This design comes from an exercise in tuning for small area, a short achievable clock period and few clock cycles per item on the open sky130 flow, not from production work.
Where RTL was checked, it was by simulation tests only, not by an equivalence proof against the original.
Not every run is shown, and edits may drop behaviour that the tests do not exercise.
Function not checked in runs 2 to 13: the RTL went through the layout flow alone.

run_1/pinout.png
Pins as bars across the die edge, other pins in grey.
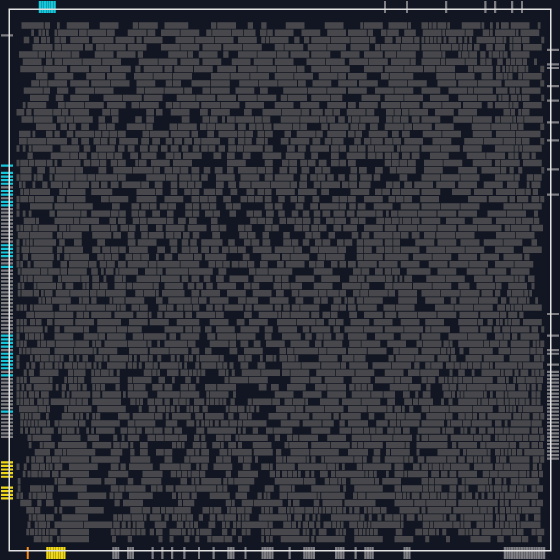
run_1/top_view.png
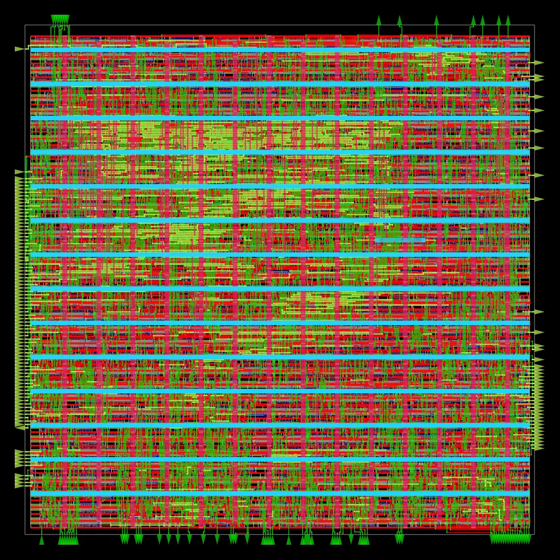
run_1/route_heat.png
The die is cut into 20 by 20 equal tiles; black is low, pale yellow is high, scaled to the fullest tile. Values are wire area over tile area, all layers added.
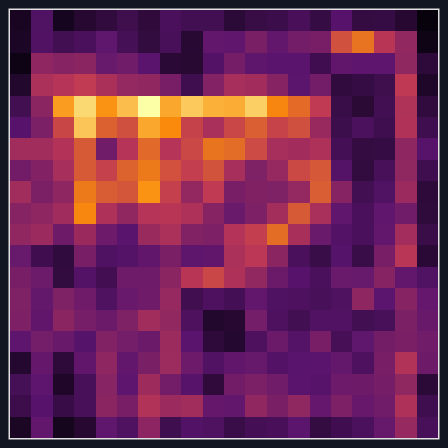
==> flow/design.v <==
`timescale 1ns / 1ps
module mul_pp_tree
(
    input  [31:0] A,
    input  [15:0] ONE,
    input  [15:0] TWO,
    input  [15:0] NEG,
    output [166:0] MID
);
wire pp0_0 = (ONE[0] & A[0]) ^ NEG[0];
wire pp0_1 = ((ONE[0] & A[1]) | (TWO[0] & A[0])) ^ NEG[0];
wire pp0_2 = ((ONE[0] & A[2]) | (TWO[0] & A[1])) ^ NEG[0];
wire pp0_3 = ((ONE[0] & A[3]) | (TWO[0] & A[2])) ^ NEG[0];
wire pp0_4 = ((ONE[0] & A[4]) | (TWO[0] & A[3])) ^ NEG[0];
wire pp0_5 = ((ONE[0] & A[5]) | (TWO[0] & A[4])) ^ NEG[0];
wire pp0_6 = ((ONE[0] & A[6]) | (TWO[0] & A[5])) ^ NEG[0];
wire pp0_7 = ((ONE[0] & A[7]) | (TWO[0] & A[6])) ^ NEG[0];
wire pp0_8 = ((ONE[0] & A[8]) | (TWO[0] & A[7])) ^ NEG[0];
wire pp0_9 = ((ONE[0] & A[9]) | (TWO[0] & A[8])) ^ NEG[0];
wire pp0_10 = ((ONE[0] & A[10]) | (TWO[0] & A[9])) ^ NEG[0];
wire pp0_11 = ((ONE[0] & A[11]) | (TWO[0] & A[10])) ^ NEG[0];
wire pp0_12 = ((ONE[0] & A[12]) | (TWO[0] & A[11])) ^ NEG[0];
wire pp0_13 = ((ONE[0] & A[13]) | (TWO[0] & A[12])) ^ NEG[0];
wire pp0_14 = ((ONE[0] & A[14]) | (TWO[0] & A[13])) ^ NEG[0];
wire pp0_15 = ((ONE[0] & A[15]) | (TWO[0] & A[14])) ^ NEG[0];
wire pp0_16 = ((ONE[0] & A[16]) | (TWO[0] & A[15])) ^ NEG[0];
wire pp0_17 = ((ONE[0] & A[17]) | (TWO[0] & A[16])) ^ NEG[0];
wire pp0_18 = ((ONE[0] & A[18]) | (TWO[0] & A[17])) ^ NEG[0];
wire pp0_19 = ((ONE[0] & A[19]) | (TWO[0] & A[18])) ^ NEG[0];
wire pp0_20 = ((ONE[0] & A[20]) | (TWO[0] & A[19])) ^ NEG[0];
wire pp0_21 = ((ONE[0] & A[21]) | (TWO[0] & A[20])) ^ NEG[0];
wire pp0_22 = ((ONE[0] & A[22]) | (TWO[0] & A[21])) ^ NEG[0];
wire pp0_23 = ((ONE[0] & A[23]) | (TWO[0] & A[22])) ^ NEG[0];
wire pp0_24 = ((ONE[0] & A[24]) | (TWO[0] & A[23])) ^ NEG[0];
wire pp0_25 = ((ONE[0] & A[25]) | (TWO[0] & A[24])) ^ NEG[0];
wire pp0_26 = ((ONE[0] & A[26]) | (TWO[0] & A[25])) ^ NEG[0];
wire pp0_27 = ((ONE[0] & A[27]) | (TWO[0] & A[26])) ^ NEG[0];
wire pp0_28 = ((ONE[0] & A[28]) | (TWO[0] & A[27])) ^ NEG[0];
wire pp0_29 = ((ONE[0] & A[29]) | (TWO[0] & A[28])) ^ NEG[0];
wire pp0_30 = ((ONE[0] & A[30]) | (TWO[0] & A[29])) ^ NEG[0];
wire pp0_31 = ((ONE[0] & A[31]) | (TWO[0] & A[30])) ^ NEG[0];
wire pp1_0 = (ONE[1] & A[0]) ^ NEG[1];
wire pp1_1 = ((ONE[1] & A[1]) | (TWO[1] & A[0])) ^ NEG[1];
wire pp1_2 = ((ONE[1] & A[2]) | (TWO[1] & A[1])) ^ NEG[1];
wire pp1_3 = ((ONE[1] & A[3]) | (TWO[1] & A[2])) ^ NEG[1];
wire pp1_4 = ((ONE[1] & A[4]) | (TWO[1] & A[3])) ^ NEG[1];
wire pp1_5 = ((ONE[1] & A[5]) | (TWO[1] & A[4])) ^ NEG[1];
wire pp1_6 = ((ONE[1] & A[6]) | (TWO[1] & A[5])) ^ NEG[1];
wire pp1_7 = ((ONE[1] & A[7]) | (TWO[1] & A[6])) ^ NEG[1];
wire pp1_8 = ((ONE[1] & A[8]) | (TWO[1] & A[7])) ^ NEG[1];
wire pp1_9 = ((ONE[1] & A[9]) | (TWO[1] & A[8])) ^ NEG[1];
wire pp1_10 = ((ONE[1] & A[10]) | (TWO[1] & A[9])) ^ NEG[1];
wire pp1_11 = ((ONE[1] & A[11]) | (TWO[1] & A[10])) ^ NEG[1];
wire pp1_12 = ((ONE[1] & A[12]) | (TWO[1] & A[11])) ^ NEG[1];
wire pp1_13 = ((ONE[1] & A[13]) | (TWO[1] & A[12])) ^ NEG[1];
wire pp1_14 = ((ONE[1] & A[14]) | (TWO[1] & A[13])) ^ NEG[1];
wire pp1_15 = ((ONE[1] & A[15]) | (TWO[1] & A[14])) ^ NEG[1];
wire pp1_16 = ((ONE[1] & A[16]) | (TWO[1] & A[15])) ^ NEG[1];
wire pp1_17 = ((ONE[1] & A[17]) | (TWO[1] & A[16])) ^ NEG[1];
wire pp1_18 = ((ONE[1] & A[18]) | (TWO[1] & A[17])) ^ NEG[1];
wire pp1_19 = ((ONE[1] & A[19]) | (TWO[1] & A[18])) ^ NEG[1];
wire pp1_20 = ((ONE[1] & A[20]) | (TWO[1] & A[19])) ^ NEG[1];
wire pp1_21 = ((ONE[1] & A[21]) | (TWO[1] & A[20])) ^ NEG[1];
wire pp1_22 = ((ONE[1] & A[22]) | (TWO[1] & A[21])) ^ NEG[1];
wire pp1_23 = ((ONE[1] & A[23]) | (TWO[1] & A[22])) ^ NEG[1];
wire pp1_24 = ((ONE[1] & A[24]) | (TWO[1] & A[23])) ^ NEG[1];
wire pp1_25 = ((ONE[1] & A[25]) | (TWO[1] & A[24])) ^ NEG[1];
wire pp1_26 = ((ONE[1] & A[26]) | (TWO[1] & A[25])) ^ NEG[1];
wire pp1_27 = ((ONE[1] & A[27]) | (TWO[1] & A[26])) ^ NEG[1];
wire pp1_28 = ((ONE[1] & A[28]) | (TWO[1] & A[27])) ^ NEG[1];
wire pp1_29 = ((ONE[1] & A[29]) | (TWO[1] & A[28])) ^ NEG[1];
wire pp2_0 = (ONE[2] & A[0]) ^ NEG[2];
wire pp2_1 = ((ONE[2] & A[1]) | (TWO[2] & A[0])) ^ NEG[2];
wire pp2_2 = ((ONE[2] & A[2]) | (TWO[2] & A[1])) ^ NEG[2];
wire pp2_3 = ((ONE[2] & A[3]) | (TWO[2] & A[2])) ^ NEG[2];
wire pp2_4 = ((ONE[2] & A[4]) | (TWO[2] & A[3])) ^ NEG[2];
wire pp2_5 = ((ONE[2] & A[5]) | (TWO[2] & A[4])) ^ NEG[2];
wire pp2_6 = ((ONE[2] & A[6]) | (TWO[2] & A[5])) ^ NEG[2];
wire pp2_7 = ((ONE[2] & A[7]) | (TWO[2] & A[6])) ^ NEG[2];
wire pp2_8 = ((ONE[2] & A[8]) | (TWO[2] & A[7])) ^ NEG[2];
wire pp2_9 = ((ONE[2] & A[9]) | (TWO[2] & A[8])) ^ NEG[2];
wire pp2_10 = ((ONE[2] & A[10]) | (TWO[2] & A[9])) ^ NEG[2];
wire pp2_11 = ((ONE[2] & A[11]) | (TWO[2] & A[10])) ^ NEG[2];
wire pp2_12 = ((ONE[2] & A[12]) | (TWO[2] & A[11])) ^ NEG[2];
wire pp2_13 = ((ONE[2] & A[13]) | (TWO[2] & A[12])) ^ NEG[2];
wire pp2_14 = ((ONE[2] & A[14]) | (TWO[2] & A[13])) ^ NEG[2];
wire pp2_15 = ((ONE[2] & A[15]) | (TWO[2] & A[14])) ^ NEG[2];
wire pp2_16 = ((ONE[2] & A[16]) | (TWO[2] & A[15])) ^ NEG[2];
wire pp2_17 = ((ONE[2] & A[17]) | (TWO[2] & A[16])) ^ NEG[2];
wire pp2_18 = ((ONE[2] & A[18]) | (TWO[2] & A[17])) ^ NEG[2];
wire pp2_19 = ((ONE[2] & A[19]) | (TWO[2] & A[18])) ^ NEG[2];
wire pp2_20 = ((ONE[2] & A[20]) | (TWO[2] & A[19])) ^ NEG[2];
wire pp2_21 = ((ONE[2] & A[21]) | (TWO[2] & A[20])) ^ NEG[2];
wire pp2_22 = ((ONE[2] & A[22]) | (TWO[2] & A[21])) ^ NEG[2];
wire pp2_23 = ((ONE[2] & A[23]) | (TWO[2] & A[22])) ^ NEG[2];
wire pp2_24 = ((ONE[2] & A[24]) | (TWO[2] & A[23])) ^ NEG[2];
wire pp2_25 = ((ONE[2] & A[25]) | (TWO[2] & A[24])) ^ NEG[2];
wire pp2_26 = ((ONE[2] & A[26]) | (TWO[2] & A[25])) ^ NEG[2];
wire pp2_27 = ((ONE[2] & A[27]) | (TWO[2] & A[26])) ^ NEG[2];
wire pp3_0 = (ONE[3] & A[0]) ^ NEG[3];
wire pp3_1 = ((ONE[3] & A[1]) | (TWO[3] & A[0])) ^ NEG[3];
wire pp3_2 = ((ONE[3] & A[2]) | (TWO[3] & A[1])) ^ NEG[3];
wire pp3_3 = ((ONE[3] & A[3]) | (TWO[3] & A[2])) ^ NEG[3];
wire pp3_4 = ((ONE[3] & A[4]) | (TWO[3] & A[3])) ^ NEG[3];
wire pp3_5 = ((ONE[3] & A[5]) | (TWO[3] & A[4])) ^ NEG[3];
wire pp3_6 = ((ONE[3] & A[6]) | (TWO[3] & A[5])) ^ NEG[3];
wire pp3_7 = ((ONE[3] & A[7]) | (TWO[3] & A[6])) ^ NEG[3];
wire pp3_8 = ((ONE[3] & A[8]) | (TWO[3] & A[7])) ^ NEG[3];
wire pp3_9 = ((ONE[3] & A[9]) | (TWO[3] & A[8])) ^ NEG[3];
wire pp3_10 = ((ONE[3] & A[10]) | (TWO[3] & A[9])) ^ NEG[3];
wire pp3_11 = ((ONE[3] & A[11]) | (TWO[3] & A[10])) ^ NEG[3];
wire pp3_12 = ((ONE[3] & A[12]) | (TWO[3] & A[11])) ^ NEG[3];
wire pp3_13 = ((ONE[3] & A[13]) | (TWO[3] & A[12])) ^ NEG[3];
wire pp3_14 = ((ONE[3] & A[14]) | (TWO[3] & A[13])) ^ NEG[3];
wire pp3_15 = ((ONE[3] & A[15]) | (TWO[3] & A[14])) ^ NEG[3];
wire pp3_16 = ((ONE[3] & A[16]) | (TWO[3] & A[15])) ^ NEG[3];
wire pp3_17 = ((ONE[3] & A[17]) | (TWO[3] & A[16])) ^ NEG[3];
wire pp3_18 = ((ONE[3] & A[18]) | (TWO[3] & A[17])) ^ NEG[3];
wire pp3_19 = ((ONE[3] & A[19]) | (TWO[3] & A[18])) ^ NEG[3];
wire pp3_20 = ((ONE[3] & A[20]) | (TWO[3] & A[19])) ^ NEG[3];
wire pp3_21 = ((ONE[3] & A[21]) | (TWO[3] & A[20])) ^ NEG[3];
wire pp3_22 = ((ONE[3] & A[22]) | (TWO[3] & A[21])) ^ NEG[3];
wire pp3_23 = ((ONE[3] & A[23]) | (TWO[3] & A[22])) ^ NEG[3];
wire pp3_24 = ((ONE[3] & A[24]) | (TWO[3] & A[23])) ^ NEG[3];
wire pp3_25 = ((ONE[3] & A[25]) | (TWO[3] & A[24])) ^ NEG[3];
wire pp4_0 = (ONE[4] & A[0]) ^ NEG[4];
wire pp4_1 = ((ONE[4] & A[1]) | (TWO[4] & A[0])) ^ NEG[4];
wire pp4_2 = ((ONE[4] & A[2]) | (TWO[4] & A[1])) ^ NEG[4];
wire pp4_3 = ((ONE[4] & A[3]) | (TWO[4] & A[2])) ^ NEG[4];
wire pp4_4 = ((ONE[4] & A[4]) | (TWO[4] & A[3])) ^ NEG[4];
wire pp4_5 = ((ONE[4] & A[5]) | (TWO[4] & A[4])) ^ NEG[4];
wire pp4_6 = ((ONE[4] & A[6]) | (TWO[4] & A[5])) ^ NEG[4];
wire pp4_7 = ((ONE[4] & A[7]) | (TWO[4] & A[6])) ^ NEG[4];
wire pp4_8 = ((ONE[4] & A[8]) | (TWO[4] & A[7])) ^ NEG[4];
wire pp4_9 = ((ONE[4] & A[9]) | (TWO[4] & A[8])) ^ NEG[4];
wire pp4_10 = ((ONE[4] & A[10]) | (TWO[4] & A[9])) ^ NEG[4];
wire pp4_11 = ((ONE[4] & A[11]) | (TWO[4] & A[10])) ^ NEG[4];
wire pp4_12 = ((ONE[4] & A[12]) | (TWO[4] & A[11])) ^ NEG[4];
wire pp4_13 = ((ONE[4] & A[13]) | (TWO[4] & A[12])) ^ NEG[4];
wire pp4_14 = ((ONE[4] & A[14]) | (TWO[4] & A[13])) ^ NEG[4];
wire pp4_15 = ((ONE[4] & A[15]) | (TWO[4] & A[14])) ^ NEG[4];
wire pp4_16 = ((ONE[4] & A[16]) | (TWO[4] & A[15])) ^ NEG[4];
wire pp4_17 = ((ONE[4] & A[17]) | (TWO[4] & A[16])) ^ NEG[4];
wire pp4_18 = ((ONE[4] & A[18]) | (TWO[4] & A[17])) ^ NEG[4];
wire pp4_19 = ((ONE[4] & A[19]) | (TWO[4] & A[18])) ^ NEG[4];
wire pp4_20 = ((ONE[4] & A[20]) | (TWO[4] & A[19])) ^ NEG[4];
wire pp4_21 = ((ONE[4] & A[21]) | (TWO[4] & A[20])) ^ NEG[4];
wire pp4_22 = ((ONE[4] & A[22]) | (TWO[4] & A[21])) ^ NEG[4];
wire pp4_23 = ((ONE[4] & A[23]) | (TWO[4] & A[22])) ^ NEG[4];
wire pp5_0 = (ONE[5] & A[0]) ^ NEG[5];
wire pp5_1 = ((ONE[5] & A[1]) | (TWO[5] & A[0])) ^ NEG[5];
wire pp5_2 = ((ONE[5] & A[2]) | (TWO[5] & A[1])) ^ NEG[5];
wire pp5_3 = ((ONE[5] & A[3]) | (TWO[5] & A[2])) ^ NEG[5];
wire pp5_4 = ((ONE[5] & A[4]) | (TWO[5] & A[3])) ^ NEG[5];
wire pp5_5 = ((ONE[5] & A[5]) | (TWO[5] & A[4])) ^ NEG[5];
wire pp5_6 = ((ONE[5] & A[6]) | (TWO[5] & A[5])) ^ NEG[5];
wire pp5_7 = ((ONE[5] & A[7]) | (TWO[5] & A[6])) ^ NEG[5];
wire pp5_8 = ((ONE[5] & A[8]) | (TWO[5] & A[7])) ^ NEG[5];
wire pp5_9 = ((ONE[5] & A[9]) | (TWO[5] & A[8])) ^ NEG[5];
wire pp5_10 = ((ONE[5] & A[10]) | (TWO[5] & A[9])) ^ NEG[5];
wire pp5_11 = ((ONE[5] & A[11]) | (TWO[5] & A[10])) ^ NEG[5];
wire pp5_12 = ((ONE[5] & A[12]) | (TWO[5] & A[11])) ^ NEG[5];
wire pp5_13 = ((ONE[5] & A[13]) | (TWO[5] & A[12])) ^ NEG[5];
wire pp5_14 = ((ONE[5] & A[14]) | (TWO[5] & A[13])) ^ NEG[5];
wire pp5_15 = ((ONE[5] & A[15]) | (TWO[5] & A[14])) ^ NEG[5];
wire pp5_16 = ((ONE[5] & A[16]) | (TWO[5] & A[15])) ^ NEG[5];
wire pp5_17 = ((ONE[5] & A[17]) | (TWO[5] & A[16])) ^ NEG[5];
wire pp5_18 = ((ONE[5] & A[18]) | (TWO[5] & A[17])) ^ NEG[5];
wire pp5_19 = ((ONE[5] & A[19]) | (TWO[5] & A[18])) ^ NEG[5];
wire pp5_20 = ((ONE[5] & A[20]) | (TWO[5] & A[19])) ^ NEG[5];
wire pp5_21 = ((ONE[5] & A[21]) | (TWO[5] & A[20])) ^ NEG[5];
wire pp6_0 = (ONE[6] & A[0]) ^ NEG[6];
wire pp6_1 = ((ONE[6] & A[1]) | (TWO[6] & A[0])) ^ NEG[6];
wire pp6_2 = ((ONE[6] & A[2]) | (TWO[6] & A[1])) ^ NEG[6];
wire pp6_3 = ((ONE[6] & A[3]) | (TWO[6] & A[2])) ^ NEG[6];
wire pp6_4 = ((ONE[6] & A[4]) | (TWO[6] & A[3])) ^ NEG[6];
wire pp6_5 = ((ONE[6] & A[5]) | (TWO[6] & A[4])) ^ NEG[6];
wire pp6_6 = ((ONE[6] & A[6]) | (TWO[6] & A[5])) ^ NEG[6];
wire pp6_7 = ((ONE[6] & A[7]) | (TWO[6] & A[6])) ^ NEG[6];
wire pp6_8 = ((ONE[6] & A[8]) | (TWO[6] & A[7])) ^ NEG[6];
wire pp6_9 = ((ONE[6] & A[9]) | (TWO[6] & A[8])) ^ NEG[6];
wire pp6_10 = ((ONE[6] & A[10]) | (TWO[6] & A[9])) ^ NEG[6];
wire pp6_11 = ((ONE[6] & A[11]) | (TWO[6] & A[10])) ^ NEG[6];
wire pp6_12 = ((ONE[6] & A[12]) | (TWO[6] & A[11])) ^ NEG[6];
wire pp6_13 = ((ONE[6] & A[13]) | (TWO[6] & A[12])) ^ NEG[6];
wire pp6_14 = ((ONE[6] & A[14]) | (TWO[6] & A[13])) ^ NEG[6];
wire pp6_15 = ((ONE[6] & A[15]) | (TWO[6] & A[14])) ^ NEG[6];
wire pp6_16 = ((ONE[6] & A[16]) | (TWO[6] & A[15])) ^ NEG[6];
wire pp6_17 = ((ONE[6] & A[17]) | (TWO[6] & A[16])) ^ NEG[6];
wire pp6_18 = ((ONE[6] & A[18]) | (TWO[6] & A[17])) ^ NEG[6];
wire pp6_19 = ((ONE[6] & A[19]) | (TWO[6] & A[18])) ^ NEG[6];
wire pp7_0 = (ONE[7] & A[0]) ^ NEG[7];
wire pp7_1 = ((ONE[7] & A[1]) | (TWO[7] & A[0])) ^ NEG[7];
wire pp7_2 = ((ONE[7] & A[2]) | (TWO[7] & A[1])) ^ NEG[7];
wire pp7_3 = ((ONE[7] & A[3]) | (TWO[7] & A[2])) ^ NEG[7];
wire pp7_4 = ((ONE[7] & A[4]) | (TWO[7] & A[3])) ^ NEG[7];
wire pp7_5 = ((ONE[7] & A[5]) | (TWO[7] & A[4])) ^ NEG[7];
wire pp7_6 = ((ONE[7] & A[6]) | (TWO[7] & A[5])) ^ NEG[7];
wire pp7_7 = ((ONE[7] & A[7]) | (TWO[7] & A[6])) ^ NEG[7];
wire pp7_8 = ((ONE[7] & A[8]) | (TWO[7] & A[7])) ^ NEG[7];
wire pp7_9 = ((ONE[7] & A[9]) | (TWO[7] & A[8])) ^ NEG[7];
wire pp7_10 = ((ONE[7] & A[10]) | (TWO[7] & A[9])) ^ NEG[7];
wire pp7_11 = ((ONE[7] & A[11]) | (TWO[7] & A[10])) ^ NEG[7];
wire pp7_12 = ((ONE[7] & A[12]) | (TWO[7] & A[11])) ^ NEG[7];
wire pp7_13 = ((ONE[7] & A[13]) | (TWO[7] & A[12])) ^ NEG[7];
wire pp7_14 = ((ONE[7] & A[14]) | (TWO[7] & A[13])) ^ NEG[7];
wire pp7_15 = ((ONE[7] & A[15]) | (TWO[7] & A[14])) ^ NEG[7];
wire pp7_16 = ((ONE[7] & A[16]) | (TWO[7] & A[15])) ^ NEG[7];
wire pp7_17 = ((ONE[7] & A[17]) | (TWO[7] & A[16])) ^ NEG[7];
wire pp8_0 = (ONE[8] & A[0]) ^ NEG[8];
wire pp8_1 = ((ONE[8] & A[1]) | (TWO[8] & A[0])) ^ NEG[8];
wire pp8_2 = ((ONE[8] & A[2]) | (TWO[8] & A[1])) ^ NEG[8];
wire pp8_3 = ((ONE[8] & A[3]) | (TWO[8] & A[2])) ^ NEG[8];
wire pp8_4 = ((ONE[8] & A[4]) | (TWO[8] & A[3])) ^ NEG[8];
wire pp8_5 = ((ONE[8] & A[5]) | (TWO[8] & A[4])) ^ NEG[8];
wire pp8_6 = ((ONE[8] & A[6]) | (TWO[8] & A[5])) ^ NEG[8];
wire pp8_7 = ((ONE[8] & A[7]) | (TWO[8] & A[6])) ^ NEG[8];
wire pp8_8 = ((ONE[8] & A[8]) | (TWO[8] & A[7])) ^ NEG[8];
wire pp8_9 = ((ONE[8] & A[9]) | (TWO[8] & A[8])) ^ NEG[8];
wire pp8_10 = ((ONE[8] & A[10]) | (TWO[8] & A[9])) ^ NEG[8];
wire pp8_11 = ((ONE[8] & A[11]) | (TWO[8] & A[10])) ^ NEG[8];
wire pp8_12 = ((ONE[8] & A[12]) | (TWO[8] & A[11])) ^ NEG[8];
wire pp8_13 = ((ONE[8] & A[13]) | (TWO[8] & A[12])) ^ NEG[8];
wire pp8_14 = ((ONE[8] & A[14]) | (TWO[8] & A[13])) ^ NEG[8];
wire pp8_15 = ((ONE[8] & A[15]) | (TWO[8] & A[14])) ^ NEG[8];
wire pp9_0 = (ONE[9] & A[0]) ^ NEG[9];
wire pp9_1 = ((ONE[9] & A[1]) | (TWO[9] & A[0])) ^ NEG[9];
wire pp9_2 = ((ONE[9] & A[2]) | (TWO[9] & A[1])) ^ NEG[9];
wire pp9_3 = ((ONE[9] & A[3]) | (TWO[9] & A[2])) ^ NEG[9];
wire pp9_4 = ((ONE[9] & A[4]) | (TWO[9] & A[3])) ^ NEG[9];
wire pp9_5 = ((ONE[9] & A[5]) | (TWO[9] & A[4])) ^ NEG[9];
wire pp9_6 = ((ONE[9] & A[6]) | (TWO[9] & A[5])) ^ NEG[9];
wire pp9_7 = ((ONE[9] & A[7]) | (TWO[9] & A[6])) ^ NEG[9];
wire pp9_8 = ((ONE[9] & A[8]) | (TWO[9] & A[7])) ^ NEG[9];
wire pp9_9 = ((ONE[9] & A[9]) | (TWO[9] & A[8])) ^ NEG[9];
wire pp9_10 = ((ONE[9] & A[10]) | (TWO[9] & A[9])) ^ NEG[9];
wire pp9_11 = ((ONE[9] & A[11]) | (TWO[9] & A[10])) ^ NEG[9];
wire pp9_12 = ((ONE[9] & A[12]) | (TWO[9] & A[11])) ^ NEG[9];
wire pp9_13 = ((ONE[9] & A[13]) | (TWO[9] & A[12])) ^ NEG[9];
wire pp10_0 = (ONE[10] & A[0]) ^ NEG[10];
wire pp10_1 = ((ONE[10] & A[1]) | (TWO[10] & A[0])) ^ NEG[10];
wire pp10_2 = ((ONE[10] & A[2]) | (TWO[10] & A[1])) ^ NEG[10];
wire pp10_3 = ((ONE[10] & A[3]) | (TWO[10] & A[2])) ^ NEG[10];
wire pp10_4 = ((ONE[10] & A[4]) | (TWO[10] & A[3])) ^ NEG[10];
wire pp10_5 = ((ONE[10] & A[5]) | (TWO[10] & A[4])) ^ NEG[10];
wire pp10_6 = ((ONE[10] & A[6]) | (TWO[10] & A[5])) ^ NEG[10];
wire pp10_7 = ((ONE[10] & A[7]) | (TWO[10] & A[6])) ^ NEG[10];
wire pp10_8 = ((ONE[10] & A[8]) | (TWO[10] & A[7])) ^ NEG[10];
wire pp10_9 = ((ONE[10] & A[9]) | (TWO[10] & A[8])) ^ NEG[10];
wire pp10_10 = ((ONE[10] & A[10]) | (TWO[10] & A[9])) ^ NEG[10];
wire pp10_11 = ((ONE[10] & A[11]) | (TWO[10] & A[10])) ^ NEG[10];
wire pp11_0 = (ONE[11] & A[0]) ^ NEG[11];
wire pp11_1 = ((ONE[11] & A[1]) | (TWO[11] & A[0])) ^ NEG[11];
wire pp11_2 = ((ONE[11] & A[2]) | (TWO[11] & A[1])) ^ NEG[11];
wire pp11_3 = ((ONE[11] & A[3]) | (TWO[11] & A[2])) ^ NEG[11];
wire pp11_4 = ((ONE[11] & A[4]) | (TWO[11] & A[3])) ^ NEG[11];
wire pp11_5 = ((ONE[11] & A[5]) | (TWO[11] & A[4])) ^ NEG[11];
wire pp11_6 = ((ONE[11] & A[6]) | (TWO[11] & A[5])) ^ NEG[11];
wire pp11_7 = ((ONE[11] & A[7]) | (TWO[11] & A[6])) ^ NEG[11];
wire pp11_8 = ((ONE[11] & A[8]) | (TWO[11] & A[7])) ^ NEG[11];
wire pp11_9 = ((ONE[11] & A[9]) | (TWO[11] & A[8])) ^ NEG[11];
wire pp12_0 = (ONE[12] & A[0]) ^ NEG[12];
wire pp12_1 = ((ONE[12] & A[1]) | (TWO[12] & A[0])) ^ NEG[12];
wire pp12_2 = ((ONE[12] & A[2]) | (TWO[12] & A[1])) ^ NEG[12];
wire pp12_3 = ((ONE[12] & A[3]) | (TWO[12] & A[2])) ^ NEG[12];
wire pp12_4 = ((ONE[12] & A[4]) | (TWO[12] & A[3])) ^ NEG[12];
wire pp12_5 = ((ONE[12] & A[5]) | (TWO[12] & A[4])) ^ NEG[12];
wire pp12_6 = ((ONE[12] & A[6]) | (TWO[12] & A[5])) ^ NEG[12];
wire pp12_7 = ((ONE[12] & A[7]) | (TWO[12] & A[6])) ^ NEG[12];
wire pp13_0 = (ONE[13] & A[0]) ^ NEG[13];
wire pp13_1 = ((ONE[13] & A[1]) | (TWO[13] & A[0])) ^ NEG[13];
wire pp13_2 = ((ONE[13] & A[2]) | (TWO[13] & A[1])) ^ NEG[13];
wire pp13_3 = ((ONE[13] & A[3]) | (TWO[13] & A[2])) ^ NEG[13];
wire pp13_4 = ((ONE[13] & A[4]) | (TWO[13] & A[3])) ^ NEG[13];
wire pp13_5 = ((ONE[13] & A[5]) | (TWO[13] & A[4])) ^ NEG[13];
wire pp14_0 = (ONE[14] & A[0]) ^ NEG[14];
wire pp14_1 = ((ONE[14] & A[1]) | (TWO[14] & A[0])) ^ NEG[14];
wire pp14_2 = ((ONE[14] & A[2]) | (TWO[14] & A[1])) ^ NEG[14];
wire pp14_3 = ((ONE[14] & A[3]) | (TWO[14] & A[2])) ^ NEG[14];
wire pp15_0 = (ONE[15] & A[0]) ^ NEG[15];
wire pp15_1 = ((ONE[15] & A[1]) | (TWO[15] & A[0])) ^ NEG[15];
wire m1, m2;
csa_ha u_m1 (.a(pp0_24), .b(pp1_22), .s(m1), .co(m2));
wire m3, m4;
csa_ha u_m3 (.a(pp0_25), .b(pp1_23), .s(m3), .co(m4));
wire m5, m6;
csa_fa u_m5 (.a(pp0_26), .b(pp1_24), .c(pp2_22), .s(m5), .co(m6));
wire m7, m8;
csa_ha u_m7 (.a(pp3_20), .b(pp4_18), .s(m7), .co(m8));
wire m9, m10;
csa_fa u_m9 (.a(pp0_27), .b(pp1_25), .c(pp2_23), .s(m9), .co(m10));
wire m11, m12;
csa_ha u_m11 (.a(pp3_21), .b(pp4_19), .s(m11), .co(m12));
wire m13, m14;
csa_fa u_m13 (.a(pp0_28), .b(pp1_26), .c(pp2_24), .s(m13), .co(m14));
wire m15, m16;
csa_fa u_m15 (.a(pp3_22), .b(pp4_20), .c(pp5_18), .s(m15), .co(m16));
wire m17, m18;
csa_ha u_m17 (.a(pp6_16), .b(pp7_14), .s(m17), .co(m18));
wire m19, m20;
csa_fa u_m19 (.a(pp0_29), .b(pp1_27), .c(pp2_25), .s(m19), .co(m20));
wire m21, m22;
csa_fa u_m21 (.a(pp3_23), .b(pp4_21), .c(pp5_19), .s(m21), .co(m22));
wire m23, m24;
csa_ha u_m23 (.a(pp6_17), .b(pp7_15), .s(m23), .co(m24));
wire m25, m26;
csa_fa u_m25 (.a(pp0_30), .b(pp1_28), .c(pp2_26), .s(m25), .co(m26));
wire m27, m28;
csa_fa u_m27 (.a(pp3_24), .b(pp4_22), .c(pp5_20), .s(m27), .co(m28));
wire m29, m30;
csa_fa u_m29 (.a(pp6_18), .b(pp7_16), .c(pp8_14), .s(m29), .co(m30));
wire m31, m32;
csa_ha u_m31 (.a(pp9_12), .b(pp10_10), .s(m31), .co(m32));
wire m33 = pp0_31 ^ pp1_29 ^ pp2_27;
wire m34 = pp3_25 ^ pp4_23 ^ pp5_21;
wire m35 = pp6_19 ^ pp7_17 ^ pp8_15;
wire m36 = pp9_13 ^ pp10_11;
wire m37, m38;
csa_ha u_m37 (.a(pp0_16), .b(pp1_14), .s(m37), .co(m38));
wire m39, m40;
csa_ha u_m39 (.a(pp0_17), .b(pp1_15), .s(m39), .co(m40));
wire m41, m42;
csa_fa u_m41 (.a(pp0_18), .b(pp1_16), .c(pp2_14), .s(m41), .co(m42));
wire m43, m44;
csa_ha u_m43 (.a(pp3_12), .b(pp4_10), .s(m43), .co(m44));
wire m45, m46;
csa_fa u_m45 (.a(pp0_19), .b(pp1_17), .c(pp2_15), .s(m45), .co(m46));
wire m47, m48;
csa_ha u_m47 (.a(pp3_13), .b(pp4_11), .s(m47), .co(m48));
wire m49, m50;
csa_fa u_m49 (.a(pp0_20), .b(pp1_18), .c(pp2_16), .s(m49), .co(m50));
wire m51, m52;
csa_fa u_m51 (.a(pp3_14), .b(pp4_12), .c(pp5_10), .s(m51), .co(m52));
wire m53, m54;
csa_ha u_m53 (.a(pp6_8), .b(pp7_6), .s(m53), .co(m54));
wire m55, m56;
csa_fa u_m55 (.a(pp0_21), .b(pp1_19), .c(pp2_17), .s(m55), .co(m56));
wire m57, m58;
csa_fa u_m57 (.a(pp3_15), .b(pp4_13), .c(pp5_11), .s(m57), .co(m58));
wire m59, m60;
csa_ha u_m59 (.a(pp6_9), .b(pp7_7), .s(m59), .co(m60));
wire m61, m62;
csa_fa u_m61 (.a(pp0_22), .b(pp1_20), .c(pp2_18), .s(m61), .co(m62));
wire m63, m64;
csa_fa u_m63 (.a(pp3_16), .b(pp4_14), .c(pp5_12), .s(m63), .co(m64));
wire m65, m66;
csa_fa u_m65 (.a(pp6_10), .b(pp7_8), .c(pp8_6), .s(m65), .co(m66));
wire m67, m68;
csa_ha u_m67 (.a(pp9_4), .b(pp10_2), .s(m67), .co(m68));
wire m69, m70;
csa_fa u_m69 (.a(pp0_23), .b(pp1_21), .c(pp2_19), .s(m69), .co(m70));
wire m71, m72;
csa_fa u_m71 (.a(pp3_17), .b(pp4_15), .c(pp5_13), .s(m71), .co(m72));
wire m73, m74;
csa_fa u_m73 (.a(pp6_11), .b(pp7_9), .c(pp8_7), .s(m73), .co(m74));
wire m75, m76;
csa_ha u_m75 (.a(pp9_5), .b(pp10_3), .s(m75), .co(m76));
wire m77, m78;
csa_fa u_m77 (.a(pp2_20), .b(pp3_18), .c(pp4_16), .s(m77), .co(m78));
wire m79, m80;
csa_fa u_m79 (.a(pp5_14), .b(pp6_12), .c(pp7_10), .s(m79), .co(m80));
wire m81, m82;
csa_fa u_m81 (.a(pp8_8), .b(pp9_6), .c(pp10_4), .s(m81), .co(m82));
wire m83, m84;
csa_fa u_m83 (.a(pp11_2), .b(pp12_0), .c(NEG[12]), .s(m83), .co(m84));
wire m85, m86;
csa_fa u_m85 (.a(pp2_21), .b(pp3_19), .c(pp4_17), .s(m85), .co(m86));
wire m87, m88;
csa_fa u_m87 (.a(pp5_15), .b(pp6_13), .c(pp7_11), .s(m87), .co(m88));
wire m89, m90;
csa_fa u_m89 (.a(pp8_9), .b(pp9_7), .c(pp10_5), .s(m89), .co(m90));
wire m91, m92;
csa_fa u_m91 (.a(pp11_3), .b(pp12_1), .c(m3), .s(m91), .co(m92));
wire m93, m94;
csa_fa u_m93 (.a(pp5_16), .b(pp6_14), .c(pp7_12), .s(m93), .co(m94));
wire m95, m96;
csa_fa u_m95 (.a(pp8_10), .b(pp9_8), .c(pp10_6), .s(m95), .co(m96));
wire m97, m98;
csa_fa u_m97 (.a(pp11_4), .b(pp12_2), .c(pp13_0), .s(m97), .co(m98));
wire m99, m100;
csa_fa u_m99 (.a(NEG[13]), .b(m5), .c(m7), .s(m99), .co(m100));
wire m101, m102;
csa_fa u_m101 (.a(pp5_17), .b(pp6_15), .c(pp7_13), .s(m101), .co(m102));
wire m103, m104;
csa_fa u_m103 (.a(pp8_11), .b(pp9_9), .c(pp10_7), .s(m103), .co(m104));
wire m105, m106;
csa_fa u_m105 (.a(pp11_5), .b(pp12_3), .c(pp13_1), .s(m105), .co(m106));
wire m107, m108;
csa_fa u_m107 (.a(m9), .b(m11), .c(m6), .s(m107), .co(m108));
wire m109, m110;
csa_fa u_m109 (.a(pp8_12), .b(pp9_10), .c(pp10_8), .s(m109), .co(m110));
wire m111, m112;
csa_fa u_m111 (.a(pp11_6), .b(pp12_4), .c(pp13_2), .s(m111), .co(m112));
wire m113, m114;
csa_fa u_m113 (.a(pp14_0), .b(NEG[14]), .c(m13), .s(m113), .co(m114));
wire m115, m116;
csa_fa u_m115 (.a(m15), .b(m17), .c(m10), .s(m115), .co(m116));
wire m117, m118;
csa_fa u_m117 (.a(pp8_13), .b(pp9_11), .c(pp10_9), .s(m117), .co(m118));
wire m119, m120;
csa_fa u_m119 (.a(pp11_7), .b(pp12_5), .c(pp13_3), .s(m119), .co(m120));
wire m121, m122;
csa_fa u_m121 (.a(pp14_1), .b(m19), .c(m21), .s(m121), .co(m122));
wire m123, m124;
csa_fa u_m123 (.a(m23), .b(m14), .c(m16), .s(m123), .co(m124));
wire m125, m126;
csa_fa u_m125 (.a(pp11_8), .b(pp12_6), .c(pp13_4), .s(m125), .co(m126));
wire m127, m128;
csa_fa u_m127 (.a(pp14_2), .b(pp15_0), .c(NEG[15]), .s(m127), .co(m128));
wire m129, m130;
csa_fa u_m129 (.a(m25), .b(m27), .c(m29), .s(m129), .co(m130));
wire m131, m132;
csa_fa u_m131 (.a(m31), .b(m20), .c(m22), .s(m131), .co(m132));
wire m133 = pp11_9 ^ pp12_7 ^ pp13_5;
wire m134 = pp14_3 ^ pp15_1 ^ m33;
wire m135 = m34 ^ m35 ^ m36;
wire m136 = m26 ^ m28 ^ m30;
wire m137, m138;
csa_ha u_m137 (.a(pp0_10), .b(pp1_8), .s(m137), .co(m138));
wire m139, m140;
csa_ha u_m139 (.a(pp0_11), .b(pp1_9), .s(m139), .co(m140));
wire m141, m142;
csa_fa u_m141 (.a(pp0_12), .b(pp1_10), .c(pp2_8), .s(m141), .co(m142));
wire m143, m144;
csa_ha u_m143 (.a(pp3_6), .b(pp4_4), .s(m143), .co(m144));
wire m145, m146;
csa_fa u_m145 (.a(pp0_13), .b(pp1_11), .c(pp2_9), .s(m145), .co(m146));
wire m147, m148;
csa_ha u_m147 (.a(pp3_7), .b(pp4_5), .s(m147), .co(m148));
wire m149, m150;
csa_fa u_m149 (.a(pp0_14), .b(pp1_12), .c(pp2_10), .s(m149), .co(m150));
wire m151, m152;
csa_fa u_m151 (.a(pp3_8), .b(pp4_6), .c(pp5_4), .s(m151), .co(m152));
wire m153, m154;
csa_ha u_m153 (.a(pp6_2), .b(pp7_0), .s(m153), .co(m154));
wire m155, m156;
csa_fa u_m155 (.a(pp0_15), .b(pp1_13), .c(pp2_11), .s(m155), .co(m156));
wire m157, m158;
csa_fa u_m157 (.a(pp3_9), .b(pp4_7), .c(pp5_5), .s(m157), .co(m158));
wire m159, m160;
csa_ha u_m159 (.a(pp6_3), .b(pp7_1), .s(m159), .co(m160));
wire m161, m162;
csa_fa u_m161 (.a(pp2_12), .b(pp3_10), .c(pp4_8), .s(m161), .co(m162));
wire m163, m164;
csa_fa u_m163 (.a(pp5_6), .b(pp6_4), .c(pp7_2), .s(m163), .co(m164));
wire m165, m166;
csa_fa u_m165 (.a(pp8_0), .b(NEG[8]), .c(m37), .s(m165), .co(m166));
wire m167, m168;
csa_fa u_m167 (.a(pp2_13), .b(pp3_11), .c(pp4_9), .s(m167), .co(m168));
wire m169, m170;
csa_fa u_m169 (.a(pp5_7), .b(pp6_5), .c(pp7_3), .s(m169), .co(m170));
wire m171, m172;
csa_fa u_m171 (.a(pp8_1), .b(m39), .c(m38), .s(m171), .co(m172));
wire m173, m174;
csa_fa u_m173 (.a(pp5_8), .b(pp6_6), .c(pp7_4), .s(m173), .co(m174));
wire m175, m176;
csa_fa u_m175 (.a(pp8_2), .b(pp9_0), .c(NEG[9]), .s(m175), .co(m176));
wire m177, m178;
csa_fa u_m177 (.a(m41), .b(m43), .c(m40), .s(m177), .co(m178));
wire m179, m180;
csa_fa u_m179 (.a(pp5_9), .b(pp6_7), .c(pp7_5), .s(m179), .co(m180));
wire m181, m182;
csa_fa u_m181 (.a(pp8_3), .b(pp9_1), .c(m45), .s(m181), .co(m182));
wire m183, m184;
csa_fa u_m183 (.a(m47), .b(m42), .c(m44), .s(m183), .co(m184));
wire m185, m186;
csa_fa u_m185 (.a(pp8_4), .b(pp9_2), .c(pp10_0), .s(m185), .co(m186));
wire m187, m188;
csa_fa u_m187 (.a(NEG[10]), .b(m49), .c(m51), .s(m187), .co(m188));
wire m189, m190;
csa_fa u_m189 (.a(m53), .b(m46), .c(m48), .s(m189), .co(m190));
wire m191, m192;
csa_fa u_m191 (.a(pp8_5), .b(pp9_3), .c(pp10_1), .s(m191), .co(m192));
wire m193, m194;
csa_fa u_m193 (.a(m55), .b(m57), .c(m59), .s(m193), .co(m194));
wire m195, m196;
csa_fa u_m195 (.a(m50), .b(m52), .c(m54), .s(m195), .co(m196));
wire m197, m198;
csa_fa u_m197 (.a(pp11_0), .b(NEG[11]), .c(m61), .s(m197), .co(m198));
wire m199, m200;
csa_fa u_m199 (.a(m63), .b(m65), .c(m67), .s(m199), .co(m200));
wire m201, m202;
csa_fa u_m201 (.a(m56), .b(m58), .c(m60), .s(m201), .co(m202));
wire m203, m204;
csa_fa u_m203 (.a(pp11_1), .b(m69), .c(m71), .s(m203), .co(m204));
wire m205, m206;
csa_fa u_m205 (.a(m73), .b(m75), .c(m62), .s(m205), .co(m206));
wire m207, m208;
csa_fa u_m207 (.a(m64), .b(m66), .c(m68), .s(m207), .co(m208));
wire m209, m210;
csa_fa u_m209 (.a(m1), .b(m77), .c(m79), .s(m209), .co(m210));
wire m211, m212;
csa_fa u_m211 (.a(m81), .b(m83), .c(m70), .s(m211), .co(m212));
wire m213, m214;
csa_fa u_m213 (.a(m72), .b(m74), .c(m76), .s(m213), .co(m214));
wire m215, m216;
csa_fa u_m215 (.a(m2), .b(m85), .c(m87), .s(m215), .co(m216));
wire m217, m218;
csa_fa u_m217 (.a(m89), .b(m91), .c(m78), .s(m217), .co(m218));
wire m219, m220;
csa_fa u_m219 (.a(m80), .b(m82), .c(m84), .s(m219), .co(m220));
wire m221, m222;
csa_fa u_m221 (.a(m4), .b(m93), .c(m95), .s(m221), .co(m222));
wire m223, m224;
csa_fa u_m223 (.a(m97), .b(m99), .c(m86), .s(m223), .co(m224));
wire m225, m226;
csa_fa u_m225 (.a(m88), .b(m90), .c(m92), .s(m225), .co(m226));
wire m227, m228;
csa_fa u_m227 (.a(m8), .b(m101), .c(m103), .s(m227), .co(m228));
wire m229, m230;
csa_fa u_m229 (.a(m105), .b(m107), .c(m94), .s(m229), .co(m230));
wire m231, m232;
csa_fa u_m231 (.a(m96), .b(m98), .c(m100), .s(m231), .co(m232));
wire m233, m234;
csa_fa u_m233 (.a(m12), .b(m109), .c(m111), .s(m233), .co(m234));
wire m235, m236;
csa_fa u_m235 (.a(m113), .b(m115), .c(m102), .s(m235), .co(m236));
wire m237, m238;
csa_fa u_m237 (.a(m104), .b(m106), .c(m108), .s(m237), .co(m238));
wire m239, m240;
csa_fa u_m239 (.a(m18), .b(m117), .c(m119), .s(m239), .co(m240));
wire m241, m242;
csa_fa u_m241 (.a(m121), .b(m123), .c(m110), .s(m241), .co(m242));
wire m243, m244;
csa_fa u_m243 (.a(m112), .b(m114), .c(m116), .s(m243), .co(m244));
wire m245, m246;
csa_fa u_m245 (.a(m24), .b(m125), .c(m127), .s(m245), .co(m246));
wire m247, m248;
csa_fa u_m247 (.a(m129), .b(m131), .c(m118), .s(m247), .co(m248));
wire m249, m250;
csa_fa u_m249 (.a(m120), .b(m122), .c(m124), .s(m249), .co(m250));
wire m251 = m32 ^ m133 ^ m134;
wire m252 = m135 ^ m136 ^ m126;
wire m253 = m128 ^ m130 ^ m132;
assign MID = {m250, m248, m246, m253, m252, m251, m244, m242, m240, m249, m247, m245, m238, m236, m234, m243, m241, m239, m232, m230, m228, m237, m235, m233, m226, m224, m222, m231, m229, m227, m220, m218, m216, m225, m223, m221, m214, m212, m210, m219, m217, m215, m208, m206, m204, m213, m211, m209, m202, m200, m198, m207, m205, m203, m196, m194, m192, m201, m199, m197, m190, m188, m186, m195, m193, m191, m184, m182, m180, m189, m187, m185, m178, m176, m174, m183, m181, m179, m172, m170, m168, m177, m175, m173, m166, m164, m162, m171, m169, m167, m160, m158, m156, m165, m163, m161, m154, m152, m150, m159, m157, m155, m148, m146, m153, m151, m149, NEG[7], m144, m142, m147, m145, pp6_1, pp5_3, m140, m143, m141, NEG[6], pp6_0, pp5_2, m138, m139, pp5_1, pp4_3, pp3_5, pp2_7, m137, NEG[5], pp5_0, pp4_2, pp3_4, pp2_6, pp4_1, pp3_3, pp2_5, pp1_7, pp0_9, NEG[4], pp4_0, pp3_2, pp2_4, pp1_6, pp0_8, pp3_1, pp2_3, pp1_5, pp0_7, NEG[3], pp3_0, pp2_2, pp1_4, pp0_6, pp2_1, pp1_3, pp0_5, NEG[2], pp2_0, pp1_2, pp0_4, pp1_1, pp0_3, NEG[1], pp1_0, pp0_2, pp0_1, NEG[0], pp0_0};
endmodule
module mac_tree
(
    input  [166:0] MID,
    input  [31:0] ACC,
    input  [31:0] ACC2,
    output [31:0] S,
    output [31:0] C
);
wire k1, k2;
csa_ha u_k1 (.a(MID[15]), .b(MID[16]), .s(k1), .co(k2));
wire k3, k4;
csa_ha u_k3 (.a(MID[20]), .b(MID[21]), .s(k3), .co(k4));
wire k5, k6;
csa_fa u_k5 (.a(MID[24]), .b(MID[25]), .c(MID[26]), .s(k5), .co(k6));
wire k7, k8;
csa_ha u_k7 (.a(MID[27]), .b(MID[28]), .s(k7), .co(k8));
wire k9, k10;
csa_fa u_k9 (.a(MID[30]), .b(MID[31]), .c(MID[32]), .s(k9), .co(k10));
wire k11, k12;
csa_ha u_k11 (.a(MID[33]), .b(MID[34]), .s(k11), .co(k12));
wire k13, k14;
csa_fa u_k13 (.a(MID[35]), .b(MID[36]), .c(MID[37]), .s(k13), .co(k14));
wire k15, k16;
csa_fa u_k15 (.a(MID[38]), .b(MID[39]), .c(MID[40]), .s(k15), .co(k16));
wire k17, k18;
csa_fa u_k17 (.a(MID[41]), .b(MID[42]), .c(MID[43]), .s(k17), .co(k18));
wire k19, k20;
csa_fa u_k19 (.a(MID[44]), .b(MID[45]), .c(MID[46]), .s(k19), .co(k20));
wire k21, k22;
csa_fa u_k21 (.a(MID[47]), .b(MID[48]), .c(MID[49]), .s(k21), .co(k22));
wire k23, k24;
csa_fa u_k23 (.a(MID[50]), .b(MID[51]), .c(MID[52]), .s(k23), .co(k24));
wire k25, k26;
csa_fa u_k25 (.a(MID[53]), .b(MID[54]), .c(MID[55]), .s(k25), .co(k26));
wire k27, k28;
csa_fa u_k27 (.a(MID[56]), .b(MID[57]), .c(MID[58]), .s(k27), .co(k28));
wire k29, k30;
csa_fa u_k29 (.a(MID[59]), .b(MID[60]), .c(MID[61]), .s(k29), .co(k30));
wire k31, k32;
csa_fa u_k31 (.a(MID[62]), .b(MID[63]), .c(MID[64]), .s(k31), .co(k32));
wire k33, k34;
csa_fa u_k33 (.a(MID[65]), .b(MID[66]), .c(MID[67]), .s(k33), .co(k34));
wire k35, k36;
csa_fa u_k35 (.a(MID[68]), .b(MID[69]), .c(MID[70]), .s(k35), .co(k36));
wire k37, k38;
csa_fa u_k37 (.a(MID[71]), .b(MID[72]), .c(MID[73]), .s(k37), .co(k38));
wire k39, k40;
csa_fa u_k39 (.a(MID[74]), .b(MID[75]), .c(MID[76]), .s(k39), .co(k40));
wire k41, k42;
csa_fa u_k41 (.a(MID[77]), .b(MID[78]), .c(MID[79]), .s(k41), .co(k42));
wire k43, k44;
csa_fa u_k43 (.a(MID[80]), .b(MID[81]), .c(MID[82]), .s(k43), .co(k44));
wire k45, k46;
csa_fa u_k45 (.a(MID[83]), .b(MID[84]), .c(MID[85]), .s(k45), .co(k46));
wire k47, k48;
csa_fa u_k47 (.a(MID[86]), .b(MID[87]), .c(MID[88]), .s(k47), .co(k48));
wire k49, k50;
csa_fa u_k49 (.a(MID[89]), .b(MID[90]), .c(MID[91]), .s(k49), .co(k50));
wire k51, k52;
csa_fa u_k51 (.a(MID[92]), .b(MID[93]), .c(MID[94]), .s(k51), .co(k52));
wire k53, k54;
csa_fa u_k53 (.a(MID[95]), .b(MID[96]), .c(MID[97]), .s(k53), .co(k54));
wire k55, k56;
csa_fa u_k55 (.a(MID[98]), .b(MID[99]), .c(MID[100]), .s(k55), .co(k56));
wire k57, k58;
csa_fa u_k57 (.a(MID[101]), .b(MID[102]), .c(MID[103]), .s(k57), .co(k58));
wire k59, k60;
csa_fa u_k59 (.a(MID[104]), .b(MID[105]), .c(MID[106]), .s(k59), .co(k60));
wire k61, k62;
csa_fa u_k61 (.a(MID[107]), .b(MID[108]), .c(MID[109]), .s(k61), .co(k62));
wire k63, k64;
csa_fa u_k63 (.a(MID[110]), .b(MID[111]), .c(MID[112]), .s(k63), .co(k64));
wire k65, k66;
csa_fa u_k65 (.a(MID[113]), .b(MID[114]), .c(MID[115]), .s(k65), .co(k66));
wire k67, k68;
csa_fa u_k67 (.a(MID[116]), .b(MID[117]), .c(MID[118]), .s(k67), .co(k68));
wire k69, k70;
csa_fa u_k69 (.a(MID[119]), .b(MID[120]), .c(MID[121]), .s(k69), .co(k70));
wire k71, k72;
csa_fa u_k71 (.a(MID[122]), .b(MID[123]), .c(MID[124]), .s(k71), .co(k72));
wire k73, k74;
csa_fa u_k73 (.a(MID[125]), .b(MID[126]), .c(MID[127]), .s(k73), .co(k74));
wire k75, k76;
csa_fa u_k75 (.a(MID[128]), .b(MID[129]), .c(MID[130]), .s(k75), .co(k76));
wire k77, k78;
csa_fa u_k77 (.a(MID[131]), .b(MID[132]), .c(MID[133]), .s(k77), .co(k78));
wire k79, k80;
csa_fa u_k79 (.a(MID[134]), .b(MID[135]), .c(MID[136]), .s(k79), .co(k80));
wire k81, k82;
csa_fa u_k81 (.a(MID[137]), .b(MID[138]), .c(MID[139]), .s(k81), .co(k82));
wire k83, k84;
csa_fa u_k83 (.a(MID[140]), .b(MID[141]), .c(MID[142]), .s(k83), .co(k84));
wire k85, k86;
csa_fa u_k85 (.a(MID[143]), .b(MID[144]), .c(MID[145]), .s(k85), .co(k86));
wire k87, k88;
csa_fa u_k87 (.a(MID[146]), .b(MID[147]), .c(MID[148]), .s(k87), .co(k88));
wire k89, k90;
csa_fa u_k89 (.a(MID[149]), .b(MID[150]), .c(MID[151]), .s(k89), .co(k90));
wire k91, k92;
csa_fa u_k91 (.a(MID[152]), .b(MID[153]), .c(MID[154]), .s(k91), .co(k92));
wire k93, k94;
csa_fa u_k93 (.a(MID[155]), .b(MID[156]), .c(MID[157]), .s(k93), .co(k94));
wire k95, k96;
csa_fa u_k95 (.a(MID[158]), .b(MID[159]), .c(MID[160]), .s(k95), .co(k96));
wire k97 = MID[161] ^ MID[162] ^ MID[163];
wire k98 = MID[164] ^ MID[165] ^ MID[166];
wire k99, k100;
csa_ha u_k99 (.a(MID[3]), .b(MID[4]), .s(k99), .co(k100));
wire k101, k102;
csa_ha u_k101 (.a(MID[6]), .b(MID[7]), .s(k101), .co(k102));
wire k103, k104;
csa_fa u_k103 (.a(MID[8]), .b(MID[9]), .c(MID[10]), .s(k103), .co(k104));
wire k105, k106;
csa_ha u_k105 (.a(MID[11]), .b(ACC[4]), .s(k105), .co(k106));
wire k107, k108;
csa_fa u_k107 (.a(MID[12]), .b(MID[13]), .c(MID[14]), .s(k107), .co(k108));
wire k109, k110;
csa_ha u_k109 (.a(ACC[5]), .b(ACC2[5]), .s(k109), .co(k110));
wire k111, k112;
csa_fa u_k111 (.a(MID[17]), .b(MID[18]), .c(MID[19]), .s(k111), .co(k112));
wire k113, k114;
csa_fa u_k113 (.a(ACC[6]), .b(ACC2[6]), .c(k1), .s(k113), .co(k114));
wire k115, k116;
csa_fa u_k115 (.a(MID[22]), .b(MID[23]), .c(ACC[7]), .s(k115), .co(k116));
wire k117, k118;
csa_fa u_k117 (.a(ACC2[7]), .b(k3), .c(k2), .s(k117), .co(k118));
wire k119, k120;
csa_fa u_k119 (.a(MID[29]), .b(ACC[8]), .c(ACC2[8]), .s(k119), .co(k120));
wire k121, k122;
csa_fa u_k121 (.a(k5), .b(k7), .c(k4), .s(k121), .co(k122));
wire k123, k124;
csa_fa u_k123 (.a(ACC[9]), .b(ACC2[9]), .c(k9), .s(k123), .co(k124));
wire k125, k126;
csa_fa u_k125 (.a(k11), .b(k6), .c(k8), .s(k125), .co(k126));
wire k127, k128;
csa_fa u_k127 (.a(ACC[10]), .b(ACC2[10]), .c(k13), .s(k127), .co(k128));
wire k129, k130;
csa_fa u_k129 (.a(k15), .b(k10), .c(k12), .s(k129), .co(k130));
wire k131, k132;
csa_fa u_k131 (.a(ACC[11]), .b(ACC2[11]), .c(k17), .s(k131), .co(k132));
wire k133, k134;
csa_fa u_k133 (.a(k19), .b(k14), .c(k16), .s(k133), .co(k134));
wire k135, k136;
csa_fa u_k135 (.a(ACC[12]), .b(ACC2[12]), .c(k21), .s(k135), .co(k136));
wire k137, k138;
csa_fa u_k137 (.a(k23), .b(k18), .c(k20), .s(k137), .co(k138));
wire k139, k140;
csa_fa u_k139 (.a(ACC[13]), .b(ACC2[13]), .c(k25), .s(k139), .co(k140));
wire k141, k142;
csa_fa u_k141 (.a(k27), .b(k22), .c(k24), .s(k141), .co(k142));
wire k143, k144;
csa_fa u_k143 (.a(ACC[14]), .b(ACC2[14]), .c(k29), .s(k143), .co(k144));
wire k145, k146;
csa_fa u_k145 (.a(k31), .b(k26), .c(k28), .s(k145), .co(k146));
wire k147, k148;
csa_fa u_k147 (.a(ACC[15]), .b(ACC2[15]), .c(k33), .s(k147), .co(k148));
wire k149, k150;
csa_fa u_k149 (.a(k35), .b(k30), .c(k32), .s(k149), .co(k150));
wire k151, k152;
csa_fa u_k151 (.a(ACC[16]), .b(ACC2[16]), .c(k37), .s(k151), .co(k152));
wire k153, k154;
csa_fa u_k153 (.a(k39), .b(k34), .c(k36), .s(k153), .co(k154));
wire k155, k156;
csa_fa u_k155 (.a(ACC[17]), .b(ACC2[17]), .c(k41), .s(k155), .co(k156));
wire k157, k158;
csa_fa u_k157 (.a(k43), .b(k38), .c(k40), .s(k157), .co(k158));
wire k159, k160;
csa_fa u_k159 (.a(ACC[18]), .b(ACC2[18]), .c(k45), .s(k159), .co(k160));
wire k161, k162;
csa_fa u_k161 (.a(k47), .b(k42), .c(k44), .s(k161), .co(k162));
wire k163, k164;
csa_fa u_k163 (.a(ACC[19]), .b(ACC2[19]), .c(k49), .s(k163), .co(k164));
wire k165, k166;
csa_fa u_k165 (.a(k51), .b(k46), .c(k48), .s(k165), .co(k166));
wire k167, k168;
csa_fa u_k167 (.a(ACC[20]), .b(ACC2[20]), .c(k53), .s(k167), .co(k168));
wire k169, k170;
csa_fa u_k169 (.a(k55), .b(k50), .c(k52), .s(k169), .co(k170));
wire k171, k172;
csa_fa u_k171 (.a(ACC[21]), .b(ACC2[21]), .c(k57), .s(k171), .co(k172));
wire k173, k174;
csa_fa u_k173 (.a(k59), .b(k54), .c(k56), .s(k173), .co(k174));
wire k175, k176;
csa_fa u_k175 (.a(ACC[22]), .b(ACC2[22]), .c(k61), .s(k175), .co(k176));
wire k177, k178;
csa_fa u_k177 (.a(k63), .b(k58), .c(k60), .s(k177), .co(k178));
wire k179, k180;
csa_fa u_k179 (.a(ACC[23]), .b(ACC2[23]), .c(k65), .s(k179), .co(k180));
wire k181, k182;
csa_fa u_k181 (.a(k67), .b(k62), .c(k64), .s(k181), .co(k182));
wire k183, k184;
csa_fa u_k183 (.a(ACC[24]), .b(ACC2[24]), .c(k69), .s(k183), .co(k184));
wire k185, k186;
csa_fa u_k185 (.a(k71), .b(k66), .c(k68), .s(k185), .co(k186));
wire k187, k188;
csa_fa u_k187 (.a(ACC[25]), .b(ACC2[25]), .c(k73), .s(k187), .co(k188));
wire k189, k190;
csa_fa u_k189 (.a(k75), .b(k70), .c(k72), .s(k189), .co(k190));
wire k191, k192;
csa_fa u_k191 (.a(ACC[26]), .b(ACC2[26]), .c(k77), .s(k191), .co(k192));
wire k193, k194;
csa_fa u_k193 (.a(k79), .b(k74), .c(k76), .s(k193), .co(k194));
wire k195, k196;
csa_fa u_k195 (.a(ACC[27]), .b(ACC2[27]), .c(k81), .s(k195), .co(k196));
wire k197, k198;
csa_fa u_k197 (.a(k83), .b(k78), .c(k80), .s(k197), .co(k198));
wire k199, k200;
csa_fa u_k199 (.a(ACC[28]), .b(ACC2[28]), .c(k85), .s(k199), .co(k200));
wire k201, k202;
csa_fa u_k201 (.a(k87), .b(k82), .c(k84), .s(k201), .co(k202));
wire k203, k204;
csa_fa u_k203 (.a(ACC[29]), .b(ACC2[29]), .c(k89), .s(k203), .co(k204));
wire k205, k206;
csa_fa u_k205 (.a(k91), .b(k86), .c(k88), .s(k205), .co(k206));
wire k207, k208;
csa_fa u_k207 (.a(ACC[30]), .b(ACC2[30]), .c(k93), .s(k207), .co(k208));
wire k209, k210;
csa_fa u_k209 (.a(k95), .b(k90), .c(k92), .s(k209), .co(k210));
wire k211 = ACC[31] ^ ACC2[31] ^ k97;
wire k212 = k98 ^ k94 ^ k96;
wire k213, k214;
csa_ha u_k213 (.a(MID[0]), .b(MID[1]), .s(k213), .co(k214));
wire k215, k216;
csa_ha u_k215 (.a(MID[2]), .b(ACC[1]), .s(k215), .co(k216));
wire k217, k218;
csa_fa u_k217 (.a(MID[5]), .b(ACC[2]), .c(ACC2[2]), .s(k217), .co(k218));
wire k219, k220;
csa_fa u_k219 (.a(ACC[3]), .b(ACC2[3]), .c(k101), .s(k219), .co(k220));
wire k221, k222;
csa_fa u_k221 (.a(ACC2[4]), .b(k103), .c(k105), .s(k221), .co(k222));
wire k223, k224;
csa_fa u_k223 (.a(k107), .b(k109), .c(k104), .s(k223), .co(k224));
wire k225, k226;
csa_fa u_k225 (.a(k111), .b(k113), .c(k108), .s(k225), .co(k226));
wire k227, k228;
csa_fa u_k227 (.a(k115), .b(k117), .c(k112), .s(k227), .co(k228));
wire k229, k230;
csa_fa u_k229 (.a(k119), .b(k121), .c(k116), .s(k229), .co(k230));
wire k231, k232;
csa_fa u_k231 (.a(k123), .b(k125), .c(k120), .s(k231), .co(k232));
wire k233, k234;
csa_fa u_k233 (.a(k127), .b(k129), .c(k124), .s(k233), .co(k234));
wire k235, k236;
csa_fa u_k235 (.a(k131), .b(k133), .c(k128), .s(k235), .co(k236));
wire k237, k238;
csa_fa u_k237 (.a(k135), .b(k137), .c(k132), .s(k237), .co(k238));
wire k239, k240;
csa_fa u_k239 (.a(k139), .b(k141), .c(k136), .s(k239), .co(k240));
wire k241, k242;
csa_fa u_k241 (.a(k143), .b(k145), .c(k140), .s(k241), .co(k242));
wire k243, k244;
csa_fa u_k243 (.a(k147), .b(k149), .c(k144), .s(k243), .co(k244));
wire k245, k246;
csa_fa u_k245 (.a(k151), .b(k153), .c(k148), .s(k245), .co(k246));
wire k247, k248;
csa_fa u_k247 (.a(k155), .b(k157), .c(k152), .s(k247), .co(k248));
wire k249, k250;
csa_fa u_k249 (.a(k159), .b(k161), .c(k156), .s(k249), .co(k250));
wire k251, k252;
csa_fa u_k251 (.a(k163), .b(k165), .c(k160), .s(k251), .co(k252));
wire k253, k254;
csa_fa u_k253 (.a(k167), .b(k169), .c(k164), .s(k253), .co(k254));
wire k255, k256;
csa_fa u_k255 (.a(k171), .b(k173), .c(k168), .s(k255), .co(k256));
wire k257, k258;
csa_fa u_k257 (.a(k175), .b(k177), .c(k172), .s(k257), .co(k258));
wire k259, k260;
csa_fa u_k259 (.a(k179), .b(k181), .c(k176), .s(k259), .co(k260));
wire k261, k262;
csa_fa u_k261 (.a(k183), .b(k185), .c(k180), .s(k261), .co(k262));
wire k263, k264;
csa_fa u_k263 (.a(k187), .b(k189), .c(k184), .s(k263), .co(k264));
wire k265, k266;
csa_fa u_k265 (.a(k191), .b(k193), .c(k188), .s(k265), .co(k266));
wire k267, k268;
csa_fa u_k267 (.a(k195), .b(k197), .c(k192), .s(k267), .co(k268));
wire k269, k270;
csa_fa u_k269 (.a(k199), .b(k201), .c(k196), .s(k269), .co(k270));
wire k271, k272;
csa_fa u_k271 (.a(k203), .b(k205), .c(k200), .s(k271), .co(k272));
wire k273, k274;
csa_fa u_k273 (.a(k207), .b(k209), .c(k204), .s(k273), .co(k274));
wire k275 = k211 ^ k212 ^ k208;
wire k276, k277;
csa_ha u_k276 (.a(ACC[0]), .b(ACC2[0]), .s(k276), .co(k277));
wire k278, k279;
csa_fa u_k278 (.a(ACC2[1]), .b(k215), .c(k214), .s(k278), .co(k279));
wire k280, k281;
csa_fa u_k280 (.a(k99), .b(k217), .c(k216), .s(k280), .co(k281));
wire k282, k283;
csa_fa u_k282 (.a(k100), .b(k219), .c(k218), .s(k282), .co(k283));
wire k284, k285;
csa_fa u_k284 (.a(k102), .b(k221), .c(k220), .s(k284), .co(k285));
wire k286, k287;
csa_fa u_k286 (.a(k106), .b(k223), .c(k222), .s(k286), .co(k287));
wire k288, k289;
csa_fa u_k288 (.a(k110), .b(k225), .c(k224), .s(k288), .co(k289));
wire k290, k291;
csa_fa u_k290 (.a(k114), .b(k227), .c(k226), .s(k290), .co(k291));
wire k292, k293;
csa_fa u_k292 (.a(k118), .b(k229), .c(k228), .s(k292), .co(k293));
wire k294, k295;
csa_fa u_k294 (.a(k122), .b(k231), .c(k230), .s(k294), .co(k295));
wire k296, k297;
csa_fa u_k296 (.a(k126), .b(k233), .c(k232), .s(k296), .co(k297));
wire k298, k299;
csa_fa u_k298 (.a(k130), .b(k235), .c(k234), .s(k298), .co(k299));
wire k300, k301;
csa_fa u_k300 (.a(k134), .b(k237), .c(k236), .s(k300), .co(k301));
wire k302, k303;
csa_fa u_k302 (.a(k138), .b(k239), .c(k238), .s(k302), .co(k303));
wire k304, k305;
csa_fa u_k304 (.a(k142), .b(k241), .c(k240), .s(k304), .co(k305));
wire k306, k307;
csa_fa u_k306 (.a(k146), .b(k243), .c(k242), .s(k306), .co(k307));
wire k308, k309;
csa_fa u_k308 (.a(k150), .b(k245), .c(k244), .s(k308), .co(k309));
wire k310, k311;
csa_fa u_k310 (.a(k154), .b(k247), .c(k246), .s(k310), .co(k311));
wire k312, k313;
csa_fa u_k312 (.a(k158), .b(k249), .c(k248), .s(k312), .co(k313));
wire k314, k315;
csa_fa u_k314 (.a(k162), .b(k251), .c(k250), .s(k314), .co(k315));
wire k316, k317;
csa_fa u_k316 (.a(k166), .b(k253), .c(k252), .s(k316), .co(k317));
wire k318, k319;
csa_fa u_k318 (.a(k170), .b(k255), .c(k254), .s(k318), .co(k319));
wire k320, k321;
csa_fa u_k320 (.a(k174), .b(k257), .c(k256), .s(k320), .co(k321));
wire k322, k323;
csa_fa u_k322 (.a(k178), .b(k259), .c(k258), .s(k322), .co(k323));
wire k324, k325;
csa_fa u_k324 (.a(k182), .b(k261), .c(k260), .s(k324), .co(k325));
wire k326, k327;
csa_fa u_k326 (.a(k186), .b(k263), .c(k262), .s(k326), .co(k327));
wire k328, k329;
csa_fa u_k328 (.a(k190), .b(k265), .c(k264), .s(k328), .co(k329));
wire k330, k331;
csa_fa u_k330 (.a(k194), .b(k267), .c(k266), .s(k330), .co(k331));
wire k332, k333;
csa_fa u_k332 (.a(k198), .b(k269), .c(k268), .s(k332), .co(k333));
wire k334, k335;
csa_fa u_k334 (.a(k202), .b(k271), .c(k270), .s(k334), .co(k335));
wire k336, k337;
csa_fa u_k336 (.a(k206), .b(k273), .c(k272), .s(k336), .co(k337));
wire k338 = k210 ^ k275 ^ k274;
wire [31:0] ra = {k338, k336, k334, k332, k330, k328, k326, k324, k322, k320, k318, k316, k314, k312, k310, k308, k306, k304, k302, k300, k298, k296, k294, k292, k290, k288, k286, k284, k282, k280, k278, k213};
wire [31:0] rb = {k337, k335, k333, k331, k329, k327, k325, k323, k321, k319, k317, k315, k313, k311, k309, k307, k305, k303, k301, k299, k297, k295, k293, k291, k289, k287, k285, k283, k281, k279, k277, k276};
assign S = ra;
assign C = rb;
endmodule
module csa_fa (input a, input b, input c, output s, output co);
assign s = a ^ b ^ c;
assign co = (a & b) | (a & c) | (b & c);
endmodule
module csa_ha (input a, input b, output s, output co);
assign s = a ^ b;
assign co = a & b;
endmodule
`timescale 1ns / 1ps
module matrix_multiplier_v2
# (
    parameter ADDR_WIDTH = 17,
    parameter DATA_WIDTH = 32
)
(
    input clk,
    input rst,
    input start,
    input [DATA_WIDTH - 1 : 0] x_data,
    input [DATA_WIDTH - 1 : 0] y_data,
    input [ADDR_WIDTH - 1 : 0] x_rows,
    input [ADDR_WIDTH - 1 : 0] y_cols,
    input [ADDR_WIDTH - 1 : 0] x_cols_y_rows,
    output reg [ADDR_WIDTH - 1 : 0] x_addr,
    output reg [ADDR_WIDTH - 1 : 0] y_addr,
    output reg [ADDR_WIDTH - 1 : 0] z_addr,
    output reg [DATA_WIDTH - 1 : 0] z_data,
    output reg z_wen,
    output reg busy
);
localparam AW = ADDR_WIDTH;
localparam DW = DATA_WIDTH;
localparam MW = 167;
localparam ND = 16;
reg          act;        
reg          kz;         
reg          k1, c1;     
reg          fst;        
reg          lk, lc, lr; 
reg [AW-1:0] kcnt;       
reg [AW-1:0] cm1;        
reg [AW-1:0] rcnt;       
reg [AW-1:0] col;        
reg [AW-1:0] rowbase;    
wire [AW-1:0] col_inc = col + 1'b1;
wire [AW-1:0] x_inc   = x_addr + 1'b1;
always @(posedge clk) begin
    if (rst)
        act <= 1'b0;
    else if (start)
        act <= (x_rows != 0) && (y_cols != 0);
    else if (lk && lc && lr)
        act <= 1'b0;
end
always @(posedge clk) begin
    if (start) begin
        kz      <= (x_cols_y_rows == 0);
        k1      <= (x_cols_y_rows == 1);
        c1      <= (y_cols == 1);
        lk      <= (x_cols_y_rows == 0) || (x_cols_y_rows == 1);
        lc      <= (y_cols == 1);
        lr      <= (x_rows == 1);
        kcnt    <= x_cols_y_rows;
        cm1     <= y_cols - 1'b1;
        rcnt    <= x_rows;
        col     <= {AW{1'b0}};
        rowbase <= {AW{1'b0}};
        x_addr  <= {AW{1'b0}};
        y_addr  <= {AW{1'b0}};
        fst     <= 1'b1;
    end else begin
        fst <= lk;
        if (!lk) begin
            kcnt   <= kcnt - 1'b1;
            lk     <= (kcnt == 2);
            x_addr <= x_inc;
            y_addr <= y_addr + cm1 + 1'b1;
        end else begin
            kcnt <= x_cols_y_rows;
            lk   <= kz | k1;
            if (!lc) begin
                lc     <= (col_inc == cm1);
                col    <= col_inc;
                y_addr <= col_inc;
                x_addr <= rowbase;
            end else begin
                lc      <= c1;
                col     <= {AW{1'b0}};
                y_addr  <= {AW{1'b0}};
                rcnt    <= rcnt - 1'b1;
                lr      <= (rcnt == 2);
                rowbase <= x_inc;
                x_addr  <= x_inc;
            end
        end
    end
end
reg v1, f1, l1;                      
reg v2, f2, l2;                      
reg [DW-1:0] a_r;
reg [ND-1:0] one_r, two_r, neg_r;    
reg v3, f3, l3;                      
reg [MW-1:0] mid_r;
reg v4, l4;                          
reg [DW-1:0] acc_s, acc_c;
wire [MW-1:0] mid;
wire [DW-1:0] nxt_s, nxt_c;
mul_pp_tree mul_pp_tree
(
    .A(a_r),
    .ONE(one_r),
    .TWO(two_r),
    .NEG(neg_r),
    .MID(mid)
);
mac_tree mac_tree
(
    .MID(mid_r),
    .ACC(f3 ? {DW{1'b0}} : acc_s),
    .ACC2(f3 ? {DW{1'b0}} : acc_c),
    .S(nxt_s),
    .C(nxt_c)
);
always @(posedge clk) begin
    if (rst) begin
        v1 <= 1'b0; v2 <= 1'b0; v3 <= 1'b0; v4 <= 1'b0;
        z_wen <= 1'b0;
        busy  <= 1'b0;
    end else begin
        v1 <= act;
        v2 <= v1;
        v3 <= v2;
        v4 <= v3;
        z_wen <= v4 & l4;
        busy  <= (start & (x_rows != 0) & (y_cols != 0)) | act | v1 | v2 | v3 | v4;
    end
end
wire [DW:0] yb = {y_data, 1'b0};
integer i;
always @(posedge clk) begin
    for (i = 0; i < ND; i = i + 1) begin
        one_r[i] <= yb[2*i+1] ^ yb[2*i];
        two_r[i] <= (yb[2*i+2] ^ yb[2*i+1]) & ~(yb[2*i+1] ^ yb[2*i]);
        neg_r[i] <= yb[2*i+2] & ~(yb[2*i+1] & yb[2*i]);
    end
end
always @(posedge clk) begin
    f1 <= fst;    l1 <= lk;
    f2 <= f1;     l2 <= l1;
    f3 <= f2;     l3 <= l2;
    l4 <= l3;
    a_r <= kz ? {DW{1'b0}} : x_data;
    mid_r <= mid;
    acc_s <= nxt_s;
    acc_c <= nxt_c;
    z_data <= acc_s + acc_c;
end
always @(posedge clk) begin
    if (start)
        z_addr <= {AW{1'b0}};
    else if (z_wen)
        z_addr <= z_addr + 1'b1;
end
endmodule
==> flow/flow/run.sh <==
#!/bin/bash
# The standard layout, with the ports buffered by a plain buffer
# instead of the delay cell buffer_ports picks by default.
set -euo pipefail
bash standard.sh "BUFFER_PORTS_ARGS=-buffer_cell sky130_fd_sc_hd__buf_1" SETUP_SLACK_MARGIN=5.7 finish > standard.log 2>&1
==> flow/standard.sh <==
#!/bin/bash
# synth_recipe.tcl (not shown) runs the flow's synth.tcl, then flattens the netlist and writes it again
# the make line also repeats each setting of config.mk as NAME=value (left out here)
make -C /OpenROAD-flow-scripts/flow DESIGN_CONFIG=/design/flow/config.mk WORK_HOME=/design/flow/orfs CLKGATE_MAP_FILE= SYNTH_SCRIPT=/design/flow/synth_recipe.tcl "${@:-finish}"
==> flow/config.mk <==
export PLATFORM = sky130hd
export DESIGN_NAME = matrix_multiplier_v2
export DESIGN_NICKNAME = matrix_multiplier_v2
export VERILOG_FILES = /design/flow/design.v
export SDC_FILE = /design/flow/constraint.sdc
export NUM_CORES = 4
export LEC_CHECK = 0
export CAP_MARGIN = 20
export CORE_MARGIN = 2
export CORE_UTILIZATION = 75
export CTS_CLUSTER_DIAMETER = 100
export CTS_CLUSTER_SIZE = 28
export SLEW_MARGIN = 20
export SYNTH_HIERARCHICAL = 1
export SYNTH_MINIMUM_KEEP_SIZE = 0
==> flow/constraint.sdc <==
create_clock -name core_clock -period 8.5 [get_ports {clk}]
set_input_delay 1.7000 -clock core_clock [delete_from_list [all_inputs] [get_ports {clk}]]
set_output_delay 1.7000 -clock core_clock [all_outputs]
set_load 0.01 [all_outputs]
==> out/qor.log, run 1 <==
INFO  outcome        status=no timing/DRC/antenna violations
INFO  synth          synth_area_per_cell=10.7um^2
INFO  synth          synth_fa_ha_area_share=21.7%
INFO  finish         multi_input_gate_share_of_total_cell_area=55.5%
INFO  clocking       cts-root-to-sink-buffers=3
INFO  finish         largestClassByArea=multi-input gates
INFO  synth          synth_top_area_share=31.1%
INFO  sta            final-setup-viol-count=0
INFO  drt            detailroute.via_count=20100
INFO  worst_setup_path endpoint_kind=flop
INFO  run            drv_cap=0
INFO  sta            report.final.slew_viol_count=0
INFO  placement      dp_hpwl=48.6mm
INFO  global_route   groute.usage.overall=34.2%
INFO  finish         seq_share=34.6%
INFO  synth          largest_family_of_logic_cells_by_synthesized_area=adder cells
INFO  synth          synth_area_in_compound_gates=11.7%
INFO  synth          post_synth_and_or_nand_nor_area_fraction=8.85%
INFO  global_route   grt_pass1_wl=111mm
INFO  finish         final.clkbuf_count=26
INFO  clocking       clkSinkCount=500
INFO  synth          syn_area=29700um^2
INFO  clocking       clk-insertion-delay-late=580ps
INFO  finish         num_antenna_cells=0
INFO  worst_setup_path cp.arrival=3260ps
INFO  worst_setup_path reg2reg_depth=10
INFO  finish         signed_area_change_from_the_synthesized_netlist_to_the_final_layout=2.85%
INFO  drt            drt_iter0_drc=2048
INFO  drt            post-route-drc-count=0
INFO  synth          async_flop_share=0%
INFO  clocking       cts.root.buffer_cell=clkbuf_16
INFO  finish         finish.net_count=3166
INFO  synth          synth_flop_type=dfxtp_1
Testbench counts for the RTL of run 1, summed over its fixed seeds: cycles 9,759, items 95.
-- pinout.png (at the start) --
x_data: shown in cyan, pins 32, direction input, edge 25 left, 7 top. start: shown in orange, pins 1, direction input, edge bottom. y_cols: shown in yellow, pins 17, direction input, edge 9 left, 8 bottom.
All pins by edge: 85 left, 65 bottom, 39 right, 14 top.

-- top_view.png (at the start) --
final instance count without filler cells: 3209
die height: 203 um
final non-filler cell area: 30600 um^2
die outline width: 203 um
ports placed on the boundary: 203

-- route_heat.png (at the start) --
0.30% of the tiles are nearly empty. 14% of the tiles are over half the peak. The mean over all tiles is 0.29. The fullest tile reaches 0.87.

[run 1: metal layers]
layer | wire (um) | vias to the layer above | global-route usage, %
met1 | 28800 | 9798 | 47.9
met5 | 18 | - | 0
met3 | 6780 | 217 | 6.95
met4 | 2620 | 2 | 10.9
li1 | - | 8980 | -
met2 | 31500 | 1088 | 54.0
[run 1: layout by cell type (no fill, tap or decap), types with 58 or more instances in the layout]
cell type	Yosys	layout
fa_1	257	255
xnor2_1	377	375
nand2_1	119	117
buf_4	234	70
nor2b_1	119	119
a22oi_1	257	257
o21ai_0	71	66
buf_1	14	132
xor2_1	71	71
dfxtp_2	0	58
nor2_1	136	133
dfxtp_1	461	377
ha_1	104	103
[run 1: registers in the layout, indices dropped and copies added (netlist names), 17 cells and up]
register and flops:
acc_s 32, cm1 17, col 17, rcnt 17, y_addr 17, acc_c 32, a_r 32, rowbase 17
z_data 32, x_addr 17, z_addr 17, kcnt 17, mid_r 167
[run 1: worst max-delay path: cells and delay by family (launching register included)]
kind	cells	cell delay (ps)
AO/OA/AOI/OAI	6	1600
AND/OR/NAND/NOR	2	270
adder cells (fa/ha/maj)	1	340
flip-flops	1	330
buffers and inverters	1	150
==> run 1 -> run 2 <==
--- a/flow/design.v
+++ b/flow/design.v
@@ -924,3 +924,2 @@
 reg          k1, c1;     
-reg          fst;        
 reg          lk, lc, lr; 
@@ -956,5 +955,3 @@
         y_addr  <= {AW{1'b0}};
-        fst     <= 1'b1;
     end else begin
-        fst <= lk;
         if (!lk) begin
@@ -984,7 +981,7 @@
 end
-reg v1, f1, l1;                      
-reg v2, f2, l2;                      
+reg v1, l1;                          
+reg v2, l2;                          
 reg [DW-1:0] a_r;
 reg [ND-1:0] one_r, two_r, neg_r;    
-reg v3, f3, l3;                      
+reg v3, l3;                          
 reg [MW-1:0] mid_r;
@@ -992,2 +989,3 @@
 reg [DW-1:0] acc_s, acc_c;
+wire f3 = l4 | ~v4;
 wire [MW-1:0] mid;
@@ -1034,5 +1032,5 @@
 always @(posedge clk) begin
-    f1 <= fst;    l1 <= lk;
-    f2 <= f1;     l2 <= l1;
-    f3 <= f2;     l3 <= l2;
+    l1 <= lk;
+    l2 <= l1;
+    l3 <= l2;
     l4 <= l3;
==> flow/flow/run.sh (replaced) <==
#!/bin/bash
# The standard layout, with the ports buffered by a plain buffer
# instead of the delay cell buffer_ports picks by default.
set -euo pipefail
bash standard.sh "BUFFER_PORTS_ARGS=-buffer_cell sky130_fd_sc_hd__buf_1" SETUP_SLACK_MARGIN=5.65 finish > standard.log 2>&1
--- a/flow/config.mk
+++ b/flow/config.mk
@@ -11,3 +11,3 @@
 export CTS_CLUSTER_DIAMETER = 100
-export CTS_CLUSTER_SIZE = 28
+export CTS_CLUSTER_SIZE = 20
 export SLEW_MARGIN = 20
run_2/route_heat.png
The die is cut into 20 by 20 equal tiles; black is low, pale yellow is high, scaled to the fullest tile. Values are wire area over tile area, all layers added.
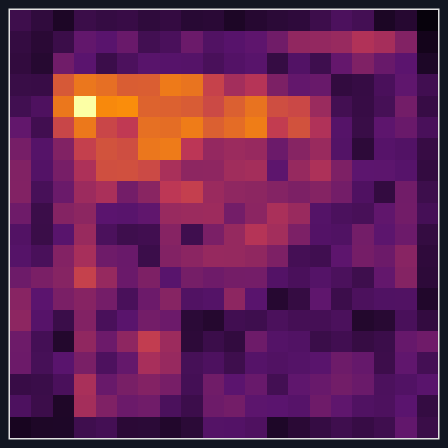
The fullest tile reaches 0.97. 11% of the tiles are over half the peak. The mean over all tiles is 0.29. 0.30% of the tiles are nearly empty.

run_2/ff_map.png
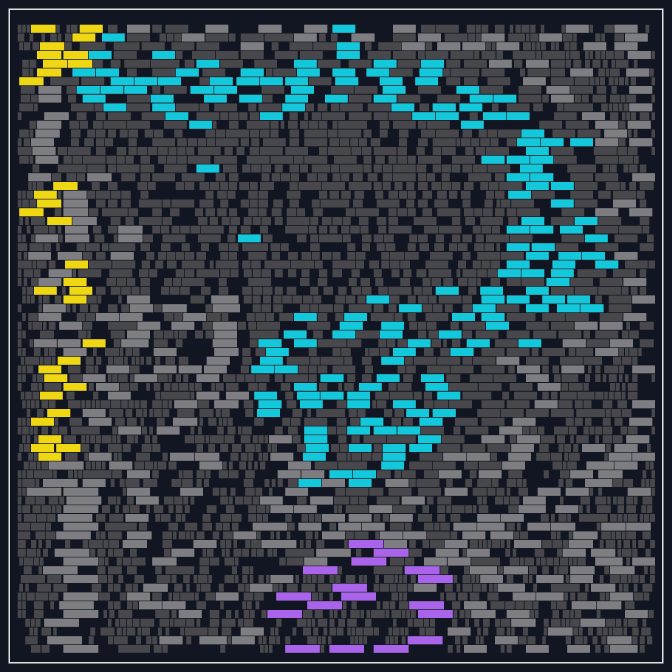
mid_r: shown in cyan, placed flops 167. a_r: shown in yellow, placed flops 32. rcnt: shown in purple, placed flops 17, where bottom centre.
Another 280 sequential cells are not coloured.

==> run 2 against run 1 <==
Net effect:
- cell count fell by 0.37%
- flip-flop and latch count fell by 4
- global-route usage barely moved
- area after synthesis is essentially flat
- largest cell class unchanged
- highest routed layer is now met4
==> out/qor.log, run 2 <==
INFO  global_route   most_crowded_layer_after_global_routing=met2
INFO  global_route   use_met3=6.50%
INFO  finish         largest_reg_flops=167
INFO  synth          syn_area=29700um^2
INFO  finish         layout.cells.most_common=dfxtp_1
INFO  synth          synth_flop_type=dfxtp_1
INFO  worst_setup_path cp.arrival=3530ps
INFO  synth          synth_top_area_share=30.8%
INFO  synth          synth_fa_ha_area_share=21.7%
INFO  drt            met1Wirelength=29.3mm
INFO  finish         final.clkbuf_count=34
INFO  global_route   grt_pass1_wl=111mm
INFO  worst_setup_path reg2reg_depth=8
INFO  floorplan      top_level_ports=203
INFO  synth          synth_area_per_cell=10.6um^2
INFO  placement      dp_hpwl=49.7mm
INFO  floorplan      die_height=203um
INFO  finish         signed_area_change_from_the_synthesized_netlist_to_the_final_layout=1.59%
INFO  clocking       cts.root.buffer_cell=clkbuf_16
INFO  finish         multi_input_gate_share_of_total_cell_area=56.3%
INFO  global_route   groute.usage.overall=34.2%
INFO  drt            met3WireLength=7.34mm
INFO  synth          post_synth_and_or_nand_nor_area_fraction=9.02%
INFO  drt            post-route-drc-count=0
INFO  floorplan      die_width=203um
INFO  finish         finish.net_count=3152
INFO  finish         largestClassByArea=multi-input gates
INFO  outcome        status=no timing/DRC/antenna violations
INFO  run            drv_cap=0
INFO  drt            drt_iter0_drc=2221
INFO  drt            detailroute.via_count=20100
INFO  drt            wl_met2=31.5mm
INFO  worst_setup_path endpoint_kind=flop
INFO  finish         max_flop_register=mid_r
INFO  finish         seq_share=34.6%
INFO  sta            report.final.slew_viol_count=0
INFO  synth          largest_family_of_logic_cells_by_synthesized_area=adder cells
run_2/top_view.png
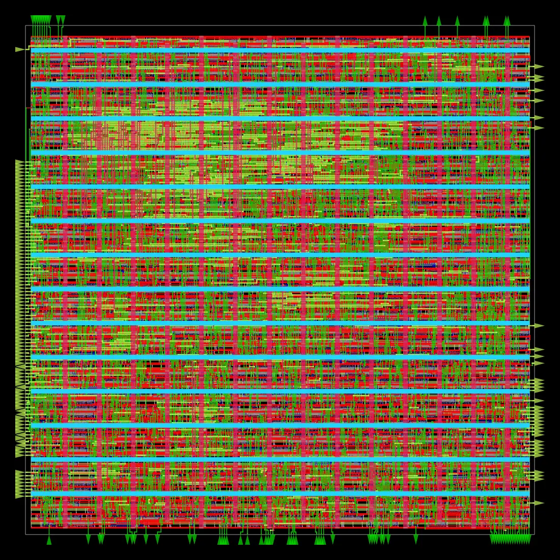
total detailed-routing wirelength: 70.2 mm
total number of placement rows: 72
final instance count without filler cells: 3197

run 2: cell types whose count changed after synthesis, sizes merged, moves of 8 or more:
cell,previous run,this run
nand2,119,147
o31ai,5,13
o21ai,71,95
nor2,137,116
nor2b,119,56
a211oi,39,25
and2,7,68
a21o,13,21
inv,37,27
run 2: metrics by stage:
stage          hold WS (ps)  std cells  util (%)  instance area [um^2]
3_5_place_dp            314       3149      74.4                 29000
5_1_grt                 337       3197      77.6                 30200
2_1_floorplan           310       2805         -                 29800
6_report                331       3197      77.6                 30200
3_3_place_gp            313       3149      74.4                 29000
4_1_cts                 332       3188      76.8                 29900
run 2: Yosys stat by module (local to each module, per instance):
| module | area, um^2 | copies in the design | flops+latches | cells |
|---|---|---|---|---|
| csa_fa | 20.0 | 255 | 0 | 1 |
| csa_ha | 12.5 | 32 | 0 | 1 |
| mac_tree | 601 | 1 | 0 | 73 |
| matrix_multiplier_v2 | 17200 | 1 | 496 | 1584 |
| mul_pp_tree | 6380 | 1 | 0 | 861 |
run 2: worst max-delay path: stages:
cell	delay, ps
buf_6	90
or4_4	530
or3_4	370
nor3_4	160
nand3b_1	270
o221ai_2	290
a31oi_1	110
==> run 2 -> run 3 <==
--- a/flow/design.v
+++ b/flow/design.v
@@ -924,2 +924,3 @@
 reg          k1, c1;     
+reg          fst;        
 reg          lk, lc, lr; 
@@ -955,3 +956,5 @@
         y_addr  <= {AW{1'b0}};
+        fst     <= 1'b1;
     end else begin
+        fst <= lk;
         if (!lk) begin
@@ -981,7 +984,8 @@
 end
-reg v1, l1;                          
-reg v2, l2;                          
+reg v1, f1, l1;                      
+reg v2, f2, l2;                      
 reg [DW-1:0] a_r;
-reg [ND-1:0] one_r, two_r, neg_r;    
-reg v3, l3;                          
+reg [DW-1:0] b_r;
+reg [ND-1:0] one_d, two_d, neg_d;    
+reg v3, f3, l3;                      
 reg [MW-1:0] mid_r;
@@ -989,3 +993,2 @@
 reg [DW-1:0] acc_s, acc_c;
-wire f3 = l4 | ~v4;
 wire [MW-1:0] mid;
@@ -995,5 +998,5 @@
     .A(a_r),
-    .ONE(one_r),
-    .TWO(two_r),
-    .NEG(neg_r),
+    .ONE(one_d),
+    .TWO(two_d),
+    .NEG(neg_d),
     .MID(mid)
@@ -1022,9 +1025,9 @@
 end
-wire [DW:0] yb = {y_data, 1'b0};
+wire [DW:0] yb = {b_r, 1'b0};
 integer i;
-always @(posedge clk) begin
+always @* begin
     for (i = 0; i < ND; i = i + 1) begin
-        one_r[i] <= yb[2*i+1] ^ yb[2*i];
-        two_r[i] <= (yb[2*i+2] ^ yb[2*i+1]) & ~(yb[2*i+1] ^ yb[2*i]);
-        neg_r[i] <= yb[2*i+2] & ~(yb[2*i+1] & yb[2*i]);
+        one_d[i] = yb[2*i+1] ^ yb[2*i];
+        two_d[i] = (yb[2*i+2] ^ yb[2*i+1]) & ~(yb[2*i+1] ^ yb[2*i]);
+        neg_d[i] = yb[2*i+2] & ~(yb[2*i+1] & yb[2*i]);
     end
@@ -1032,7 +1035,8 @@
 always @(posedge clk) begin
-    l1 <= lk;
-    l2 <= l1;
-    l3 <= l2;
+    f1 <= fst;    l1 <= lk;
+    f2 <= f1;     l2 <= l1;
+    f3 <= f2;     l3 <= l2;
     l4 <= l3;
     a_r <= kz ? {DW{1'b0}} : x_data;
+    b_r <= y_data;
     mid_r <= mid;
==> flow/flow/run.sh (replaced) <==
#!/bin/bash
# The standard layout, with the ports buffered by a plain buffer
# instead of the delay cell buffer_ports picks by default.
set -euo pipefail
bash standard.sh "BUFFER_PORTS_ARGS=-buffer_cell sky130_fd_sc_hd__buf_1" SETUP_SLACK_MARGIN=5.5 finish > standard.log 2>&1
--- a/flow/config.mk
+++ b/flow/config.mk
@@ -9,3 +9,3 @@
 export CORE_MARGIN = 2
-export CORE_UTILIZATION = 75
+export CORE_UTILIZATION = 60
 export CTS_CLUSTER_DIAMETER = 100
run_3/route_heat.png
The die is cut into 23 by 23 equal tiles; black is low, pale yellow is high, scaled to the fullest tile. Values are wire area over tile area, all layers added.
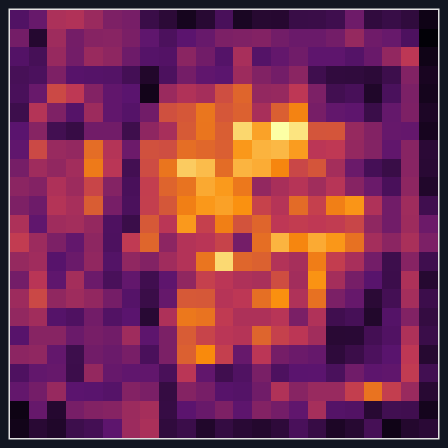
0.20% of the tiles are nearly empty. The mean over all tiles is 0.24. The densest ninth of the die: centre. The fullest tile reaches 0.66.

run_3/gates.png
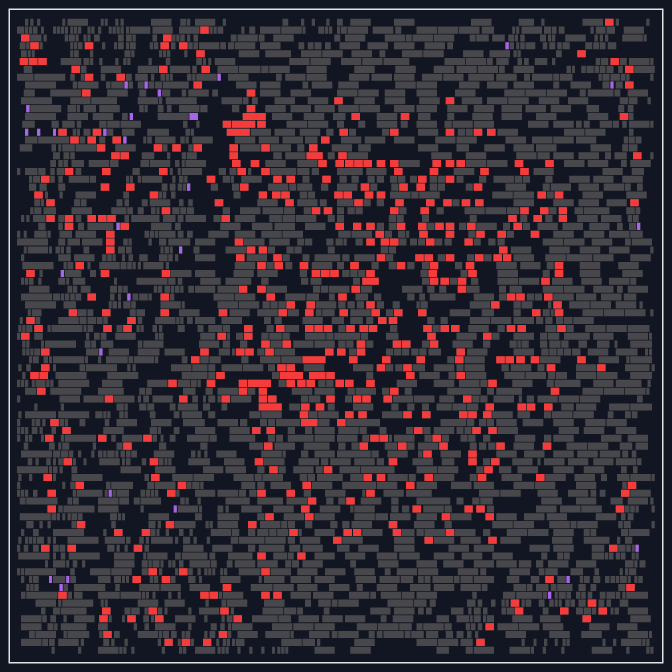
xor and xnor cells: shown in red, cells 448, where all over the die. inv cells: shown in purple, cells 29, where all over the die.

==> run 3 against run 2 <==
Net effect:
- non-clock buffer count is 51 higher
- utilization is 14 points lower
- largest cell class unchanged
- synthesized cell count is 0.57% higher
==> out/qor.log, run 3 <==
INFO  outcome        status=no timing/DRC/antenna violations
INFO  synth          synth_top_area_share=30.1%
INFO  drt            met1Wirelength=31.5mm
INFO  drt            route.top_layer_used=met5
INFO  drt            drt_iter0_drc=1646
INFO  global_route   grt_pass1_wl=117mm
INFO  finish         fin_util=63.6%
INFO  clocking       cts.root.buffer_cell=clkbuf_16
INFO  drt            post-route-drc-count=0
INFO  sta            final-setup-viol-count=0
INFO  synth          synth_area_per_cell=10.5um^2
INFO  synth          async_flop_share=0%
INFO  finish         signed_area_change_from_the_synthesized_netlist_to_the_final_layout=4.97%
INFO  worst_setup_path dominant_delay_contributor_by_cell_family_on_the_critical_path=adder cells
INFO  worst_setup_path timing.critical_path.cells=ha_4 -> buf_12 -> nor2_4 -> buf_12 -> a22oi_2 -> xnor2_1 -> fa_1 -> fa_1 -> fa_1
INFO  synth          syn_area=29600um^2
INFO  drt            detailroute.via_count=19900
INFO  finish         finish.net_count=3213
INFO  clocking       clkSinkCount=484
INFO  drt            finalWirelength=75.1mm
INFO  worst_setup_path crit_path_max_incr_delay=620ps
INFO  synth          synth_flop_type=dfxtp_1
INFO  run            drv_cap=0
INFO  finish         layout.cells.most_common=dfxtp_1
INFO  drt            wl_met2=34.9mm
INFO  worst_setup_path crit_buf_inv=2
INFO  finish         max_flop_register=mid_r
INFO  floorplan      row_count=81
INFO  floorplan      top_level_ports=203
run_3/pinout.png
Pins as bars across the die edge, other pins in grey.
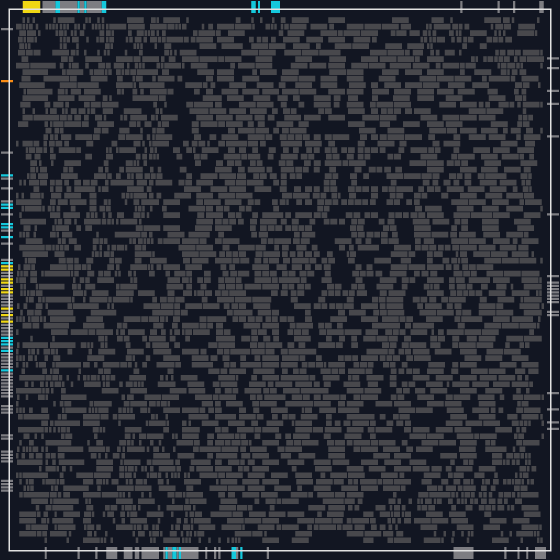
x_data: shown in cyan, pins 32, direction input, edge 13 top, 12 left, 7 bottom. start: shown in orange, pins 1, direction input, edge left. y_cols: shown in yellow, pins 17, direction input, edge 9 left, 8 top.

==> run 3: cell count changes after synthesis, sizes merged, moves of 5 or more <==
| cell | change |
|---|---|
| o31ai | -8 |
| nor2b | +66 |
| nor3 | +10 |
| nor2 | +5 |
| a31oi | +7 |
| nand4 | +7 |
| dfxtp | -12 |
| and2 | -62 |
| clkbuf | +5 |
==> run 3: final timing paths <==
path | from | to | slack [ps] | cells after the start
worst min register to register | f1 | f2 | 320 | 0
worst max-delay path | b_r[5] | mid_r[150] | 5520 | 9
worst min-delay path | f1 | f2 | 320 | 0
worst max register to register | b_r[5] | mid_r[150] | 5520 | 9
==> run 3: layout make-up <==
type | instances | area, um^2 | share of cell area, %
Antenna cell | 2 | 5.00 | 0.0161
Clock buffer | 34 | 744 | 2.40
Clock inverter | 3 | 33.8 | 0.109
Inverter | 29 | 114 | 0.367
Multi-Input combinational cell | 1894 | 17300 | 55.9
Sequential cell | 484 | 10100 | 32.6
Tap cell | 664 | 831 | 2.68
Timing Repair Buffer | 297 | 1840 | 5.93
==> run 3: per-layer routing <==
metal	vias to the layer above	track usage, %
li1	9166	-
met1	9816	40.0
met2	753	48.1
met3	150	5.57
met4	2	12.7
met5	-	0
==> run 4: a larger rewrite; changed files in full <==
removed: flow/flow/run.sh
removed: flow/standard.sh
==> flow/design.v <==
`timescale 1ns / 1ps
module mul_pp_tree
(
    input  [31:0] A,
    input  [15:0] ONE,
    input  [15:0] TWO,
    input  [15:0] NEG,
    output [118:0] MID
);
wire pp0_0 = (ONE[0] & A[0]) ^ NEG[0];
wire pp0_1 = ((ONE[0] & A[1]) | (TWO[0] & A[0])) ^ NEG[0];
wire pp0_2 = ((ONE[0] & A[2]) | (TWO[0] & A[1])) ^ NEG[0];
wire pp0_3 = ((ONE[0] & A[3]) | (TWO[0] & A[2])) ^ NEG[0];
wire pp0_4 = ((ONE[0] & A[4]) | (TWO[0] & A[3])) ^ NEG[0];
wire pp0_5 = ((ONE[0] & A[5]) | (TWO[0] & A[4])) ^ NEG[0];
wire pp0_6 = ((ONE[0] & A[6]) | (TWO[0] & A[5])) ^ NEG[0];
wire pp0_7 = ((ONE[0] & A[7]) | (TWO[0] & A[6])) ^ NEG[0];
wire pp0_8 = ((ONE[0] & A[8]) | (TWO[0] & A[7])) ^ NEG[0];
wire pp0_9 = ((ONE[0] & A[9]) | (TWO[0] & A[8])) ^ NEG[0];
wire pp0_10 = ((ONE[0] & A[10]) | (TWO[0] & A[9])) ^ NEG[0];
wire pp0_11 = ((ONE[0] & A[11]) | (TWO[0] & A[10])) ^ NEG[0];
wire pp0_12 = ((ONE[0] & A[12]) | (TWO[0] & A[11])) ^ NEG[0];
wire pp0_13 = ((ONE[0] & A[13]) | (TWO[0] & A[12])) ^ NEG[0];
wire pp0_14 = ((ONE[0] & A[14]) | (TWO[0] & A[13])) ^ NEG[0];
wire pp0_15 = ((ONE[0] & A[15]) | (TWO[0] & A[14])) ^ NEG[0];
wire pp0_16 = ((ONE[0] & A[16]) | (TWO[0] & A[15])) ^ NEG[0];
wire pp0_17 = ((ONE[0] & A[17]) | (TWO[0] & A[16])) ^ NEG[0];
wire pp0_18 = ((ONE[0] & A[18]) | (TWO[0] & A[17])) ^ NEG[0];
wire pp0_19 = ((ONE[0] & A[19]) | (TWO[0] & A[18])) ^ NEG[0];
wire pp0_20 = ((ONE[0] & A[20]) | (TWO[0] & A[19])) ^ NEG[0];
wire pp0_21 = ((ONE[0] & A[21]) | (TWO[0] & A[20])) ^ NEG[0];
wire pp0_22 = ((ONE[0] & A[22]) | (TWO[0] & A[21])) ^ NEG[0];
wire pp0_23 = ((ONE[0] & A[23]) | (TWO[0] & A[22])) ^ NEG[0];
wire pp0_24 = ((ONE[0] & A[24]) | (TWO[0] & A[23])) ^ NEG[0];
wire pp0_25 = ((ONE[0] & A[25]) | (TWO[0] & A[24])) ^ NEG[0];
wire pp0_26 = ((ONE[0] & A[26]) | (TWO[0] & A[25])) ^ NEG[0];
wire pp0_27 = ((ONE[0] & A[27]) | (TWO[0] & A[26])) ^ NEG[0];
wire pp0_28 = ((ONE[0] & A[28]) | (TWO[0] & A[27])) ^ NEG[0];
wire pp0_29 = ((ONE[0] & A[29]) | (TWO[0] & A[28])) ^ NEG[0];
wire pp0_30 = ((ONE[0] & A[30]) | (TWO[0] & A[29])) ^ NEG[0];
wire pp0_31 = ((ONE[0] & A[31]) | (TWO[0] & A[30])) ^ NEG[0];
wire pp1_0 = (ONE[1] & A[0]) ^ NEG[1];
wire pp1_1 = ((ONE[1] & A[1]) | (TWO[1] & A[0])) ^ NEG[1];
wire pp1_2 = ((ONE[1] & A[2]) | (TWO[1] & A[1])) ^ NEG[1];
wire pp1_3 = ((ONE[1] & A[3]) | (TWO[1] & A[2])) ^ NEG[1];
wire pp1_4 = ((ONE[1] & A[4]) | (TWO[1] & A[3])) ^ NEG[1];
wire pp1_5 = ((ONE[1] & A[5]) | (TWO[1] & A[4])) ^ NEG[1];
wire pp1_6 = ((ONE[1] & A[6]) | (TWO[1] & A[5])) ^ NEG[1];
wire pp1_7 = ((ONE[1] & A[7]) | (TWO[1] & A[6])) ^ NEG[1];
wire pp1_8 = ((ONE[1] & A[8]) | (TWO[1] & A[7])) ^ NEG[1];
wire pp1_9 = ((ONE[1] & A[9]) | (TWO[1] & A[8])) ^ NEG[1];
wire pp1_10 = ((ONE[1] & A[10]) | (TWO[1] & A[9])) ^ NEG[1];
wire pp1_11 = ((ONE[1] & A[11]) | (TWO[1] & A[10])) ^ NEG[1];
wire pp1_12 = ((ONE[1] & A[12]) | (TWO[1] & A[11])) ^ NEG[1];
wire pp1_13 = ((ONE[1] & A[13]) | (TWO[1] & A[12])) ^ NEG[1];
wire pp1_14 = ((ONE[1] & A[14]) | (TWO[1] & A[13])) ^ NEG[1];
wire pp1_15 = ((ONE[1] & A[15]) | (TWO[1] & A[14])) ^ NEG[1];
wire pp1_16 = ((ONE[1] & A[16]) | (TWO[1] & A[15])) ^ NEG[1];
wire pp1_17 = ((ONE[1] & A[17]) | (TWO[1] & A[16])) ^ NEG[1];
wire pp1_18 = ((ONE[1] & A[18]) | (TWO[1] & A[17])) ^ NEG[1];
wire pp1_19 = ((ONE[1] & A[19]) | (TWO[1] & A[18])) ^ NEG[1];
wire pp1_20 = ((ONE[1] & A[20]) | (TWO[1] & A[19])) ^ NEG[1];
wire pp1_21 = ((ONE[1] & A[21]) | (TWO[1] & A[20])) ^ NEG[1];
wire pp1_22 = ((ONE[1] & A[22]) | (TWO[1] & A[21])) ^ NEG[1];
wire pp1_23 = ((ONE[1] & A[23]) | (TWO[1] & A[22])) ^ NEG[1];
wire pp1_24 = ((ONE[1] & A[24]) | (TWO[1] & A[23])) ^ NEG[1];
wire pp1_25 = ((ONE[1] & A[25]) | (TWO[1] & A[24])) ^ NEG[1];
wire pp1_26 = ((ONE[1] & A[26]) | (TWO[1] & A[25])) ^ NEG[1];
wire pp1_27 = ((ONE[1] & A[27]) | (TWO[1] & A[26])) ^ NEG[1];
wire pp1_28 = ((ONE[1] & A[28]) | (TWO[1] & A[27])) ^ NEG[1];
wire pp1_29 = ((ONE[1] & A[29]) | (TWO[1] & A[28])) ^ NEG[1];
wire pp2_0 = (ONE[2] & A[0]) ^ NEG[2];
wire pp2_1 = ((ONE[2] & A[1]) | (TWO[2] & A[0])) ^ NEG[2];
wire pp2_2 = ((ONE[2] & A[2]) | (TWO[2] & A[1])) ^ NEG[2];
wire pp2_3 = ((ONE[2] & A[3]) | (TWO[2] & A[2])) ^ NEG[2];
wire pp2_4 = ((ONE[2] & A[4]) | (TWO[2] & A[3])) ^ NEG[2];
wire pp2_5 = ((ONE[2] & A[5]) | (TWO[2] & A[4])) ^ NEG[2];
wire pp2_6 = ((ONE[2] & A[6]) | (TWO[2] & A[5])) ^ NEG[2];
wire pp2_7 = ((ONE[2] & A[7]) | (TWO[2] & A[6])) ^ NEG[2];
wire pp2_8 = ((ONE[2] & A[8]) | (TWO[2] & A[7])) ^ NEG[2];
wire pp2_9 = ((ONE[2] & A[9]) | (TWO[2] & A[8])) ^ NEG[2];
wire pp2_10 = ((ONE[2] & A[10]) | (TWO[2] & A[9])) ^ NEG[2];
wire pp2_11 = ((ONE[2] & A[11]) | (TWO[2] & A[10])) ^ NEG[2];
wire pp2_12 = ((ONE[2] & A[12]) | (TWO[2] & A[11])) ^ NEG[2];
wire pp2_13 = ((ONE[2] & A[13]) | (TWO[2] & A[12])) ^ NEG[2];
wire pp2_14 = ((ONE[2] & A[14]) | (TWO[2] & A[13])) ^ NEG[2];
wire pp2_15 = ((ONE[2] & A[15]) | (TWO[2] & A[14])) ^ NEG[2];
wire pp2_16 = ((ONE[2] & A[16]) | (TWO[2] & A[15])) ^ NEG[2];
wire pp2_17 = ((ONE[2] & A[17]) | (TWO[2] & A[16])) ^ NEG[2];
wire pp2_18 = ((ONE[2] & A[18]) | (TWO[2] & A[17])) ^ NEG[2];
wire pp2_19 = ((ONE[2] & A[19]) | (TWO[2] & A[18])) ^ NEG[2];
wire pp2_20 = ((ONE[2] & A[20]) | (TWO[2] & A[19])) ^ NEG[2];
wire pp2_21 = ((ONE[2] & A[21]) | (TWO[2] & A[20])) ^ NEG[2];
wire pp2_22 = ((ONE[2] & A[22]) | (TWO[2] & A[21])) ^ NEG[2];
wire pp2_23 = ((ONE[2] & A[23]) | (TWO[2] & A[22])) ^ NEG[2];
wire pp2_24 = ((ONE[2] & A[24]) | (TWO[2] & A[23])) ^ NEG[2];
wire pp2_25 = ((ONE[2] & A[25]) | (TWO[2] & A[24])) ^ NEG[2];
wire pp2_26 = ((ONE[2] & A[26]) | (TWO[2] & A[25])) ^ NEG[2];
wire pp2_27 = ((ONE[2] & A[27]) | (TWO[2] & A[26])) ^ NEG[2];
wire pp3_0 = (ONE[3] & A[0]) ^ NEG[3];
wire pp3_1 = ((ONE[3] & A[1]) | (TWO[3] & A[0])) ^ NEG[3];
wire pp3_2 = ((ONE[3] & A[2]) | (TWO[3] & A[1])) ^ NEG[3];
wire pp3_3 = ((ONE[3] & A[3]) | (TWO[3] & A[2])) ^ NEG[3];
wire pp3_4 = ((ONE[3] & A[4]) | (TWO[3] & A[3])) ^ NEG[3];
wire pp3_5 = ((ONE[3] & A[5]) | (TWO[3] & A[4])) ^ NEG[3];
wire pp3_6 = ((ONE[3] & A[6]) | (TWO[3] & A[5])) ^ NEG[3];
wire pp3_7 = ((ONE[3] & A[7]) | (TWO[3] & A[6])) ^ NEG[3];
wire pp3_8 = ((ONE[3] & A[8]) | (TWO[3] & A[7])) ^ NEG[3];
wire pp3_9 = ((ONE[3] & A[9]) | (TWO[3] & A[8])) ^ NEG[3];
wire pp3_10 = ((ONE[3] & A[10]) | (TWO[3] & A[9])) ^ NEG[3];
wire pp3_11 = ((ONE[3] & A[11]) | (TWO[3] & A[10])) ^ NEG[3];
wire pp3_12 = ((ONE[3] & A[12]) | (TWO[3] & A[11])) ^ NEG[3];
wire pp3_13 = ((ONE[3] & A[13]) | (TWO[3] & A[12])) ^ NEG[3];
wire pp3_14 = ((ONE[3] & A[14]) | (TWO[3] & A[13])) ^ NEG[3];
wire pp3_15 = ((ONE[3] & A[15]) | (TWO[3] & A[14])) ^ NEG[3];
wire pp3_16 = ((ONE[3] & A[16]) | (TWO[3] & A[15])) ^ NEG[3];
wire pp3_17 = ((ONE[3] & A[17]) | (TWO[3] & A[16])) ^ NEG[3];
wire pp3_18 = ((ONE[3] & A[18]) | (TWO[3] & A[17])) ^ NEG[3];
wire pp3_19 = ((ONE[3] & A[19]) | (TWO[3] & A[18])) ^ NEG[3];
wire pp3_20 = ((ONE[3] & A[20]) | (TWO[3] & A[19])) ^ NEG[3];
wire pp3_21 = ((ONE[3] & A[21]) | (TWO[3] & A[20])) ^ NEG[3];
wire pp3_22 = ((ONE[3] & A[22]) | (TWO[3] & A[21])) ^ NEG[3];
wire pp3_23 = ((ONE[3] & A[23]) | (TWO[3] & A[22])) ^ NEG[3];
wire pp3_24 = ((ONE[3] & A[24]) | (TWO[3] & A[23])) ^ NEG[3];
wire pp3_25 = ((ONE[3] & A[25]) | (TWO[3] & A[24])) ^ NEG[3];
wire pp4_0 = (ONE[4] & A[0]) ^ NEG[4];
wire pp4_1 = ((ONE[4] & A[1]) | (TWO[4] & A[0])) ^ NEG[4];
wire pp4_2 = ((ONE[4] & A[2]) | (TWO[4] & A[1])) ^ NEG[4];
wire pp4_3 = ((ONE[4] & A[3]) | (TWO[4] & A[2])) ^ NEG[4];
wire pp4_4 = ((ONE[4] & A[4]) | (TWO[4] & A[3])) ^ NEG[4];
wire pp4_5 = ((ONE[4] & A[5]) | (TWO[4] & A[4])) ^ NEG[4];
wire pp4_6 = ((ONE[4] & A[6]) | (TWO[4] & A[5])) ^ NEG[4];
wire pp4_7 = ((ONE[4] & A[7]) | (TWO[4] & A[6])) ^ NEG[4];
wire pp4_8 = ((ONE[4] & A[8]) | (TWO[4] & A[7])) ^ NEG[4];
wire pp4_9 = ((ONE[4] & A[9]) | (TWO[4] & A[8])) ^ NEG[4];
wire pp4_10 = ((ONE[4] & A[10]) | (TWO[4] & A[9])) ^ NEG[4];
wire pp4_11 = ((ONE[4] & A[11]) | (TWO[4] & A[10])) ^ NEG[4];
wire pp4_12 = ((ONE[4] & A[12]) | (TWO[4] & A[11])) ^ NEG[4];
wire pp4_13 = ((ONE[4] & A[13]) | (TWO[4] & A[12])) ^ NEG[4];
wire pp4_14 = ((ONE[4] & A[14]) | (TWO[4] & A[13])) ^ NEG[4];
wire pp4_15 = ((ONE[4] & A[15]) | (TWO[4] & A[14])) ^ NEG[4];
wire pp4_16 = ((ONE[4] & A[16]) | (TWO[4] & A[15])) ^ NEG[4];
wire pp4_17 = ((ONE[4] & A[17]) | (TWO[4] & A[16])) ^ NEG[4];
wire pp4_18 = ((ONE[4] & A[18]) | (TWO[4] & A[17])) ^ NEG[4];
wire pp4_19 = ((ONE[4] & A[19]) | (TWO[4] & A[18])) ^ NEG[4];
wire pp4_20 = ((ONE[4] & A[20]) | (TWO[4] & A[19])) ^ NEG[4];
wire pp4_21 = ((ONE[4] & A[21]) | (TWO[4] & A[20])) ^ NEG[4];
wire pp4_22 = ((ONE[4] & A[22]) | (TWO[4] & A[21])) ^ NEG[4];
wire pp4_23 = ((ONE[4] & A[23]) | (TWO[4] & A[22])) ^ NEG[4];
wire pp5_0 = (ONE[5] & A[0]) ^ NEG[5];
wire pp5_1 = ((ONE[5] & A[1]) | (TWO[5] & A[0])) ^ NEG[5];
wire pp5_2 = ((ONE[5] & A[2]) | (TWO[5] & A[1])) ^ NEG[5];
wire pp5_3 = ((ONE[5] & A[3]) | (TWO[5] & A[2])) ^ NEG[5];
wire pp5_4 = ((ONE[5] & A[4]) | (TWO[5] & A[3])) ^ NEG[5];
wire pp5_5 = ((ONE[5] & A[5]) | (TWO[5] & A[4])) ^ NEG[5];
wire pp5_6 = ((ONE[5] & A[6]) | (TWO[5] & A[5])) ^ NEG[5];
wire pp5_7 = ((ONE[5] & A[7]) | (TWO[5] & A[6])) ^ NEG[5];
wire pp5_8 = ((ONE[5] & A[8]) | (TWO[5] & A[7])) ^ NEG[5];
wire pp5_9 = ((ONE[5] & A[9]) | (TWO[5] & A[8])) ^ NEG[5];
wire pp5_10 = ((ONE[5] & A[10]) | (TWO[5] & A[9])) ^ NEG[5];
wire pp5_11 = ((ONE[5] & A[11]) | (TWO[5] & A[10])) ^ NEG[5];
wire pp5_12 = ((ONE[5] & A[12]) | (TWO[5] & A[11])) ^ NEG[5];
wire pp5_13 = ((ONE[5] & A[13]) | (TWO[5] & A[12])) ^ NEG[5];
wire pp5_14 = ((ONE[5] & A[14]) | (TWO[5] & A[13])) ^ NEG[5];
wire pp5_15 = ((ONE[5] & A[15]) | (TWO[5] & A[14])) ^ NEG[5];
wire pp5_16 = ((ONE[5] & A[16]) | (TWO[5] & A[15])) ^ NEG[5];
wire pp5_17 = ((ONE[5] & A[17]) | (TWO[5] & A[16])) ^ NEG[5];
wire pp5_18 = ((ONE[5] & A[18]) | (TWO[5] & A[17])) ^ NEG[5];
wire pp5_19 = ((ONE[5] & A[19]) | (TWO[5] & A[18])) ^ NEG[5];
wire pp5_20 = ((ONE[5] & A[20]) | (TWO[5] & A[19])) ^ NEG[5];
wire pp5_21 = ((ONE[5] & A[21]) | (TWO[5] & A[20])) ^ NEG[5];
wire pp6_0 = (ONE[6] & A[0]) ^ NEG[6];
wire pp6_1 = ((ONE[6] & A[1]) | (TWO[6] & A[0])) ^ NEG[6];
wire pp6_2 = ((ONE[6] & A[2]) | (TWO[6] & A[1])) ^ NEG[6];
wire pp6_3 = ((ONE[6] & A[3]) | (TWO[6] & A[2])) ^ NEG[6];
wire pp6_4 = ((ONE[6] & A[4]) | (TWO[6] & A[3])) ^ NEG[6];
wire pp6_5 = ((ONE[6] & A[5]) | (TWO[6] & A[4])) ^ NEG[6];
wire pp6_6 = ((ONE[6] & A[6]) | (TWO[6] & A[5])) ^ NEG[6];
wire pp6_7 = ((ONE[6] & A[7]) | (TWO[6] & A[6])) ^ NEG[6];
wire pp6_8 = ((ONE[6] & A[8]) | (TWO[6] & A[7])) ^ NEG[6];
wire pp6_9 = ((ONE[6] & A[9]) | (TWO[6] & A[8])) ^ NEG[6];
wire pp6_10 = ((ONE[6] & A[10]) | (TWO[6] & A[9])) ^ NEG[6];
wire pp6_11 = ((ONE[6] & A[11]) | (TWO[6] & A[10])) ^ NEG[6];
wire pp6_12 = ((ONE[6] & A[12]) | (TWO[6] & A[11])) ^ NEG[6];
wire pp6_13 = ((ONE[6] & A[13]) | (TWO[6] & A[12])) ^ NEG[6];
wire pp6_14 = ((ONE[6] & A[14]) | (TWO[6] & A[13])) ^ NEG[6];
wire pp6_15 = ((ONE[6] & A[15]) | (TWO[6] & A[14])) ^ NEG[6];
wire pp6_16 = ((ONE[6] & A[16]) | (TWO[6] & A[15])) ^ NEG[6];
wire pp6_17 = ((ONE[6] & A[17]) | (TWO[6] & A[16])) ^ NEG[6];
wire pp6_18 = ((ONE[6] & A[18]) | (TWO[6] & A[17])) ^ NEG[6];
wire pp6_19 = ((ONE[6] & A[19]) | (TWO[6] & A[18])) ^ NEG[6];
wire pp7_0 = (ONE[7] & A[0]) ^ NEG[7];
wire pp7_1 = ((ONE[7] & A[1]) | (TWO[7] & A[0])) ^ NEG[7];
wire pp7_2 = ((ONE[7] & A[2]) | (TWO[7] & A[1])) ^ NEG[7];
wire pp7_3 = ((ONE[7] & A[3]) | (TWO[7] & A[2])) ^ NEG[7];
wire pp7_4 = ((ONE[7] & A[4]) | (TWO[7] & A[3])) ^ NEG[7];
wire pp7_5 = ((ONE[7] & A[5]) | (TWO[7] & A[4])) ^ NEG[7];
wire pp7_6 = ((ONE[7] & A[6]) | (TWO[7] & A[5])) ^ NEG[7];
wire pp7_7 = ((ONE[7] & A[7]) | (TWO[7] & A[6])) ^ NEG[7];
wire pp7_8 = ((ONE[7] & A[8]) | (TWO[7] & A[7])) ^ NEG[7];
wire pp7_9 = ((ONE[7] & A[9]) | (TWO[7] & A[8])) ^ NEG[7];
wire pp7_10 = ((ONE[7] & A[10]) | (TWO[7] & A[9])) ^ NEG[7];
wire pp7_11 = ((ONE[7] & A[11]) | (TWO[7] & A[10])) ^ NEG[7];
wire pp7_12 = ((ONE[7] & A[12]) | (TWO[7] & A[11])) ^ NEG[7];
wire pp7_13 = ((ONE[7] & A[13]) | (TWO[7] & A[12])) ^ NEG[7];
wire pp7_14 = ((ONE[7] & A[14]) | (TWO[7] & A[13])) ^ NEG[7];
wire pp7_15 = ((ONE[7] & A[15]) | (TWO[7] & A[14])) ^ NEG[7];
wire pp7_16 = ((ONE[7] & A[16]) | (TWO[7] & A[15])) ^ NEG[7];
wire pp7_17 = ((ONE[7] & A[17]) | (TWO[7] & A[16])) ^ NEG[7];
wire pp8_0 = (ONE[8] & A[0]) ^ NEG[8];
wire pp8_1 = ((ONE[8] & A[1]) | (TWO[8] & A[0])) ^ NEG[8];
wire pp8_2 = ((ONE[8] & A[2]) | (TWO[8] & A[1])) ^ NEG[8];
wire pp8_3 = ((ONE[8] & A[3]) | (TWO[8] & A[2])) ^ NEG[8];
wire pp8_4 = ((ONE[8] & A[4]) | (TWO[8] & A[3])) ^ NEG[8];
wire pp8_5 = ((ONE[8] & A[5]) | (TWO[8] & A[4])) ^ NEG[8];
wire pp8_6 = ((ONE[8] & A[6]) | (TWO[8] & A[5])) ^ NEG[8];
wire pp8_7 = ((ONE[8] & A[7]) | (TWO[8] & A[6])) ^ NEG[8];
wire pp8_8 = ((ONE[8] & A[8]) | (TWO[8] & A[7])) ^ NEG[8];
wire pp8_9 = ((ONE[8] & A[9]) | (TWO[8] & A[8])) ^ NEG[8];
wire pp8_10 = ((ONE[8] & A[10]) | (TWO[8] & A[9])) ^ NEG[8];
wire pp8_11 = ((ONE[8] & A[11]) | (TWO[8] & A[10])) ^ NEG[8];
wire pp8_12 = ((ONE[8] & A[12]) | (TWO[8] & A[11])) ^ NEG[8];
wire pp8_13 = ((ONE[8] & A[13]) | (TWO[8] & A[12])) ^ NEG[8];
wire pp8_14 = ((ONE[8] & A[14]) | (TWO[8] & A[13])) ^ NEG[8];
wire pp8_15 = ((ONE[8] & A[15]) | (TWO[8] & A[14])) ^ NEG[8];
wire pp9_0 = (ONE[9] & A[0]) ^ NEG[9];
wire pp9_1 = ((ONE[9] & A[1]) | (TWO[9] & A[0])) ^ NEG[9];
wire pp9_2 = ((ONE[9] & A[2]) | (TWO[9] & A[1])) ^ NEG[9];
wire pp9_3 = ((ONE[9] & A[3]) | (TWO[9] & A[2])) ^ NEG[9];
wire pp9_4 = ((ONE[9] & A[4]) | (TWO[9] & A[3])) ^ NEG[9];
wire pp9_5 = ((ONE[9] & A[5]) | (TWO[9] & A[4])) ^ NEG[9];
wire pp9_6 = ((ONE[9] & A[6]) | (TWO[9] & A[5])) ^ NEG[9];
wire pp9_7 = ((ONE[9] & A[7]) | (TWO[9] & A[6])) ^ NEG[9];
wire pp9_8 = ((ONE[9] & A[8]) | (TWO[9] & A[7])) ^ NEG[9];
wire pp9_9 = ((ONE[9] & A[9]) | (TWO[9] & A[8])) ^ NEG[9];
wire pp9_10 = ((ONE[9] & A[10]) | (TWO[9] & A[9])) ^ NEG[9];
wire pp9_11 = ((ONE[9] & A[11]) | (TWO[9] & A[10])) ^ NEG[9];
wire pp9_12 = ((ONE[9] & A[12]) | (TWO[9] & A[11])) ^ NEG[9];
wire pp9_13 = ((ONE[9] & A[13]) | (TWO[9] & A[12])) ^ NEG[9];
wire pp10_0 = (ONE[10] & A[0]) ^ NEG[10];
wire pp10_1 = ((ONE[10] & A[1]) | (TWO[10] & A[0])) ^ NEG[10];
wire pp10_2 = ((ONE[10] & A[2]) | (TWO[10] & A[1])) ^ NEG[10];
wire pp10_3 = ((ONE[10] & A[3]) | (TWO[10] & A[2])) ^ NEG[10];
wire pp10_4 = ((ONE[10] & A[4]) | (TWO[10] & A[3])) ^ NEG[10];
wire pp10_5 = ((ONE[10] & A[5]) | (TWO[10] & A[4])) ^ NEG[10];
wire pp10_6 = ((ONE[10] & A[6]) | (TWO[10] & A[5])) ^ NEG[10];
wire pp10_7 = ((ONE[10] & A[7]) | (TWO[10] & A[6])) ^ NEG[10];
wire pp10_8 = ((ONE[10] & A[8]) | (TWO[10] & A[7])) ^ NEG[10];
wire pp10_9 = ((ONE[10] & A[9]) | (TWO[10] & A[8])) ^ NEG[10];
wire pp10_10 = ((ONE[10] & A[10]) | (TWO[10] & A[9])) ^ NEG[10];
wire pp10_11 = ((ONE[10] & A[11]) | (TWO[10] & A[10])) ^ NEG[10];
wire pp11_0 = (ONE[11] & A[0]) ^ NEG[11];
wire pp11_1 = ((ONE[11] & A[1]) | (TWO[11] & A[0])) ^ NEG[11];
wire pp11_2 = ((ONE[11] & A[2]) | (TWO[11] & A[1])) ^ NEG[11];
wire pp11_3 = ((ONE[11] & A[3]) | (TWO[11] & A[2])) ^ NEG[11];
wire pp11_4 = ((ONE[11] & A[4]) | (TWO[11] & A[3])) ^ NEG[11];
wire pp11_5 = ((ONE[11] & A[5]) | (TWO[11] & A[4])) ^ NEG[11];
wire pp11_6 = ((ONE[11] & A[6]) | (TWO[11] & A[5])) ^ NEG[11];
wire pp11_7 = ((ONE[11] & A[7]) | (TWO[11] & A[6])) ^ NEG[11];
wire pp11_8 = ((ONE[11] & A[8]) | (TWO[11] & A[7])) ^ NEG[11];
wire pp11_9 = ((ONE[11] & A[9]) | (TWO[11] & A[8])) ^ NEG[11];
wire pp12_0 = (ONE[12] & A[0]) ^ NEG[12];
wire pp12_1 = ((ONE[12] & A[1]) | (TWO[12] & A[0])) ^ NEG[12];
wire pp12_2 = ((ONE[12] & A[2]) | (TWO[12] & A[1])) ^ NEG[12];
wire pp12_3 = ((ONE[12] & A[3]) | (TWO[12] & A[2])) ^ NEG[12];
wire pp12_4 = ((ONE[12] & A[4]) | (TWO[12] & A[3])) ^ NEG[12];
wire pp12_5 = ((ONE[12] & A[5]) | (TWO[12] & A[4])) ^ NEG[12];
wire pp12_6 = ((ONE[12] & A[6]) | (TWO[12] & A[5])) ^ NEG[12];
wire pp12_7 = ((ONE[12] & A[7]) | (TWO[12] & A[6])) ^ NEG[12];
wire pp13_0 = (ONE[13] & A[0]) ^ NEG[13];
wire pp13_1 = ((ONE[13] & A[1]) | (TWO[13] & A[0])) ^ NEG[13];
wire pp13_2 = ((ONE[13] & A[2]) | (TWO[13] & A[1])) ^ NEG[13];
wire pp13_3 = ((ONE[13] & A[3]) | (TWO[13] & A[2])) ^ NEG[13];
wire pp13_4 = ((ONE[13] & A[4]) | (TWO[13] & A[3])) ^ NEG[13];
wire pp13_5 = ((ONE[13] & A[5]) | (TWO[13] & A[4])) ^ NEG[13];
wire pp14_0 = (ONE[14] & A[0]) ^ NEG[14];
wire pp14_1 = ((ONE[14] & A[1]) | (TWO[14] & A[0])) ^ NEG[14];
wire pp14_2 = ((ONE[14] & A[2]) | (TWO[14] & A[1])) ^ NEG[14];
wire pp14_3 = ((ONE[14] & A[3]) | (TWO[14] & A[2])) ^ NEG[14];
wire pp15_0 = (ONE[15] & A[0]) ^ NEG[15];
wire pp15_1 = ((ONE[15] & A[1]) | (TWO[15] & A[0])) ^ NEG[15];
wire m1, m2;
csa_ha u_m1 (.a(pp0_24), .b(pp1_22), .s(m1), .co(m2));
wire m3, m4;
csa_ha u_m3 (.a(pp0_25), .b(pp1_23), .s(m3), .co(m4));
wire m5, m6;
csa_fa u_m5 (.a(pp0_26), .b(pp1_24), .c(pp2_22), .s(m5), .co(m6));
wire m7, m8;
csa_ha u_m7 (.a(pp3_20), .b(pp4_18), .s(m7), .co(m8));
wire m9, m10;
csa_fa u_m9 (.a(pp0_27), .b(pp1_25), .c(pp2_23), .s(m9), .co(m10));
wire m11, m12;
csa_ha u_m11 (.a(pp3_21), .b(pp4_19), .s(m11), .co(m12));
wire m13, m14;
csa_fa u_m13 (.a(pp0_28), .b(pp1_26), .c(pp2_24), .s(m13), .co(m14));
wire m15, m16;
csa_fa u_m15 (.a(pp3_22), .b(pp4_20), .c(pp5_18), .s(m15), .co(m16));
wire m17, m18;
csa_ha u_m17 (.a(pp6_16), .b(pp7_14), .s(m17), .co(m18));
wire m19, m20;
csa_fa u_m19 (.a(pp0_29), .b(pp1_27), .c(pp2_25), .s(m19), .co(m20));
wire m21, m22;
csa_fa u_m21 (.a(pp3_23), .b(pp4_21), .c(pp5_19), .s(m21), .co(m22));
wire m23, m24;
csa_ha u_m23 (.a(pp6_17), .b(pp7_15), .s(m23), .co(m24));
wire m25, m26;
csa_fa u_m25 (.a(pp0_30), .b(pp1_28), .c(pp2_26), .s(m25), .co(m26));
wire m27, m28;
csa_fa u_m27 (.a(pp3_24), .b(pp4_22), .c(pp5_20), .s(m27), .co(m28));
wire m29, m30;
csa_fa u_m29 (.a(pp6_18), .b(pp7_16), .c(pp8_14), .s(m29), .co(m30));
wire m31, m32;
csa_ha u_m31 (.a(pp9_12), .b(pp10_10), .s(m31), .co(m32));
wire m33 = pp0_31 ^ pp1_29 ^ pp2_27;
wire m34 = pp3_25 ^ pp4_23 ^ pp5_21;
wire m35 = pp6_19 ^ pp7_17 ^ pp8_15;
wire m36 = pp9_13 ^ pp10_11;
wire m37, m38;
csa_ha u_m37 (.a(pp0_16), .b(pp1_14), .s(m37), .co(m38));
wire m39, m40;
csa_ha u_m39 (.a(pp0_17), .b(pp1_15), .s(m39), .co(m40));
wire m41, m42;
csa_fa u_m41 (.a(pp0_18), .b(pp1_16), .c(pp2_14), .s(m41), .co(m42));
wire m43, m44;
csa_ha u_m43 (.a(pp3_12), .b(pp4_10), .s(m43), .co(m44));
wire m45, m46;
csa_fa u_m45 (.a(pp0_19), .b(pp1_17), .c(pp2_15), .s(m45), .co(m46));
wire m47, m48;
csa_ha u_m47 (.a(pp3_13), .b(pp4_11), .s(m47), .co(m48));
wire m49, m50;
csa_fa u_m49 (.a(pp0_20), .b(pp1_18), .c(pp2_16), .s(m49), .co(m50));
wire m51, m52;
csa_fa u_m51 (.a(pp3_14), .b(pp4_12), .c(pp5_10), .s(m51), .co(m52));
wire m53, m54;
csa_ha u_m53 (.a(pp6_8), .b(pp7_6), .s(m53), .co(m54));
wire m55, m56;
csa_fa u_m55 (.a(pp0_21), .b(pp1_19), .c(pp2_17), .s(m55), .co(m56));
wire m57, m58;
csa_fa u_m57 (.a(pp3_15), .b(pp4_13), .c(pp5_11), .s(m57), .co(m58));
wire m59, m60;
csa_ha u_m59 (.a(pp6_9), .b(pp7_7), .s(m59), .co(m60));
wire m61, m62;
csa_fa u_m61 (.a(pp0_22), .b(pp1_20), .c(pp2_18), .s(m61), .co(m62));
wire m63, m64;
csa_fa u_m63 (.a(pp3_16), .b(pp4_14), .c(pp5_12), .s(m63), .co(m64));
wire m65, m66;
csa_fa u_m65 (.a(pp6_10), .b(pp7_8), .c(pp8_6), .s(m65), .co(m66));
wire m67, m68;
csa_ha u_m67 (.a(pp9_4), .b(pp10_2), .s(m67), .co(m68));
wire m69, m70;
csa_fa u_m69 (.a(pp0_23), .b(pp1_21), .c(pp2_19), .s(m69), .co(m70));
wire m71, m72;
csa_fa u_m71 (.a(pp3_17), .b(pp4_15), .c(pp5_13), .s(m71), .co(m72));
wire m73, m74;
csa_fa u_m73 (.a(pp6_11), .b(pp7_9), .c(pp8_7), .s(m73), .co(m74));
wire m75, m76;
csa_ha u_m75 (.a(pp9_5), .b(pp10_3), .s(m75), .co(m76));
wire m77, m78;
csa_fa u_m77 (.a(pp2_20), .b(pp3_18), .c(pp4_16), .s(m77), .co(m78));
wire m79, m80;
csa_fa u_m79 (.a(pp5_14), .b(pp6_12), .c(pp7_10), .s(m79), .co(m80));
wire m81, m82;
csa_fa u_m81 (.a(pp8_8), .b(pp9_6), .c(pp10_4), .s(m81), .co(m82));
wire m83, m84;
csa_fa u_m83 (.a(pp11_2), .b(pp12_0), .c(NEG[12]), .s(m83), .co(m84));
wire m85, m86;
csa_fa u_m85 (.a(pp2_21), .b(pp3_19), .c(pp4_17), .s(m85), .co(m86));
wire m87, m88;
csa_fa u_m87 (.a(pp5_15), .b(pp6_13), .c(pp7_11), .s(m87), .co(m88));
wire m89, m90;
csa_fa u_m89 (.a(pp8_9), .b(pp9_7), .c(pp10_5), .s(m89), .co(m90));
wire m91, m92;
csa_fa u_m91 (.a(pp11_3), .b(pp12_1), .c(m3), .s(m91), .co(m92));
wire m93, m94;
csa_fa u_m93 (.a(pp5_16), .b(pp6_14), .c(pp7_12), .s(m93), .co(m94));
wire m95, m96;
csa_fa u_m95 (.a(pp8_10), .b(pp9_8), .c(pp10_6), .s(m95), .co(m96));
wire m97, m98;
csa_fa u_m97 (.a(pp11_4), .b(pp12_2), .c(pp13_0), .s(m97), .co(m98));
wire m99, m100;
csa_fa u_m99 (.a(NEG[13]), .b(m5), .c(m7), .s(m99), .co(m100));
wire m101, m102;
csa_fa u_m101 (.a(pp5_17), .b(pp6_15), .c(pp7_13), .s(m101), .co(m102));
wire m103, m104;
csa_fa u_m103 (.a(pp8_11), .b(pp9_9), .c(pp10_7), .s(m103), .co(m104));
wire m105, m106;
csa_fa u_m105 (.a(pp11_5), .b(pp12_3), .c(pp13_1), .s(m105), .co(m106));
wire m107, m108;
csa_fa u_m107 (.a(m9), .b(m11), .c(m6), .s(m107), .co(m108));
wire m109, m110;
csa_fa u_m109 (.a(pp8_12), .b(pp9_10), .c(pp10_8), .s(m109), .co(m110));
wire m111, m112;
csa_fa u_m111 (.a(pp11_6), .b(pp12_4), .c(pp13_2), .s(m111), .co(m112));
wire m113, m114;
csa_fa u_m113 (.a(pp14_0), .b(NEG[14]), .c(m13), .s(m113), .co(m114));
wire m115, m116;
csa_fa u_m115 (.a(m15), .b(m17), .c(m10), .s(m115), .co(m116));
wire m117, m118;
csa_fa u_m117 (.a(pp8_13), .b(pp9_11), .c(pp10_9), .s(m117), .co(m118));
wire m119, m120;
csa_fa u_m119 (.a(pp11_7), .b(pp12_5), .c(pp13_3), .s(m119), .co(m120));
wire m121, m122;
csa_fa u_m121 (.a(pp14_1), .b(m19), .c(m21), .s(m121), .co(m122));
wire m123, m124;
csa_fa u_m123 (.a(m23), .b(m14), .c(m16), .s(m123), .co(m124));
wire m125, m126;
csa_fa u_m125 (.a(pp11_8), .b(pp12_6), .c(pp13_4), .s(m125), .co(m126));
wire m127, m128;
csa_fa u_m127 (.a(pp14_2), .b(pp15_0), .c(NEG[15]), .s(m127), .co(m128));
wire m129, m130;
csa_fa u_m129 (.a(m25), .b(m27), .c(m29), .s(m129), .co(m130));
wire m131, m132;
csa_fa u_m131 (.a(m31), .b(m20), .c(m22), .s(m131), .co(m132));
wire m133 = pp11_9 ^ pp12_7 ^ pp13_5;
wire m134 = pp14_3 ^ pp15_1 ^ m33;
wire m135 = m34 ^ m35 ^ m36;
wire m136 = m26 ^ m28 ^ m30;
wire m137, m138;
csa_ha u_m137 (.a(pp0_10), .b(pp1_8), .s(m137), .co(m138));
wire m139, m140;
csa_ha u_m139 (.a(pp0_11), .b(pp1_9), .s(m139), .co(m140));
wire m141, m142;
csa_fa u_m141 (.a(pp0_12), .b(pp1_10), .c(pp2_8), .s(m141), .co(m142));
wire m143, m144;
csa_ha u_m143 (.a(pp3_6), .b(pp4_4), .s(m143), .co(m144));
wire m145, m146;
csa_fa u_m145 (.a(pp0_13), .b(pp1_11), .c(pp2_9), .s(m145), .co(m146));
wire m147, m148;
csa_ha u_m147 (.a(pp3_7), .b(pp4_5), .s(m147), .co(m148));
wire m149, m150;
csa_fa u_m149 (.a(pp0_14), .b(pp1_12), .c(pp2_10), .s(m149), .co(m150));
wire m151, m152;
csa_fa u_m151 (.a(pp3_8), .b(pp4_6), .c(pp5_4), .s(m151), .co(m152));
wire m153, m154;
csa_ha u_m153 (.a(pp6_2), .b(pp7_0), .s(m153), .co(m154));
wire m155, m156;
csa_fa u_m155 (.a(pp0_15), .b(pp1_13), .c(pp2_11), .s(m155), .co(m156));
wire m157, m158;
csa_fa u_m157 (.a(pp3_9), .b(pp4_7), .c(pp5_5), .s(m157), .co(m158));
wire m159, m160;
csa_ha u_m159 (.a(pp6_3), .b(pp7_1), .s(m159), .co(m160));
wire m161, m162;
csa_fa u_m161 (.a(pp2_12), .b(pp3_10), .c(pp4_8), .s(m161), .co(m162));
wire m163, m164;
csa_fa u_m163 (.a(pp5_6), .b(pp6_4), .c(pp7_2), .s(m163), .co(m164));
wire m165, m166;
csa_fa u_m165 (.a(pp8_0), .b(NEG[8]), .c(m37), .s(m165), .co(m166));
wire m167, m168;
csa_fa u_m167 (.a(pp2_13), .b(pp3_11), .c(pp4_9), .s(m167), .co(m168));
wire m169, m170;
csa_fa u_m169 (.a(pp5_7), .b(pp6_5), .c(pp7_3), .s(m169), .co(m170));
wire m171, m172;
csa_fa u_m171 (.a(pp8_1), .b(m39), .c(m38), .s(m171), .co(m172));
wire m173, m174;
csa_fa u_m173 (.a(pp5_8), .b(pp6_6), .c(pp7_4), .s(m173), .co(m174));
wire m175, m176;
csa_fa u_m175 (.a(pp8_2), .b(pp9_0), .c(NEG[9]), .s(m175), .co(m176));
wire m177, m178;
csa_fa u_m177 (.a(m41), .b(m43), .c(m40), .s(m177), .co(m178));
wire m179, m180;
csa_fa u_m179 (.a(pp5_9), .b(pp6_7), .c(pp7_5), .s(m179), .co(m180));
wire m181, m182;
csa_fa u_m181 (.a(pp8_3), .b(pp9_1), .c(m45), .s(m181), .co(m182));
wire m183, m184;
csa_fa u_m183 (.a(m47), .b(m42), .c(m44), .s(m183), .co(m184));
wire m185, m186;
csa_fa u_m185 (.a(pp8_4), .b(pp9_2), .c(pp10_0), .s(m185), .co(m186));
wire m187, m188;
csa_fa u_m187 (.a(NEG[10]), .b(m49), .c(m51), .s(m187), .co(m188));
wire m189, m190;
csa_fa u_m189 (.a(m53), .b(m46), .c(m48), .s(m189), .co(m190));
wire m191, m192;
csa_fa u_m191 (.a(pp8_5), .b(pp9_3), .c(pp10_1), .s(m191), .co(m192));
wire m193, m194;
csa_fa u_m193 (.a(m55), .b(m57), .c(m59), .s(m193), .co(m194));
wire m195, m196;
csa_fa u_m195 (.a(m50), .b(m52), .c(m54), .s(m195), .co(m196));
wire m197, m198;
csa_fa u_m197 (.a(pp11_0), .b(NEG[11]), .c(m61), .s(m197), .co(m198));
wire m199, m200;
csa_fa u_m199 (.a(m63), .b(m65), .c(m67), .s(m199), .co(m200));
wire m201, m202;
csa_fa u_m201 (.a(m56), .b(m58), .c(m60), .s(m201), .co(m202));
wire m203, m204;
csa_fa u_m203 (.a(pp11_1), .b(m69), .c(m71), .s(m203), .co(m204));
wire m205, m206;
csa_fa u_m205 (.a(m73), .b(m75), .c(m62), .s(m205), .co(m206));
wire m207, m208;
csa_fa u_m207 (.a(m64), .b(m66), .c(m68), .s(m207), .co(m208));
wire m209, m210;
csa_fa u_m209 (.a(m1), .b(m77), .c(m79), .s(m209), .co(m210));
wire m211, m212;
csa_fa u_m211 (.a(m81), .b(m83), .c(m70), .s(m211), .co(m212));
wire m213, m214;
csa_fa u_m213 (.a(m72), .b(m74), .c(m76), .s(m213), .co(m214));
wire m215, m216;
csa_fa u_m215 (.a(m2), .b(m85), .c(m87), .s(m215), .co(m216));
wire m217, m218;
csa_fa u_m217 (.a(m89), .b(m91), .c(m78), .s(m217), .co(m218));
wire m219, m220;
csa_fa u_m219 (.a(m80), .b(m82), .c(m84), .s(m219), .co(m220));
wire m221, m222;
csa_fa u_m221 (.a(m4), .b(m93), .c(m95), .s(m221), .co(m222));
wire m223, m224;
csa_fa u_m223 (.a(m97), .b(m99), .c(m86), .s(m223), .co(m224));
wire m225, m226;
csa_fa u_m225 (.a(m88), .b(m90), .c(m92), .s(m225), .co(m226));
wire m227, m228;
csa_fa u_m227 (.a(m8), .b(m101), .c(m103), .s(m227), .co(m228));
wire m229, m230;
csa_fa u_m229 (.a(m105), .b(m107), .c(m94), .s(m229), .co(m230));
wire m231, m232;
csa_fa u_m231 (.a(m96), .b(m98), .c(m100), .s(m231), .co(m232));
wire m233, m234;
csa_fa u_m233 (.a(m12), .b(m109), .c(m111), .s(m233), .co(m234));
wire m235, m236;
csa_fa u_m235 (.a(m113), .b(m115), .c(m102), .s(m235), .co(m236));
wire m237, m238;
csa_fa u_m237 (.a(m104), .b(m106), .c(m108), .s(m237), .co(m238));
wire m239, m240;
csa_fa u_m239 (.a(m18), .b(m117), .c(m119), .s(m239), .co(m240));
wire m241, m242;
csa_fa u_m241 (.a(m121), .b(m123), .c(m110), .s(m241), .co(m242));
wire m243, m244;
csa_fa u_m243 (.a(m112), .b(m114), .c(m116), .s(m243), .co(m244));
wire m245, m246;
csa_fa u_m245 (.a(m24), .b(m125), .c(m127), .s(m245), .co(m246));
wire m247, m248;
csa_fa u_m247 (.a(m129), .b(m131), .c(m118), .s(m247), .co(m248));
wire m249, m250;
csa_fa u_m249 (.a(m120), .b(m122), .c(m124), .s(m249), .co(m250));
wire m251 = m32 ^ m133 ^ m134;
wire m252 = m135 ^ m136 ^ m126;
wire m253 = m128 ^ m130 ^ m132;
wire m254, m255;
csa_ha u_m254 (.a(pp0_6), .b(pp1_4), .s(m254), .co(m255));
wire m256, m257;
csa_ha u_m256 (.a(pp0_7), .b(pp1_5), .s(m256), .co(m257));
wire m258, m259;
csa_fa u_m258 (.a(pp0_8), .b(pp1_6), .c(pp2_4), .s(m258), .co(m259));
wire m260, m261;
csa_ha u_m260 (.a(pp3_2), .b(pp4_0), .s(m260), .co(m261));
wire m262, m263;
csa_fa u_m262 (.a(pp0_9), .b(pp1_7), .c(pp2_5), .s(m262), .co(m263));
wire m264, m265;
csa_ha u_m264 (.a(pp3_3), .b(pp4_1), .s(m264), .co(m265));
wire m266, m267;
csa_fa u_m266 (.a(pp2_6), .b(pp3_4), .c(pp4_2), .s(m266), .co(m267));
wire m268, m269;
csa_fa u_m268 (.a(pp5_0), .b(NEG[5]), .c(m137), .s(m268), .co(m269));
wire m270, m271;
csa_fa u_m270 (.a(pp2_7), .b(pp3_5), .c(pp4_3), .s(m270), .co(m271));
wire m272, m273;
csa_fa u_m272 (.a(pp5_1), .b(m139), .c(m138), .s(m272), .co(m273));
wire m274, m275;
csa_fa u_m274 (.a(pp5_2), .b(pp6_0), .c(NEG[6]), .s(m274), .co(m275));
wire m276, m277;
csa_fa u_m276 (.a(m141), .b(m143), .c(m140), .s(m276), .co(m277));
wire m278, m279;
csa_fa u_m278 (.a(pp5_3), .b(pp6_1), .c(m145), .s(m278), .co(m279));
wire m280, m281;
csa_fa u_m280 (.a(m147), .b(m142), .c(m144), .s(m280), .co(m281));
wire m282, m283;
csa_fa u_m282 (.a(NEG[7]), .b(m149), .c(m151), .s(m282), .co(m283));
wire m284, m285;
csa_fa u_m284 (.a(m153), .b(m146), .c(m148), .s(m284), .co(m285));
wire m286, m287;
csa_fa u_m286 (.a(m155), .b(m157), .c(m159), .s(m286), .co(m287));
wire m288, m289;
csa_fa u_m288 (.a(m150), .b(m152), .c(m154), .s(m288), .co(m289));
wire m290, m291;
csa_fa u_m290 (.a(m161), .b(m163), .c(m165), .s(m290), .co(m291));
wire m292, m293;
csa_fa u_m292 (.a(m156), .b(m158), .c(m160), .s(m292), .co(m293));
wire m294, m295;
csa_fa u_m294 (.a(m167), .b(m169), .c(m171), .s(m294), .co(m295));
wire m296, m297;
csa_fa u_m296 (.a(m162), .b(m164), .c(m166), .s(m296), .co(m297));
wire m298, m299;
csa_fa u_m298 (.a(m173), .b(m175), .c(m177), .s(m298), .co(m299));
wire m300, m301;
csa_fa u_m300 (.a(m168), .b(m170), .c(m172), .s(m300), .co(m301));
wire m302, m303;
csa_fa u_m302 (.a(m179), .b(m181), .c(m183), .s(m302), .co(m303));
wire m304, m305;
csa_fa u_m304 (.a(m174), .b(m176), .c(m178), .s(m304), .co(m305));
wire m306, m307;
csa_fa u_m306 (.a(m185), .b(m187), .c(m189), .s(m306), .co(m307));
wire m308, m309;
csa_fa u_m308 (.a(m180), .b(m182), .c(m184), .s(m308), .co(m309));
wire m310, m311;
csa_fa u_m310 (.a(m191), .b(m193), .c(m195), .s(m310), .co(m311));
wire m312, m313;
csa_fa u_m312 (.a(m186), .b(m188), .c(m190), .s(m312), .co(m313));
wire m314, m315;
csa_fa u_m314 (.a(m197), .b(m199), .c(m201), .s(m314), .co(m315));
wire m316, m317;
csa_fa u_m316 (.a(m192), .b(m194), .c(m196), .s(m316), .co(m317));
wire m318, m319;
csa_fa u_m318 (.a(m203), .b(m205), .c(m207), .s(m318), .co(m319));
wire m320, m321;
csa_fa u_m320 (.a(m198), .b(m200), .c(m202), .s(m320), .co(m321));
wire m322, m323;
csa_fa u_m322 (.a(m209), .b(m211), .c(m213), .s(m322), .co(m323));
wire m324, m325;
csa_fa u_m324 (.a(m204), .b(m206), .c(m208), .s(m324), .co(m325));
wire m326, m327;
csa_fa u_m326 (.a(m215), .b(m217), .c(m219), .s(m326), .co(m327));
wire m328, m329;
csa_fa u_m328 (.a(m210), .b(m212), .c(m214), .s(m328), .co(m329));
wire m330, m331;
csa_fa u_m330 (.a(m221), .b(m223), .c(m225), .s(m330), .co(m331));
wire m332, m333;
csa_fa u_m332 (.a(m216), .b(m218), .c(m220), .s(m332), .co(m333));
wire m334, m335;
csa_fa u_m334 (.a(m227), .b(m229), .c(m231), .s(m334), .co(m335));
wire m336, m337;
csa_fa u_m336 (.a(m222), .b(m224), .c(m226), .s(m336), .co(m337));
wire m338, m339;
csa_fa u_m338 (.a(m233), .b(m235), .c(m237), .s(m338), .co(m339));
wire m340, m341;
csa_fa u_m340 (.a(m228), .b(m230), .c(m232), .s(m340), .co(m341));
wire m342, m343;
csa_fa u_m342 (.a(m239), .b(m241), .c(m243), .s(m342), .co(m343));
wire m344, m345;
csa_fa u_m344 (.a(m234), .b(m236), .c(m238), .s(m344), .co(m345));
wire m346, m347;
csa_fa u_m346 (.a(m245), .b(m247), .c(m249), .s(m346), .co(m347));
wire m348, m349;
csa_fa u_m348 (.a(m240), .b(m242), .c(m244), .s(m348), .co(m349));
wire m350 = m251 ^ m252 ^ m253;
wire m351 = m246 ^ m248 ^ m250;
assign MID = {m349, m347, m351, m350, m345, m343, m348, m346, m341, m339, m344, m342, m337, m335, m340, m338, m333, m331, m336, m334, m329, m327, m332, m330, m325, m323, m328, m326, m321, m319, m324, m322, m317, m315, m320, m318, m313, m311, m316, m314, m309, m307, m312, m310, m305, m303, m308, m306, m301, m299, m304, m302, m297, m295, m300, m298, m293, m291, m296, m294, m289, m287, m292, m290, m285, m283, m288, m286, m281, m279, m284, m282, m277, m275, m280, m278, m273, m271, m276, m274, m269, m267, m272, m270, m265, m263, m268, m266, m261, m259, m264, m262, m257, m260, m258, NEG[4], m255, m256, pp3_1, pp2_3, m254, NEG[3], pp3_0, pp2_2, pp2_1, pp1_3, pp0_5, NEG[2], pp2_0, pp1_2, pp0_4, pp1_1, pp0_3, NEG[1], pp1_0, pp0_2, pp0_1, NEG[0], pp0_0};
endmodule
module mac_tree
(
    input  [118:0] MID,
    input  [31:0] ACC,
    output [31:0] SUM
);
wire k1, k2;
csa_ha u_k1 (.a(MID[8]), .b(MID[9]), .s(k1), .co(k2));
wire k3, k4;
csa_ha u_k3 (.a(MID[12]), .b(MID[13]), .s(k3), .co(k4));
wire k5, k6;
csa_fa u_k5 (.a(MID[15]), .b(MID[16]), .c(MID[17]), .s(k5), .co(k6));
wire k7, k8;
csa_fa u_k7 (.a(MID[19]), .b(MID[20]), .c(MID[21]), .s(k7), .co(k8));
wire k9, k10;
csa_fa u_k9 (.a(MID[23]), .b(MID[24]), .c(MID[25]), .s(k9), .co(k10));
wire k11, k12;
csa_fa u_k11 (.a(MID[27]), .b(MID[28]), .c(MID[29]), .s(k11), .co(k12));
wire k13, k14;
csa_fa u_k13 (.a(MID[31]), .b(MID[32]), .c(MID[33]), .s(k13), .co(k14));
wire k15, k16;
csa_fa u_k15 (.a(MID[35]), .b(MID[36]), .c(MID[37]), .s(k15), .co(k16));
wire k17, k18;
csa_fa u_k17 (.a(MID[39]), .b(MID[40]), .c(MID[41]), .s(k17), .co(k18));
wire k19, k20;
csa_fa u_k19 (.a(MID[43]), .b(MID[44]), .c(MID[45]), .s(k19), .co(k20));
wire k21, k22;
csa_fa u_k21 (.a(MID[47]), .b(MID[48]), .c(MID[49]), .s(k21), .co(k22));
wire k23, k24;
csa_fa u_k23 (.a(MID[51]), .b(MID[52]), .c(MID[53]), .s(k23), .co(k24));
wire k25, k26;
csa_fa u_k25 (.a(MID[55]), .b(MID[56]), .c(MID[57]), .s(k25), .co(k26));
wire k27, k28;
csa_fa u_k27 (.a(MID[59]), .b(MID[60]), .c(MID[61]), .s(k27), .co(k28));
wire k29, k30;
csa_fa u_k29 (.a(MID[63]), .b(MID[64]), .c(MID[65]), .s(k29), .co(k30));
wire k31, k32;
csa_fa u_k31 (.a(MID[67]), .b(MID[68]), .c(MID[69]), .s(k31), .co(k32));
wire k33, k34;
csa_fa u_k33 (.a(MID[71]), .b(MID[72]), .c(MID[73]), .s(k33), .co(k34));
wire k35, k36;
csa_fa u_k35 (.a(MID[75]), .b(MID[76]), .c(MID[77]), .s(k35), .co(k36));
wire k37, k38;
csa_fa u_k37 (.a(MID[79]), .b(MID[80]), .c(MID[81]), .s(k37), .co(k38));
wire k39, k40;
csa_fa u_k39 (.a(MID[83]), .b(MID[84]), .c(MID[85]), .s(k39), .co(k40));
wire k41, k42;
csa_fa u_k41 (.a(MID[87]), .b(MID[88]), .c(MID[89]), .s(k41), .co(k42));
wire k43, k44;
csa_fa u_k43 (.a(MID[91]), .b(MID[92]), .c(MID[93]), .s(k43), .co(k44));
wire k45, k46;
csa_fa u_k45 (.a(MID[95]), .b(MID[96]), .c(MID[97]), .s(k45), .co(k46));
wire k47, k48;
csa_fa u_k47 (.a(MID[99]), .b(MID[100]), .c(MID[101]), .s(k47), .co(k48));
wire k49, k50;
csa_fa u_k49 (.a(MID[103]), .b(MID[104]), .c(MID[105]), .s(k49), .co(k50));
wire k51, k52;
csa_fa u_k51 (.a(MID[107]), .b(MID[108]), .c(MID[109]), .s(k51), .co(k52));
wire k53, k54;
csa_fa u_k53 (.a(MID[111]), .b(MID[112]), .c(MID[113]), .s(k53), .co(k54));
wire k55 = MID[115] ^ MID[116] ^ MID[117];
wire k56, k57;
csa_ha u_k56 (.a(MID[3]), .b(MID[4]), .s(k56), .co(k57));
wire k58, k59;
csa_ha u_k58 (.a(MID[6]), .b(MID[7]), .s(k58), .co(k59));
wire k60, k61;
csa_fa u_k60 (.a(MID[10]), .b(MID[11]), .c(ACC[4]), .s(k60), .co(k61));
wire k62, k63;
csa_fa u_k62 (.a(MID[14]), .b(ACC[5]), .c(k3), .s(k62), .co(k63));
wire k64, k65;
csa_fa u_k64 (.a(MID[18]), .b(ACC[6]), .c(k5), .s(k64), .co(k65));
wire k66, k67;
csa_fa u_k66 (.a(MID[22]), .b(ACC[7]), .c(k7), .s(k66), .co(k67));
wire k68, k69;
csa_fa u_k68 (.a(MID[26]), .b(ACC[8]), .c(k9), .s(k68), .co(k69));
wire k70, k71;
csa_fa u_k70 (.a(MID[30]), .b(ACC[9]), .c(k11), .s(k70), .co(k71));
wire k72, k73;
csa_fa u_k72 (.a(MID[34]), .b(ACC[10]), .c(k13), .s(k72), .co(k73));
wire k74, k75;
csa_fa u_k74 (.a(MID[38]), .b(ACC[11]), .c(k15), .s(k74), .co(k75));
wire k76, k77;
csa_fa u_k76 (.a(MID[42]), .b(ACC[12]), .c(k17), .s(k76), .co(k77));
wire k78, k79;
csa_fa u_k78 (.a(MID[46]), .b(ACC[13]), .c(k19), .s(k78), .co(k79));
wire k80, k81;
csa_fa u_k80 (.a(MID[50]), .b(ACC[14]), .c(k21), .s(k80), .co(k81));
wire k82, k83;
csa_fa u_k82 (.a(MID[54]), .b(ACC[15]), .c(k23), .s(k82), .co(k83));
wire k84, k85;
csa_fa u_k84 (.a(MID[58]), .b(ACC[16]), .c(k25), .s(k84), .co(k85));
wire k86, k87;
csa_fa u_k86 (.a(MID[62]), .b(ACC[17]), .c(k27), .s(k86), .co(k87));
wire k88, k89;
csa_fa u_k88 (.a(MID[66]), .b(ACC[18]), .c(k29), .s(k88), .co(k89));
wire k90, k91;
csa_fa u_k90 (.a(MID[70]), .b(ACC[19]), .c(k31), .s(k90), .co(k91));
wire k92, k93;
csa_fa u_k92 (.a(MID[74]), .b(ACC[20]), .c(k33), .s(k92), .co(k93));
wire k94, k95;
csa_fa u_k94 (.a(MID[78]), .b(ACC[21]), .c(k35), .s(k94), .co(k95));
wire k96, k97;
csa_fa u_k96 (.a(MID[82]), .b(ACC[22]), .c(k37), .s(k96), .co(k97));
wire k98, k99;
csa_fa u_k98 (.a(MID[86]), .b(ACC[23]), .c(k39), .s(k98), .co(k99));
wire k100, k101;
csa_fa u_k100 (.a(MID[90]), .b(ACC[24]), .c(k41), .s(k100), .co(k101));
wire k102, k103;
csa_fa u_k102 (.a(MID[94]), .b(ACC[25]), .c(k43), .s(k102), .co(k103));
wire k104, k105;
csa_fa u_k104 (.a(MID[98]), .b(ACC[26]), .c(k45), .s(k104), .co(k105));
wire k106, k107;
csa_fa u_k106 (.a(MID[102]), .b(ACC[27]), .c(k47), .s(k106), .co(k107));
wire k108, k109;
csa_fa u_k108 (.a(MID[106]), .b(ACC[28]), .c(k49), .s(k108), .co(k109));
wire k110, k111;
csa_fa u_k110 (.a(MID[110]), .b(ACC[29]), .c(k51), .s(k110), .co(k111));
wire k112, k113;
csa_fa u_k112 (.a(MID[114]), .b(ACC[30]), .c(k53), .s(k112), .co(k113));
wire k114 = MID[118] ^ ACC[31] ^ k55;
wire k115, k116;
csa_ha u_k115 (.a(MID[0]), .b(MID[1]), .s(k115), .co(k116));
wire k117, k118;
csa_ha u_k117 (.a(MID[2]), .b(ACC[1]), .s(k117), .co(k118));
wire k119, k120;
csa_fa u_k119 (.a(MID[5]), .b(ACC[2]), .c(k56), .s(k119), .co(k120));
wire k121, k122;
csa_fa u_k121 (.a(ACC[3]), .b(k58), .c(k57), .s(k121), .co(k122));
wire k123, k124;
csa_fa u_k123 (.a(k1), .b(k60), .c(k59), .s(k123), .co(k124));
wire k125, k126;
csa_fa u_k125 (.a(k2), .b(k62), .c(k61), .s(k125), .co(k126));
wire k127, k128;
csa_fa u_k127 (.a(k4), .b(k64), .c(k63), .s(k127), .co(k128));
wire k129, k130;
csa_fa u_k129 (.a(k6), .b(k66), .c(k65), .s(k129), .co(k130));
wire k131, k132;
csa_fa u_k131 (.a(k8), .b(k68), .c(k67), .s(k131), .co(k132));
wire k133, k134;
csa_fa u_k133 (.a(k10), .b(k70), .c(k69), .s(k133), .co(k134));
wire k135, k136;
csa_fa u_k135 (.a(k12), .b(k72), .c(k71), .s(k135), .co(k136));
wire k137, k138;
csa_fa u_k137 (.a(k14), .b(k74), .c(k73), .s(k137), .co(k138));
wire k139, k140;
csa_fa u_k139 (.a(k16), .b(k76), .c(k75), .s(k139), .co(k140));
wire k141, k142;
csa_fa u_k141 (.a(k18), .b(k78), .c(k77), .s(k141), .co(k142));
wire k143, k144;
csa_fa u_k143 (.a(k20), .b(k80), .c(k79), .s(k143), .co(k144));
wire k145, k146;
csa_fa u_k145 (.a(k22), .b(k82), .c(k81), .s(k145), .co(k146));
wire k147, k148;
csa_fa u_k147 (.a(k24), .b(k84), .c(k83), .s(k147), .co(k148));
wire k149, k150;
csa_fa u_k149 (.a(k26), .b(k86), .c(k85), .s(k149), .co(k150));
wire k151, k152;
csa_fa u_k151 (.a(k28), .b(k88), .c(k87), .s(k151), .co(k152));
wire k153, k154;
csa_fa u_k153 (.a(k30), .b(k90), .c(k89), .s(k153), .co(k154));
wire k155, k156;
csa_fa u_k155 (.a(k32), .b(k92), .c(k91), .s(k155), .co(k156));
wire k157, k158;
csa_fa u_k157 (.a(k34), .b(k94), .c(k93), .s(k157), .co(k158));
wire k159, k160;
csa_fa u_k159 (.a(k36), .b(k96), .c(k95), .s(k159), .co(k160));
wire k161, k162;
csa_fa u_k161 (.a(k38), .b(k98), .c(k97), .s(k161), .co(k162));
wire k163, k164;
csa_fa u_k163 (.a(k40), .b(k100), .c(k99), .s(k163), .co(k164));
wire k165, k166;
csa_fa u_k165 (.a(k42), .b(k102), .c(k101), .s(k165), .co(k166));
wire k167, k168;
csa_fa u_k167 (.a(k44), .b(k104), .c(k103), .s(k167), .co(k168));
wire k169, k170;
csa_fa u_k169 (.a(k46), .b(k106), .c(k105), .s(k169), .co(k170));
wire k171, k172;
csa_fa u_k171 (.a(k48), .b(k108), .c(k107), .s(k171), .co(k172));
wire k173, k174;
csa_fa u_k173 (.a(k50), .b(k110), .c(k109), .s(k173), .co(k174));
wire k175, k176;
csa_fa u_k175 (.a(k52), .b(k112), .c(k111), .s(k175), .co(k176));
wire k177 = k54 ^ k114 ^ k113;
wire [31:0] ra = {k177, k175, k173, k171, k169, k167, k165, k163, k161, k159, k157, k155, k153, k151, k149, k147, k145, k143, k141, k139, k137, k135, k133, k131, k129, k127, k125, k123, k121, k119, k117, ACC[0]};
wire [31:0] rb = {k176, k174, k172, k170, k168, k166, k164, k162, k160, k158, k156, k154, k152, k150, k148, k146, k144, k142, k140, k138, k136, k134, k132, k130, k128, k126, k124, k122, k120, k118, k116, k115};
assign SUM = ra + rb;
endmodule
module csa_fa (input a, input b, input c, output s, output co);
assign s = a ^ b ^ c;
assign co = (a & b) | (a & c) | (b & c);
endmodule
module csa_ha (input a, input b, output s, output co);
assign s = a ^ b;
assign co = a & b;
endmodule
`timescale 1ns / 1ps
module matrix_multiplier_v2
# (
    parameter ADDR_WIDTH = 17,
    parameter DATA_WIDTH = 32
)
(
    input clk,
    input rst,
    input start,
    input [DATA_WIDTH - 1 : 0] x_data,
    input [DATA_WIDTH - 1 : 0] y_data,
    input [ADDR_WIDTH - 1 : 0] x_rows,
    input [ADDR_WIDTH - 1 : 0] y_cols,
    input [ADDR_WIDTH - 1 : 0] x_cols_y_rows,
    output reg [ADDR_WIDTH - 1 : 0] x_addr,
    output reg [ADDR_WIDTH - 1 : 0] y_addr,
    output reg [ADDR_WIDTH - 1 : 0] z_addr,
    output reg [DATA_WIDTH - 1 : 0] z_data,
    output reg z_wen,
    output reg busy
);
localparam AW = ADDR_WIDTH;
localparam DW = DATA_WIDTH;
localparam MW = 119;
localparam ND = 16;
reg          act;        
reg          kz;         
reg          fst;        
reg [AW-1:0] kcnt;       
reg [AW-1:0] col;        
reg [AW-1:0] row;        
reg [AW-1:0] rowbase;    
wire [AW-1:0] col_inc = col + 1'b1;
wire [AW-1:0] row_inc = row + 1'b1;
wire [AW-1:0] x_inc   = x_addr + 1'b1;
wire last_k = kz | (kcnt == 1);
wire last_c = (col_inc == y_cols);
wire last_r = (row_inc == x_rows);
always @(posedge clk) begin
    if (rst)
        act <= 1'b0;
    else if (start)
        act <= (x_rows != 0) && (y_cols != 0);
    else if (last_k && last_c && last_r)
        act <= 1'b0;
end
always @(posedge clk) begin
    if (start) begin
        kz      <= (x_cols_y_rows == 0);
        kcnt    <= x_cols_y_rows;
        col     <= {AW{1'b0}};
        row     <= {AW{1'b0}};
        rowbase <= {AW{1'b0}};
        x_addr  <= {AW{1'b0}};
        y_addr  <= {AW{1'b0}};
        fst     <= 1'b1;
    end else begin
        fst <= last_k;
        if (!last_k) begin
            kcnt   <= kcnt - 1'b1;
            x_addr <= x_inc;
            y_addr <= y_addr + y_cols;
        end else begin
            kcnt <= x_cols_y_rows;
            if (!last_c) begin
                col    <= col_inc;
                y_addr <= col_inc;
                x_addr <= rowbase;
            end else begin
                col     <= {AW{1'b0}};
                y_addr  <= {AW{1'b0}};
                row     <= row_inc;
                rowbase <= x_inc;
                x_addr  <= x_inc;
            end
        end
    end
end
reg v1, f1, l1;
reg v2, f2, l2;
reg [DW-1:0] a_r;
reg [ND-1:0] one_r, two_r, neg_r;    
reg v3, f3, l3;
reg [MW-1:0] mid_r;
wire [MW-1:0] mid;
wire [DW-1:0] sum;
mul_pp_tree mul_pp_tree
(
    .A(a_r),
    .ONE(one_r),
    .TWO(two_r),
    .NEG(neg_r),
    .MID(mid)
);
mac_tree mac_tree
(
    .MID(mid_r),
    .ACC(f3 ? {DW{1'b0}} : z_data),
    .SUM(sum)
);
always @(posedge clk) begin
    if (rst) begin
        v1 <= 1'b0; v2 <= 1'b0; v3 <= 1'b0;
        z_wen <= 1'b0;
        busy  <= 1'b0;
    end else begin
        v1 <= act;
        v2 <= v1;
        v3 <= v2;
        z_wen <= v3 & l3;
        busy  <= (start & (x_rows != 0) & (y_cols != 0)) | act | v1 | v2 | v3;
    end
end
wire [DW:0] yb = {y_data, 1'b0};
integer i;
always @(posedge clk) begin
    for (i = 0; i < ND; i = i + 1) begin
        one_r[i] <= yb[2*i+1] ^ yb[2*i];
        two_r[i] <= (yb[2*i+2] ^ yb[2*i+1]) & ~(yb[2*i+1] ^ yb[2*i]);
        neg_r[i] <= yb[2*i+2] & ~(yb[2*i+1] & yb[2*i]);
    end
end
always @(posedge clk) begin
    f1 <= fst;    l1 <= last_k;
    f2 <= f1;     l2 <= l1;
    f3 <= f2;     l3 <= l2;
    a_r <= kz ? {DW{1'b0}} : x_data;
    mid_r <= mid;
    z_data <= sum;
end
always @(posedge clk) begin
    if (start)
        z_addr <= {AW{1'b0}};
    else if (z_wen)
        z_addr <= z_addr + 1'b1;
end
endmodule
==> flow/run.sh <==
#!/bin/bash
# synth_recipe.tcl (not shown) runs the flow's synth.tcl, then flattens the netlist and writes it again
# the make line also repeats each setting of config.mk as NAME=value (left out here)
make -C /OpenROAD-flow-scripts/flow DESIGN_CONFIG=/design/flow/config.mk WORK_HOME=/design/flow/orfs CLKGATE_MAP_FILE= SYNTH_SCRIPT=/design/flow/synth_recipe.tcl finish
==> flow/config.mk <==
export PLATFORM = sky130hd
export DESIGN_NAME = matrix_multiplier_v2
export DESIGN_NICKNAME = matrix_multiplier_v2
export VERILOG_FILES = /design/flow/design.v
export SDC_FILE = /design/flow/constraint.sdc
export NUM_CORES = 4
export LEC_CHECK = 0
export CAP_MARGIN = 20
export CORE_MARGIN = 2
export CORE_UTILIZATION = 40
export SETUP_SLACK_MARGIN = 5
export SLEW_MARGIN = 20
export SYNTH_HIERARCHICAL = 1
export SYNTH_MINIMUM_KEEP_SIZE = 0
run_4/ff_map.png
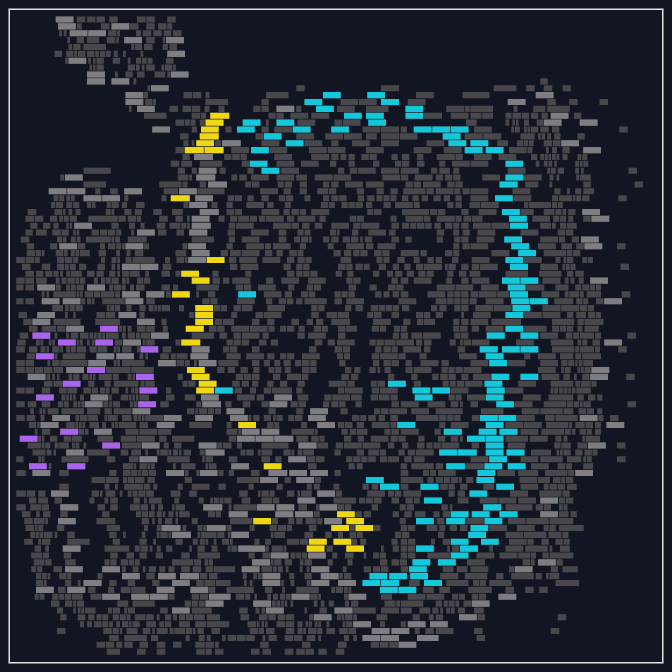
rowbase: shown in purple, placed flops 17, where middle left. a_r: shown in yellow, placed flops 32. mid_r: shown in cyan, placed flops 119.

run_4/pinout.png
Pins as bars across the die edge, other pins in grey.
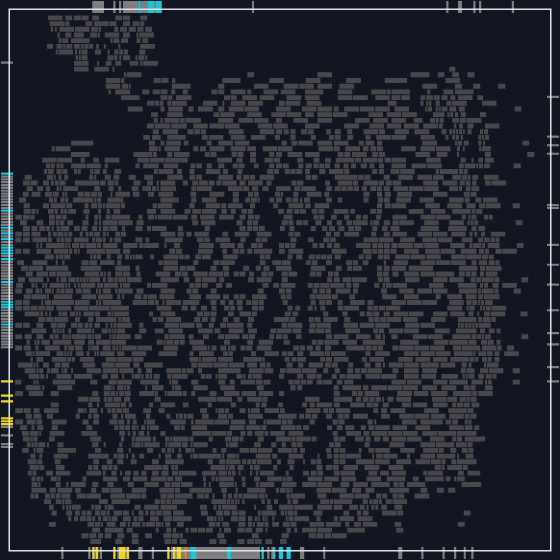
x_data: shown in cyan, pins 32, direction input, edge 14 left, 11 bottom, 7 top. start: shown in orange, pins 1, direction input, edge bottom. y_cols: shown in yellow, pins 17, direction input, edge 11 bottom, 6 left.

==> run 4 against run 3 <==
Net effect:
- still clean on timing, DRC and antenna
- clock skew fell by 4.9 ps
- sequential share of layout area fell by 9.1 points
- final area rose by 0.37%
- flip-flop and latch count fell by 120
- utilization fell by 15 points
- non-clock buffer count rose by 14
- count of clock-buffer cells in the layout rose by 18
- first-iteration DRC count rose by 4.3%
- critical endpoint is now row[14]
- largest cell class unchanged
==> out/qor.log, run 4 <==
INFO  global_route   use_met3=5.39%
INFO  finish         fin_util=48.6%
INFO  worst_setup_path timing.reg2reg.setup_slack=4780ps
INFO  sta            worst-slew-pin-transition=1090ps
INFO  drt            met1Wirelength=30.8mm
INFO  global_route   groute.usage.overall=22.5%
INFO  drt            finalWirelength=76.5mm
INFO  finish         mostFrequentLayoutCells=xnor2_1 (385), dfxtp_1 (335), a22oi_1 (250)
INFO  floorplan      top_level_ports=203
INFO  floorplan      die_height=258um
INFO  clocking       cts.root.buffer_cell=clkbuf_16
INFO  clocking       cts-root-to-sink-buffers=3
INFO  worst_setup_path timing.critical_path.cells=buf_8 -> xnor2_4 -> a311oi_2 -> a21oi_1 -> or4_1 -> a211o_1 -> or4_4 -> buf_12 -> bufbuf_16 -> o31ai_4 -> a21oi_2
INFO  synth          synth_area_per_cell=9.98um^2
INFO  drt            post-route-drc-count=0
INFO  synth          syn_area=25800um^2
INFO  worst_setup_path cell_with_the_largest_stage_delay_on_the_worst_path=or4_4
INFO  sta            hold_slack=323ps
INFO  sta            final-setup-viol-count=0
INFO  floorplan      die_width=258um
INFO  finish         finish.cell_count_without_fillers=3533
INFO  run            drv_cap=0
INFO  drt            wl_met2=36.4mm
INFO  drt            drt_iter0_drc=1716
INFO  synth          synth_fa_ha_area_share=22.4%
INFO  global_route   groute.layer.met2.usage=37.5%
INFO  synth          synth_top_area_share=28.1%
INFO  drt            met3WireLength=6.16mm
INFO  clocking       clkSinkCount=364
INFO  sta            report.final.slew_viol_count=0
INFO  worst_setup_path crit_path_max_incr_delay=530ps
INFO  outcome        status=no timing/DRC/antenna violations
INFO  finish         layout.cells.most_common=xnor2_1
INFO  finish         design_area=31100um^2
INFO  finish         reg_top3=mid_r (119), a_r (32), z_data (32)
INFO  synth          post_synth_and_or_nand_nor_area_fraction=11.5%
INFO  global_route   grt_pass1_wl=118mm
INFO  placement      dp_cells=3379
INFO  finish         max_flop_register=mid_r
INFO  worst_setup_path endpoint_kind=flop
INFO  finish         largest_reg_flops=119
INFO  worst_setup_path worst_setup_path_endpoint=row[14]
INFO  floorplan      row_count=93
INFO  worst_setup_path worst_setup_path_startpoint=y_cols[10]
INFO  synth          largest_family_of_logic_cells_by_synthesized_area=adder cells
INFO  placement      dp_hpwl=52.4mm
INFO  synth          synth_flop_type=dfxtp_1
INFO  drt            detailroute.via_count=19700
INFO  synth          async_flop_share=0%
INFO  finish         signed_area_change_from_the_synthesized_netlist_to_the_final_layout=20.6%
run_4/gates.png
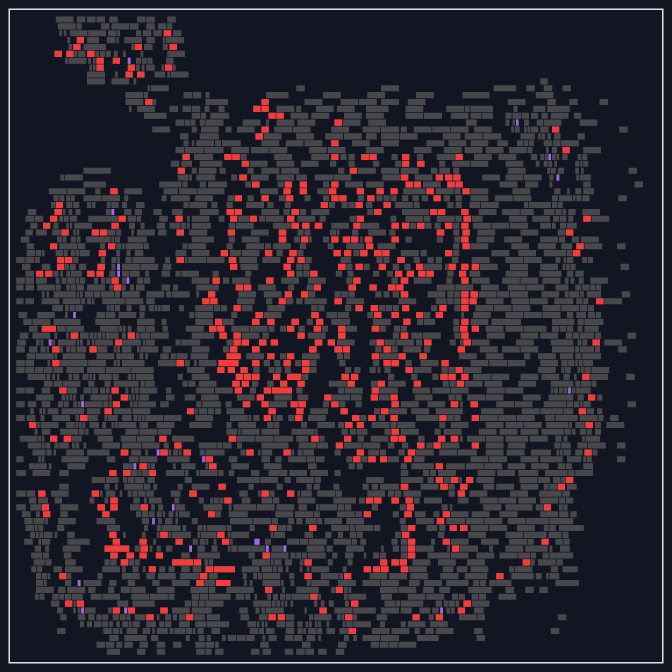
xor and xnor cells: shown in red, cells 463. inv cells: shown in purple, cells 25, where all over the die.

[run 4: cell types whose count changed after synthesis, sizes merged, moves of 38 or more]
cell	previous run	this run
dfxtp	445	363
buf	274	204
nand2	150	106
o21ai	99	56
edfxtp	39	1
nor2	121	159
[run 4: worst min-delay path by stage]
| stage | from | end | slack, ps | cells past startpoint |
|---|---|---|---|---|
| floorplan | fst | f1 | 310 | 0 |
| global route | fst | f1 | 330 | 0 |
| finish | fst | f1 | 320 | 0 |
| CTS | fst | f1 | 330 | 0 |
| detailed placement | fst | f1 | 310 | 0 |
| global placement | fst | f1 | 310 | 0 |
[run 4: final cells by class]
class	instances	area [um^2]	share of cell area [%]
Antenna cell	6	15.0	0.0482
Clock buffer	52	1210	3.90
Timing Repair Buffer	311	3170	10.2
Clock inverter	28	448	1.44
Inverter	25	96.3	0.309
Multi-Input combinational cell	1892	17800	57.1
Tap cell	855	1070	3.44
Sequential cell	364	7340	23.6
[run 4: worst max-delay path, delay by kind of cell]
| kind | cells | cell delay (ps) |
|---|---|---|
| AND/OR/NAND/NOR | 2 | 1040 |
| buffers and inverters | 3 | 550 |
| XOR/XNOR | 1 | 120 |
| AO/OA/AOI/OAI | 5 | 1030 |
==> run 4 -> run 5 <==
--- a/flow/design.v
+++ b/flow/design.v
@@ -7,3 +7,3 @@
     input  [15:0] NEG,
-    output [118:0] MID
+    output [91:0] MID
 );
@@ -632,3 +632,58 @@
 wire m351 = m246 ^ m248 ^ m250;
-assign MID = {m349, m347, m351, m350, m345, m343, m348, m346, m341, m339, m344, m342, m337, m335, m340, m338, m333, m331, m336, m334, m329, m327, m332, m330, m325, m323, m328, m326, m321, m319, m324, m322, m317, m315, m320, m318, m313, m311, m316, m314, m309, m307, m312, m310, m305, m303, m308, m306, m301, m299, m304, m302, m297, m295, m300, m298, m293, m291, m296, m294, m289, m287, m292, m290, m285, m283, m288, m286, m281, m279, m284, m282, m277, m275, m280, m278, m273, m271, m276, m274, m269, m267, m272, m270, m265, m263, m268, m266, m261, m259, m264, m262, m257, m260, m258, NEG[4], m255, m256, pp3_1, pp2_3, m254, NEG[3], pp3_0, pp2_2, pp2_1, pp1_3, pp0_5, NEG[2], pp2_0, pp1_2, pp0_4, pp1_1, pp0_3, NEG[1], pp1_0, pp0_2, pp0_1, NEG[0], pp0_0};
+wire m352, m353;
+csa_ha u_m352 (.a(pp0_4), .b(pp1_2), .s(m352), .co(m353));
+wire m354, m355;
+csa_ha u_m354 (.a(pp0_5), .b(pp1_3), .s(m354), .co(m355));
+wire m356, m357;
+csa_fa u_m356 (.a(pp2_2), .b(pp3_0), .c(NEG[3]), .s(m356), .co(m357));
+wire m358, m359;
+csa_fa u_m358 (.a(pp2_3), .b(pp3_1), .c(m256), .s(m358), .co(m359));
+wire m360, m361;
+csa_fa u_m360 (.a(NEG[4]), .b(m258), .c(m260), .s(m360), .co(m361));
+wire m362, m363;
+csa_fa u_m362 (.a(m262), .b(m264), .c(m259), .s(m362), .co(m363));
+wire m364, m365;
+csa_fa u_m364 (.a(m266), .b(m268), .c(m263), .s(m364), .co(m365));
+wire m366, m367;
+csa_fa u_m366 (.a(m270), .b(m272), .c(m267), .s(m366), .co(m367));
+wire m368, m369;
+csa_fa u_m368 (.a(m274), .b(m276), .c(m271), .s(m368), .co(m369));
+wire m370, m371;
+csa_fa u_m370 (.a(m278), .b(m280), .c(m275), .s(m370), .co(m371));
+wire m372, m373;
+csa_fa u_m372 (.a(m282), .b(m284), .c(m279), .s(m372), .co(m373));
+wire m374, m375;
+csa_fa u_m374 (.a(m286), .b(m288), .c(m283), .s(m374), .co(m375));
+wire m376, m377;
+csa_fa u_m376 (.a(m290), .b(m292), .c(m287), .s(m376), .co(m377));
+wire m378, m379;
+csa_fa u_m378 (.a(m294), .b(m296), .c(m291), .s(m378), .co(m379));
+wire m380, m381;
+csa_fa u_m380 (.a(m298), .b(m300), .c(m295), .s(m380), .co(m381));
+wire m382, m383;
+csa_fa u_m382 (.a(m302), .b(m304), .c(m299), .s(m382), .co(m383));
+wire m384, m385;
+csa_fa u_m384 (.a(m306), .b(m308), .c(m303), .s(m384), .co(m385));
+wire m386, m387;
+csa_fa u_m386 (.a(m310), .b(m312), .c(m307), .s(m386), .co(m387));
+wire m388, m389;
+csa_fa u_m388 (.a(m314), .b(m316), .c(m311), .s(m388), .co(m389));
+wire m390, m391;
+csa_fa u_m390 (.a(m318), .b(m320), .c(m315), .s(m390), .co(m391));
+wire m392, m393;
+csa_fa u_m392 (.a(m322), .b(m324), .c(m319), .s(m392), .co(m393));
+wire m394, m395;
+csa_fa u_m394 (.a(m326), .b(m328), .c(m323), .s(m394), .co(m395));
+wire m396, m397;
+csa_fa u_m396 (.a(m330), .b(m332), .c(m327), .s(m396), .co(m397));
+wire m398, m399;
+csa_fa u_m398 (.a(m334), .b(m336), .c(m331), .s(m398), .co(m399));
+wire m400, m401;
+csa_fa u_m400 (.a(m338), .b(m340), .c(m335), .s(m400), .co(m401));
+wire m402, m403;
+csa_fa u_m402 (.a(m342), .b(m344), .c(m339), .s(m402), .co(m403));
+wire m404, m405;
+csa_fa u_m404 (.a(m346), .b(m348), .c(m343), .s(m404), .co(m405));
+wire m406 = m350 ^ m351 ^ m347;
+assign MID = {m405, m406, m349, m403, m404, m345, m401, m402, m341, m399, m400, m337, m397, m398, m333, m395, m396, m329, m393, m394, m325, m391, m392, m321, m389, m390, m317, m387, m388, m313, m385, m386, m309, m383, m384, m305, m381, m382, m301, m379, m380, m297, m377, m378, m293, m375, m376, m289, m373, m374, m285, m371, m372, m281, m369, m370, m277, m367, m368, m273, m365, m366, m269, m363, m364, m265, m361, m362, m261, m359, m360, m257, m357, m358, m255, m355, m356, m254, m353, m354, pp2_1, m352, NEG[2], pp2_0, pp1_1, pp0_3, NEG[1], pp1_0, pp0_2, pp0_1, NEG[0], pp0_0};
 endmodule
@@ -636,3 +691,3 @@
 (
-    input  [118:0] MID,
+    input  [91:0] MID,
     input  [31:0] ACC,
@@ -641,180 +696,125 @@
 wire k1, k2;
-csa_ha u_k1 (.a(MID[8]), .b(MID[9]), .s(k1), .co(k2));
+csa_ha u_k1 (.a(MID[3]), .b(MID[4]), .s(k1), .co(k2));
 wire k3, k4;
-csa_ha u_k3 (.a(MID[12]), .b(MID[13]), .s(k3), .co(k4));
+csa_ha u_k3 (.a(MID[6]), .b(MID[7]), .s(k3), .co(k4));
 wire k5, k6;
-csa_fa u_k5 (.a(MID[15]), .b(MID[16]), .c(MID[17]), .s(k5), .co(k6));
+csa_fa u_k5 (.a(MID[8]), .b(MID[9]), .c(MID[10]), .s(k5), .co(k6));
 wire k7, k8;
-csa_fa u_k7 (.a(MID[19]), .b(MID[20]), .c(MID[21]), .s(k7), .co(k8));
+csa_fa u_k7 (.a(MID[11]), .b(MID[12]), .c(MID[13]), .s(k7), .co(k8));
 wire k9, k10;
-csa_fa u_k9 (.a(MID[23]), .b(MID[24]), .c(MID[25]), .s(k9), .co(k10));
+csa_fa u_k9 (.a(MID[14]), .b(MID[15]), .c(MID[16]), .s(k9), .co(k10));
 wire k11, k12;
-csa_fa u_k11 (.a(MID[27]), .b(MID[28]), .c(MID[29]), .s(k11), .co(k12));
+csa_fa u_k11 (.a(MID[17]), .b(MID[18]), .c(MID[19]), .s(k11), .co(k12));
 wire k13, k14;
-csa_fa u_k13 (.a(MID[31]), .b(MID[32]), .c(MID[33]), .s(k13), .co(k14));
+csa_fa u_k13 (.a(MID[20]), .b(MID[21]), .c(MID[22]), .s(k13), .co(k14));
 wire k15, k16;
-csa_fa u_k15 (.a(MID[35]), .b(MID[36]), .c(MID[37]), .s(k15), .co(k16));
+csa_fa u_k15 (.a(MID[23]), .b(MID[24]), .c(MID[25]), .s(k15), .co(k16));
 wire k17, k18;
-csa_fa u_k17 (.a(MID[39]), .b(MID[40]), .c(MID[41]), .s(k17), .co(k18));
+csa_fa u_k17 (.a(MID[26]), .b(MID[27]), .c(MID[28]), .s(k17), .co(k18));
 wire k19, k20;
-csa_fa u_k19 (.a(MID[43]), .b(MID[44]), .c(MID[45]), .s(k19), .co(k20));
+csa_fa u_k19 (.a(MID[29]), .b(MID[30]), .c(MID[31]), .s(k19), .co(k20));
 wire k21, k22;
-csa_fa u_k21 (.a(MID[47]), .b(MID[48]), .c(MID[49]), .s(k21), .co(k22));
+csa_fa u_k21 (.a(MID[32]), .b(MID[33]), .c(MID[34]), .s(k21), .co(k22));
 wire k23, k24;
-csa_fa u_k23 (.a(MID[51]), .b(MID[52]), .c(MID[53]), .s(k23), .co(k24));
+csa_fa u_k23 (.a(MID[35]), .b(MID[36]), .c(MID[37]), .s(k23), .co(k24));
 wire k25, k26;
-csa_fa u_k25 (.a(MID[55]), .b(MID[56]), .c(MID[57]), .s(k25), .co(k26));
+csa_fa u_k25 (.a(MID[38]), .b(MID[39]), .c(MID[40]), .s(k25), .co(k26));
 wire k27, k28;
-csa_fa u_k27 (.a(MID[59]), .b(MID[60]), .c(MID[61]), .s(k27), .co(k28));
+csa_fa u_k27 (.a(MID[41]), .b(MID[42]), .c(MID[43]), .s(k27), .co(k28));
 wire k29, k30;
-csa_fa u_k29 (.a(MID[63]), .b(MID[64]), .c(MID[65]), .s(k29), .co(k30));
+csa_fa u_k29 (.a(MID[44]), .b(MID[45]), .c(MID[46]), .s(k29), .co(k30));
 wire k31, k32;
-csa_fa u_k31 (.a(MID[67]), .b(MID[68]), .c(MID[69]), .s(k31), .co(k32));
+csa_fa u_k31 (.a(MID[47]), .b(MID[48]), .c(MID[49]), .s(k31), .co(k32));
 wire k33, k34;
-csa_fa u_k33 (.a(MID[71]), .b(MID[72]), .c(MID[73]), .s(k33), .co(k34));
+csa_fa u_k33 (.a(MID[50]), .b(MID[51]), .c(MID[52]), .s(k33), .co(k34));
 wire k35, k36;
-csa_fa u_k35 (.a(MID[75]), .b(MID[76]), .c(MID[77]), .s(k35), .co(k36));
+csa_fa u_k35 (.a(MID[53]), .b(MID[54]), .c(MID[55]), .s(k35), .co(k36));
 wire k37, k38;
-csa_fa u_k37 (.a(MID[79]), .b(MID[80]), .c(MID[81]), .s(k37), .co(k38));
+csa_fa u_k37 (.a(MID[56]), .b(MID[57]), .c(MID[58]), .s(k37), .co(k38));
 wire k39, k40;
-csa_fa u_k39 (.a(MID[83]), .b(MID[84]), .c(MID[85]), .s(k39), .co(k40));
+csa_fa u_k39 (.a(MID[59]), .b(MID[60]), .c(MID[61]), .s(k39), .co(k40));
 wire k41, k42;
-csa_fa u_k41 (.a(MID[87]), .b(MID[88]), .c(MID[89]), .s(k41), .co(k42));
+csa_fa u_k41 (.a(MID[62]), .b(MID[63]), .c(MID[64]), .s(k41), .co(k42));
 wire k43, k44;
-csa_fa u_k43 (.a(MID[91]), .b(MID[92]), .c(MID[93]), .s(k43), .co(k44));
+csa_fa u_k43 (.a(MID[65]), .b(MID[66]), .c(MID[67]), .s(k43), .co(k44));
 wire k45, k46;
-csa_fa u_k45 (.a(MID[95]), .b(MID[96]), .c(MID[97]), .s(k45), .co(k46));
+csa_fa u_k45 (.a(MID[68]), .b(MID[69]), .c(MID[70]), .s(k45), .co(k46));
 wire k47, k48;
-csa_fa u_k47 (.a(MID[99]), .b(MID[100]), .c(MID[101]), .s(k47), .co(k48));
+csa_fa u_k47 (.a(MID[71]), .b(MID[72]), .c(MID[73]), .s(k47), .co(k48));
 wire k49, k50;
-csa_fa u_k49 (.a(MID[103]), .b(MID[104]), .c(MID[105]), .s(k49), .co(k50));
+csa_fa u_k49 (.a(MID[74]), .b(MID[75]), .c(MID[76]), .s(k49), .co(k50));
 wire k51, k52;
-csa_fa u_k51 (.a(MID[107]), .b(MID[108]), .c(MID[109]), .s(k51), .co(k52));
+csa_fa u_k51 (.a(MID[77]), .b(MID[78]), .c(MID[79]), .s(k51), .co(k52));
 wire k53, k54;
-csa_fa u_k53 (.a(MID[111]), .b(MID[112]), .c(MID[113]), .s(k53), .co(k54));
-wire k55 = MID[115] ^ MID[116] ^ MID[117];
-wire k56, k57;
-csa_ha u_k56 (.a(MID[3]), .b(MID[4]), .s(k56), .co(k57));
-wire k58, k59;
-csa_ha u_k58 (.a(MID[6]), .b(MID[7]), .s(k58), .co(k59));
+csa_fa u_k53 (.a(MID[80]), .b(MID[81]), .c(MID[82]), .s(k53), .co(k54));
+wire k55, k56;
+csa_fa u_k55 (.a(MID[83]), .b(MID[84]), .c(MID[85]), .s(k55), .co(k56));
+wire k57, k58;
+csa_fa u_k57 (.a(MID[86]), .b(MID[87]), .c(MID[88]), .s(k57), .co(k58));
+wire k59 = MID[89] ^ MID[90] ^ MID[91];
 wire k60, k61;
-csa_fa u_k60 (.a(MID[10]), .b(MID[11]), .c(ACC[4]), .s(k60), .co(k61));
+csa_ha u_k60 (.a(MID[0]), .b(MID[1]), .s(k60), .co(k61));
 wire k62, k63;
-csa_fa u_k62 (.a(MID[14]), .b(ACC[5]), .c(k3), .s(k62), .co(k63));
+csa_ha u_k62 (.a(MID[2]), .b(ACC[1]), .s(k62), .co(k63));
 wire k64, k65;
-csa_fa u_k64 (.a(MID[18]), .b(ACC[6]), .c(k5), .s(k64), .co(k65));
+csa_fa u_k64 (.a(MID[5]), .b(ACC[2]), .c(k1), .s(k64), .co(k65));
 wire k66, k67;
-csa_fa u_k66 (.a(MID[22]), .b(ACC[7]), .c(k7), .s(k66), .co(k67));
+csa_fa u_k66 (.a(ACC[3]), .b(k3), .c(k2), .s(k66), .co(k67));
 wire k68, k69;
-csa_fa u_k68 (.a(MID[26]), .b(ACC[8]), .c(k9), .s(k68), .co(k69));
+csa_fa u_k68 (.a(ACC[4]), .b(k5), .c(k4), .s(k68), .co(k69));
 wire k70, k71;
-csa_fa u_k70 (.a(MID[30]), .b(ACC[9]), .c(k11), .s(k70), .co(k71));
+csa_fa u_k70 (.a(ACC[5]), .b(k7), .c(k6), .s(k70), .co(k71));
 wire k72, k73;
-csa_fa u_k72 (.a(MID[34]), .b(ACC[10]), .c(k13), .s(k72), .co(k73));
+csa_fa u_k72 (.a(ACC[6]), .b(k9), .c(k8), .s(k72), .co(k73));
 wire k74, k75;
-csa_fa u_k74 (.a(MID[38]), .b(ACC[11]), .c(k15), .s(k74), .co(k75));
+csa_fa u_k74 (.a(ACC[7]), .b(k11), .c(k10), .s(k74), .co(k75));
 wire k76, k77;
-csa_fa u_k76 (.a(MID[42]), .b(ACC[12]), .c(k17), .s(k76), .co(k77));
+csa_fa u_k76 (.a(ACC[8]), .b(k13), .c(k12), .s(k76), .co(k77));
 wire k78, k79;
-csa_fa u_k78 (.a(MID[46]), .b(ACC[13]), .c(k19), .s(k78), .co(k79));
+csa_fa u_k78 (.a(ACC[9]), .b(k15), .c(k14), .s(k78), .co(k79));
 wire k80, k81;
-csa_fa u_k80 (.a(MID[50]), .b(ACC[14]), .c(k21), .s(k80), .co(k81));
+csa_fa u_k80 (.a(ACC[10]), .b(k17), .c(k16), .s(k80), .co(k81));
 wire k82, k83;
-csa_fa u_k82 (.a(MID[54]), .b(ACC[15]), .c(k23), .s(k82), .co(k83));
+csa_fa u_k82 (.a(ACC[11]), .b(k19), .c(k18), .s(k82), .co(k83));
 wire k84, k85;
-csa_fa u_k84 (.a(MID[58]), .b(ACC[16]), .c(k25), .s(k84), .co(k85));
+csa_fa u_k84 (.a(ACC[12]), .b(k21), .c(k20), .s(k84), .co(k85));
 wire k86, k87;
-csa_fa u_k86 (.a(MID[62]), .b(ACC[17]), .c(k27), .s(k86), .co(k87));
+csa_fa u_k86 (.a(ACC[13]), .b(k23), .c(k22), .s(k86), .co(k87));
 wire k88, k89;
-csa_fa u_k88 (.a(MID[66]), .b(ACC[18]), .c(k29), .s(k88), .co(k89));
+csa_fa u_k88 (.a(ACC[14]), .b(k25), .c(k24), .s(k88), .co(k89));
 wire k90, k91;
-csa_fa u_k90 (.a(MID[70]), .b(ACC[19]), .c(k31), .s(k90), .co(k91));
+csa_fa u_k90 (.a(ACC[15]), .b(k27), .c(k26), .s(k90), .co(k91));
 wire k92, k93;
-csa_fa u_k92 (.a(MID[74]), .b(ACC[20]), .c(k33), .s(k92), .co(k93));
+csa_fa u_k92 (.a(ACC[16]), .b(k29), .c(k28), .s(k92), .co(k93));
 wire k94, k95;
-csa_fa u_k94 (.a(MID[78]), .b(ACC[21]), .c(k35), .s(k94), .co(k95));
+csa_fa u_k94 (.a(ACC[17]), .b(k31), .c(k30), .s(k94), .co(k95));
 wire k96, k97;
-csa_fa u_k96 (.a(MID[82]), .b(ACC[22]), .c(k37), .s(k96), .co(k97));
+csa_fa u_k96 (.a(ACC[18]), .b(k33), .c(k32), .s(k96), .co(k97));
 wire k98, k99;
-csa_fa u_k98 (.a(MID[86]), .b(ACC[23]), .c(k39), .s(k98), .co(k99));
+csa_fa u_k98 (.a(ACC[19]), .b(k35), .c(k34), .s(k98), .co(k99));
 wire k100, k101;
-csa_fa u_k100 (.a(MID[90]), .b(ACC[24]), .c(k41), .s(k100), .co(k101));
+csa_fa u_k100 (.a(ACC[20]), .b(k37), .c(k36), .s(k100), .co(k101));
 wire k102, k103;
-csa_fa u_k102 (.a(MID[94]), .b(ACC[25]), .c(k43), .s(k102), .co(k103));
+csa_fa u_k102 (.a(ACC[21]), .b(k39), .c(k38), .s(k102), .co(k103));
 wire k104, k105;
-csa_fa u_k104 (.a(MID[98]), .b(ACC[26]), .c(k45), .s(k104), .co(k105));
+csa_fa u_k104 (.a(ACC[22]), .b(k41), .c(k40), .s(k104), .co(k105));
 wire k106, k107;
-csa_fa u_k106 (.a(MID[102]), .b(ACC[27]), .c(k47), .s(k106), .co(k107));
+csa_fa u_k106 (.a(ACC[23]), .b(k43), .c(k42), .s(k106), .co(k107));
 wire k108, k109;
-csa_fa u_k108 (.a(MID[106]), .b(ACC[28]), .c(k49), .s(k108), .co(k109));
+csa_fa u_k108 (.a(ACC[24]), .b(k45), .c(k44), .s(k108), .co(k109));
 wire k110, k111;
-csa_fa u_k110 (.a(MID[110]), .b(ACC[29]), .c(k51), .s(k110), .co(k111));
+csa_fa u_k110 (.a(ACC[25]), .b(k47), .c(k46), .s(k110), .co(k111));
 wire k112, k113;
-csa_fa u_k112 (.a(MID[114]), .b(ACC[30]), .c(k53), .s(k112), .co(k113));
-wire k114 = MID[118] ^ ACC[31] ^ k55;
-wire k115, k116;
-csa_ha u_k115 (.a(MID[0]), .b(MID[1]), .s(k115), .co(k116));
-wire k117, k118;
-csa_ha u_k117 (.a(MID[2]), .b(ACC[1]), .s(k117), .co(k118));
-wire k119, k120;
-csa_fa u_k119 (.a(MID[5]), .b(ACC[2]), .c(k56), .s(k119), .co(k120));
-wire k121, k122;
-csa_fa u_k121 (.a(ACC[3]), .b(k58), .c(k57), .s(k121), .co(k122));
-wire k123, k124;
-csa_fa u_k123 (.a(k1), .b(k60), .c(k59), .s(k123), .co(k124));
-wire k125, k126;
-csa_fa u_k125 (.a(k2), .b(k62), .c(k61), .s(k125), .co(k126));
-wire k127, k128;
-csa_fa u_k127 (.a(k4), .b(k64), .c(k63), .s(k127), .co(k128));
-wire k129, k130;
-csa_fa u_k129 (.a(k6), .b(k66), .c(k65), .s(k129), .co(k130));
-wire k131, k132;
-csa_fa u_k131 (.a(k8), .b(k68), .c(k67), .s(k131), .co(k132));
-wire k133, k134;
-csa_fa u_k133 (.a(k10), .b(k70), .c(k69), .s(k133), .co(k134));
-wire k135, k136;
-csa_fa u_k135 (.a(k12), .b(k72), .c(k71), .s(k135), .co(k136));
-wire k137, k138;
-csa_fa u_k137 (.a(k14), .b(k74), .c(k73), .s(k137), .co(k138));
-wire k139, k140;
-csa_fa u_k139 (.a(k16), .b(k76), .c(k75), .s(k139), .co(k140));
-wire k141, k142;
-csa_fa u_k141 (.a(k18), .b(k78), .c(k77), .s(k141), .co(k142));
-wire k143, k144;
-csa_fa u_k143 (.a(k20), .b(k80), .c(k79), .s(k143), .co(k144));
-wire k145, k146;
-csa_fa u_k145 (.a(k22), .b(k82), .c(k81), .s(k145), .co(k146));
-wire k147, k148;
-csa_fa u_k147 (.a(k24), .b(k84), .c(k83), .s(k147), .co(k148));
-wire k149, k150;
-csa_fa u_k149 (.a(k26), .b(k86), .c(k85), .s(k149), .co(k150));
-wire k151, k152;
-csa_fa u_k151 (.a(k28), .b(k88), .c(k87), .s(k151), .co(k152));
-wire k153, k154;
-csa_fa u_k153 (.a(k30), .b(k90), .c(k89), .s(k153), .co(k154));
-wire k155, k156;
-csa_fa u_k155 (.a(k32), .b(k92), .c(k91), .s(k155), .co(k156));
-wire k157, k158;
-csa_fa u_k157 (.a(k34), .b(k94), .c(k93), .s(k157), .co(k158));
-wire k159, k160;
-csa_fa u_k159 (.a(k36), .b(k96), .c(k95), .s(k159), .co(k160));
-wire k161, k162;
-csa_fa u_k161 (.a(k38), .b(k98), .c(k97), .s(k161), .co(k162));
-wire k163, k164;
-csa_fa u_k163 (.a(k40), .b(k100), .c(k99), .s(k163), .co(k164));
-wire k165, k166;
-csa_fa u_k165 (.a(k42), .b(k102), .c(k101), .s(k165), .co(k166));
-wire k167, k168;
-csa_fa u_k167 (.a(k44), .b(k104), .c(k103), .s(k167), .co(k168));
-wire k169, k170;
-csa_fa u_k169 (.a(k46), .b(k106), .c(k105), .s(k169), .co(k170));
-wire k171, k172;
-csa_fa u_k171 (.a(k48), .b(k108), .c(k107), .s(k171), .co(k172));
-wire k173, k174;
-csa_fa u_k173 (.a(k50), .b(k110), .c(k109), .s(k173), .co(k174));
-wire k175, k176;
-csa_fa u_k175 (.a(k52), .b(k112), .c(k111), .s(k175), .co(k176));
-wire k177 = k54 ^ k114 ^ k113;
-wire [31:0] ra = {k177, k175, k173, k171, k169, k167, k165, k163, k161, k159, k157, k155, k153, k151, k149, k147, k145, k143, k141, k139, k137, k135, k133, k131, k129, k127, k125, k123, k121, k119, k117, ACC[0]};
-wire [31:0] rb = {k176, k174, k172, k170, k168, k166, k164, k162, k160, k158, k156, k154, k152, k150, k148, k146, k144, k142, k140, k138, k136, k134, k132, k130, k128, k126, k124, k122, k120, k118, k116, k115};
+csa_fa u_k112 (.a(ACC[26]), .b(k49), .c(k48), .s(k112), .co(k113));
+wire k114, k115;
+csa_fa u_k114 (.a(ACC[27]), .b(k51), .c(k50), .s(k114), .co(k115));
+wire k116, k117;
+csa_fa u_k116 (.a(ACC[28]), .b(k53), .c(k52), .s(k116), .co(k117));
+wire k118, k119;
+csa_fa u_k118 (.a(ACC[29]), .b(k55), .c(k54), .s(k118), .co(k119));
+wire k120, k121;
+csa_fa u_k120 (.a(ACC[30]), .b(k57), .c(k56), .s(k120), .co(k121));
+wire k122 = ACC[31] ^ k59 ^ k58;
+wire [31:0] ra = {k122, k120, k118, k116, k114, k112, k110, k108, k106, k104, k102, k100, k98, k96, k94, k92, k90, k88, k86, k84, k82, k80, k78, k76, k74, k72, k70, k68, k66, k64, k62, ACC[0]};
+wire [31:0] rb = {k121, k119, k117, k115, k113, k111, k109, k107, k105, k103, k101, k99, k97, k95, k93, k91, k89, k87, k85, k83, k81, k79, k77, k75, k73, k71, k69, k67, k65, k63, k61, k60};
 assign SUM = ra + rb;
@@ -853,3 +853,3 @@
 localparam DW = DATA_WIDTH;
-localparam MW = 119;
+localparam MW = 92;
 localparam ND = 16;
run_5/ff_map.png
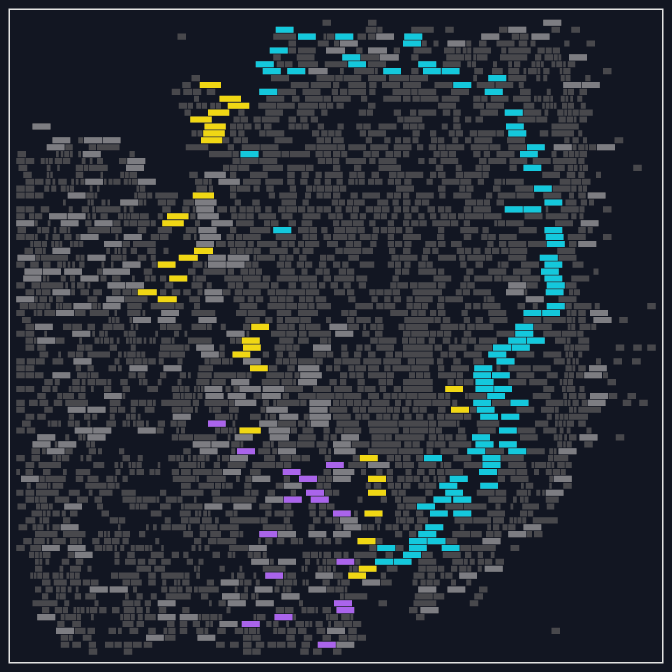
mid_r: shown in cyan, placed flops 92. a_r: shown in yellow, placed flops 32. rowbase: shown in purple, placed flops 17, where bottom centre.

run_5/top_view.png
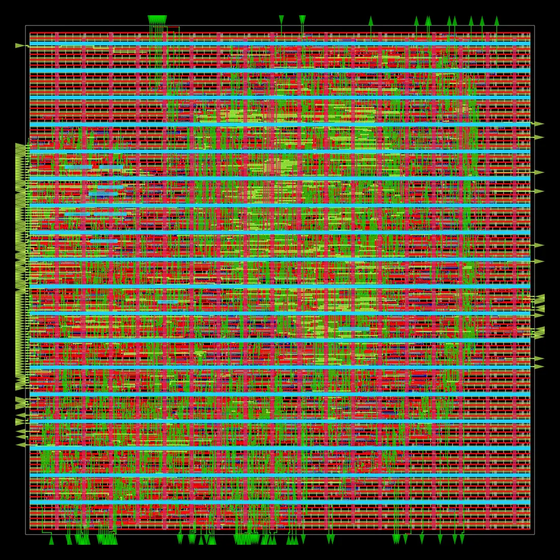
fin util: 49.2%
total number of placement rows: 92
final instance count without filler cells: 3526
die height: 257 um

==> run 5 against run 4 <==
Net effect:
- critical path depth rose by 1
- register-to-register slack got worse by 20 ps
- cell count fell by 0.20%
- via count rose by 1.9%
- first-iteration DRC count rose by 1.5%
- non-clock buffer count rose by 13
- synthesized cell count fell by 0.66%
- critical endpoint is now mid_r[90]
==> out/qor.log, run 5 <==
INFO  outcome        status=no timing/DRC/antenna violations
INFO  drt            post-route-drc-count=0
INFO  finish         signed_area_change_from_the_synthesized_netlist_to_the_final_layout=21.5%
INFO  synth          async_flop_share=0%
INFO  finish         layout.cells.most_common=xnor2_1
INFO  floorplan      die_width=257um
INFO  synth          synth_top_area_share=26.3%
INFO  finish         mostFrequentLayoutCells=xnor2_1 (380), dfxtp_1 (293), a22oi_1 (233)
INFO  drt            finalWirelength=80.1mm
INFO  finish         max_flop_register=mid_r
INFO  finish         reg_top3=mid_r (92), a_r (32), z_data (32)
INFO  finish         multi_input_gates=1908
INFO  worst_setup_path cp.arrival=4210ps
INFO  finish         layout.non_clock_buffers=324
INFO  worst_setup_path path_common_cell=fa_1
INFO  finish         area.sequential=6890um^2
INFO  worst_setup_path dominant_delay_contributor_by_cell_family_on_the_critical_path=adder cells
INFO  clocking       cts-root-to-sink-buffers=3
INFO  synth          syn_area=25500um^2
INFO  finish         num_antenna_cells=3
INFO  worst_setup_path timing.critical_path.cells=buf_12 -> a22oi_2 -> xnor2_2 -> fa_1 -> fa_1 -> fa_1 -> fa_2 -> xor2_2 -> xnor2_1 -> xnor2_1 -> xnor3_2 -> xnor3_1
INFO  synth          synth_area_in_compound_gates=14.5%
INFO  sta            report.final.slew_viol_count=0
INFO  finish         finish.net_count=3088
INFO  finish         layout.sequential_cells=337
INFO  finish         multi_input_area=17900um^2
INFO  floorplan      floorplan.tapcells=846
INFO  sta            worst-slew-pin-transition=1060ps
INFO  worst_setup_path cell_with_the_largest_stage_delay_on_the_worst_path=fa_1
INFO  synth          synth_flop_type=dfxtp_1
INFO  synth          synth_fa_ha_area_share=22.7%
INFO  worst_setup_path endpoint_kind=flop
run_5/gates.png
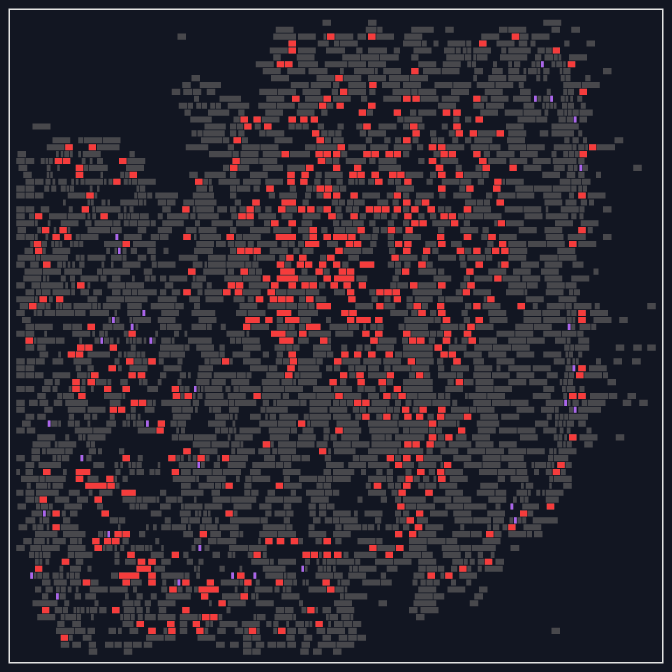
xor and xnor cells: shown in red, cells 474. inv cells: shown in purple, cells 32, where all over the die.

run 5: changes by cell type after synthesis, moves of 18 or more:
cell     previous run  this run
a21o_1             31        13
buf_2              40        18
dfxtp_1           363       336
nor2_1            159       112
nand2_1           106       124
run 5: per-layer routing:
layer  track usage, %  wire (um)
met3             5.27       6340
met2             38.5      36700
met5                0        105
met4             9.21       2720
met1             31.3      34300
run 5: worst paths after layout:
kind	start	end	slack (ps)
worst max-delay path	two_r[3]	mid_r[90]	4760
worst min-delay path	f2	f3	340
worst max register to register	two_r[3]	mid_r[90]	4760
worst min register to register	f2	f3	340
run 5: stage by stage:
step | instance area, um^2 | worst slack [ps] | instances
finish | 31000 | 4760 | 3526
global route | 31000 | 4640 | 3525
CTS | 30400 | 4770 | 3488
detailed placement | 27700 | 3510 | 3365
global placement | 27700 | 3590 | 3365
floorplan | 26000 | 4800 | 2572
==> run 6: too many edits to list; what changed since run 5 <==
flow/design.v: 967 -> 1053 lines; modules unchanged: 2
  mul_pp_tree: edited, 688 -> 633 lines
  mac_tree: edited, 132 -> 253 lines
  matrix_multiplier_v2: edited, 137 -> 157 lines
==> module matrix_multiplier_v2 as of run 6 <==
module matrix_multiplier_v2
# (
    parameter ADDR_WIDTH = 17,
    parameter DATA_WIDTH = 32
)
(
    input clk,
    input rst,
    input start,
    input [DATA_WIDTH - 1 : 0] x_data,
    input [DATA_WIDTH - 1 : 0] y_data,
    input [ADDR_WIDTH - 1 : 0] x_rows,
    input [ADDR_WIDTH - 1 : 0] y_cols,
    input [ADDR_WIDTH - 1 : 0] x_cols_y_rows,
    output reg [ADDR_WIDTH - 1 : 0] x_addr,
    output reg [ADDR_WIDTH - 1 : 0] y_addr,
    output reg [ADDR_WIDTH - 1 : 0] z_addr,
    output reg [DATA_WIDTH - 1 : 0] z_data,
    output reg z_wen,
    output reg busy
);
localparam AW = ADDR_WIDTH;
localparam DW = DATA_WIDTH;
localparam MW = 119;
localparam ND = 16;
reg          act;        
reg          kz;         
reg          k1, c1;     
reg          fst;        
reg          lk, lc, lr; 
reg [AW-1:0] kcnt;       
reg [AW-1:0] ccnt;       
reg [AW-1:0] rcnt;       
reg [AW-1:0] col;        
reg [AW-1:0] rowbase;    
wire [AW-1:0] col_inc = col + 1'b1;
wire [AW-1:0] x_inc   = x_addr + 1'b1;
always @(posedge clk) begin
    if (rst)
        act <= 1'b0;
    else if (start)
        act <= (x_rows != 0) && (y_cols != 0);
    else if (lk && lc && lr)
        act <= 1'b0;
end
always @(posedge clk) begin
    if (start) begin
        kz      <= (x_cols_y_rows == 0);
        k1      <= (x_cols_y_rows == 1);
        c1      <= (y_cols == 1);
        lk      <= (x_cols_y_rows == 0) || (x_cols_y_rows == 1);
        lc      <= (y_cols == 1);
        lr      <= (x_rows == 1);
        kcnt    <= x_cols_y_rows;
        ccnt    <= y_cols;
        rcnt    <= x_rows;
        col     <= {AW{1'b0}};
        rowbase <= {AW{1'b0}};
        x_addr  <= {AW{1'b0}};
        y_addr  <= {AW{1'b0}};
        fst     <= 1'b1;
    end else begin
        fst <= lk;
        if (!lk) begin
            kcnt   <= kcnt - 1'b1;
            lk     <= (kcnt == 2);
            x_addr <= x_inc;
            y_addr <= y_addr + y_cols;
        end else begin
            kcnt <= x_cols_y_rows;
            lk   <= kz | k1;
            if (!lc) begin
                ccnt   <= ccnt - 1'b1;
                lc     <= (ccnt == 2);
                col    <= col_inc;
                y_addr <= col_inc;
                x_addr <= rowbase;
            end else begin
                ccnt    <= y_cols;
                lc      <= c1;
                col     <= {AW{1'b0}};
                y_addr  <= {AW{1'b0}};
                rcnt    <= rcnt - 1'b1;
                lr      <= (rcnt == 2);
                rowbase <= x_inc;
                x_addr  <= x_inc;
            end
        end
    end
end
reg v1, f1, l1;                      
reg v2, f2, l2;                      
reg [DW-1:0] a_r;
reg [ND-1:0] one_r, two_r, neg_r;    
reg v3, f3, l3;                      
reg [MW-1:0] mid_r;
reg v4, l4;                          
reg [DW-1:0] acc_s, acc_c;
wire [MW-1:0] mid;
wire [DW-1:0] nxt_s, nxt_c;
mul_pp_tree mul_pp_tree
(
    .A(a_r),
    .ONE(one_r),
    .TWO(two_r),
    .NEG(neg_r),
    .MID(mid)
);
mac_tree mac_tree
(
    .MID(mid_r),
    .ACC(f3 ? {DW{1'b0}} : acc_s),
    .ACC2(f3 ? {DW{1'b0}} : acc_c),
    .S(nxt_s),
    .C(nxt_c)
);
always @(posedge clk) begin
    if (rst) begin
        v1 <= 1'b0; v2 <= 1'b0; v3 <= 1'b0; v4 <= 1'b0;
        z_wen <= 1'b0;
        busy  <= 1'b0;
    end else begin
        v1 <= act;
        v2 <= v1;
        v3 <= v2;
        v4 <= v3;
        z_wen <= v4 & l4;
        busy  <= (start & (x_rows != 0) & (y_cols != 0)) | act | v1 | v2 | v3 | v4;
    end
end
wire [DW:0] yb = {y_data, 1'b0};
integer i;
always @(posedge clk) begin
    for (i = 0; i < ND; i = i + 1) begin
        one_r[i] <= yb[2*i+1] ^ yb[2*i];
        two_r[i] <= (yb[2*i+2] ^ yb[2*i+1]) & ~(yb[2*i+1] ^ yb[2*i]);
        neg_r[i] <= yb[2*i+2] & ~(yb[2*i+1] & yb[2*i]);
    end
end
always @(posedge clk) begin
    f1 <= fst;    l1 <= lk;
    f2 <= f1;     l2 <= l1;
    f3 <= f2;     l3 <= l2;
    l4 <= l3;
    a_r <= kz ? {DW{1'b0}} : x_data;
    mid_r <= mid;
    acc_s <= nxt_s;
    acc_c <= nxt_c;
    z_data <= acc_s + acc_c;
end
always @(posedge clk) begin
    if (start)
        z_addr <= {AW{1'b0}};
    else if (z_wen)
        z_addr <= z_addr + 1'b1;
end
endmodule
run_6/route_heat.png
The die is cut into 27 by 27 equal tiles; black is low, pale yellow is high, scaled to the fullest tile. Values are wire area over tile area, all layers added.
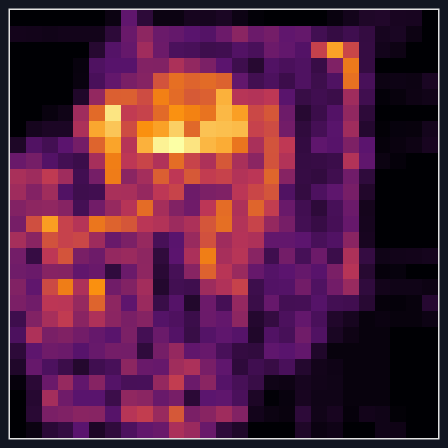
The mean over all tiles is 0.16. The fullest tile reaches 0.64. 14% of the tiles are over half the peak. The emptiest ninth of the die: lower right. 14% of the tiles are nearly empty.

run_6/top_view.png
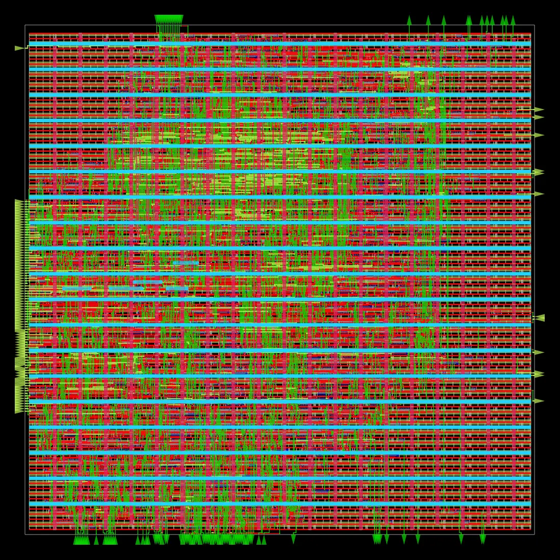
die height: 271 um
final non-filler cell area: 31700 um^2
fin util: 45.0%
die outline width: 271 um
total number of placement rows: 97

==> run 6 against run 5 <==
Net effect:
- wire length shrank 8.2%
- count of clock-buffer cells in the layout grew 23
- critical path depth shrank 11
- utilization shrank 4.2 points
- cell count grew 3.2%
- register-to-register slack gained 390 ps
- flip-flop and latch count grew 115
- setup slack gained 300 ps
- final area grew 2.1%
==> out/qor.log, run 6 <==
INFO  global_route   groute.usage.overall=19.9%
INFO  worst_setup_path timing.critical_path.cells=clkdlybuf4s50_1
INFO  drt            post-route-drc-count=0
INFO  global_route   groute.layer.met2.usage=32.4%
INFO  finish         area.sequential=9460um^2
INFO  finish         multi_input_gate_share_of_total_cell_area=53.3%
INFO  finish         final-nonclk-buf-share=7.36%
INFO  worst_setup_path cell_with_the_largest_stage_delay_on_the_worst_path=clkdlybuf4s50_1
INFO  synth          synth_flop_type=dfxtp_1
INFO  placement      place_area=29900um^2
INFO  synth          synth_area_per_cell=10.4um^2
INFO  finish         multi_input_gates=1886
INFO  finish         mostFrequentLayoutCells=dfxtp_1 (399), xnor2_1 (369), fa_1 (256)
INFO  finish         layout.non_clock_buffers=244
INFO  clocking       clk-insertion-delay-late=620ps
INFO  finish         largest_reg_flops=119
INFO  global_route   most_crowded_layer_after_global_routing=met2
INFO  finish         layout.cells.most_common=dfxtp_1
INFO  clocking       clkSinkCount=452
INFO  finish         signed_area_change_from_the_synthesized_netlist_to_the_final_layout=10.9%
INFO  worst_setup_path endpoint_kind=output pin
INFO  worst_setup_path cp.arrival=1740ps
INFO  worst_setup_path crit_path_max_incr_delay=630ps
INFO  placement      dp_hpwl=53.4mm
INFO  worst_setup_path dominant_delay_contributor_by_cell_family_on_the_critical_path=buffers and inverters
INFO  sta            hold_slack=326ps
INFO  synth          syn_area=28500um^2
INFO  drt            route.top_layer_used=met5
INFO  drt            wl_met2=34.2mm
INFO  worst_setup_path crit_buf_inv=1
INFO  sta            worst-slew-pin-transition=964ps
INFO  global_route   use_met3=4.32%
INFO  finish         multi_input_area=16900um^2
INFO  drt            finalWirelength=73.5mm
INFO  finish         max_flop_register=mid_r
INFO  drt            detailroute.via_count=19600
INFO  synth          synth_area_in_compound_gates=13.0%
INFO  finish         clock_tree_area_fraction=5.45%
INFO  sta            final-setup-viol-count=0
INFO  finish         num_antenna_cells=3
INFO  outcome        status=no timing/DRC/antenna violations
run_6/pinout.png
Pins as bars across the die edge, other pins in grey.
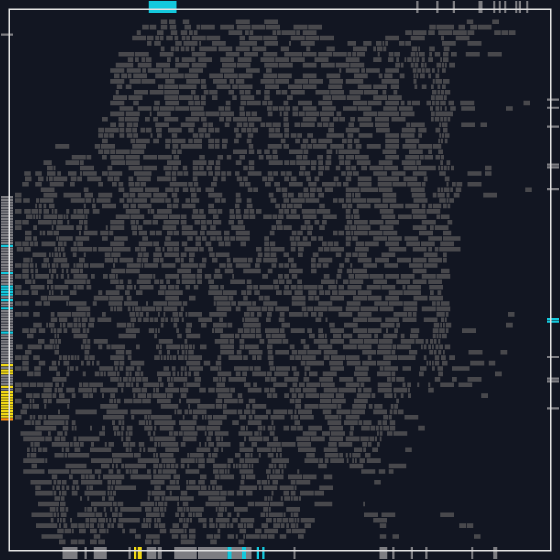
y_cols: shown in yellow, pins 17, direction input, edge 14 left, 3 bottom. x_data: shown in cyan, pins 32, direction input, edge 15 top, 9 left, 6 bottom, 2 right. start: shown in orange, pins 1, direction input, edge left.
All pins by edge: 84 left, 81 bottom, 26 top, 12 right.

-- run 6: changes by cell type in the layout (fill, tap and decap cells not counted), sizes merged, moves of 18 or more --
cell	previous run	this run
nand3	49	31
buf	109	43
xnor2	392	371
edfxtp	1	39
o21ai	50	98
fa	227	257
nor2b	96	121
dfxtp	336	413
-- run 6: path summary, 6_finish.rpt --
check	from	end	slack, ps	cells past startpoint
max	x_addr[0]	x_addr[0]	5060	1
min	fst	f1	330	0
max reg2reg	two_r[0]	mid_r[107]	5150	7
min reg2reg	fst	f1	330	0
-- run 6: stage by stage --
step | std cells | setup slack (ps) | utilization (%)
6_report | 3640 | 5060 | 45.0
2_1_floorplan | 2736 | 5000 | -
3_3_place_gp | 3543 | 4210 | 42.4
3_5_place_dp | 3543 | 4160 | 42.4
4_1_cts | 3636 | 5000 | 44.9
5_1_grt | 3640 | 4980 | 45.0
-- run 6: timing repair --
| action | CTS | global route |
|---|---|---|
| buffers inserted | 1 | 1 |
| gates cloned | 0 | 0 |
| endpoints found under the setup margin | 10 | 16 |
| resized for setup | 2 | 17 |
| pin swaps | 3 | 2 |
==> run 6 -> run 7 <==
==> flow/flow/run.sh (new file) <==
#!/bin/bash
# The standard layout, with the ports buffered by a plain buffer
# instead of the delay cell buffer_ports picks by default.
set -euo pipefail
bash standard.sh "BUFFER_PORTS_ARGS=-buffer_cell sky130_fd_sc_hd__buf_2" finish > standard.log 2>&1
==> flow/standard.sh (new file) <==
#!/bin/bash
# synth_recipe.tcl (not shown) runs the flow's synth.tcl, then flattens the netlist and writes it again
# the make line also repeats each setting of config.mk as NAME=value (left out here)
make -C /OpenROAD-flow-scripts/flow DESIGN_CONFIG=/design/flow/config.mk WORK_HOME=/design/flow/orfs CLKGATE_MAP_FILE= SYNTH_SCRIPT=/design/flow/synth_recipe.tcl "${@:-finish}"
removed: flow/run.sh
run_7/top_view.png
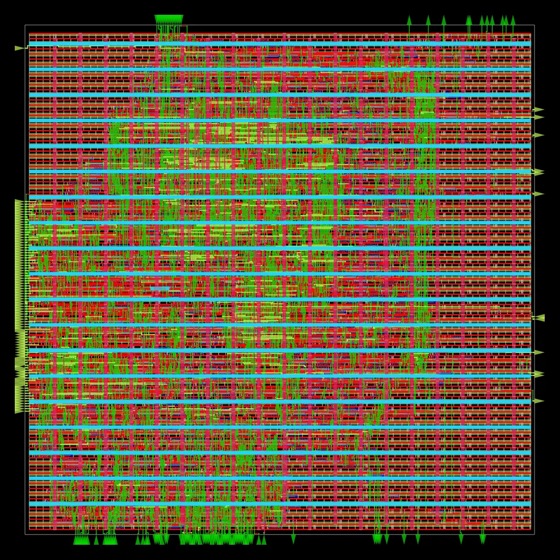
final instance count without filler cells: 3635
fin util: 43.5%

run_7/route_heat.png
The die is cut into 27 by 27 equal tiles; black is low, pale yellow is high, scaled to the fullest tile. Values are wire area over tile area, all layers added.
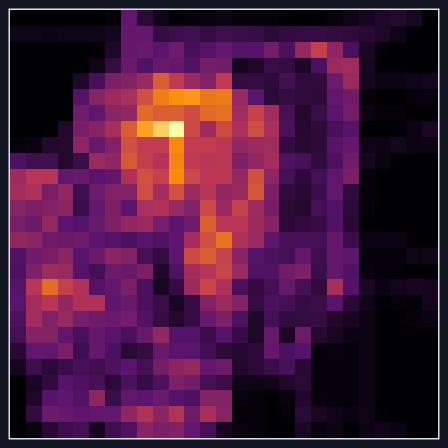
The mean over all tiles is 0.16. The emptiest ninth of the die: lower right. 7.4% of the tiles are over half the peak.

==> run 7 against run 6 <==
Net effect:
- still clean on timing, DRC and antenna
- wire length decreased by 1.2%
- via count decreased by 0.83%
- maximum frequency about the same
- final area decreased by 3.3%
- non-clock buffer count decreased by 7
- count of clock-buffer cells in the layout decreased by 5
- critical path type is now flop to flop
- critical endpoint is now mid_r[111]
==> out/qor.log, run 7 <==
INFO  clocking       postCtsSetupRepairBufs=0
INFO  finish         signed_area_change_from_the_synthesized_netlist_to_the_final_layout=7.27%
INFO  finish         mostFrequentLayoutCells=dfxtp_1 (396), xnor2_1 (369), fa_1 (257)
INFO  synth          synth_flop_type=dfxtp_1
INFO  clocking       ctsResizeCount=3
INFO  finish         multi_input_gates=1886
INFO  global_route   groute.usage.overall=19.7%
INFO  finish         seq_share=30.9%
INFO  min_path       timing.hold.worst_path_depth=0
INFO  clocking       cts-root-to-sink-buffers=3
INFO  finish         layout.cells.most_common=dfxtp_1
INFO  drt            finalWirelength=72.6mm
INFO  synth          async_flop_share=0%
INFO  placement      dp_hpwl=52.5mm
INFO  min_path       min_from=f1
INFO  finish         layout.non_clock_buffers=237
INFO  drt            detailroute.via_count=19400
INFO  floorplan      die_height=271um
INFO  worst_setup_path crit_path_max_incr_delay=900ps
INFO  finish         area.sequential=9460um^2
INFO  clocking       cts.root.buffer_cell=clkbuf_16
INFO  worst_setup_path worst_setup_path_startpoint=two_r[8]
INFO  worst_setup_path cp.arrival=3920ps
INFO  min_path       worstHoldEndpoint=f2
INFO  outcome        status=no timing/DRC/antenna violations
INFO  worst_setup_path r2r_end=mid_r[111]
INFO  finish         num_antenna_cells=6
INFO  worst_setup_path dominant_delay_contributor_by_cell_family_on_the_critical_path=adder cells
INFO  worst_setup_path endpoint_kind=flop
INFO  synth          synth_top_area_share=29.0%
INFO  sta            worst-slew-pin-transition=1080ps
INFO  worst_setup_path crit_buf_inv=0
INFO  worst_setup_path reg2reg_depth=6
INFO  floorplan      die_width=271um
INFO  finish         multi_input_area=16800um^2
run_7/ff_map.png
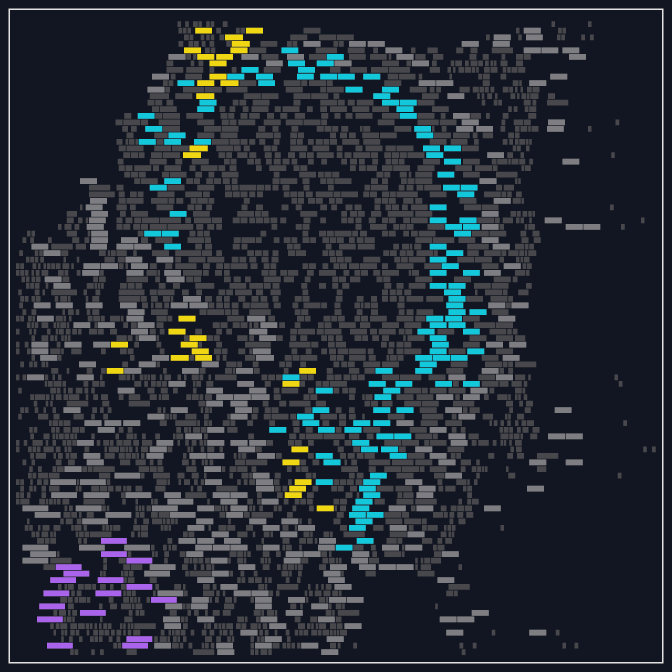
a_r: shown in yellow, placed flops 32. rcnt: shown in purple, placed flops 17, where lower left. mid_r: shown in cyan, placed flops 119.
Another 284 sequential cells are not coloured.

==> run 7: cell counts after synthesis <==
Identical to the previous run, type by type.
==> run 7: through the flow <==
stage / hold slack (ps) / setup slack (ps) / cells / utilization, % / instance area [um^2]
global route: 336 / 5020 / 3634 / 43.5 / 30600
detailed placement: 312 / 4080 / 3538 / 41.0 / 28800
CTS: 326 / 5030 / 3629 / 43.4 / 30600
global placement: 311 / 4200 / 3538 / 41.0 / 28800
floorplan: 310 / 5000 / 2736 / - / 28500
finish: 326 / 5060 / 3635 / 43.5 / 30600
==> run 7: metal layers <==
layer	part of all wire, %	vias up	global-route usage, %
li1	-	8993	-
met1	44	9572	26.0
met2	47	698	32.6
met3	6.6	141	3.58
met4	2.7	2	6.61
met5	0.011	-	0
==> run 7: cells by family after synthesis <==
logic type               synth area share (%)
XOR/XNOR                                 13.8
AND/OR/NAND/NOR                          9.44
AO/OA/AOI/OAI                            13.0
adder cells (fa/ha/maj)                  22.5
multiplexers                            0.210
flip-flops                               33.1
buffers and inverters                    7.91
==> run 7 -> run 8 <==
==> flow/flow/run.sh (replaced) <==
#!/bin/bash
# The standard layout, with the ports buffered by a plain buffer
# instead of the delay cell buffer_ports picks by default.
set -euo pipefail
bash standard.sh "BUFFER_PORTS_ARGS=-buffer_cell sky130_fd_sc_hd__buf_2" SETUP_SLACK_MARGIN=5.5 finish > standard.log 2>&1
run_8/gates.png
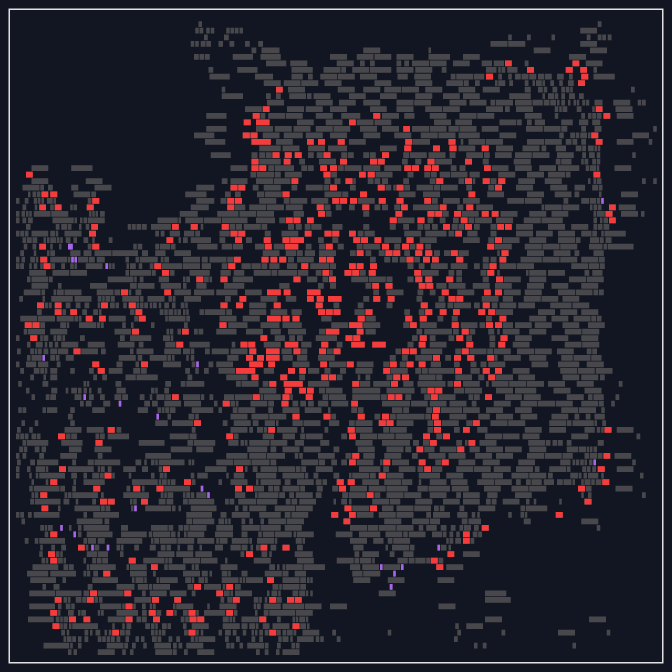
xor and xnor cells: shown in red, cells 442. inv cells: shown in purple, cells 23.

run_8/top_view.png
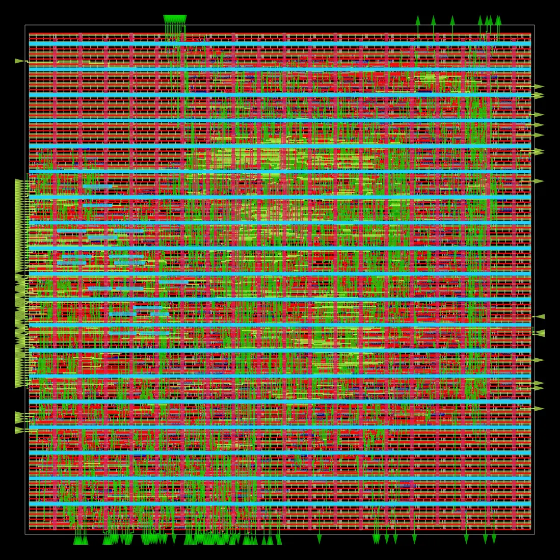
total detailed-routing wirelength: 76.8 mm
final non-filler cell area: 31900 um^2
fin util: 45.3%

==> run 8 against run 7 <==
Net effect:
- maximum frequency rose by 12%
- flip-flop and latch count stayed put
- global-route usage grew 0.98 points
- area after synthesis stayed put
- utilization grew 1.9 points
- sequential share of layout area down 0.88 points
- critical path depth unchanged
- first-iteration DRC count up 19%
==> out/qor.log, run 8 <==
INFO  floorplan      top_level_ports=203
INFO  sta            report.final.slew_viol_count=0
INFO  finish         mostFrequentLayoutCells=dfxtp_1 (361), xnor2_1 (357), fa_1 (246)
INFO  finish         finish.net_count=3164
INFO  worst_setup_path timing.critical_path.cells=clkbuf_8 -> xnor2_2 -> fa_1 -> fa_2 -> fa_2 -> fa_1
INFO  finish         max_flop_register=mid_r
INFO  floorplan      die_width=271um
INFO  sta            worst-slew-pin-transition=815ps
INFO  drt            detailroute.via_count=19900
INFO  worst_setup_path dominant_delay_contributor_by_cell_family_on_the_critical_path=adder cells
INFO  clocking       cts.root.buffer_cell=clkbuf_16
INFO  sta            hold_slack=323ps
INFO  placement      place_area=28900um^2
INFO  clocking       ctsResizeCount=130
INFO  global_route   grt_pass1_wl=120mm
INFO  worst_setup_path endpoint_kind=flop
INFO  finish         layout.cells.most_common=dfxtp_1
INFO  synth          syn_area=28500um^2
INFO  finish         finish.cell_count_without_fillers=3679
INFO  synth          synth_area_per_cell=10.4um^2
INFO  worst_setup_path cp.arrival=3550ps
INFO  outcome        status=no timing/DRC/antenna violations
INFO  clocking       clk-insertion-delay-late=640ps
INFO  placement      dp_hpwl=54.2mm
INFO  clocking       clkSinkCount=452
INFO  worst_setup_path crit_buf_inv=1
INFO  synth          async_flop_share=0%
INFO  floorplan      die_height=271um
INFO  clocking       postCtsSetupRepairBufs=12
INFO  drt            post-route-drc-count=0
INFO  floorplan      row_count=97
INFO  placement      dp_cells=3539
INFO  synth          synth_flop_type=dfxtp_1
INFO  synth          synth_top_area_share=29.0%
INFO  sta            final-setup-viol-count=0
INFO  run            drv_cap=0
INFO  worst_setup_path cell_with_the_largest_stage_delay_on_the_worst_path=fa_1
INFO  placement      preCtsSetupSlack=4130ps
run_8/ff_map.png
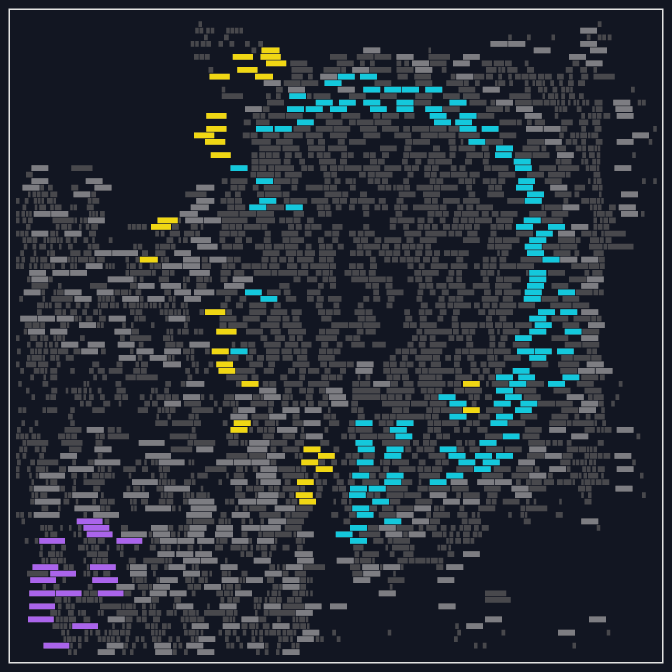
mid_r: shown in cyan, placed flops 119. a_r: shown in yellow, placed flops 32. rcnt: shown in purple, placed flops 17, where lower left.

run 8: cell types whose count changed in the layout (fill, tap and decap cells not counted), sizes merged, moves of 3 or more:
| cell | change |
|---|---|
| clkbuf | +12 |
| buf | +23 |
| diode | +5 |
| bufbuf | +8 |
| clkinvlp | -3 |
run 8: cell type report:
cell class	instances	area (um^2)
well taps	940	1180
clock buffers	76	1550
inverters	23	88.8
flip-flops and latches	452	9580
clock inverters	21	290
multi-input cells	1886	17200
diodes	11	27.5
repair buffers	270	1970
fillers	6603	38500
run 8: cell families after synthesis:
| kind of cell | synth area share (%) |
|---|---|
| mux | 0.210 |
| fa+ha+maj | 22.5 |
| flops | 33.1 |
| xor+xnor | 13.8 |
| buf+inv | 7.91 |
| simple gates | 9.44 |
| compound gates | 13.0 |
run 8: per-layer routing:
layer	wire, um	GRT usage (%)	vias to the layer above
li1	-	-	9086
met1	30800	25.8	9737
met2	36500	34.5	846
met3	6420	5.18	224
met4	2920	7.95	34
met5	227	0	-
run 8: worst paths after layout:
check	from	to	slack, ps	cells after the start
setup / recovery	neg_r[4]	mid_r[107]	5440	6
hold / removal	f2	f3	320	0
setup reg to reg	neg_r[4]	mid_r[107]	5440	6
hold reg to reg	f2	f3	320	0
==> run 8 -> run 9 <==
==> flow/flow/run.sh (replaced) <==
#!/bin/bash
# The standard layout, with the ports buffered by a plain buffer
# instead of the delay cell buffer_ports picks by default.
set -euo pipefail
bash standard.sh "BUFFER_PORTS_ARGS=-buffer_cell sky130_fd_sc_hd__buf_2" SETUP_SLACK_MARGIN=5.8 finish > standard.log 2>&1
run_9/ff_map.png
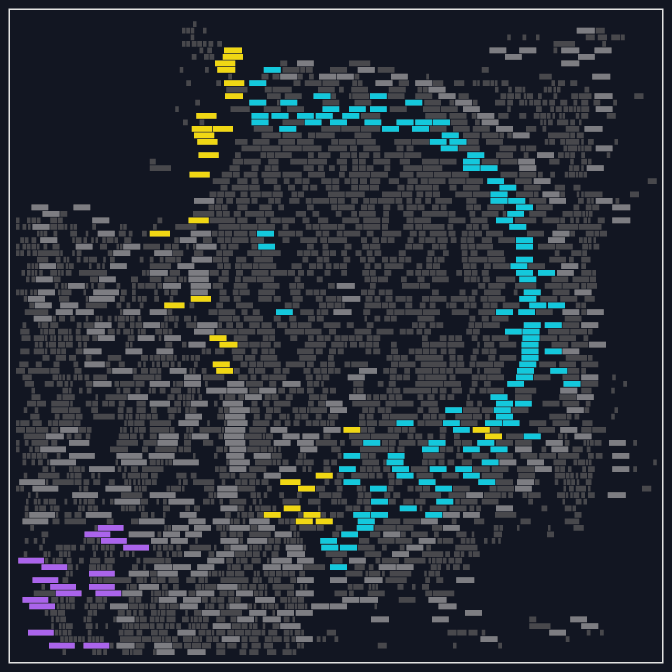
mid_r: shown in cyan, placed flops 119. a_r: shown in yellow, placed flops 32. rcnt: shown in purple, placed flops 17, where lower left.
Another 284 sequential cells are not coloured.

run_9/route_heat.png
The die is cut into 27 by 27 equal tiles; black is low, pale yellow is high, scaled to the fullest tile. Values are wire area over tile area, all layers added.
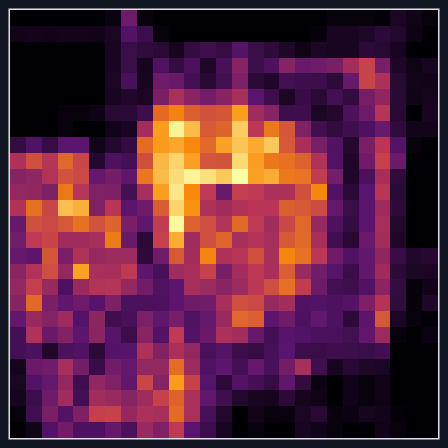
The mean over all tiles is 0.18. The densest ninth of the die: centre. 15% of the tiles are nearly empty. The emptiest ninth of the die: upper left. 18% of the tiles are over half the peak. The fullest tile reaches 0.65.

==> run 9 against run 8 <==
Net effect:
- highest routed layer unchanged
- die area stayed put
- sequential share of layout area decreased by 1.0 points
- cell count increased by 2.3%
- global-route usage grew 0.46 points
- first-iteration DRC count rose by 1.9%
- still clean
- setup slack better by 80 ps
- register-to-register slack gained 80 ps
- critical endpoint is now mid_r[103]
==> out/qor.log, run 9 <==
INFO  worst_setup_path crit_path_max_incr_delay=570ps
INFO  finish         design_area=33600um^2
INFO  worst_setup_path cp.arrival=3460ps
INFO  drt            met1Wirelength=31.9mm
INFO  floorplan      top_level_ports=203
INFO  finish         finish.cell_count_without_fillers=3763
INFO  sta            report.final.slew_viol_count=0
INFO  global_route   most_crowded_layer_after_global_routing=met2
INFO  clocking       ctsResizeCount=303
INFO  worst_setup_path cell_with_the_largest_stage_delay_on_the_worst_path=fa_2
INFO  drt            finalWirelength=78.3mm
INFO  floorplan      die_height=271um
INFO  synth          synth_area_per_cell=10.4um^2
INFO  drt            drt_iter0_drc=1693
INFO  worst_setup_path timing.reg2reg.setup_slack=5520ps
INFO  global_route   use_met3=4.27%
INFO  finish         layout.cells.most_common=xnor2_1
INFO  floorplan      die_width=271um
INFO  worst_setup_path endpoint_kind=flop
INFO  synth          synth_flop_type=dfxtp_1
INFO  placement      dp_hpwl=53.9mm
INFO  worst_setup_path timing.critical_path.cells=buf_12 -> buf_12 -> a22oi_2 -> xnor2_1 -> fa_1 -> fa_1 -> fa_2 -> fa_2
INFO  finish         largest_reg_flops=119
INFO  clocking       clk-insertion-delay-late=630ps
INFO  clocking       cts-root-to-sink-buffers=3
INFO  drt            post-route-drc-count=0
INFO  sta            final-setup-viol-count=0
INFO  synth          async_flop_share=0%
INFO  drt            wl_met2=36.3mm
INFO  global_route   grt_pass1_wl=122mm
INFO  clocking       clkSinkCount=452
INFO  outcome        status=no timing/DRC/antenna violations
INFO  finish         signed_area_change_from_the_synthesized_netlist_to_the_final_layout=17.6%
INFO  placement      preCtsSetupSlack=4440ps
INFO  finish         nFillCells=6414
INFO  run            drv_cap=0
INFO  finish         mostFrequentLayoutCells=xnor2_1 (354), dfxtp_1 (295), fa_1 (224)
INFO  clocking       postCtsSetupRepairBufs=75
INFO  global_route   groute.usage.overall=21.2%
INFO  worst_setup_path dominant_delay_contributor_by_cell_family_on_the_critical_path=adder cells
INFO  drt            route.top_layer_used=met5
INFO  synth          synth_top_area_share=29.0%
INFO  finish         fin_util=47.7%
INFO  worst_setup_path crit_buf_inv=2
INFO  finish         finish.net_count=3242
INFO  sta            worst-slew-pin-transition=647ps
INFO  finish         max_flop_register=mid_r
INFO  global_route   groute.layer.met2.usage=34.0%
INFO  finish         multi_input_area=17700um^2
INFO  synth          syn_area=28500um^2
INFO  placement      dp_cells=3536
INFO  drt            detailroute.via_count=20300
run_9/pinout.png
Pins as bars across the die edge, other pins in grey.
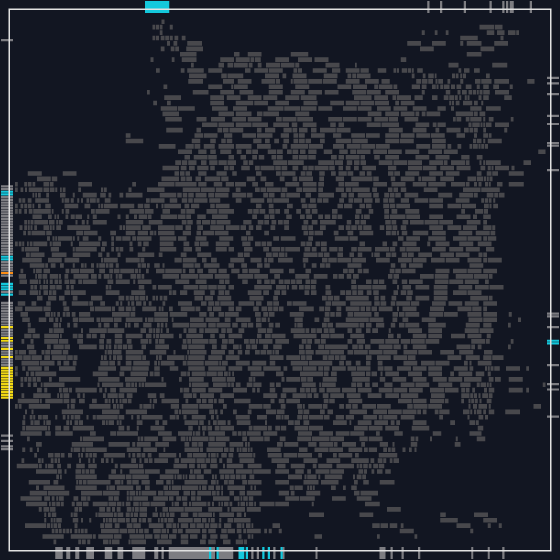
y_cols: shown in yellow, pins 17, direction input, edge left. x_data: shown in cyan, pins 32, direction input, edge 13 top, 9 bottom, 8 left, 2 right. start: shown in orange, pins 1, direction input, edge left.

run 9: layout make-up:
cell class,count,area share [%]
repair buffers,349,9.39
flip-flops and latches,452,29.0
clock inverters,22,0.637
clock buffers,73,4.38
multi-input cells,1886,52.7
inverters,23,0.261
diodes,18,0.134
well taps,940,3.50
run 9: worst paths after layout:
check,depth (start not counted),to,from
hold / removal,0,f3,f2
setup / recovery,8,mid_r[103],two_r[1]
hold reg to reg,0,f3,f2
setup reg to reg,8,mid_r[103],two_r[1]
run 9: cells by family after synthesis:
| family | after synthesis | share of synthesized area, % |
|---|---|---|
| AND/OR/NAND/NOR | 544 | 9.44 |
| AO/OA/AOI/OAI | 534 | 13.0 |
| buffers and inverters | 398 | 7.91 |
| adder cells (fa/ha/maj) | 360 | 22.5 |
| XOR/XNOR | 442 | 13.8 |
| multiplexers | 6 | 0.210 |
| flip-flops | 452 | 33.1 |
==> run 9 -> run 10 <==
--- a/flow/design.v
+++ b/flow/design.v
@@ -927,3 +927,3 @@
 reg [AW-1:0] kcnt;       
-reg [AW-1:0] ccnt;       
+reg [AW-1:0] cm1;        
 reg [AW-1:0] rcnt;       
@@ -950,3 +950,3 @@
         kcnt    <= x_cols_y_rows;
-        ccnt    <= y_cols;
+        cm1     <= y_cols - 1'b1;
         rcnt    <= x_rows;
@@ -963,3 +963,3 @@
             x_addr <= x_inc;
-            y_addr <= y_addr + y_cols;
+            y_addr <= y_addr + cm1 + 1'b1;
         end else begin
@@ -968,4 +968,3 @@
             if (!lc) begin
-                ccnt   <= ccnt - 1'b1;
-                lc     <= (ccnt == 2);
+                lc     <= (col_inc == cm1);
                 col    <= col_inc;
@@ -974,3 +973,2 @@
             end else begin
-                ccnt    <= y_cols;
                 lc      <= c1;
==> flow/flow/run.sh (replaced) <==
#!/bin/bash
# The standard layout, with the ports buffered by a plain buffer
# instead of the delay cell buffer_ports picks by default.
set -euo pipefail
bash standard.sh "BUFFER_PORTS_ARGS=-buffer_cell sky130_fd_sc_hd__buf_2" SETUP_SLACK_MARGIN=5.5 finish > standard.log 2>&1
--- a/flow/config.mk
+++ b/flow/config.mk
@@ -9,4 +9,5 @@
 export CORE_MARGIN = 2
-export CORE_UTILIZATION = 40
-export SETUP_SLACK_MARGIN = 5
+export CORE_UTILIZATION = 60
+export CTS_CLUSTER_DIAMETER = 100
+export CTS_CLUSTER_SIZE = 20
 export SLEW_MARGIN = 20
run_10/ff_map.png
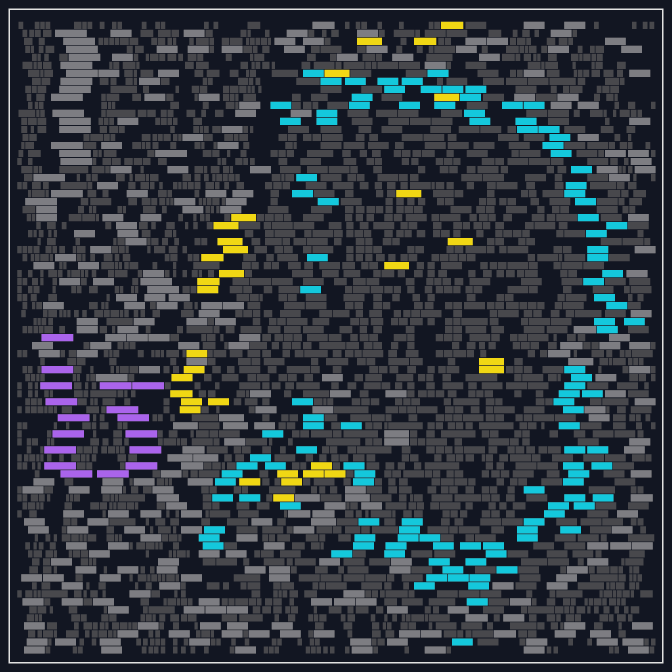
rcnt: shown in purple, placed flops 17. mid_r: shown in cyan, placed flops 119. a_r: shown in yellow, placed flops 32.
Another 284 sequential cells are not coloured.

run_10/gates.png
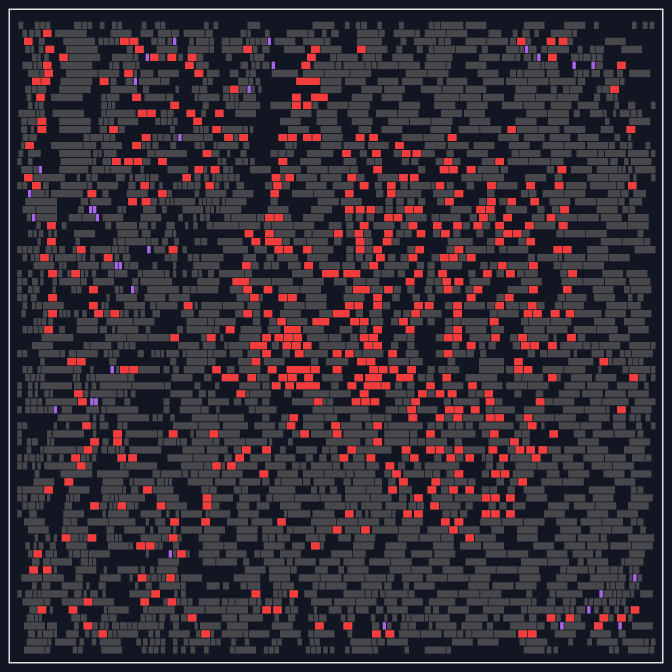
inv cells: shown in purple, cells 32, where all over the die. xor and xnor cells: shown in red, cells 454, where all over the die.

==> run 10 against run 9 <==
Net effect:
- still clean on timing, DRC and antenna
- critical path depth decreased by 1
- via count down 4.7%
- non-clock buffer count decreased by 59
- die area decreased by 33%
- register-to-register slack barely moved
- hold slack better by 25 ps
- utilization is 18 points higher
- global-route usage grew 6.8 points
- first-iteration DRC count decreased by 21%
- area after synthesis is 0.57% lower
- critical path type unchanged
- highest routed layer unchanged
==> out/qor.log, run 10 <==
INFO  finish         largestClassByArea=multi-input gates
INFO  global_route   groute.usage.overall=27.9%
INFO  finish         max_flop_register=mid_r
INFO  finish         multi_input_gates=1843
INFO  finish         inverters_excl_clock=32
INFO  clocking       clkSinkCount=452
INFO  worst_setup_path reg2reg_depth=7
INFO  finish         layout.non_clock_buffers=290
INFO  outcome        status=no timing/DRC/antenna violations
INFO  floorplan      top_level_ports=203
INFO  worst_setup_path path_common_cell=fa_1
INFO  synth          synth_area_per_cell=10.5um^2
INFO  worst_setup_path crit_path_max_incr_delay=580ps
INFO  worst_setup_path crit_cells=7
INFO  worst_setup_path crit_buf_inv=1
INFO  worst_setup_path worst_setup_path_startpoint=two_r[4]
INFO  sta            worst-slew-pin-transition=836ps
INFO  worst_setup_path dominant_delay_contributor_by_cell_family_on_the_critical_path=adder cells
INFO  worst_setup_path timing.reg2reg.setup_slack=5500ps
INFO  worst_setup_path worst_setup_path_endpoint=mid_r[103]
INFO  worst_setup_path r2r_start=two_r[4]
INFO  finish         mostFrequentLayoutCells=dfxtp_1 (371), xnor2_1 (369), fa_1 (255)
INFO  finish         finish.cell_count_without_fillers=3267
INFO  finish         final.clkbuf_count=33
INFO  min_path       worstHoldEndpoint=l2
INFO  worst_setup_path cp.arrival=3460ps
INFO  synth          synth_flop_type=dfxtp_1
INFO  finish         nFillCells=3725
INFO  clocking       clk-insertion-delay-late=610ps
INFO  clocking       postCtsSetupRepairBufs=4
INFO  synth          async_flop_share=0%
INFO  clocking       cts.root.buffer_cell=clkbuf_16
INFO  finish         seq_share=31.4%
INFO  run            drv_cap=0
run_10/top_view.png
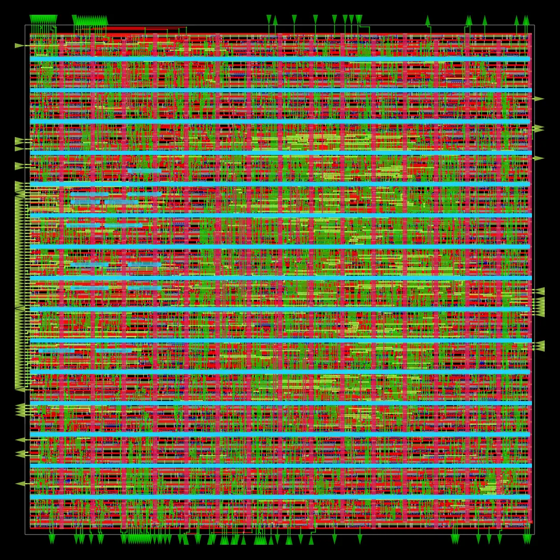
fin util: 65.3%
die height: 221 um

-- run 10: cell count changes after synthesis, moves of 8 or more --
cell / change
nand2_1: -24
o21ai_0: -23
xnor2_1: +11
clkbuf_1: -9
inv_1: +8
nor4_1: -8
-- run 10: cells by family after synthesis --
logic type | Yosys count | share of synthesized area (%)
compound gates | 507 | 12.6
xor+xnor | 454 | 14.2
fa+ha+maj | 361 | 22.7
buf+inv | 396 | 7.95
flops | 452 | 33.3
mux | 4 | 0.141
simple gates | 517 | 9.13
-- run 10: metrics by stage --
step | instance area [um^2] | worst slack [ps]
finish | 30400 | 5500
global route | 30400 | 5430
CTS | 29800 | 5450
detailed placement | 28400 | 4440
global placement | 28400 | 4470
floorplan | 28500 | 5430
-- run 10: per-layer routing --
layer	GRT usage, %	part of all wire [%]	wire length (um)	up-vias
met1	36.7	41	28900	9588
met3	5.09	6.8	4760	148
li1	-	-	-	8883
met5	0	0.25	174	-
met4	8.65	3.1	2140	26
met2	47.2	49	34100	666
==> run 10 -> run 11 <==
==> flow/flow/run.sh (replaced) <==
#!/bin/bash
# The standard layout, with the ports buffered by a plain buffer
# instead of the delay cell buffer_ports picks by default.
set -euo pipefail
bash standard.sh "BUFFER_PORTS_ARGS=-buffer_cell sky130_fd_sc_hd__buf_1" SETUP_SLACK_MARGIN=5.65 finish > standard.log 2>&1
--- a/flow/config.mk
+++ b/flow/config.mk
@@ -9,3 +9,3 @@
 export CORE_MARGIN = 2
-export CORE_UTILIZATION = 60
+export CORE_UTILIZATION = 75
 export CTS_CLUSTER_DIAMETER = 100
run_11/top_view.png
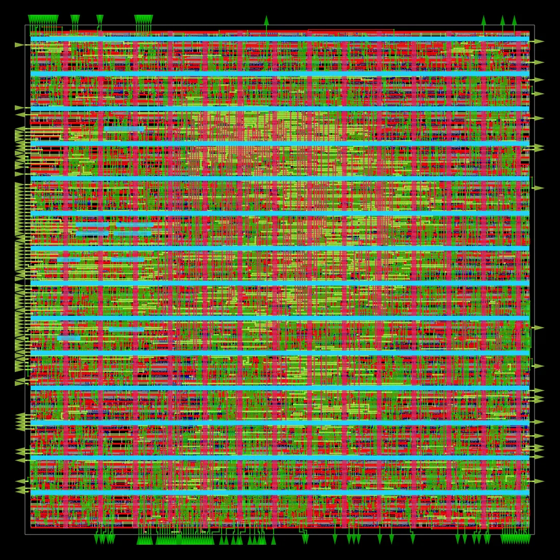
final instance count without filler cells: 3203
floorplan die area: 39400 um^2
total detailed-routing wirelength: 76.7 mm
final non-filler cell area: 30900 um^2
die outline width: 199 um

run_11/ff_map.png
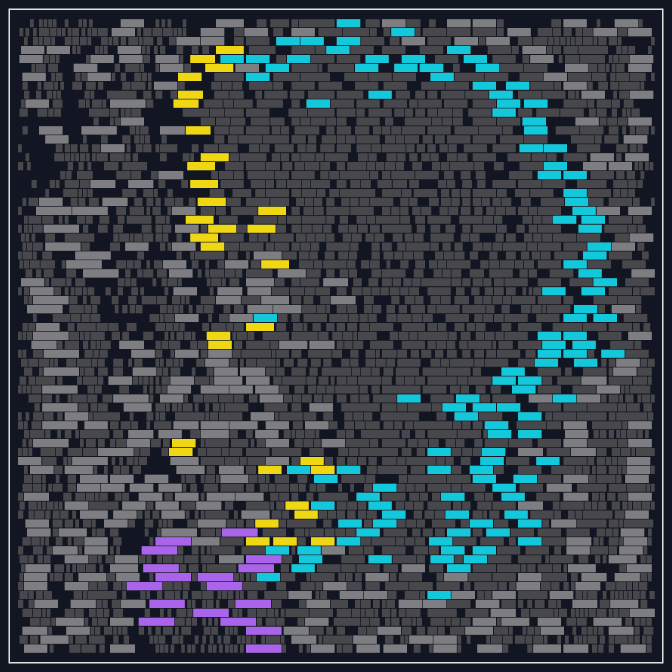
a_r: shown in yellow, placed flops 32. rcnt: shown in purple, placed flops 17. mid_r: shown in cyan, placed flops 119.
Another 284 sequential cells are not coloured.

==> run 11 against run 10 <==
Net effect:
- still clean
- via count up 6.4%
- flip-flop and latch count unchanged
- clock skew down 16 ps
- critical path type unchanged
- critical endpoint is now mid_r[111]
- setup slack worse by 71 ps
==> out/qor.log, run 11 <==
INFO  placement      dp_hpwl=47.6mm
INFO  sta            worst-slew-pin-transition=708ps
INFO  synth          synth_xor_xnor_area_share=14.2%
INFO  worst_setup_path r2r_end=mid_r[111]
INFO  placement      dp_cells=3073
INFO  finish         largestClassByArea=multi-input gates
INFO  worst_setup_path endpoint_kind=flop
INFO  finish         final-nonclk-buf-share=7.44%
INFO  finish         clock_tree_area_fraction=2.46%
INFO  worst_setup_path timing.reg2reg.setup_slack=5430ps
INFO  global_route   grt_pass1_wl=112mm
INFO  run            drv_cap=0
INFO  synth          syn_area=28400um^2
INFO  finish         mostFrequentLayoutCells=xnor2_1 (361), dfxtp_1 (312), fa_1 (240)
INFO  drt            post-route-drc-count=0
INFO  finish         multi_input_gate_share_of_total_cell_area=56.2%
INFO  outcome        status=no timing/DRC/antenna violations
INFO  finish         final.clkbuf_count=34
INFO  finish         layout.sequential_cells=452
INFO  finish         layout.non_clock_buffers=321
INFO  finish         layout.cells.most_common=xnor2_1
INFO  drt            route.top_layer_used=met5
INFO  drt            drt_iter0_drc=2387
INFO  floorplan      top_level_ports=203
INFO  finish         largest_reg_flops=119
INFO  sta            postLayoutSetupSlackWorst=5430ps
INFO  clocking       clkSinkCount=452
INFO  sta            hold_slack=328ps
INFO  clocking       clk-insertion-delay-late=610ps
INFO  worst_setup_path r2r_start=one_r[0]
INFO  finish         nFillCells=2131
INFO  synth          post_synth_mux_area_share=0.141%
INFO  finish         seq_share=31.3%
INFO  synth          post_synth_and_or_nand_nor_area_fraction=9.13%
INFO  worst_setup_path cp.arrival=3550ps
INFO  finish         finish.net_count=3155
INFO  clocking       cts.root.buffer_cell=clkbuf_16
INFO  synth          synth_flop_type=dfxtp_1
INFO  drt            met3WireLength=8.18mm
INFO  synth          async_flop_share=0%
INFO  synth          synth_area_per_cell=10.5um^2
run_11/gates.png
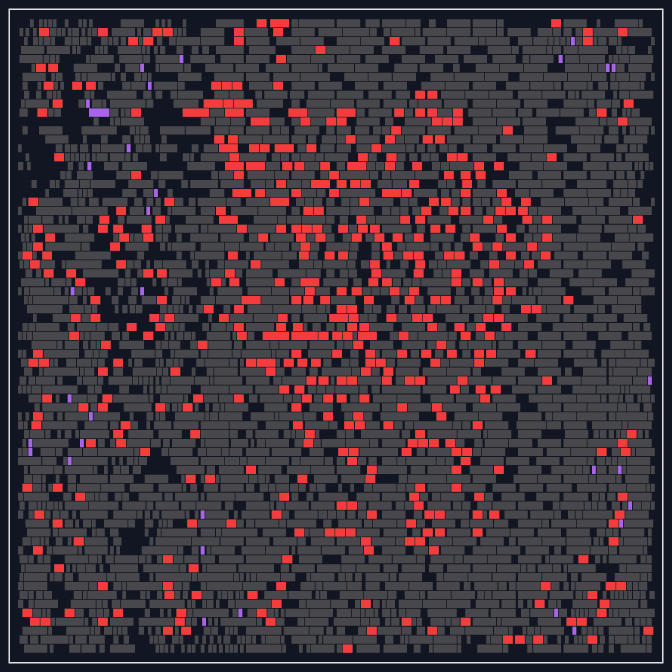
inv cells: shown in purple, cells 32, where all over the die. xor and xnor cells: shown in red, cells 454, where all over the die.

-- run 11: repair_timing --
| item | CTS | global route |
|---|---|---|
| endpoints found under the setup margin | 168 | 103 |
| gates cloned | 7 | 6 |
| hold buffers | 0 | 0 |
| resized for setup | 209 | 131 |
| setup buffers | 26 | 46 |
| pin swaps | 46 | 52 |
-- run 11: critical path, cell delays in order, from the launching register on --
cell	delay, ps
dfxtp_4	370
buf_12	150
a22oi_2	190
xnor2_1	150
fa_1	590
fa_2	460
fa_1	570
fa_2	460
-- run 11: modules after synthesis, one instance, submodules excluded --
module,times used,area [um^2],cells inside,flip-flops and latches
matrix_multiplier_v2,1,16200,1514,452
mul_pp_tree,1,6110,819,0
csa_ha,32,12.5,1,0
csa_fa,255,20.0,1,0
mac_tree,1,563,71,0
-- run 11: worst max path at each step --
stage | from | endpoint
floorplan | start | lc
global placement | start | y_addr[11]
detailed placement | start | rcnt[8]
CTS | two_r[8] | mid_r[111]
global route | a_r[0] | mid_r[107]
finish | one_r[0] | mid_r[111]
-- run 11: metal layers --
layer / global-route usage [%] / up-vias
li1: - / 8948
met1: 45.1 / 9942
met2: 62.3 / 1276
met3: 8.43 / 371
met4: 19.4 / 18
met5: 0 / -
--- run 12 (changed files replaced; the others as in run 11) ---
removed: flow/flow/run.sh
removed: flow/standard.sh
==> flow/design.v <==
`timescale 1ns / 1ps
module multiplier
(
    input CLK,
    input [31:0] A,
    input [31:0] B,
    output reg [63:0] P
);
reg [31:0] a_r;
reg [31:0] b_r;
reg [63:0] p1, p2, p3, p4;
always @(posedge CLK) begin
    a_r <= A;
    b_r <= B;
    p1 <= a_r * b_r;
    p2 <= p1;
    p3 <= p2;
    p4 <= p3;
    P <= p4;
end
endmodule
`timescale 1ns / 1ps
module matrix_multiplier_v2
# (
    ADDR_WIDTH = 17,
    DATA_WIDTH = 32
)
(
    input clk,
    input rst,
    input start,
    input [DATA_WIDTH - 1 : 0] x_data,
    input [DATA_WIDTH - 1 : 0] y_data,
    input [ADDR_WIDTH - 1 : 0] x_rows,
    input [ADDR_WIDTH - 1 : 0] y_cols,
    input [ADDR_WIDTH - 1 : 0] x_cols_y_rows,
    output reg [ADDR_WIDTH - 1 : 0] x_addr,
    output reg [ADDR_WIDTH - 1 : 0] y_addr,
    output reg [ADDR_WIDTH - 1 : 0] z_addr,
    output reg [DATA_WIDTH - 1 : 0] z_data,
    output reg z_wen,
    output reg busy
);
reg [DATA_WIDTH - 1 : 0] multi_iter;
reg [DATA_WIDTH - 1 : 0] x_row;
reg [DATA_WIDTH - 1 : 0] y_col;
reg [DATA_WIDTH - 1 : 0] x_col_y_row;
reg [1:0] x_addr_cnt_en;
reg x_addr_cnt_rst;
reg [1:0] y_addr_cnt_en;
reg y_addr_cnt_rst;
reg z_addr_cnt_en;
reg z_addr_cnt_rst;
reg z_sum_reg_en;
reg z_sum_reg_rst;
reg multi_iter_en;
reg multi_iter_rst;
reg x_row_en;
reg x_row_rst;
reg y_col_en;
reg y_col_rst;
reg x_col_y_row_en;
reg x_col_y_row_rst;
wire [63:0] x_mul_y;
reg [2:0] current_state;
reg [2:0] next_state;
localparam done = 0, x_row_loop = 1, y_col_loop = 2, x_addr_loop = 3, x_col_y_row_loop = 4, y_addr_loop = 5, z_sum_loop = 6, z_sum_store = 7;
always @ (posedge clk) begin
    if (rst)
        current_state <= done;
    else
        current_state <= next_state;
end
always @(
    current_state,
    start,
    z_data,
    multi_iter,
    x_row,
    y_col,
    x_col_y_row,
    x_data,
    x_rows,
    y_cols,
    x_cols_y_rows
     ) begin
    busy = 0;
    z_wen = 0;
    x_addr_cnt_en = 0;
    x_addr_cnt_rst = 0;
    y_addr_cnt_en = 0;
    y_addr_cnt_rst = 0;
    z_addr_cnt_en = 0;
    z_addr_cnt_rst = 0;
    z_sum_reg_en = 0;
    z_sum_reg_rst = 0;
    multi_iter_en = 0;
    multi_iter_rst = 0;
    x_row_en = 0;
    x_row_rst = 0;
    y_col_en = 0;
    y_col_rst = 0;
    x_col_y_row_en = 0;
    x_col_y_row_rst = 0;
    next_state = current_state;
    case (current_state)
        done:
        begin
            if (start) begin
                busy = 1;
                x_addr_cnt_rst = 1;
                y_addr_cnt_rst = 1;
                z_addr_cnt_rst = 1;
                z_sum_reg_rst = 1;
                multi_iter_rst = 1;
                x_row_rst = 1;
                y_col_rst = 1;
                x_col_y_row_rst = 1;
                next_state = x_row_loop;
            end
        end
        x_row_loop:
        begin
            busy = 1;
            if (x_row == x_rows) begin
                next_state = done;
            end
            else begin
                y_col_rst = 1;
                next_state = y_col_loop;
            end
        end
        y_col_loop:
        begin
            busy = 1;
            if (y_col == y_cols) begin
                x_row_en = 1;
                next_state = x_row_loop;
            end
            else begin
                z_sum_reg_rst = 1;
                x_addr_cnt_rst = 1;
                multi_iter_rst = 1;
                x_col_y_row_rst = 1;
                next_state = x_addr_loop;
            end
        end
        x_addr_loop:
        begin
            busy = 1;
            if (multi_iter == x_row) begin
                next_state = x_col_y_row_loop; 
            end
            else begin
                x_addr_cnt_en = 2'b01;
                multi_iter_en = 1;
            end
        end
        x_col_y_row_loop:
        begin
            busy = 1;
            if (x_col_y_row == x_cols_y_rows) begin
                z_wen = 1;
                z_addr_cnt_en = 1;
                y_col_en = 1;
                next_state = y_col_loop;
            end
            else begin
                y_addr_cnt_rst = 1;
                multi_iter_rst = 1;
                next_state = y_addr_loop;
            end
        end
        y_addr_loop:
        begin
            busy = 1;
            if (multi_iter == x_col_y_row) begin
                multi_iter_en = 1;
                y_addr_cnt_en = 2'b10;
            end
            else if(multi_iter == x_col_y_row + 1) begin
                multi_iter_rst = 1;
                next_state = z_sum_loop;
            end
            else begin
                multi_iter_en = 1;
                y_addr_cnt_en = 2'b01;
            end
        end
        z_sum_loop:
        begin
            busy = 1;
            multi_iter_en = 1;
            if (multi_iter == 6)
                next_state = z_sum_store;
        end
        z_sum_store:
        begin
            busy = 1;
            z_sum_reg_en = 1;
            x_addr_cnt_en = 2'b10;
            x_col_y_row_en = 1;
            next_state = x_col_y_row_loop;
        end
        default:
        begin
            busy = 0;
            z_wen = 0;
            x_addr_cnt_en = 0;
            x_addr_cnt_rst = 0;
            y_addr_cnt_en = 0;
            y_addr_cnt_rst = 0;
            z_addr_cnt_en = 0;
            z_addr_cnt_rst = 0;
            z_sum_reg_en = 0;
            z_sum_reg_rst = 0;
            multi_iter_en = 0;
            multi_iter_rst = 0;
            x_row_en = 0;
            x_row_rst = 0;
            y_col_en = 0;
            y_col_rst = 0;
            x_col_y_row_en = 0;
            x_col_y_row_rst = 0;
        end
    endcase
end
always @(posedge clk) begin
    if (x_addr_cnt_rst)
        x_addr <= 0;
    else if(x_addr_cnt_en == 2'b01) 
        x_addr <= x_addr + x_cols_y_rows;
    else if (x_addr_cnt_en == 2'b10)
        x_addr <= x_addr + 1;
end
always @(posedge clk) begin
    if (y_addr_cnt_rst)
        y_addr <= 0;
    else if(y_addr_cnt_en == 2'b01)
        y_addr <= y_addr + y_cols;
    else if(y_addr_cnt_en == 2'b10) 
        y_addr <= y_addr + y_col;
end
always @(posedge clk) begin
    if (z_addr_cnt_rst)
        z_addr <= 0;
    else if(z_addr_cnt_en) 
        z_addr <= z_addr + 1;
end
always @(posedge clk) begin
    if (multi_iter_rst)
        multi_iter <= 0;
    else if(multi_iter_en) 
        multi_iter <= multi_iter + 1;
end
always @(posedge clk) begin
    if (x_row_rst)
        x_row <= 0;
    else if(x_row_en) 
        x_row <= x_row + 1;
end
always @(posedge clk) begin
    if (y_col_rst)
        y_col <= 0;
    else if(y_col_en) 
        y_col <= y_col + 1;
end
always @(posedge clk) begin
    if (x_col_y_row_rst)
        x_col_y_row <= 0;
    else if(x_col_y_row_en) 
        x_col_y_row <= x_col_y_row + 1;
end
always @(posedge clk) begin
    if (z_sum_reg_rst)
        z_data <= 0;
    else if(z_sum_reg_en) 
        z_data <= x_mul_y[31:0] + z_data;
end
multiplier multiplier
(
    .CLK(clk),
    .A(x_data),
    .B(y_data),
    .P(x_mul_y)
);
endmodule
==> flow/run.sh <==
#!/bin/bash
# synth_recipe.tcl (not shown) runs the flow's synth.tcl, then flattens the netlist and writes it again
# the make line also repeats each setting of config.mk as NAME=value (left out here)
make -C /OpenROAD-flow-scripts/flow DESIGN_CONFIG=/design/flow/config.mk WORK_HOME=/design/flow/orfs CLKGATE_MAP_FILE= SYNTH_SCRIPT=/design/flow/synth_recipe.tcl finish
==> flow/config.mk <==
export PLATFORM = sky130hd
export DESIGN_NAME = matrix_multiplier_v2
export DESIGN_NICKNAME = matrix_multiplier_v2
export VERILOG_FILES = /design/flow/design.v
export SDC_FILE = /design/flow/constraint.sdc
export NUM_CORES = 4
export LEC_CHECK = 0
export CAP_MARGIN = 20
export CORE_MARGIN = 2
export CORE_UTILIZATION = 40
export SLEW_MARGIN = 20
run_12/route_heat.png
The die is cut into 30 by 30 equal tiles; black is low, pale yellow is high, scaled to the fullest tile. Values are wire area over tile area, all layers added.
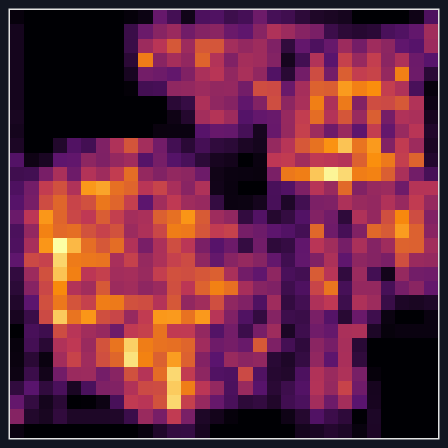
The mean over all tiles is 0.16. The fullest tile reaches 0.51. The emptiest ninth of the die: upper left. 15% of the tiles are nearly empty. 23% of the tiles are over half the peak. The densest ninth of the die: middle left.

run_12/pinout.png
Pins as bars across the die edge, other pins in grey.
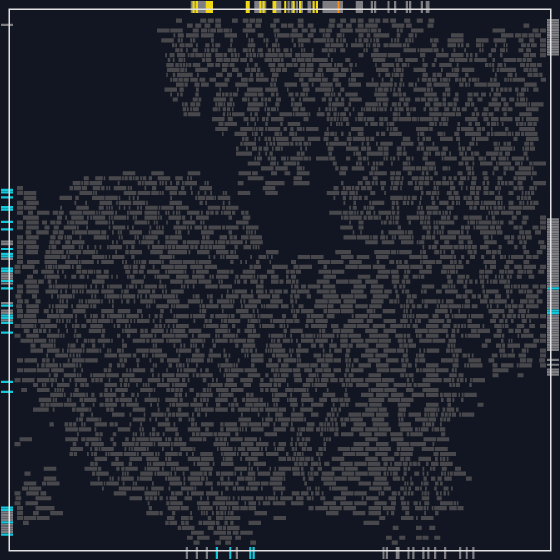
y_cols: shown in yellow, pins 17, direction input, edge top. start: shown in orange, pins 1, direction input, edge top. x_data: shown in cyan, pins 32, direction input, edge 25 left, 4 bottom, 3 right.

==> run 12 against run 11 <==
Net effect:
- utilization shrank 37 points
- flip-flop and latch count is 14 lower
- die area is 130% higher
- via count grew 23%
- still clean
==> out/qor.log, run 12 <==
INFO  placement      dp_cells=4972
INFO  sta            final-setup-viol-count=0
INFO  finish         num_antenna_cells=2
INFO  worst_setup_path cp.arrival=8100ps
INFO  worst_setup_path timing.reg2reg.setup_slack=850ps
INFO  synth          synth_flop_type=dfxtp_1
INFO  worst_setup_path reg2reg_depth=24
INFO  sta            hold_slack=291ps
INFO  drt            wl_met2=39.9mm
INFO  synth          synth_area_in_compound_gates=6.76%
INFO  finish         final.clkbuf_count=69
INFO  drt            drt_iter0_drc=1566
INFO  clocking       cts-root-to-sink-buffers=3
INFO  clocking       ctsResizeCount=0
INFO  finish         inverters_excl_clock=450
INFO  drt            met1Wirelength=41.7mm
INFO  synth          synth_top_area_share=25.3%
INFO  worst_setup_path timing.critical_path.cells=and2_1 -> fa_1 -> fa_1 -> inv_1 -> fa_1 -> fa_1 -> inv_1 -> ha_1 -> ha_1 -> fa_1 -> inv_1 -> fa_1 -> inv_1 -> ha_1 -> or3_1 -> nor4_1 -> a21boi_0 -> nor4_1 -> o2111ai_1 -> a21oi_1 -> o31ai_1 -> nand2_1 -> a311oi_1 -> xnor2_1
INFO  worst_setup_path worst_setup_path_startpoint=multiplier.a_r[6]
INFO  worst_setup_path endpoint_kind=flop
INFO  floorplan      die_width=298um
INFO  global_route   groute.usage.overall=20.1%
INFO  clocking       clk-insertion-delay-late=620ps
INFO  worst_setup_path crit_path_max_incr_delay=980ps
INFO  clocking       postCtsSetupRepairBufs=0
INFO  outcome        status=no timing/DRC/antenna violations
INFO  clocking       hold_buffers=0
INFO  worst_setup_path dominant_delay_contributor_by_cell_family_on_the_critical_path=adder cells
INFO  synth          syn_area=34600um^2
INFO  finish         finish.cell_count_without_fillers=5066
INFO  finish         signed_area_change_from_the_synthesized_netlist_to_the_final_layout=13.4%
INFO  floorplan      die-area=89000um^2
INFO  min_path       min_from=multiplier.p2[30]
INFO  min_path       worstHoldEndpoint=multiplier.p3[30]
INFO  drt            finalWirelength=88.8mm
INFO  global_route   grt_pass1_wl=142mm
INFO  finish         finish.net_count=4602
INFO  finish         fin_util=45.9%
INFO  worst_setup_path cell_with_the_largest_stage_delay_on_the_worst_path=dfxtp_1
INFO  finish         layout.non_clock_buffers=240
INFO  synth          synth_fa_ha_area_share=30.8%
INFO  finish         layout.sequential_cells=438
INFO  finish         final-nonclk-buf-share=5.87%
INFO  drt            post-route-drc-count=0
INFO  worst_setup_path worst_setup_path_endpoint=multiplier.p1[31]
INFO  finish         largestClassByArea=multi-input gates
INFO  placement      dp_hpwl=69.7mm
INFO  finish         mostFrequentLayoutCells=inv_1 (449), dfxtp_1 (438), fa_1 (412)
INFO  finish         clock_tree_area_fraction=4.34%
INFO  worst_setup_path crit_buf_inv=4
INFO  min_path       timing.hold.worst_path_depth=0
INFO  finish         seq_share=22.3%
INFO  worst_setup_path r2r_start=multiplier.a_r[6]
run_12/gates.png
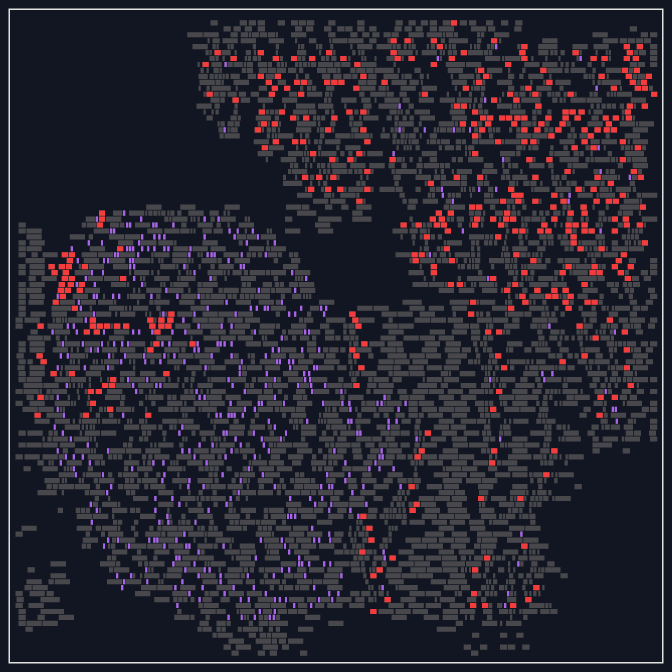
xor and xnor cells: shown in red, cells 386. inv cells: shown in purple, cells 450.

-- run 12: cell types whose count changed in the layout (fill, tap and decap cells not counted), sizes merged, moves of 45 or more --
cell,previous run,this run
buf,285,38
a22oi,257,1
xnor2,382,260
clkdlybuf4s50,0,202
nand4,14,59
a21oi,46,109
xor2,69,126
nor2b,119,13
fa,257,412
nor2,123,267
nand2,116,402
and2,8,306
inv,31,451
ha,104,193
-- run 12: layer usage --
layer  vias to the layer above  global-route usage, %
li1                      12200                      -
met1                     12300                   28.4
met2                       634                   31.9
met3                       118                   2.72
met4                         0                   6.02
met5                         -                      0
-- run 12: cell families (layout without fill, tap and decap cells) --
kind of cell | after synthesis | after routing
fa+ha+maj | 606 | 606
simple gates | 1312 | 1312
buf+inv | 651 | 782
compound gates | 355 | 355
other cells | 0 | 2
xor+xnor | 386 | 386
flops | 438 | 438
mux | 41 | 41
-- run 12: stage by stage --
stage,area (um^2),setup WS [ps]
3_3_place_gp,37600,917
2_1_floorplan,34600,1770
6_report,39300,854
5_1_grt,39300,414
4_1_cts,39300,783
3_5_place_dp,37600,805
## Run 13: large edit since run 12, in outline
flow/design.v: 287 -> 1642 lines; modules unchanged: 0
  mul_pp_tree: new, 1320 lines
  mac_tree: new, 187 lines
  csa_fa: new, 4 lines
  csa_ha: new, 4 lines
  matrix_multiplier_v2: edited, 265 -> 125 lines
  removed: multiplier
==> module csa_fa as of run 13 <==
module csa_fa (input a, input b, input c, output s, output co);
assign s = a ^ b ^ c;
assign co = (a & b) | (a & c) | (b & c);
endmodule
==> module csa_ha as of run 13 <==
module csa_ha (input a, input b, output s, output co);
assign s = a ^ b;
assign co = a & b;
endmodule
--- a/flow/config.mk
+++ b/flow/config.mk
@@ -9,3 +9,6 @@
 export CORE_MARGIN = 2
 export CORE_UTILIZATION = 40
+export SETUP_SLACK_MARGIN = 5
 export SLEW_MARGIN = 20
+export SYNTH_HIERARCHICAL = 1
+export SYNTH_MINIMUM_KEEP_SIZE = 0
run_13/top_view.png
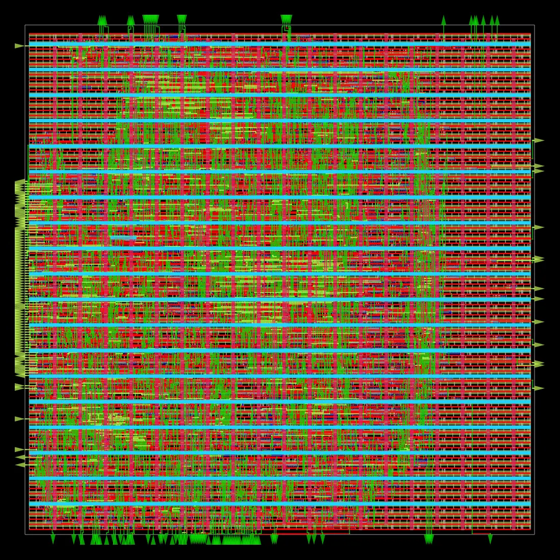
fin util: 48.3%
final non-filler cell area: 34000 um^2
total detailed-routing wirelength: 86.1 mm

run_13/gates.png
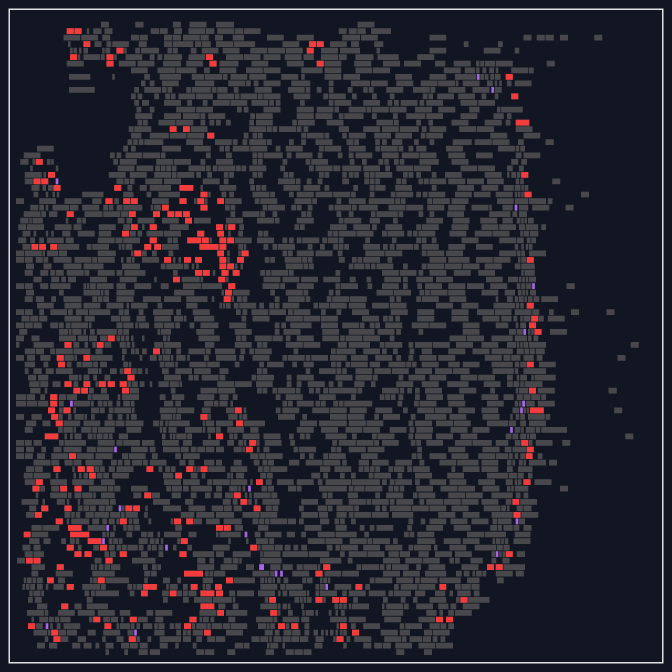
inv cells: shown in purple, cells 25. xor and xnor cells: shown in red, cells 216, where all over the die.

==> run 13 against run 12 <==
Net effect:
- setup slack improved by 3900 ps
- largest cell class unchanged
- cell count shrank 25%
- non-clock buffer count is 66 higher
- count of clock-buffer cells in the layout down 11
- global-route usage rose by 3.3 points
- flip-flop and latch count shrank 87
- critical path type unchanged
- area after synthesis down 18%
- synthesized cell count decreased by 28%
- register-to-register slack improved by 3900 ps
- via count down 19%
==> out/qor.log, run 13 <==
INFO  outcome        status=no timing/DRC/antenna violations
INFO  drt            met1Wirelength=37.1mm
INFO  global_route   groute.layer.met2.usage=38.1%
INFO  drt            met3WireLength=5.57mm
INFO  finish         multi_input_area=20900um^2
INFO  worst_setup_path endpoint_kind=flop
INFO  clocking       clkSinkCount=351
INFO  clocking       clk-insertion-delay-late=590ps
INFO  worst_setup_path cp.arrival=4230ps
INFO  finish         max_flop_register=mid_r
INFO  clocking       postCtsSetupRepairBufs=60
INFO  clocking       ctsResizeCount=207
INFO  synth          synth_area_in_compound_gates=6.31%
INFO  worst_setup_path crit_path_max_incr_delay=560ps
INFO  worst_setup_path reg2reg_depth=8
INFO  floorplan      die-area=73600um^2
INFO  worst_setup_path path_common_cell=fa_2
INFO  worst_setup_path worst_setup_path_startpoint=b_r[0]
INFO  sta            hold_slack=324ps
INFO  placement      dp_cells=3625
INFO  placement      preCtsSetupSlack=3320ps
INFO  floorplan      die_height=271um
INFO  global_route   groute.usage.overall=23.4%
INFO  finish         finish.cell_count_without_fillers=3779
INFO  worst_setup_path dominant_delay_contributor_by_cell_family_on_the_critical_path=adder cells
INFO  synth          syn_area=28600um^2
INFO  sta            report.final.slew_viol_count=0
INFO  floorplan      top_level_ports=203
INFO  worst_setup_path worst_setup_path_endpoint=mid_r[110]
INFO  floorplan      row_count=97
INFO  synth          post_synth_and_or_nand_nor_area_fraction=21.1%
INFO  worst_setup_path r2r_start=b_r[0]
INFO  finish         nFillCells=6403
INFO  synth          synth_area_per_cell=10.5um^2
INFO  drt            route.top_layer_used=met5
INFO  worst_setup_path timing.reg2reg.setup_slack=4740ps
INFO  sta            final-setup-viol-count=0
run_13/ff_map.png
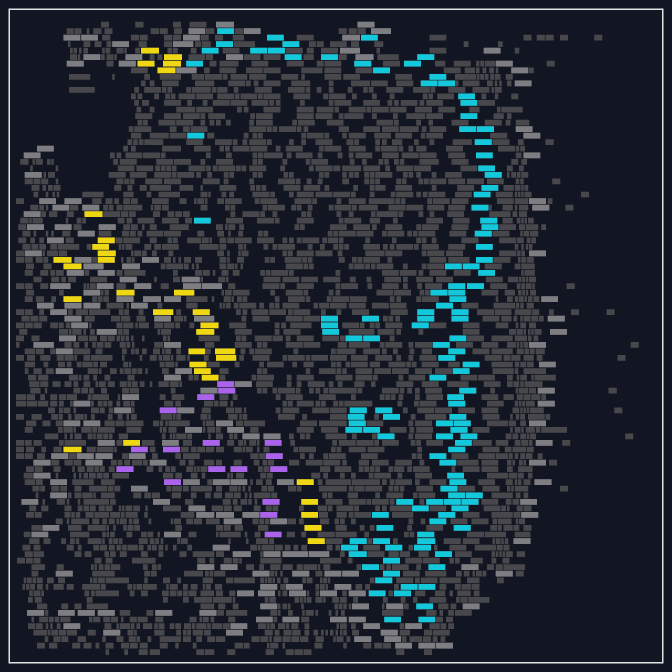
rowbase: shown in purple, placed flops 17. mid_r: shown in cyan, placed flops 122. a_r: shown in yellow, placed flops 32.

## run 13: worst min-delay path by stage
stage / startpoint / slack, ps / endpoint / cells after the start
floorplan: fst / 310 / f1 / 0
global placement: fst / 310 / f1 / 0
finish: l1 / 320 / l2 / 0
detailed placement: l1 / 310 / l2 / 0
global route: f2 / 340 / f3 / 0
CTS: l1 / 330 / l2 / 0
## run 13: Yosys stat by module, one instance, submodules excluded
module | times used | cell area, um^2
matrix_multiplier_v2 | 1 | 12700
csa_fa | 435 | 20.0
csa_ha | 30 | 12.5
mac_tree | 1 | 1820
mul_pp_tree | 1 | 4930
## run 13: area by class of cell
class                   instances  share of cell area [%]
flip-flops and latches        351                    21.0
inverters                      25                   0.283
diodes                          5                  0.0368
clock buffers                  58                    3.48
repair buffers                306                    9.43
well taps                     940                    3.46
multi-input cells            2077                    61.6
clock inverters                17                   0.780

-- separate check: timing with driven ports --
In the flow no input, the clock included, has a driving cell. The finished layouts below were timed again as built, in two steps. Step 1 sets driving cells, clkbuf_16 on the clock port and buf_2 on the other inputs (assumed; they add their load-dependent delay and slew). Step 2 adds t to the input delays and takes it off the output delays; t is the mean of the earliest and latest rising clock arrival at the registers after step 1. Input paths then give back, and output paths get back, about the clock's delay inside the block. Three values: no drivers, after step 1, after step 2; two values: the first two.
| run | shift t [ns] | setup WS [ns] | worst hold slack (ns) | worst register clock-pin slew, ns | pins driven straight from the clock port |
|---|---|---|---|---|---|
| run 1 | 0.624 | 5.716 / 5.671 / 5.226 | 0.332 / 0.332 / 0.332 | 0.12 / 0.12 | 1 |
| run 2 | 0.659 | 5.448 / 5.472 / 4.813 | 0.331 / 0.331 / 0.331 | 0.10 / 0.10 | 1 |
| run 3 | 0.662 | 5.519 / 5.486 / 5.082 | 0.324 / 0.324 / 0.324 | 0.10 / 0.10 | 1 |
| run 4 | 0.635 | 4.472 / 4.492 / 3.857 | 0.323 / 0.323 / 0.323 | 0.06 / 0.06 | 1 |
| run 5 | 0.631 | 4.758 / 4.758 / 4.480 | 0.335 / 0.335 / 0.335 | 0.07 / 0.07 | 1 |
| run 6 | 0.669 | 5.059 / 4.996 / 4.433 | 0.326 / 0.326 / 0.326 | 0.07 / 0.07 | 1 |
| run 7 | 0.670 | 5.058 / 5.058 / 4.631 | 0.326 / 0.326 / 0.326 | 0.07 / 0.07 | 1 |
| run 8 | 0.678 | 5.435 / 5.435 / 4.801 | 0.323 / 0.323 / 0.323 | 0.06 / 0.06 | 1 |
| run 9 | 0.671 | 5.515 / 5.515 / 4.948 | 0.307 / 0.307 / 0.307 | 0.07 / 0.07 | 1 |
| run 10 | 0.655 | 5.505 / 5.490 / 5.029 | 0.332 / 0.332 / 0.332 | 0.10 / 0.10 | 1 |
| run 11 | 0.666 | 5.434 / 5.434 / 5.107 | 0.328 / 0.328 / 0.328 | 0.09 / 0.09 | 1 |
| run 12 | 0.663 | 0.854 / 0.854 / 0.854 | 0.291 / 0.291 / 0.291 | 0.07 / 0.07 | 1 |
| run 13 | 0.643 | 4.739 / 4.739 / 4.397 | 0.324 / 0.324 / 0.324 | 0.06 / 0.06 | 1 |
After both steps setup and hold are still met in every run listed. For run 2, which loses most, drivers alone change the setup slack by +0.024 ns; drivers and shift together by -0.635 ns.
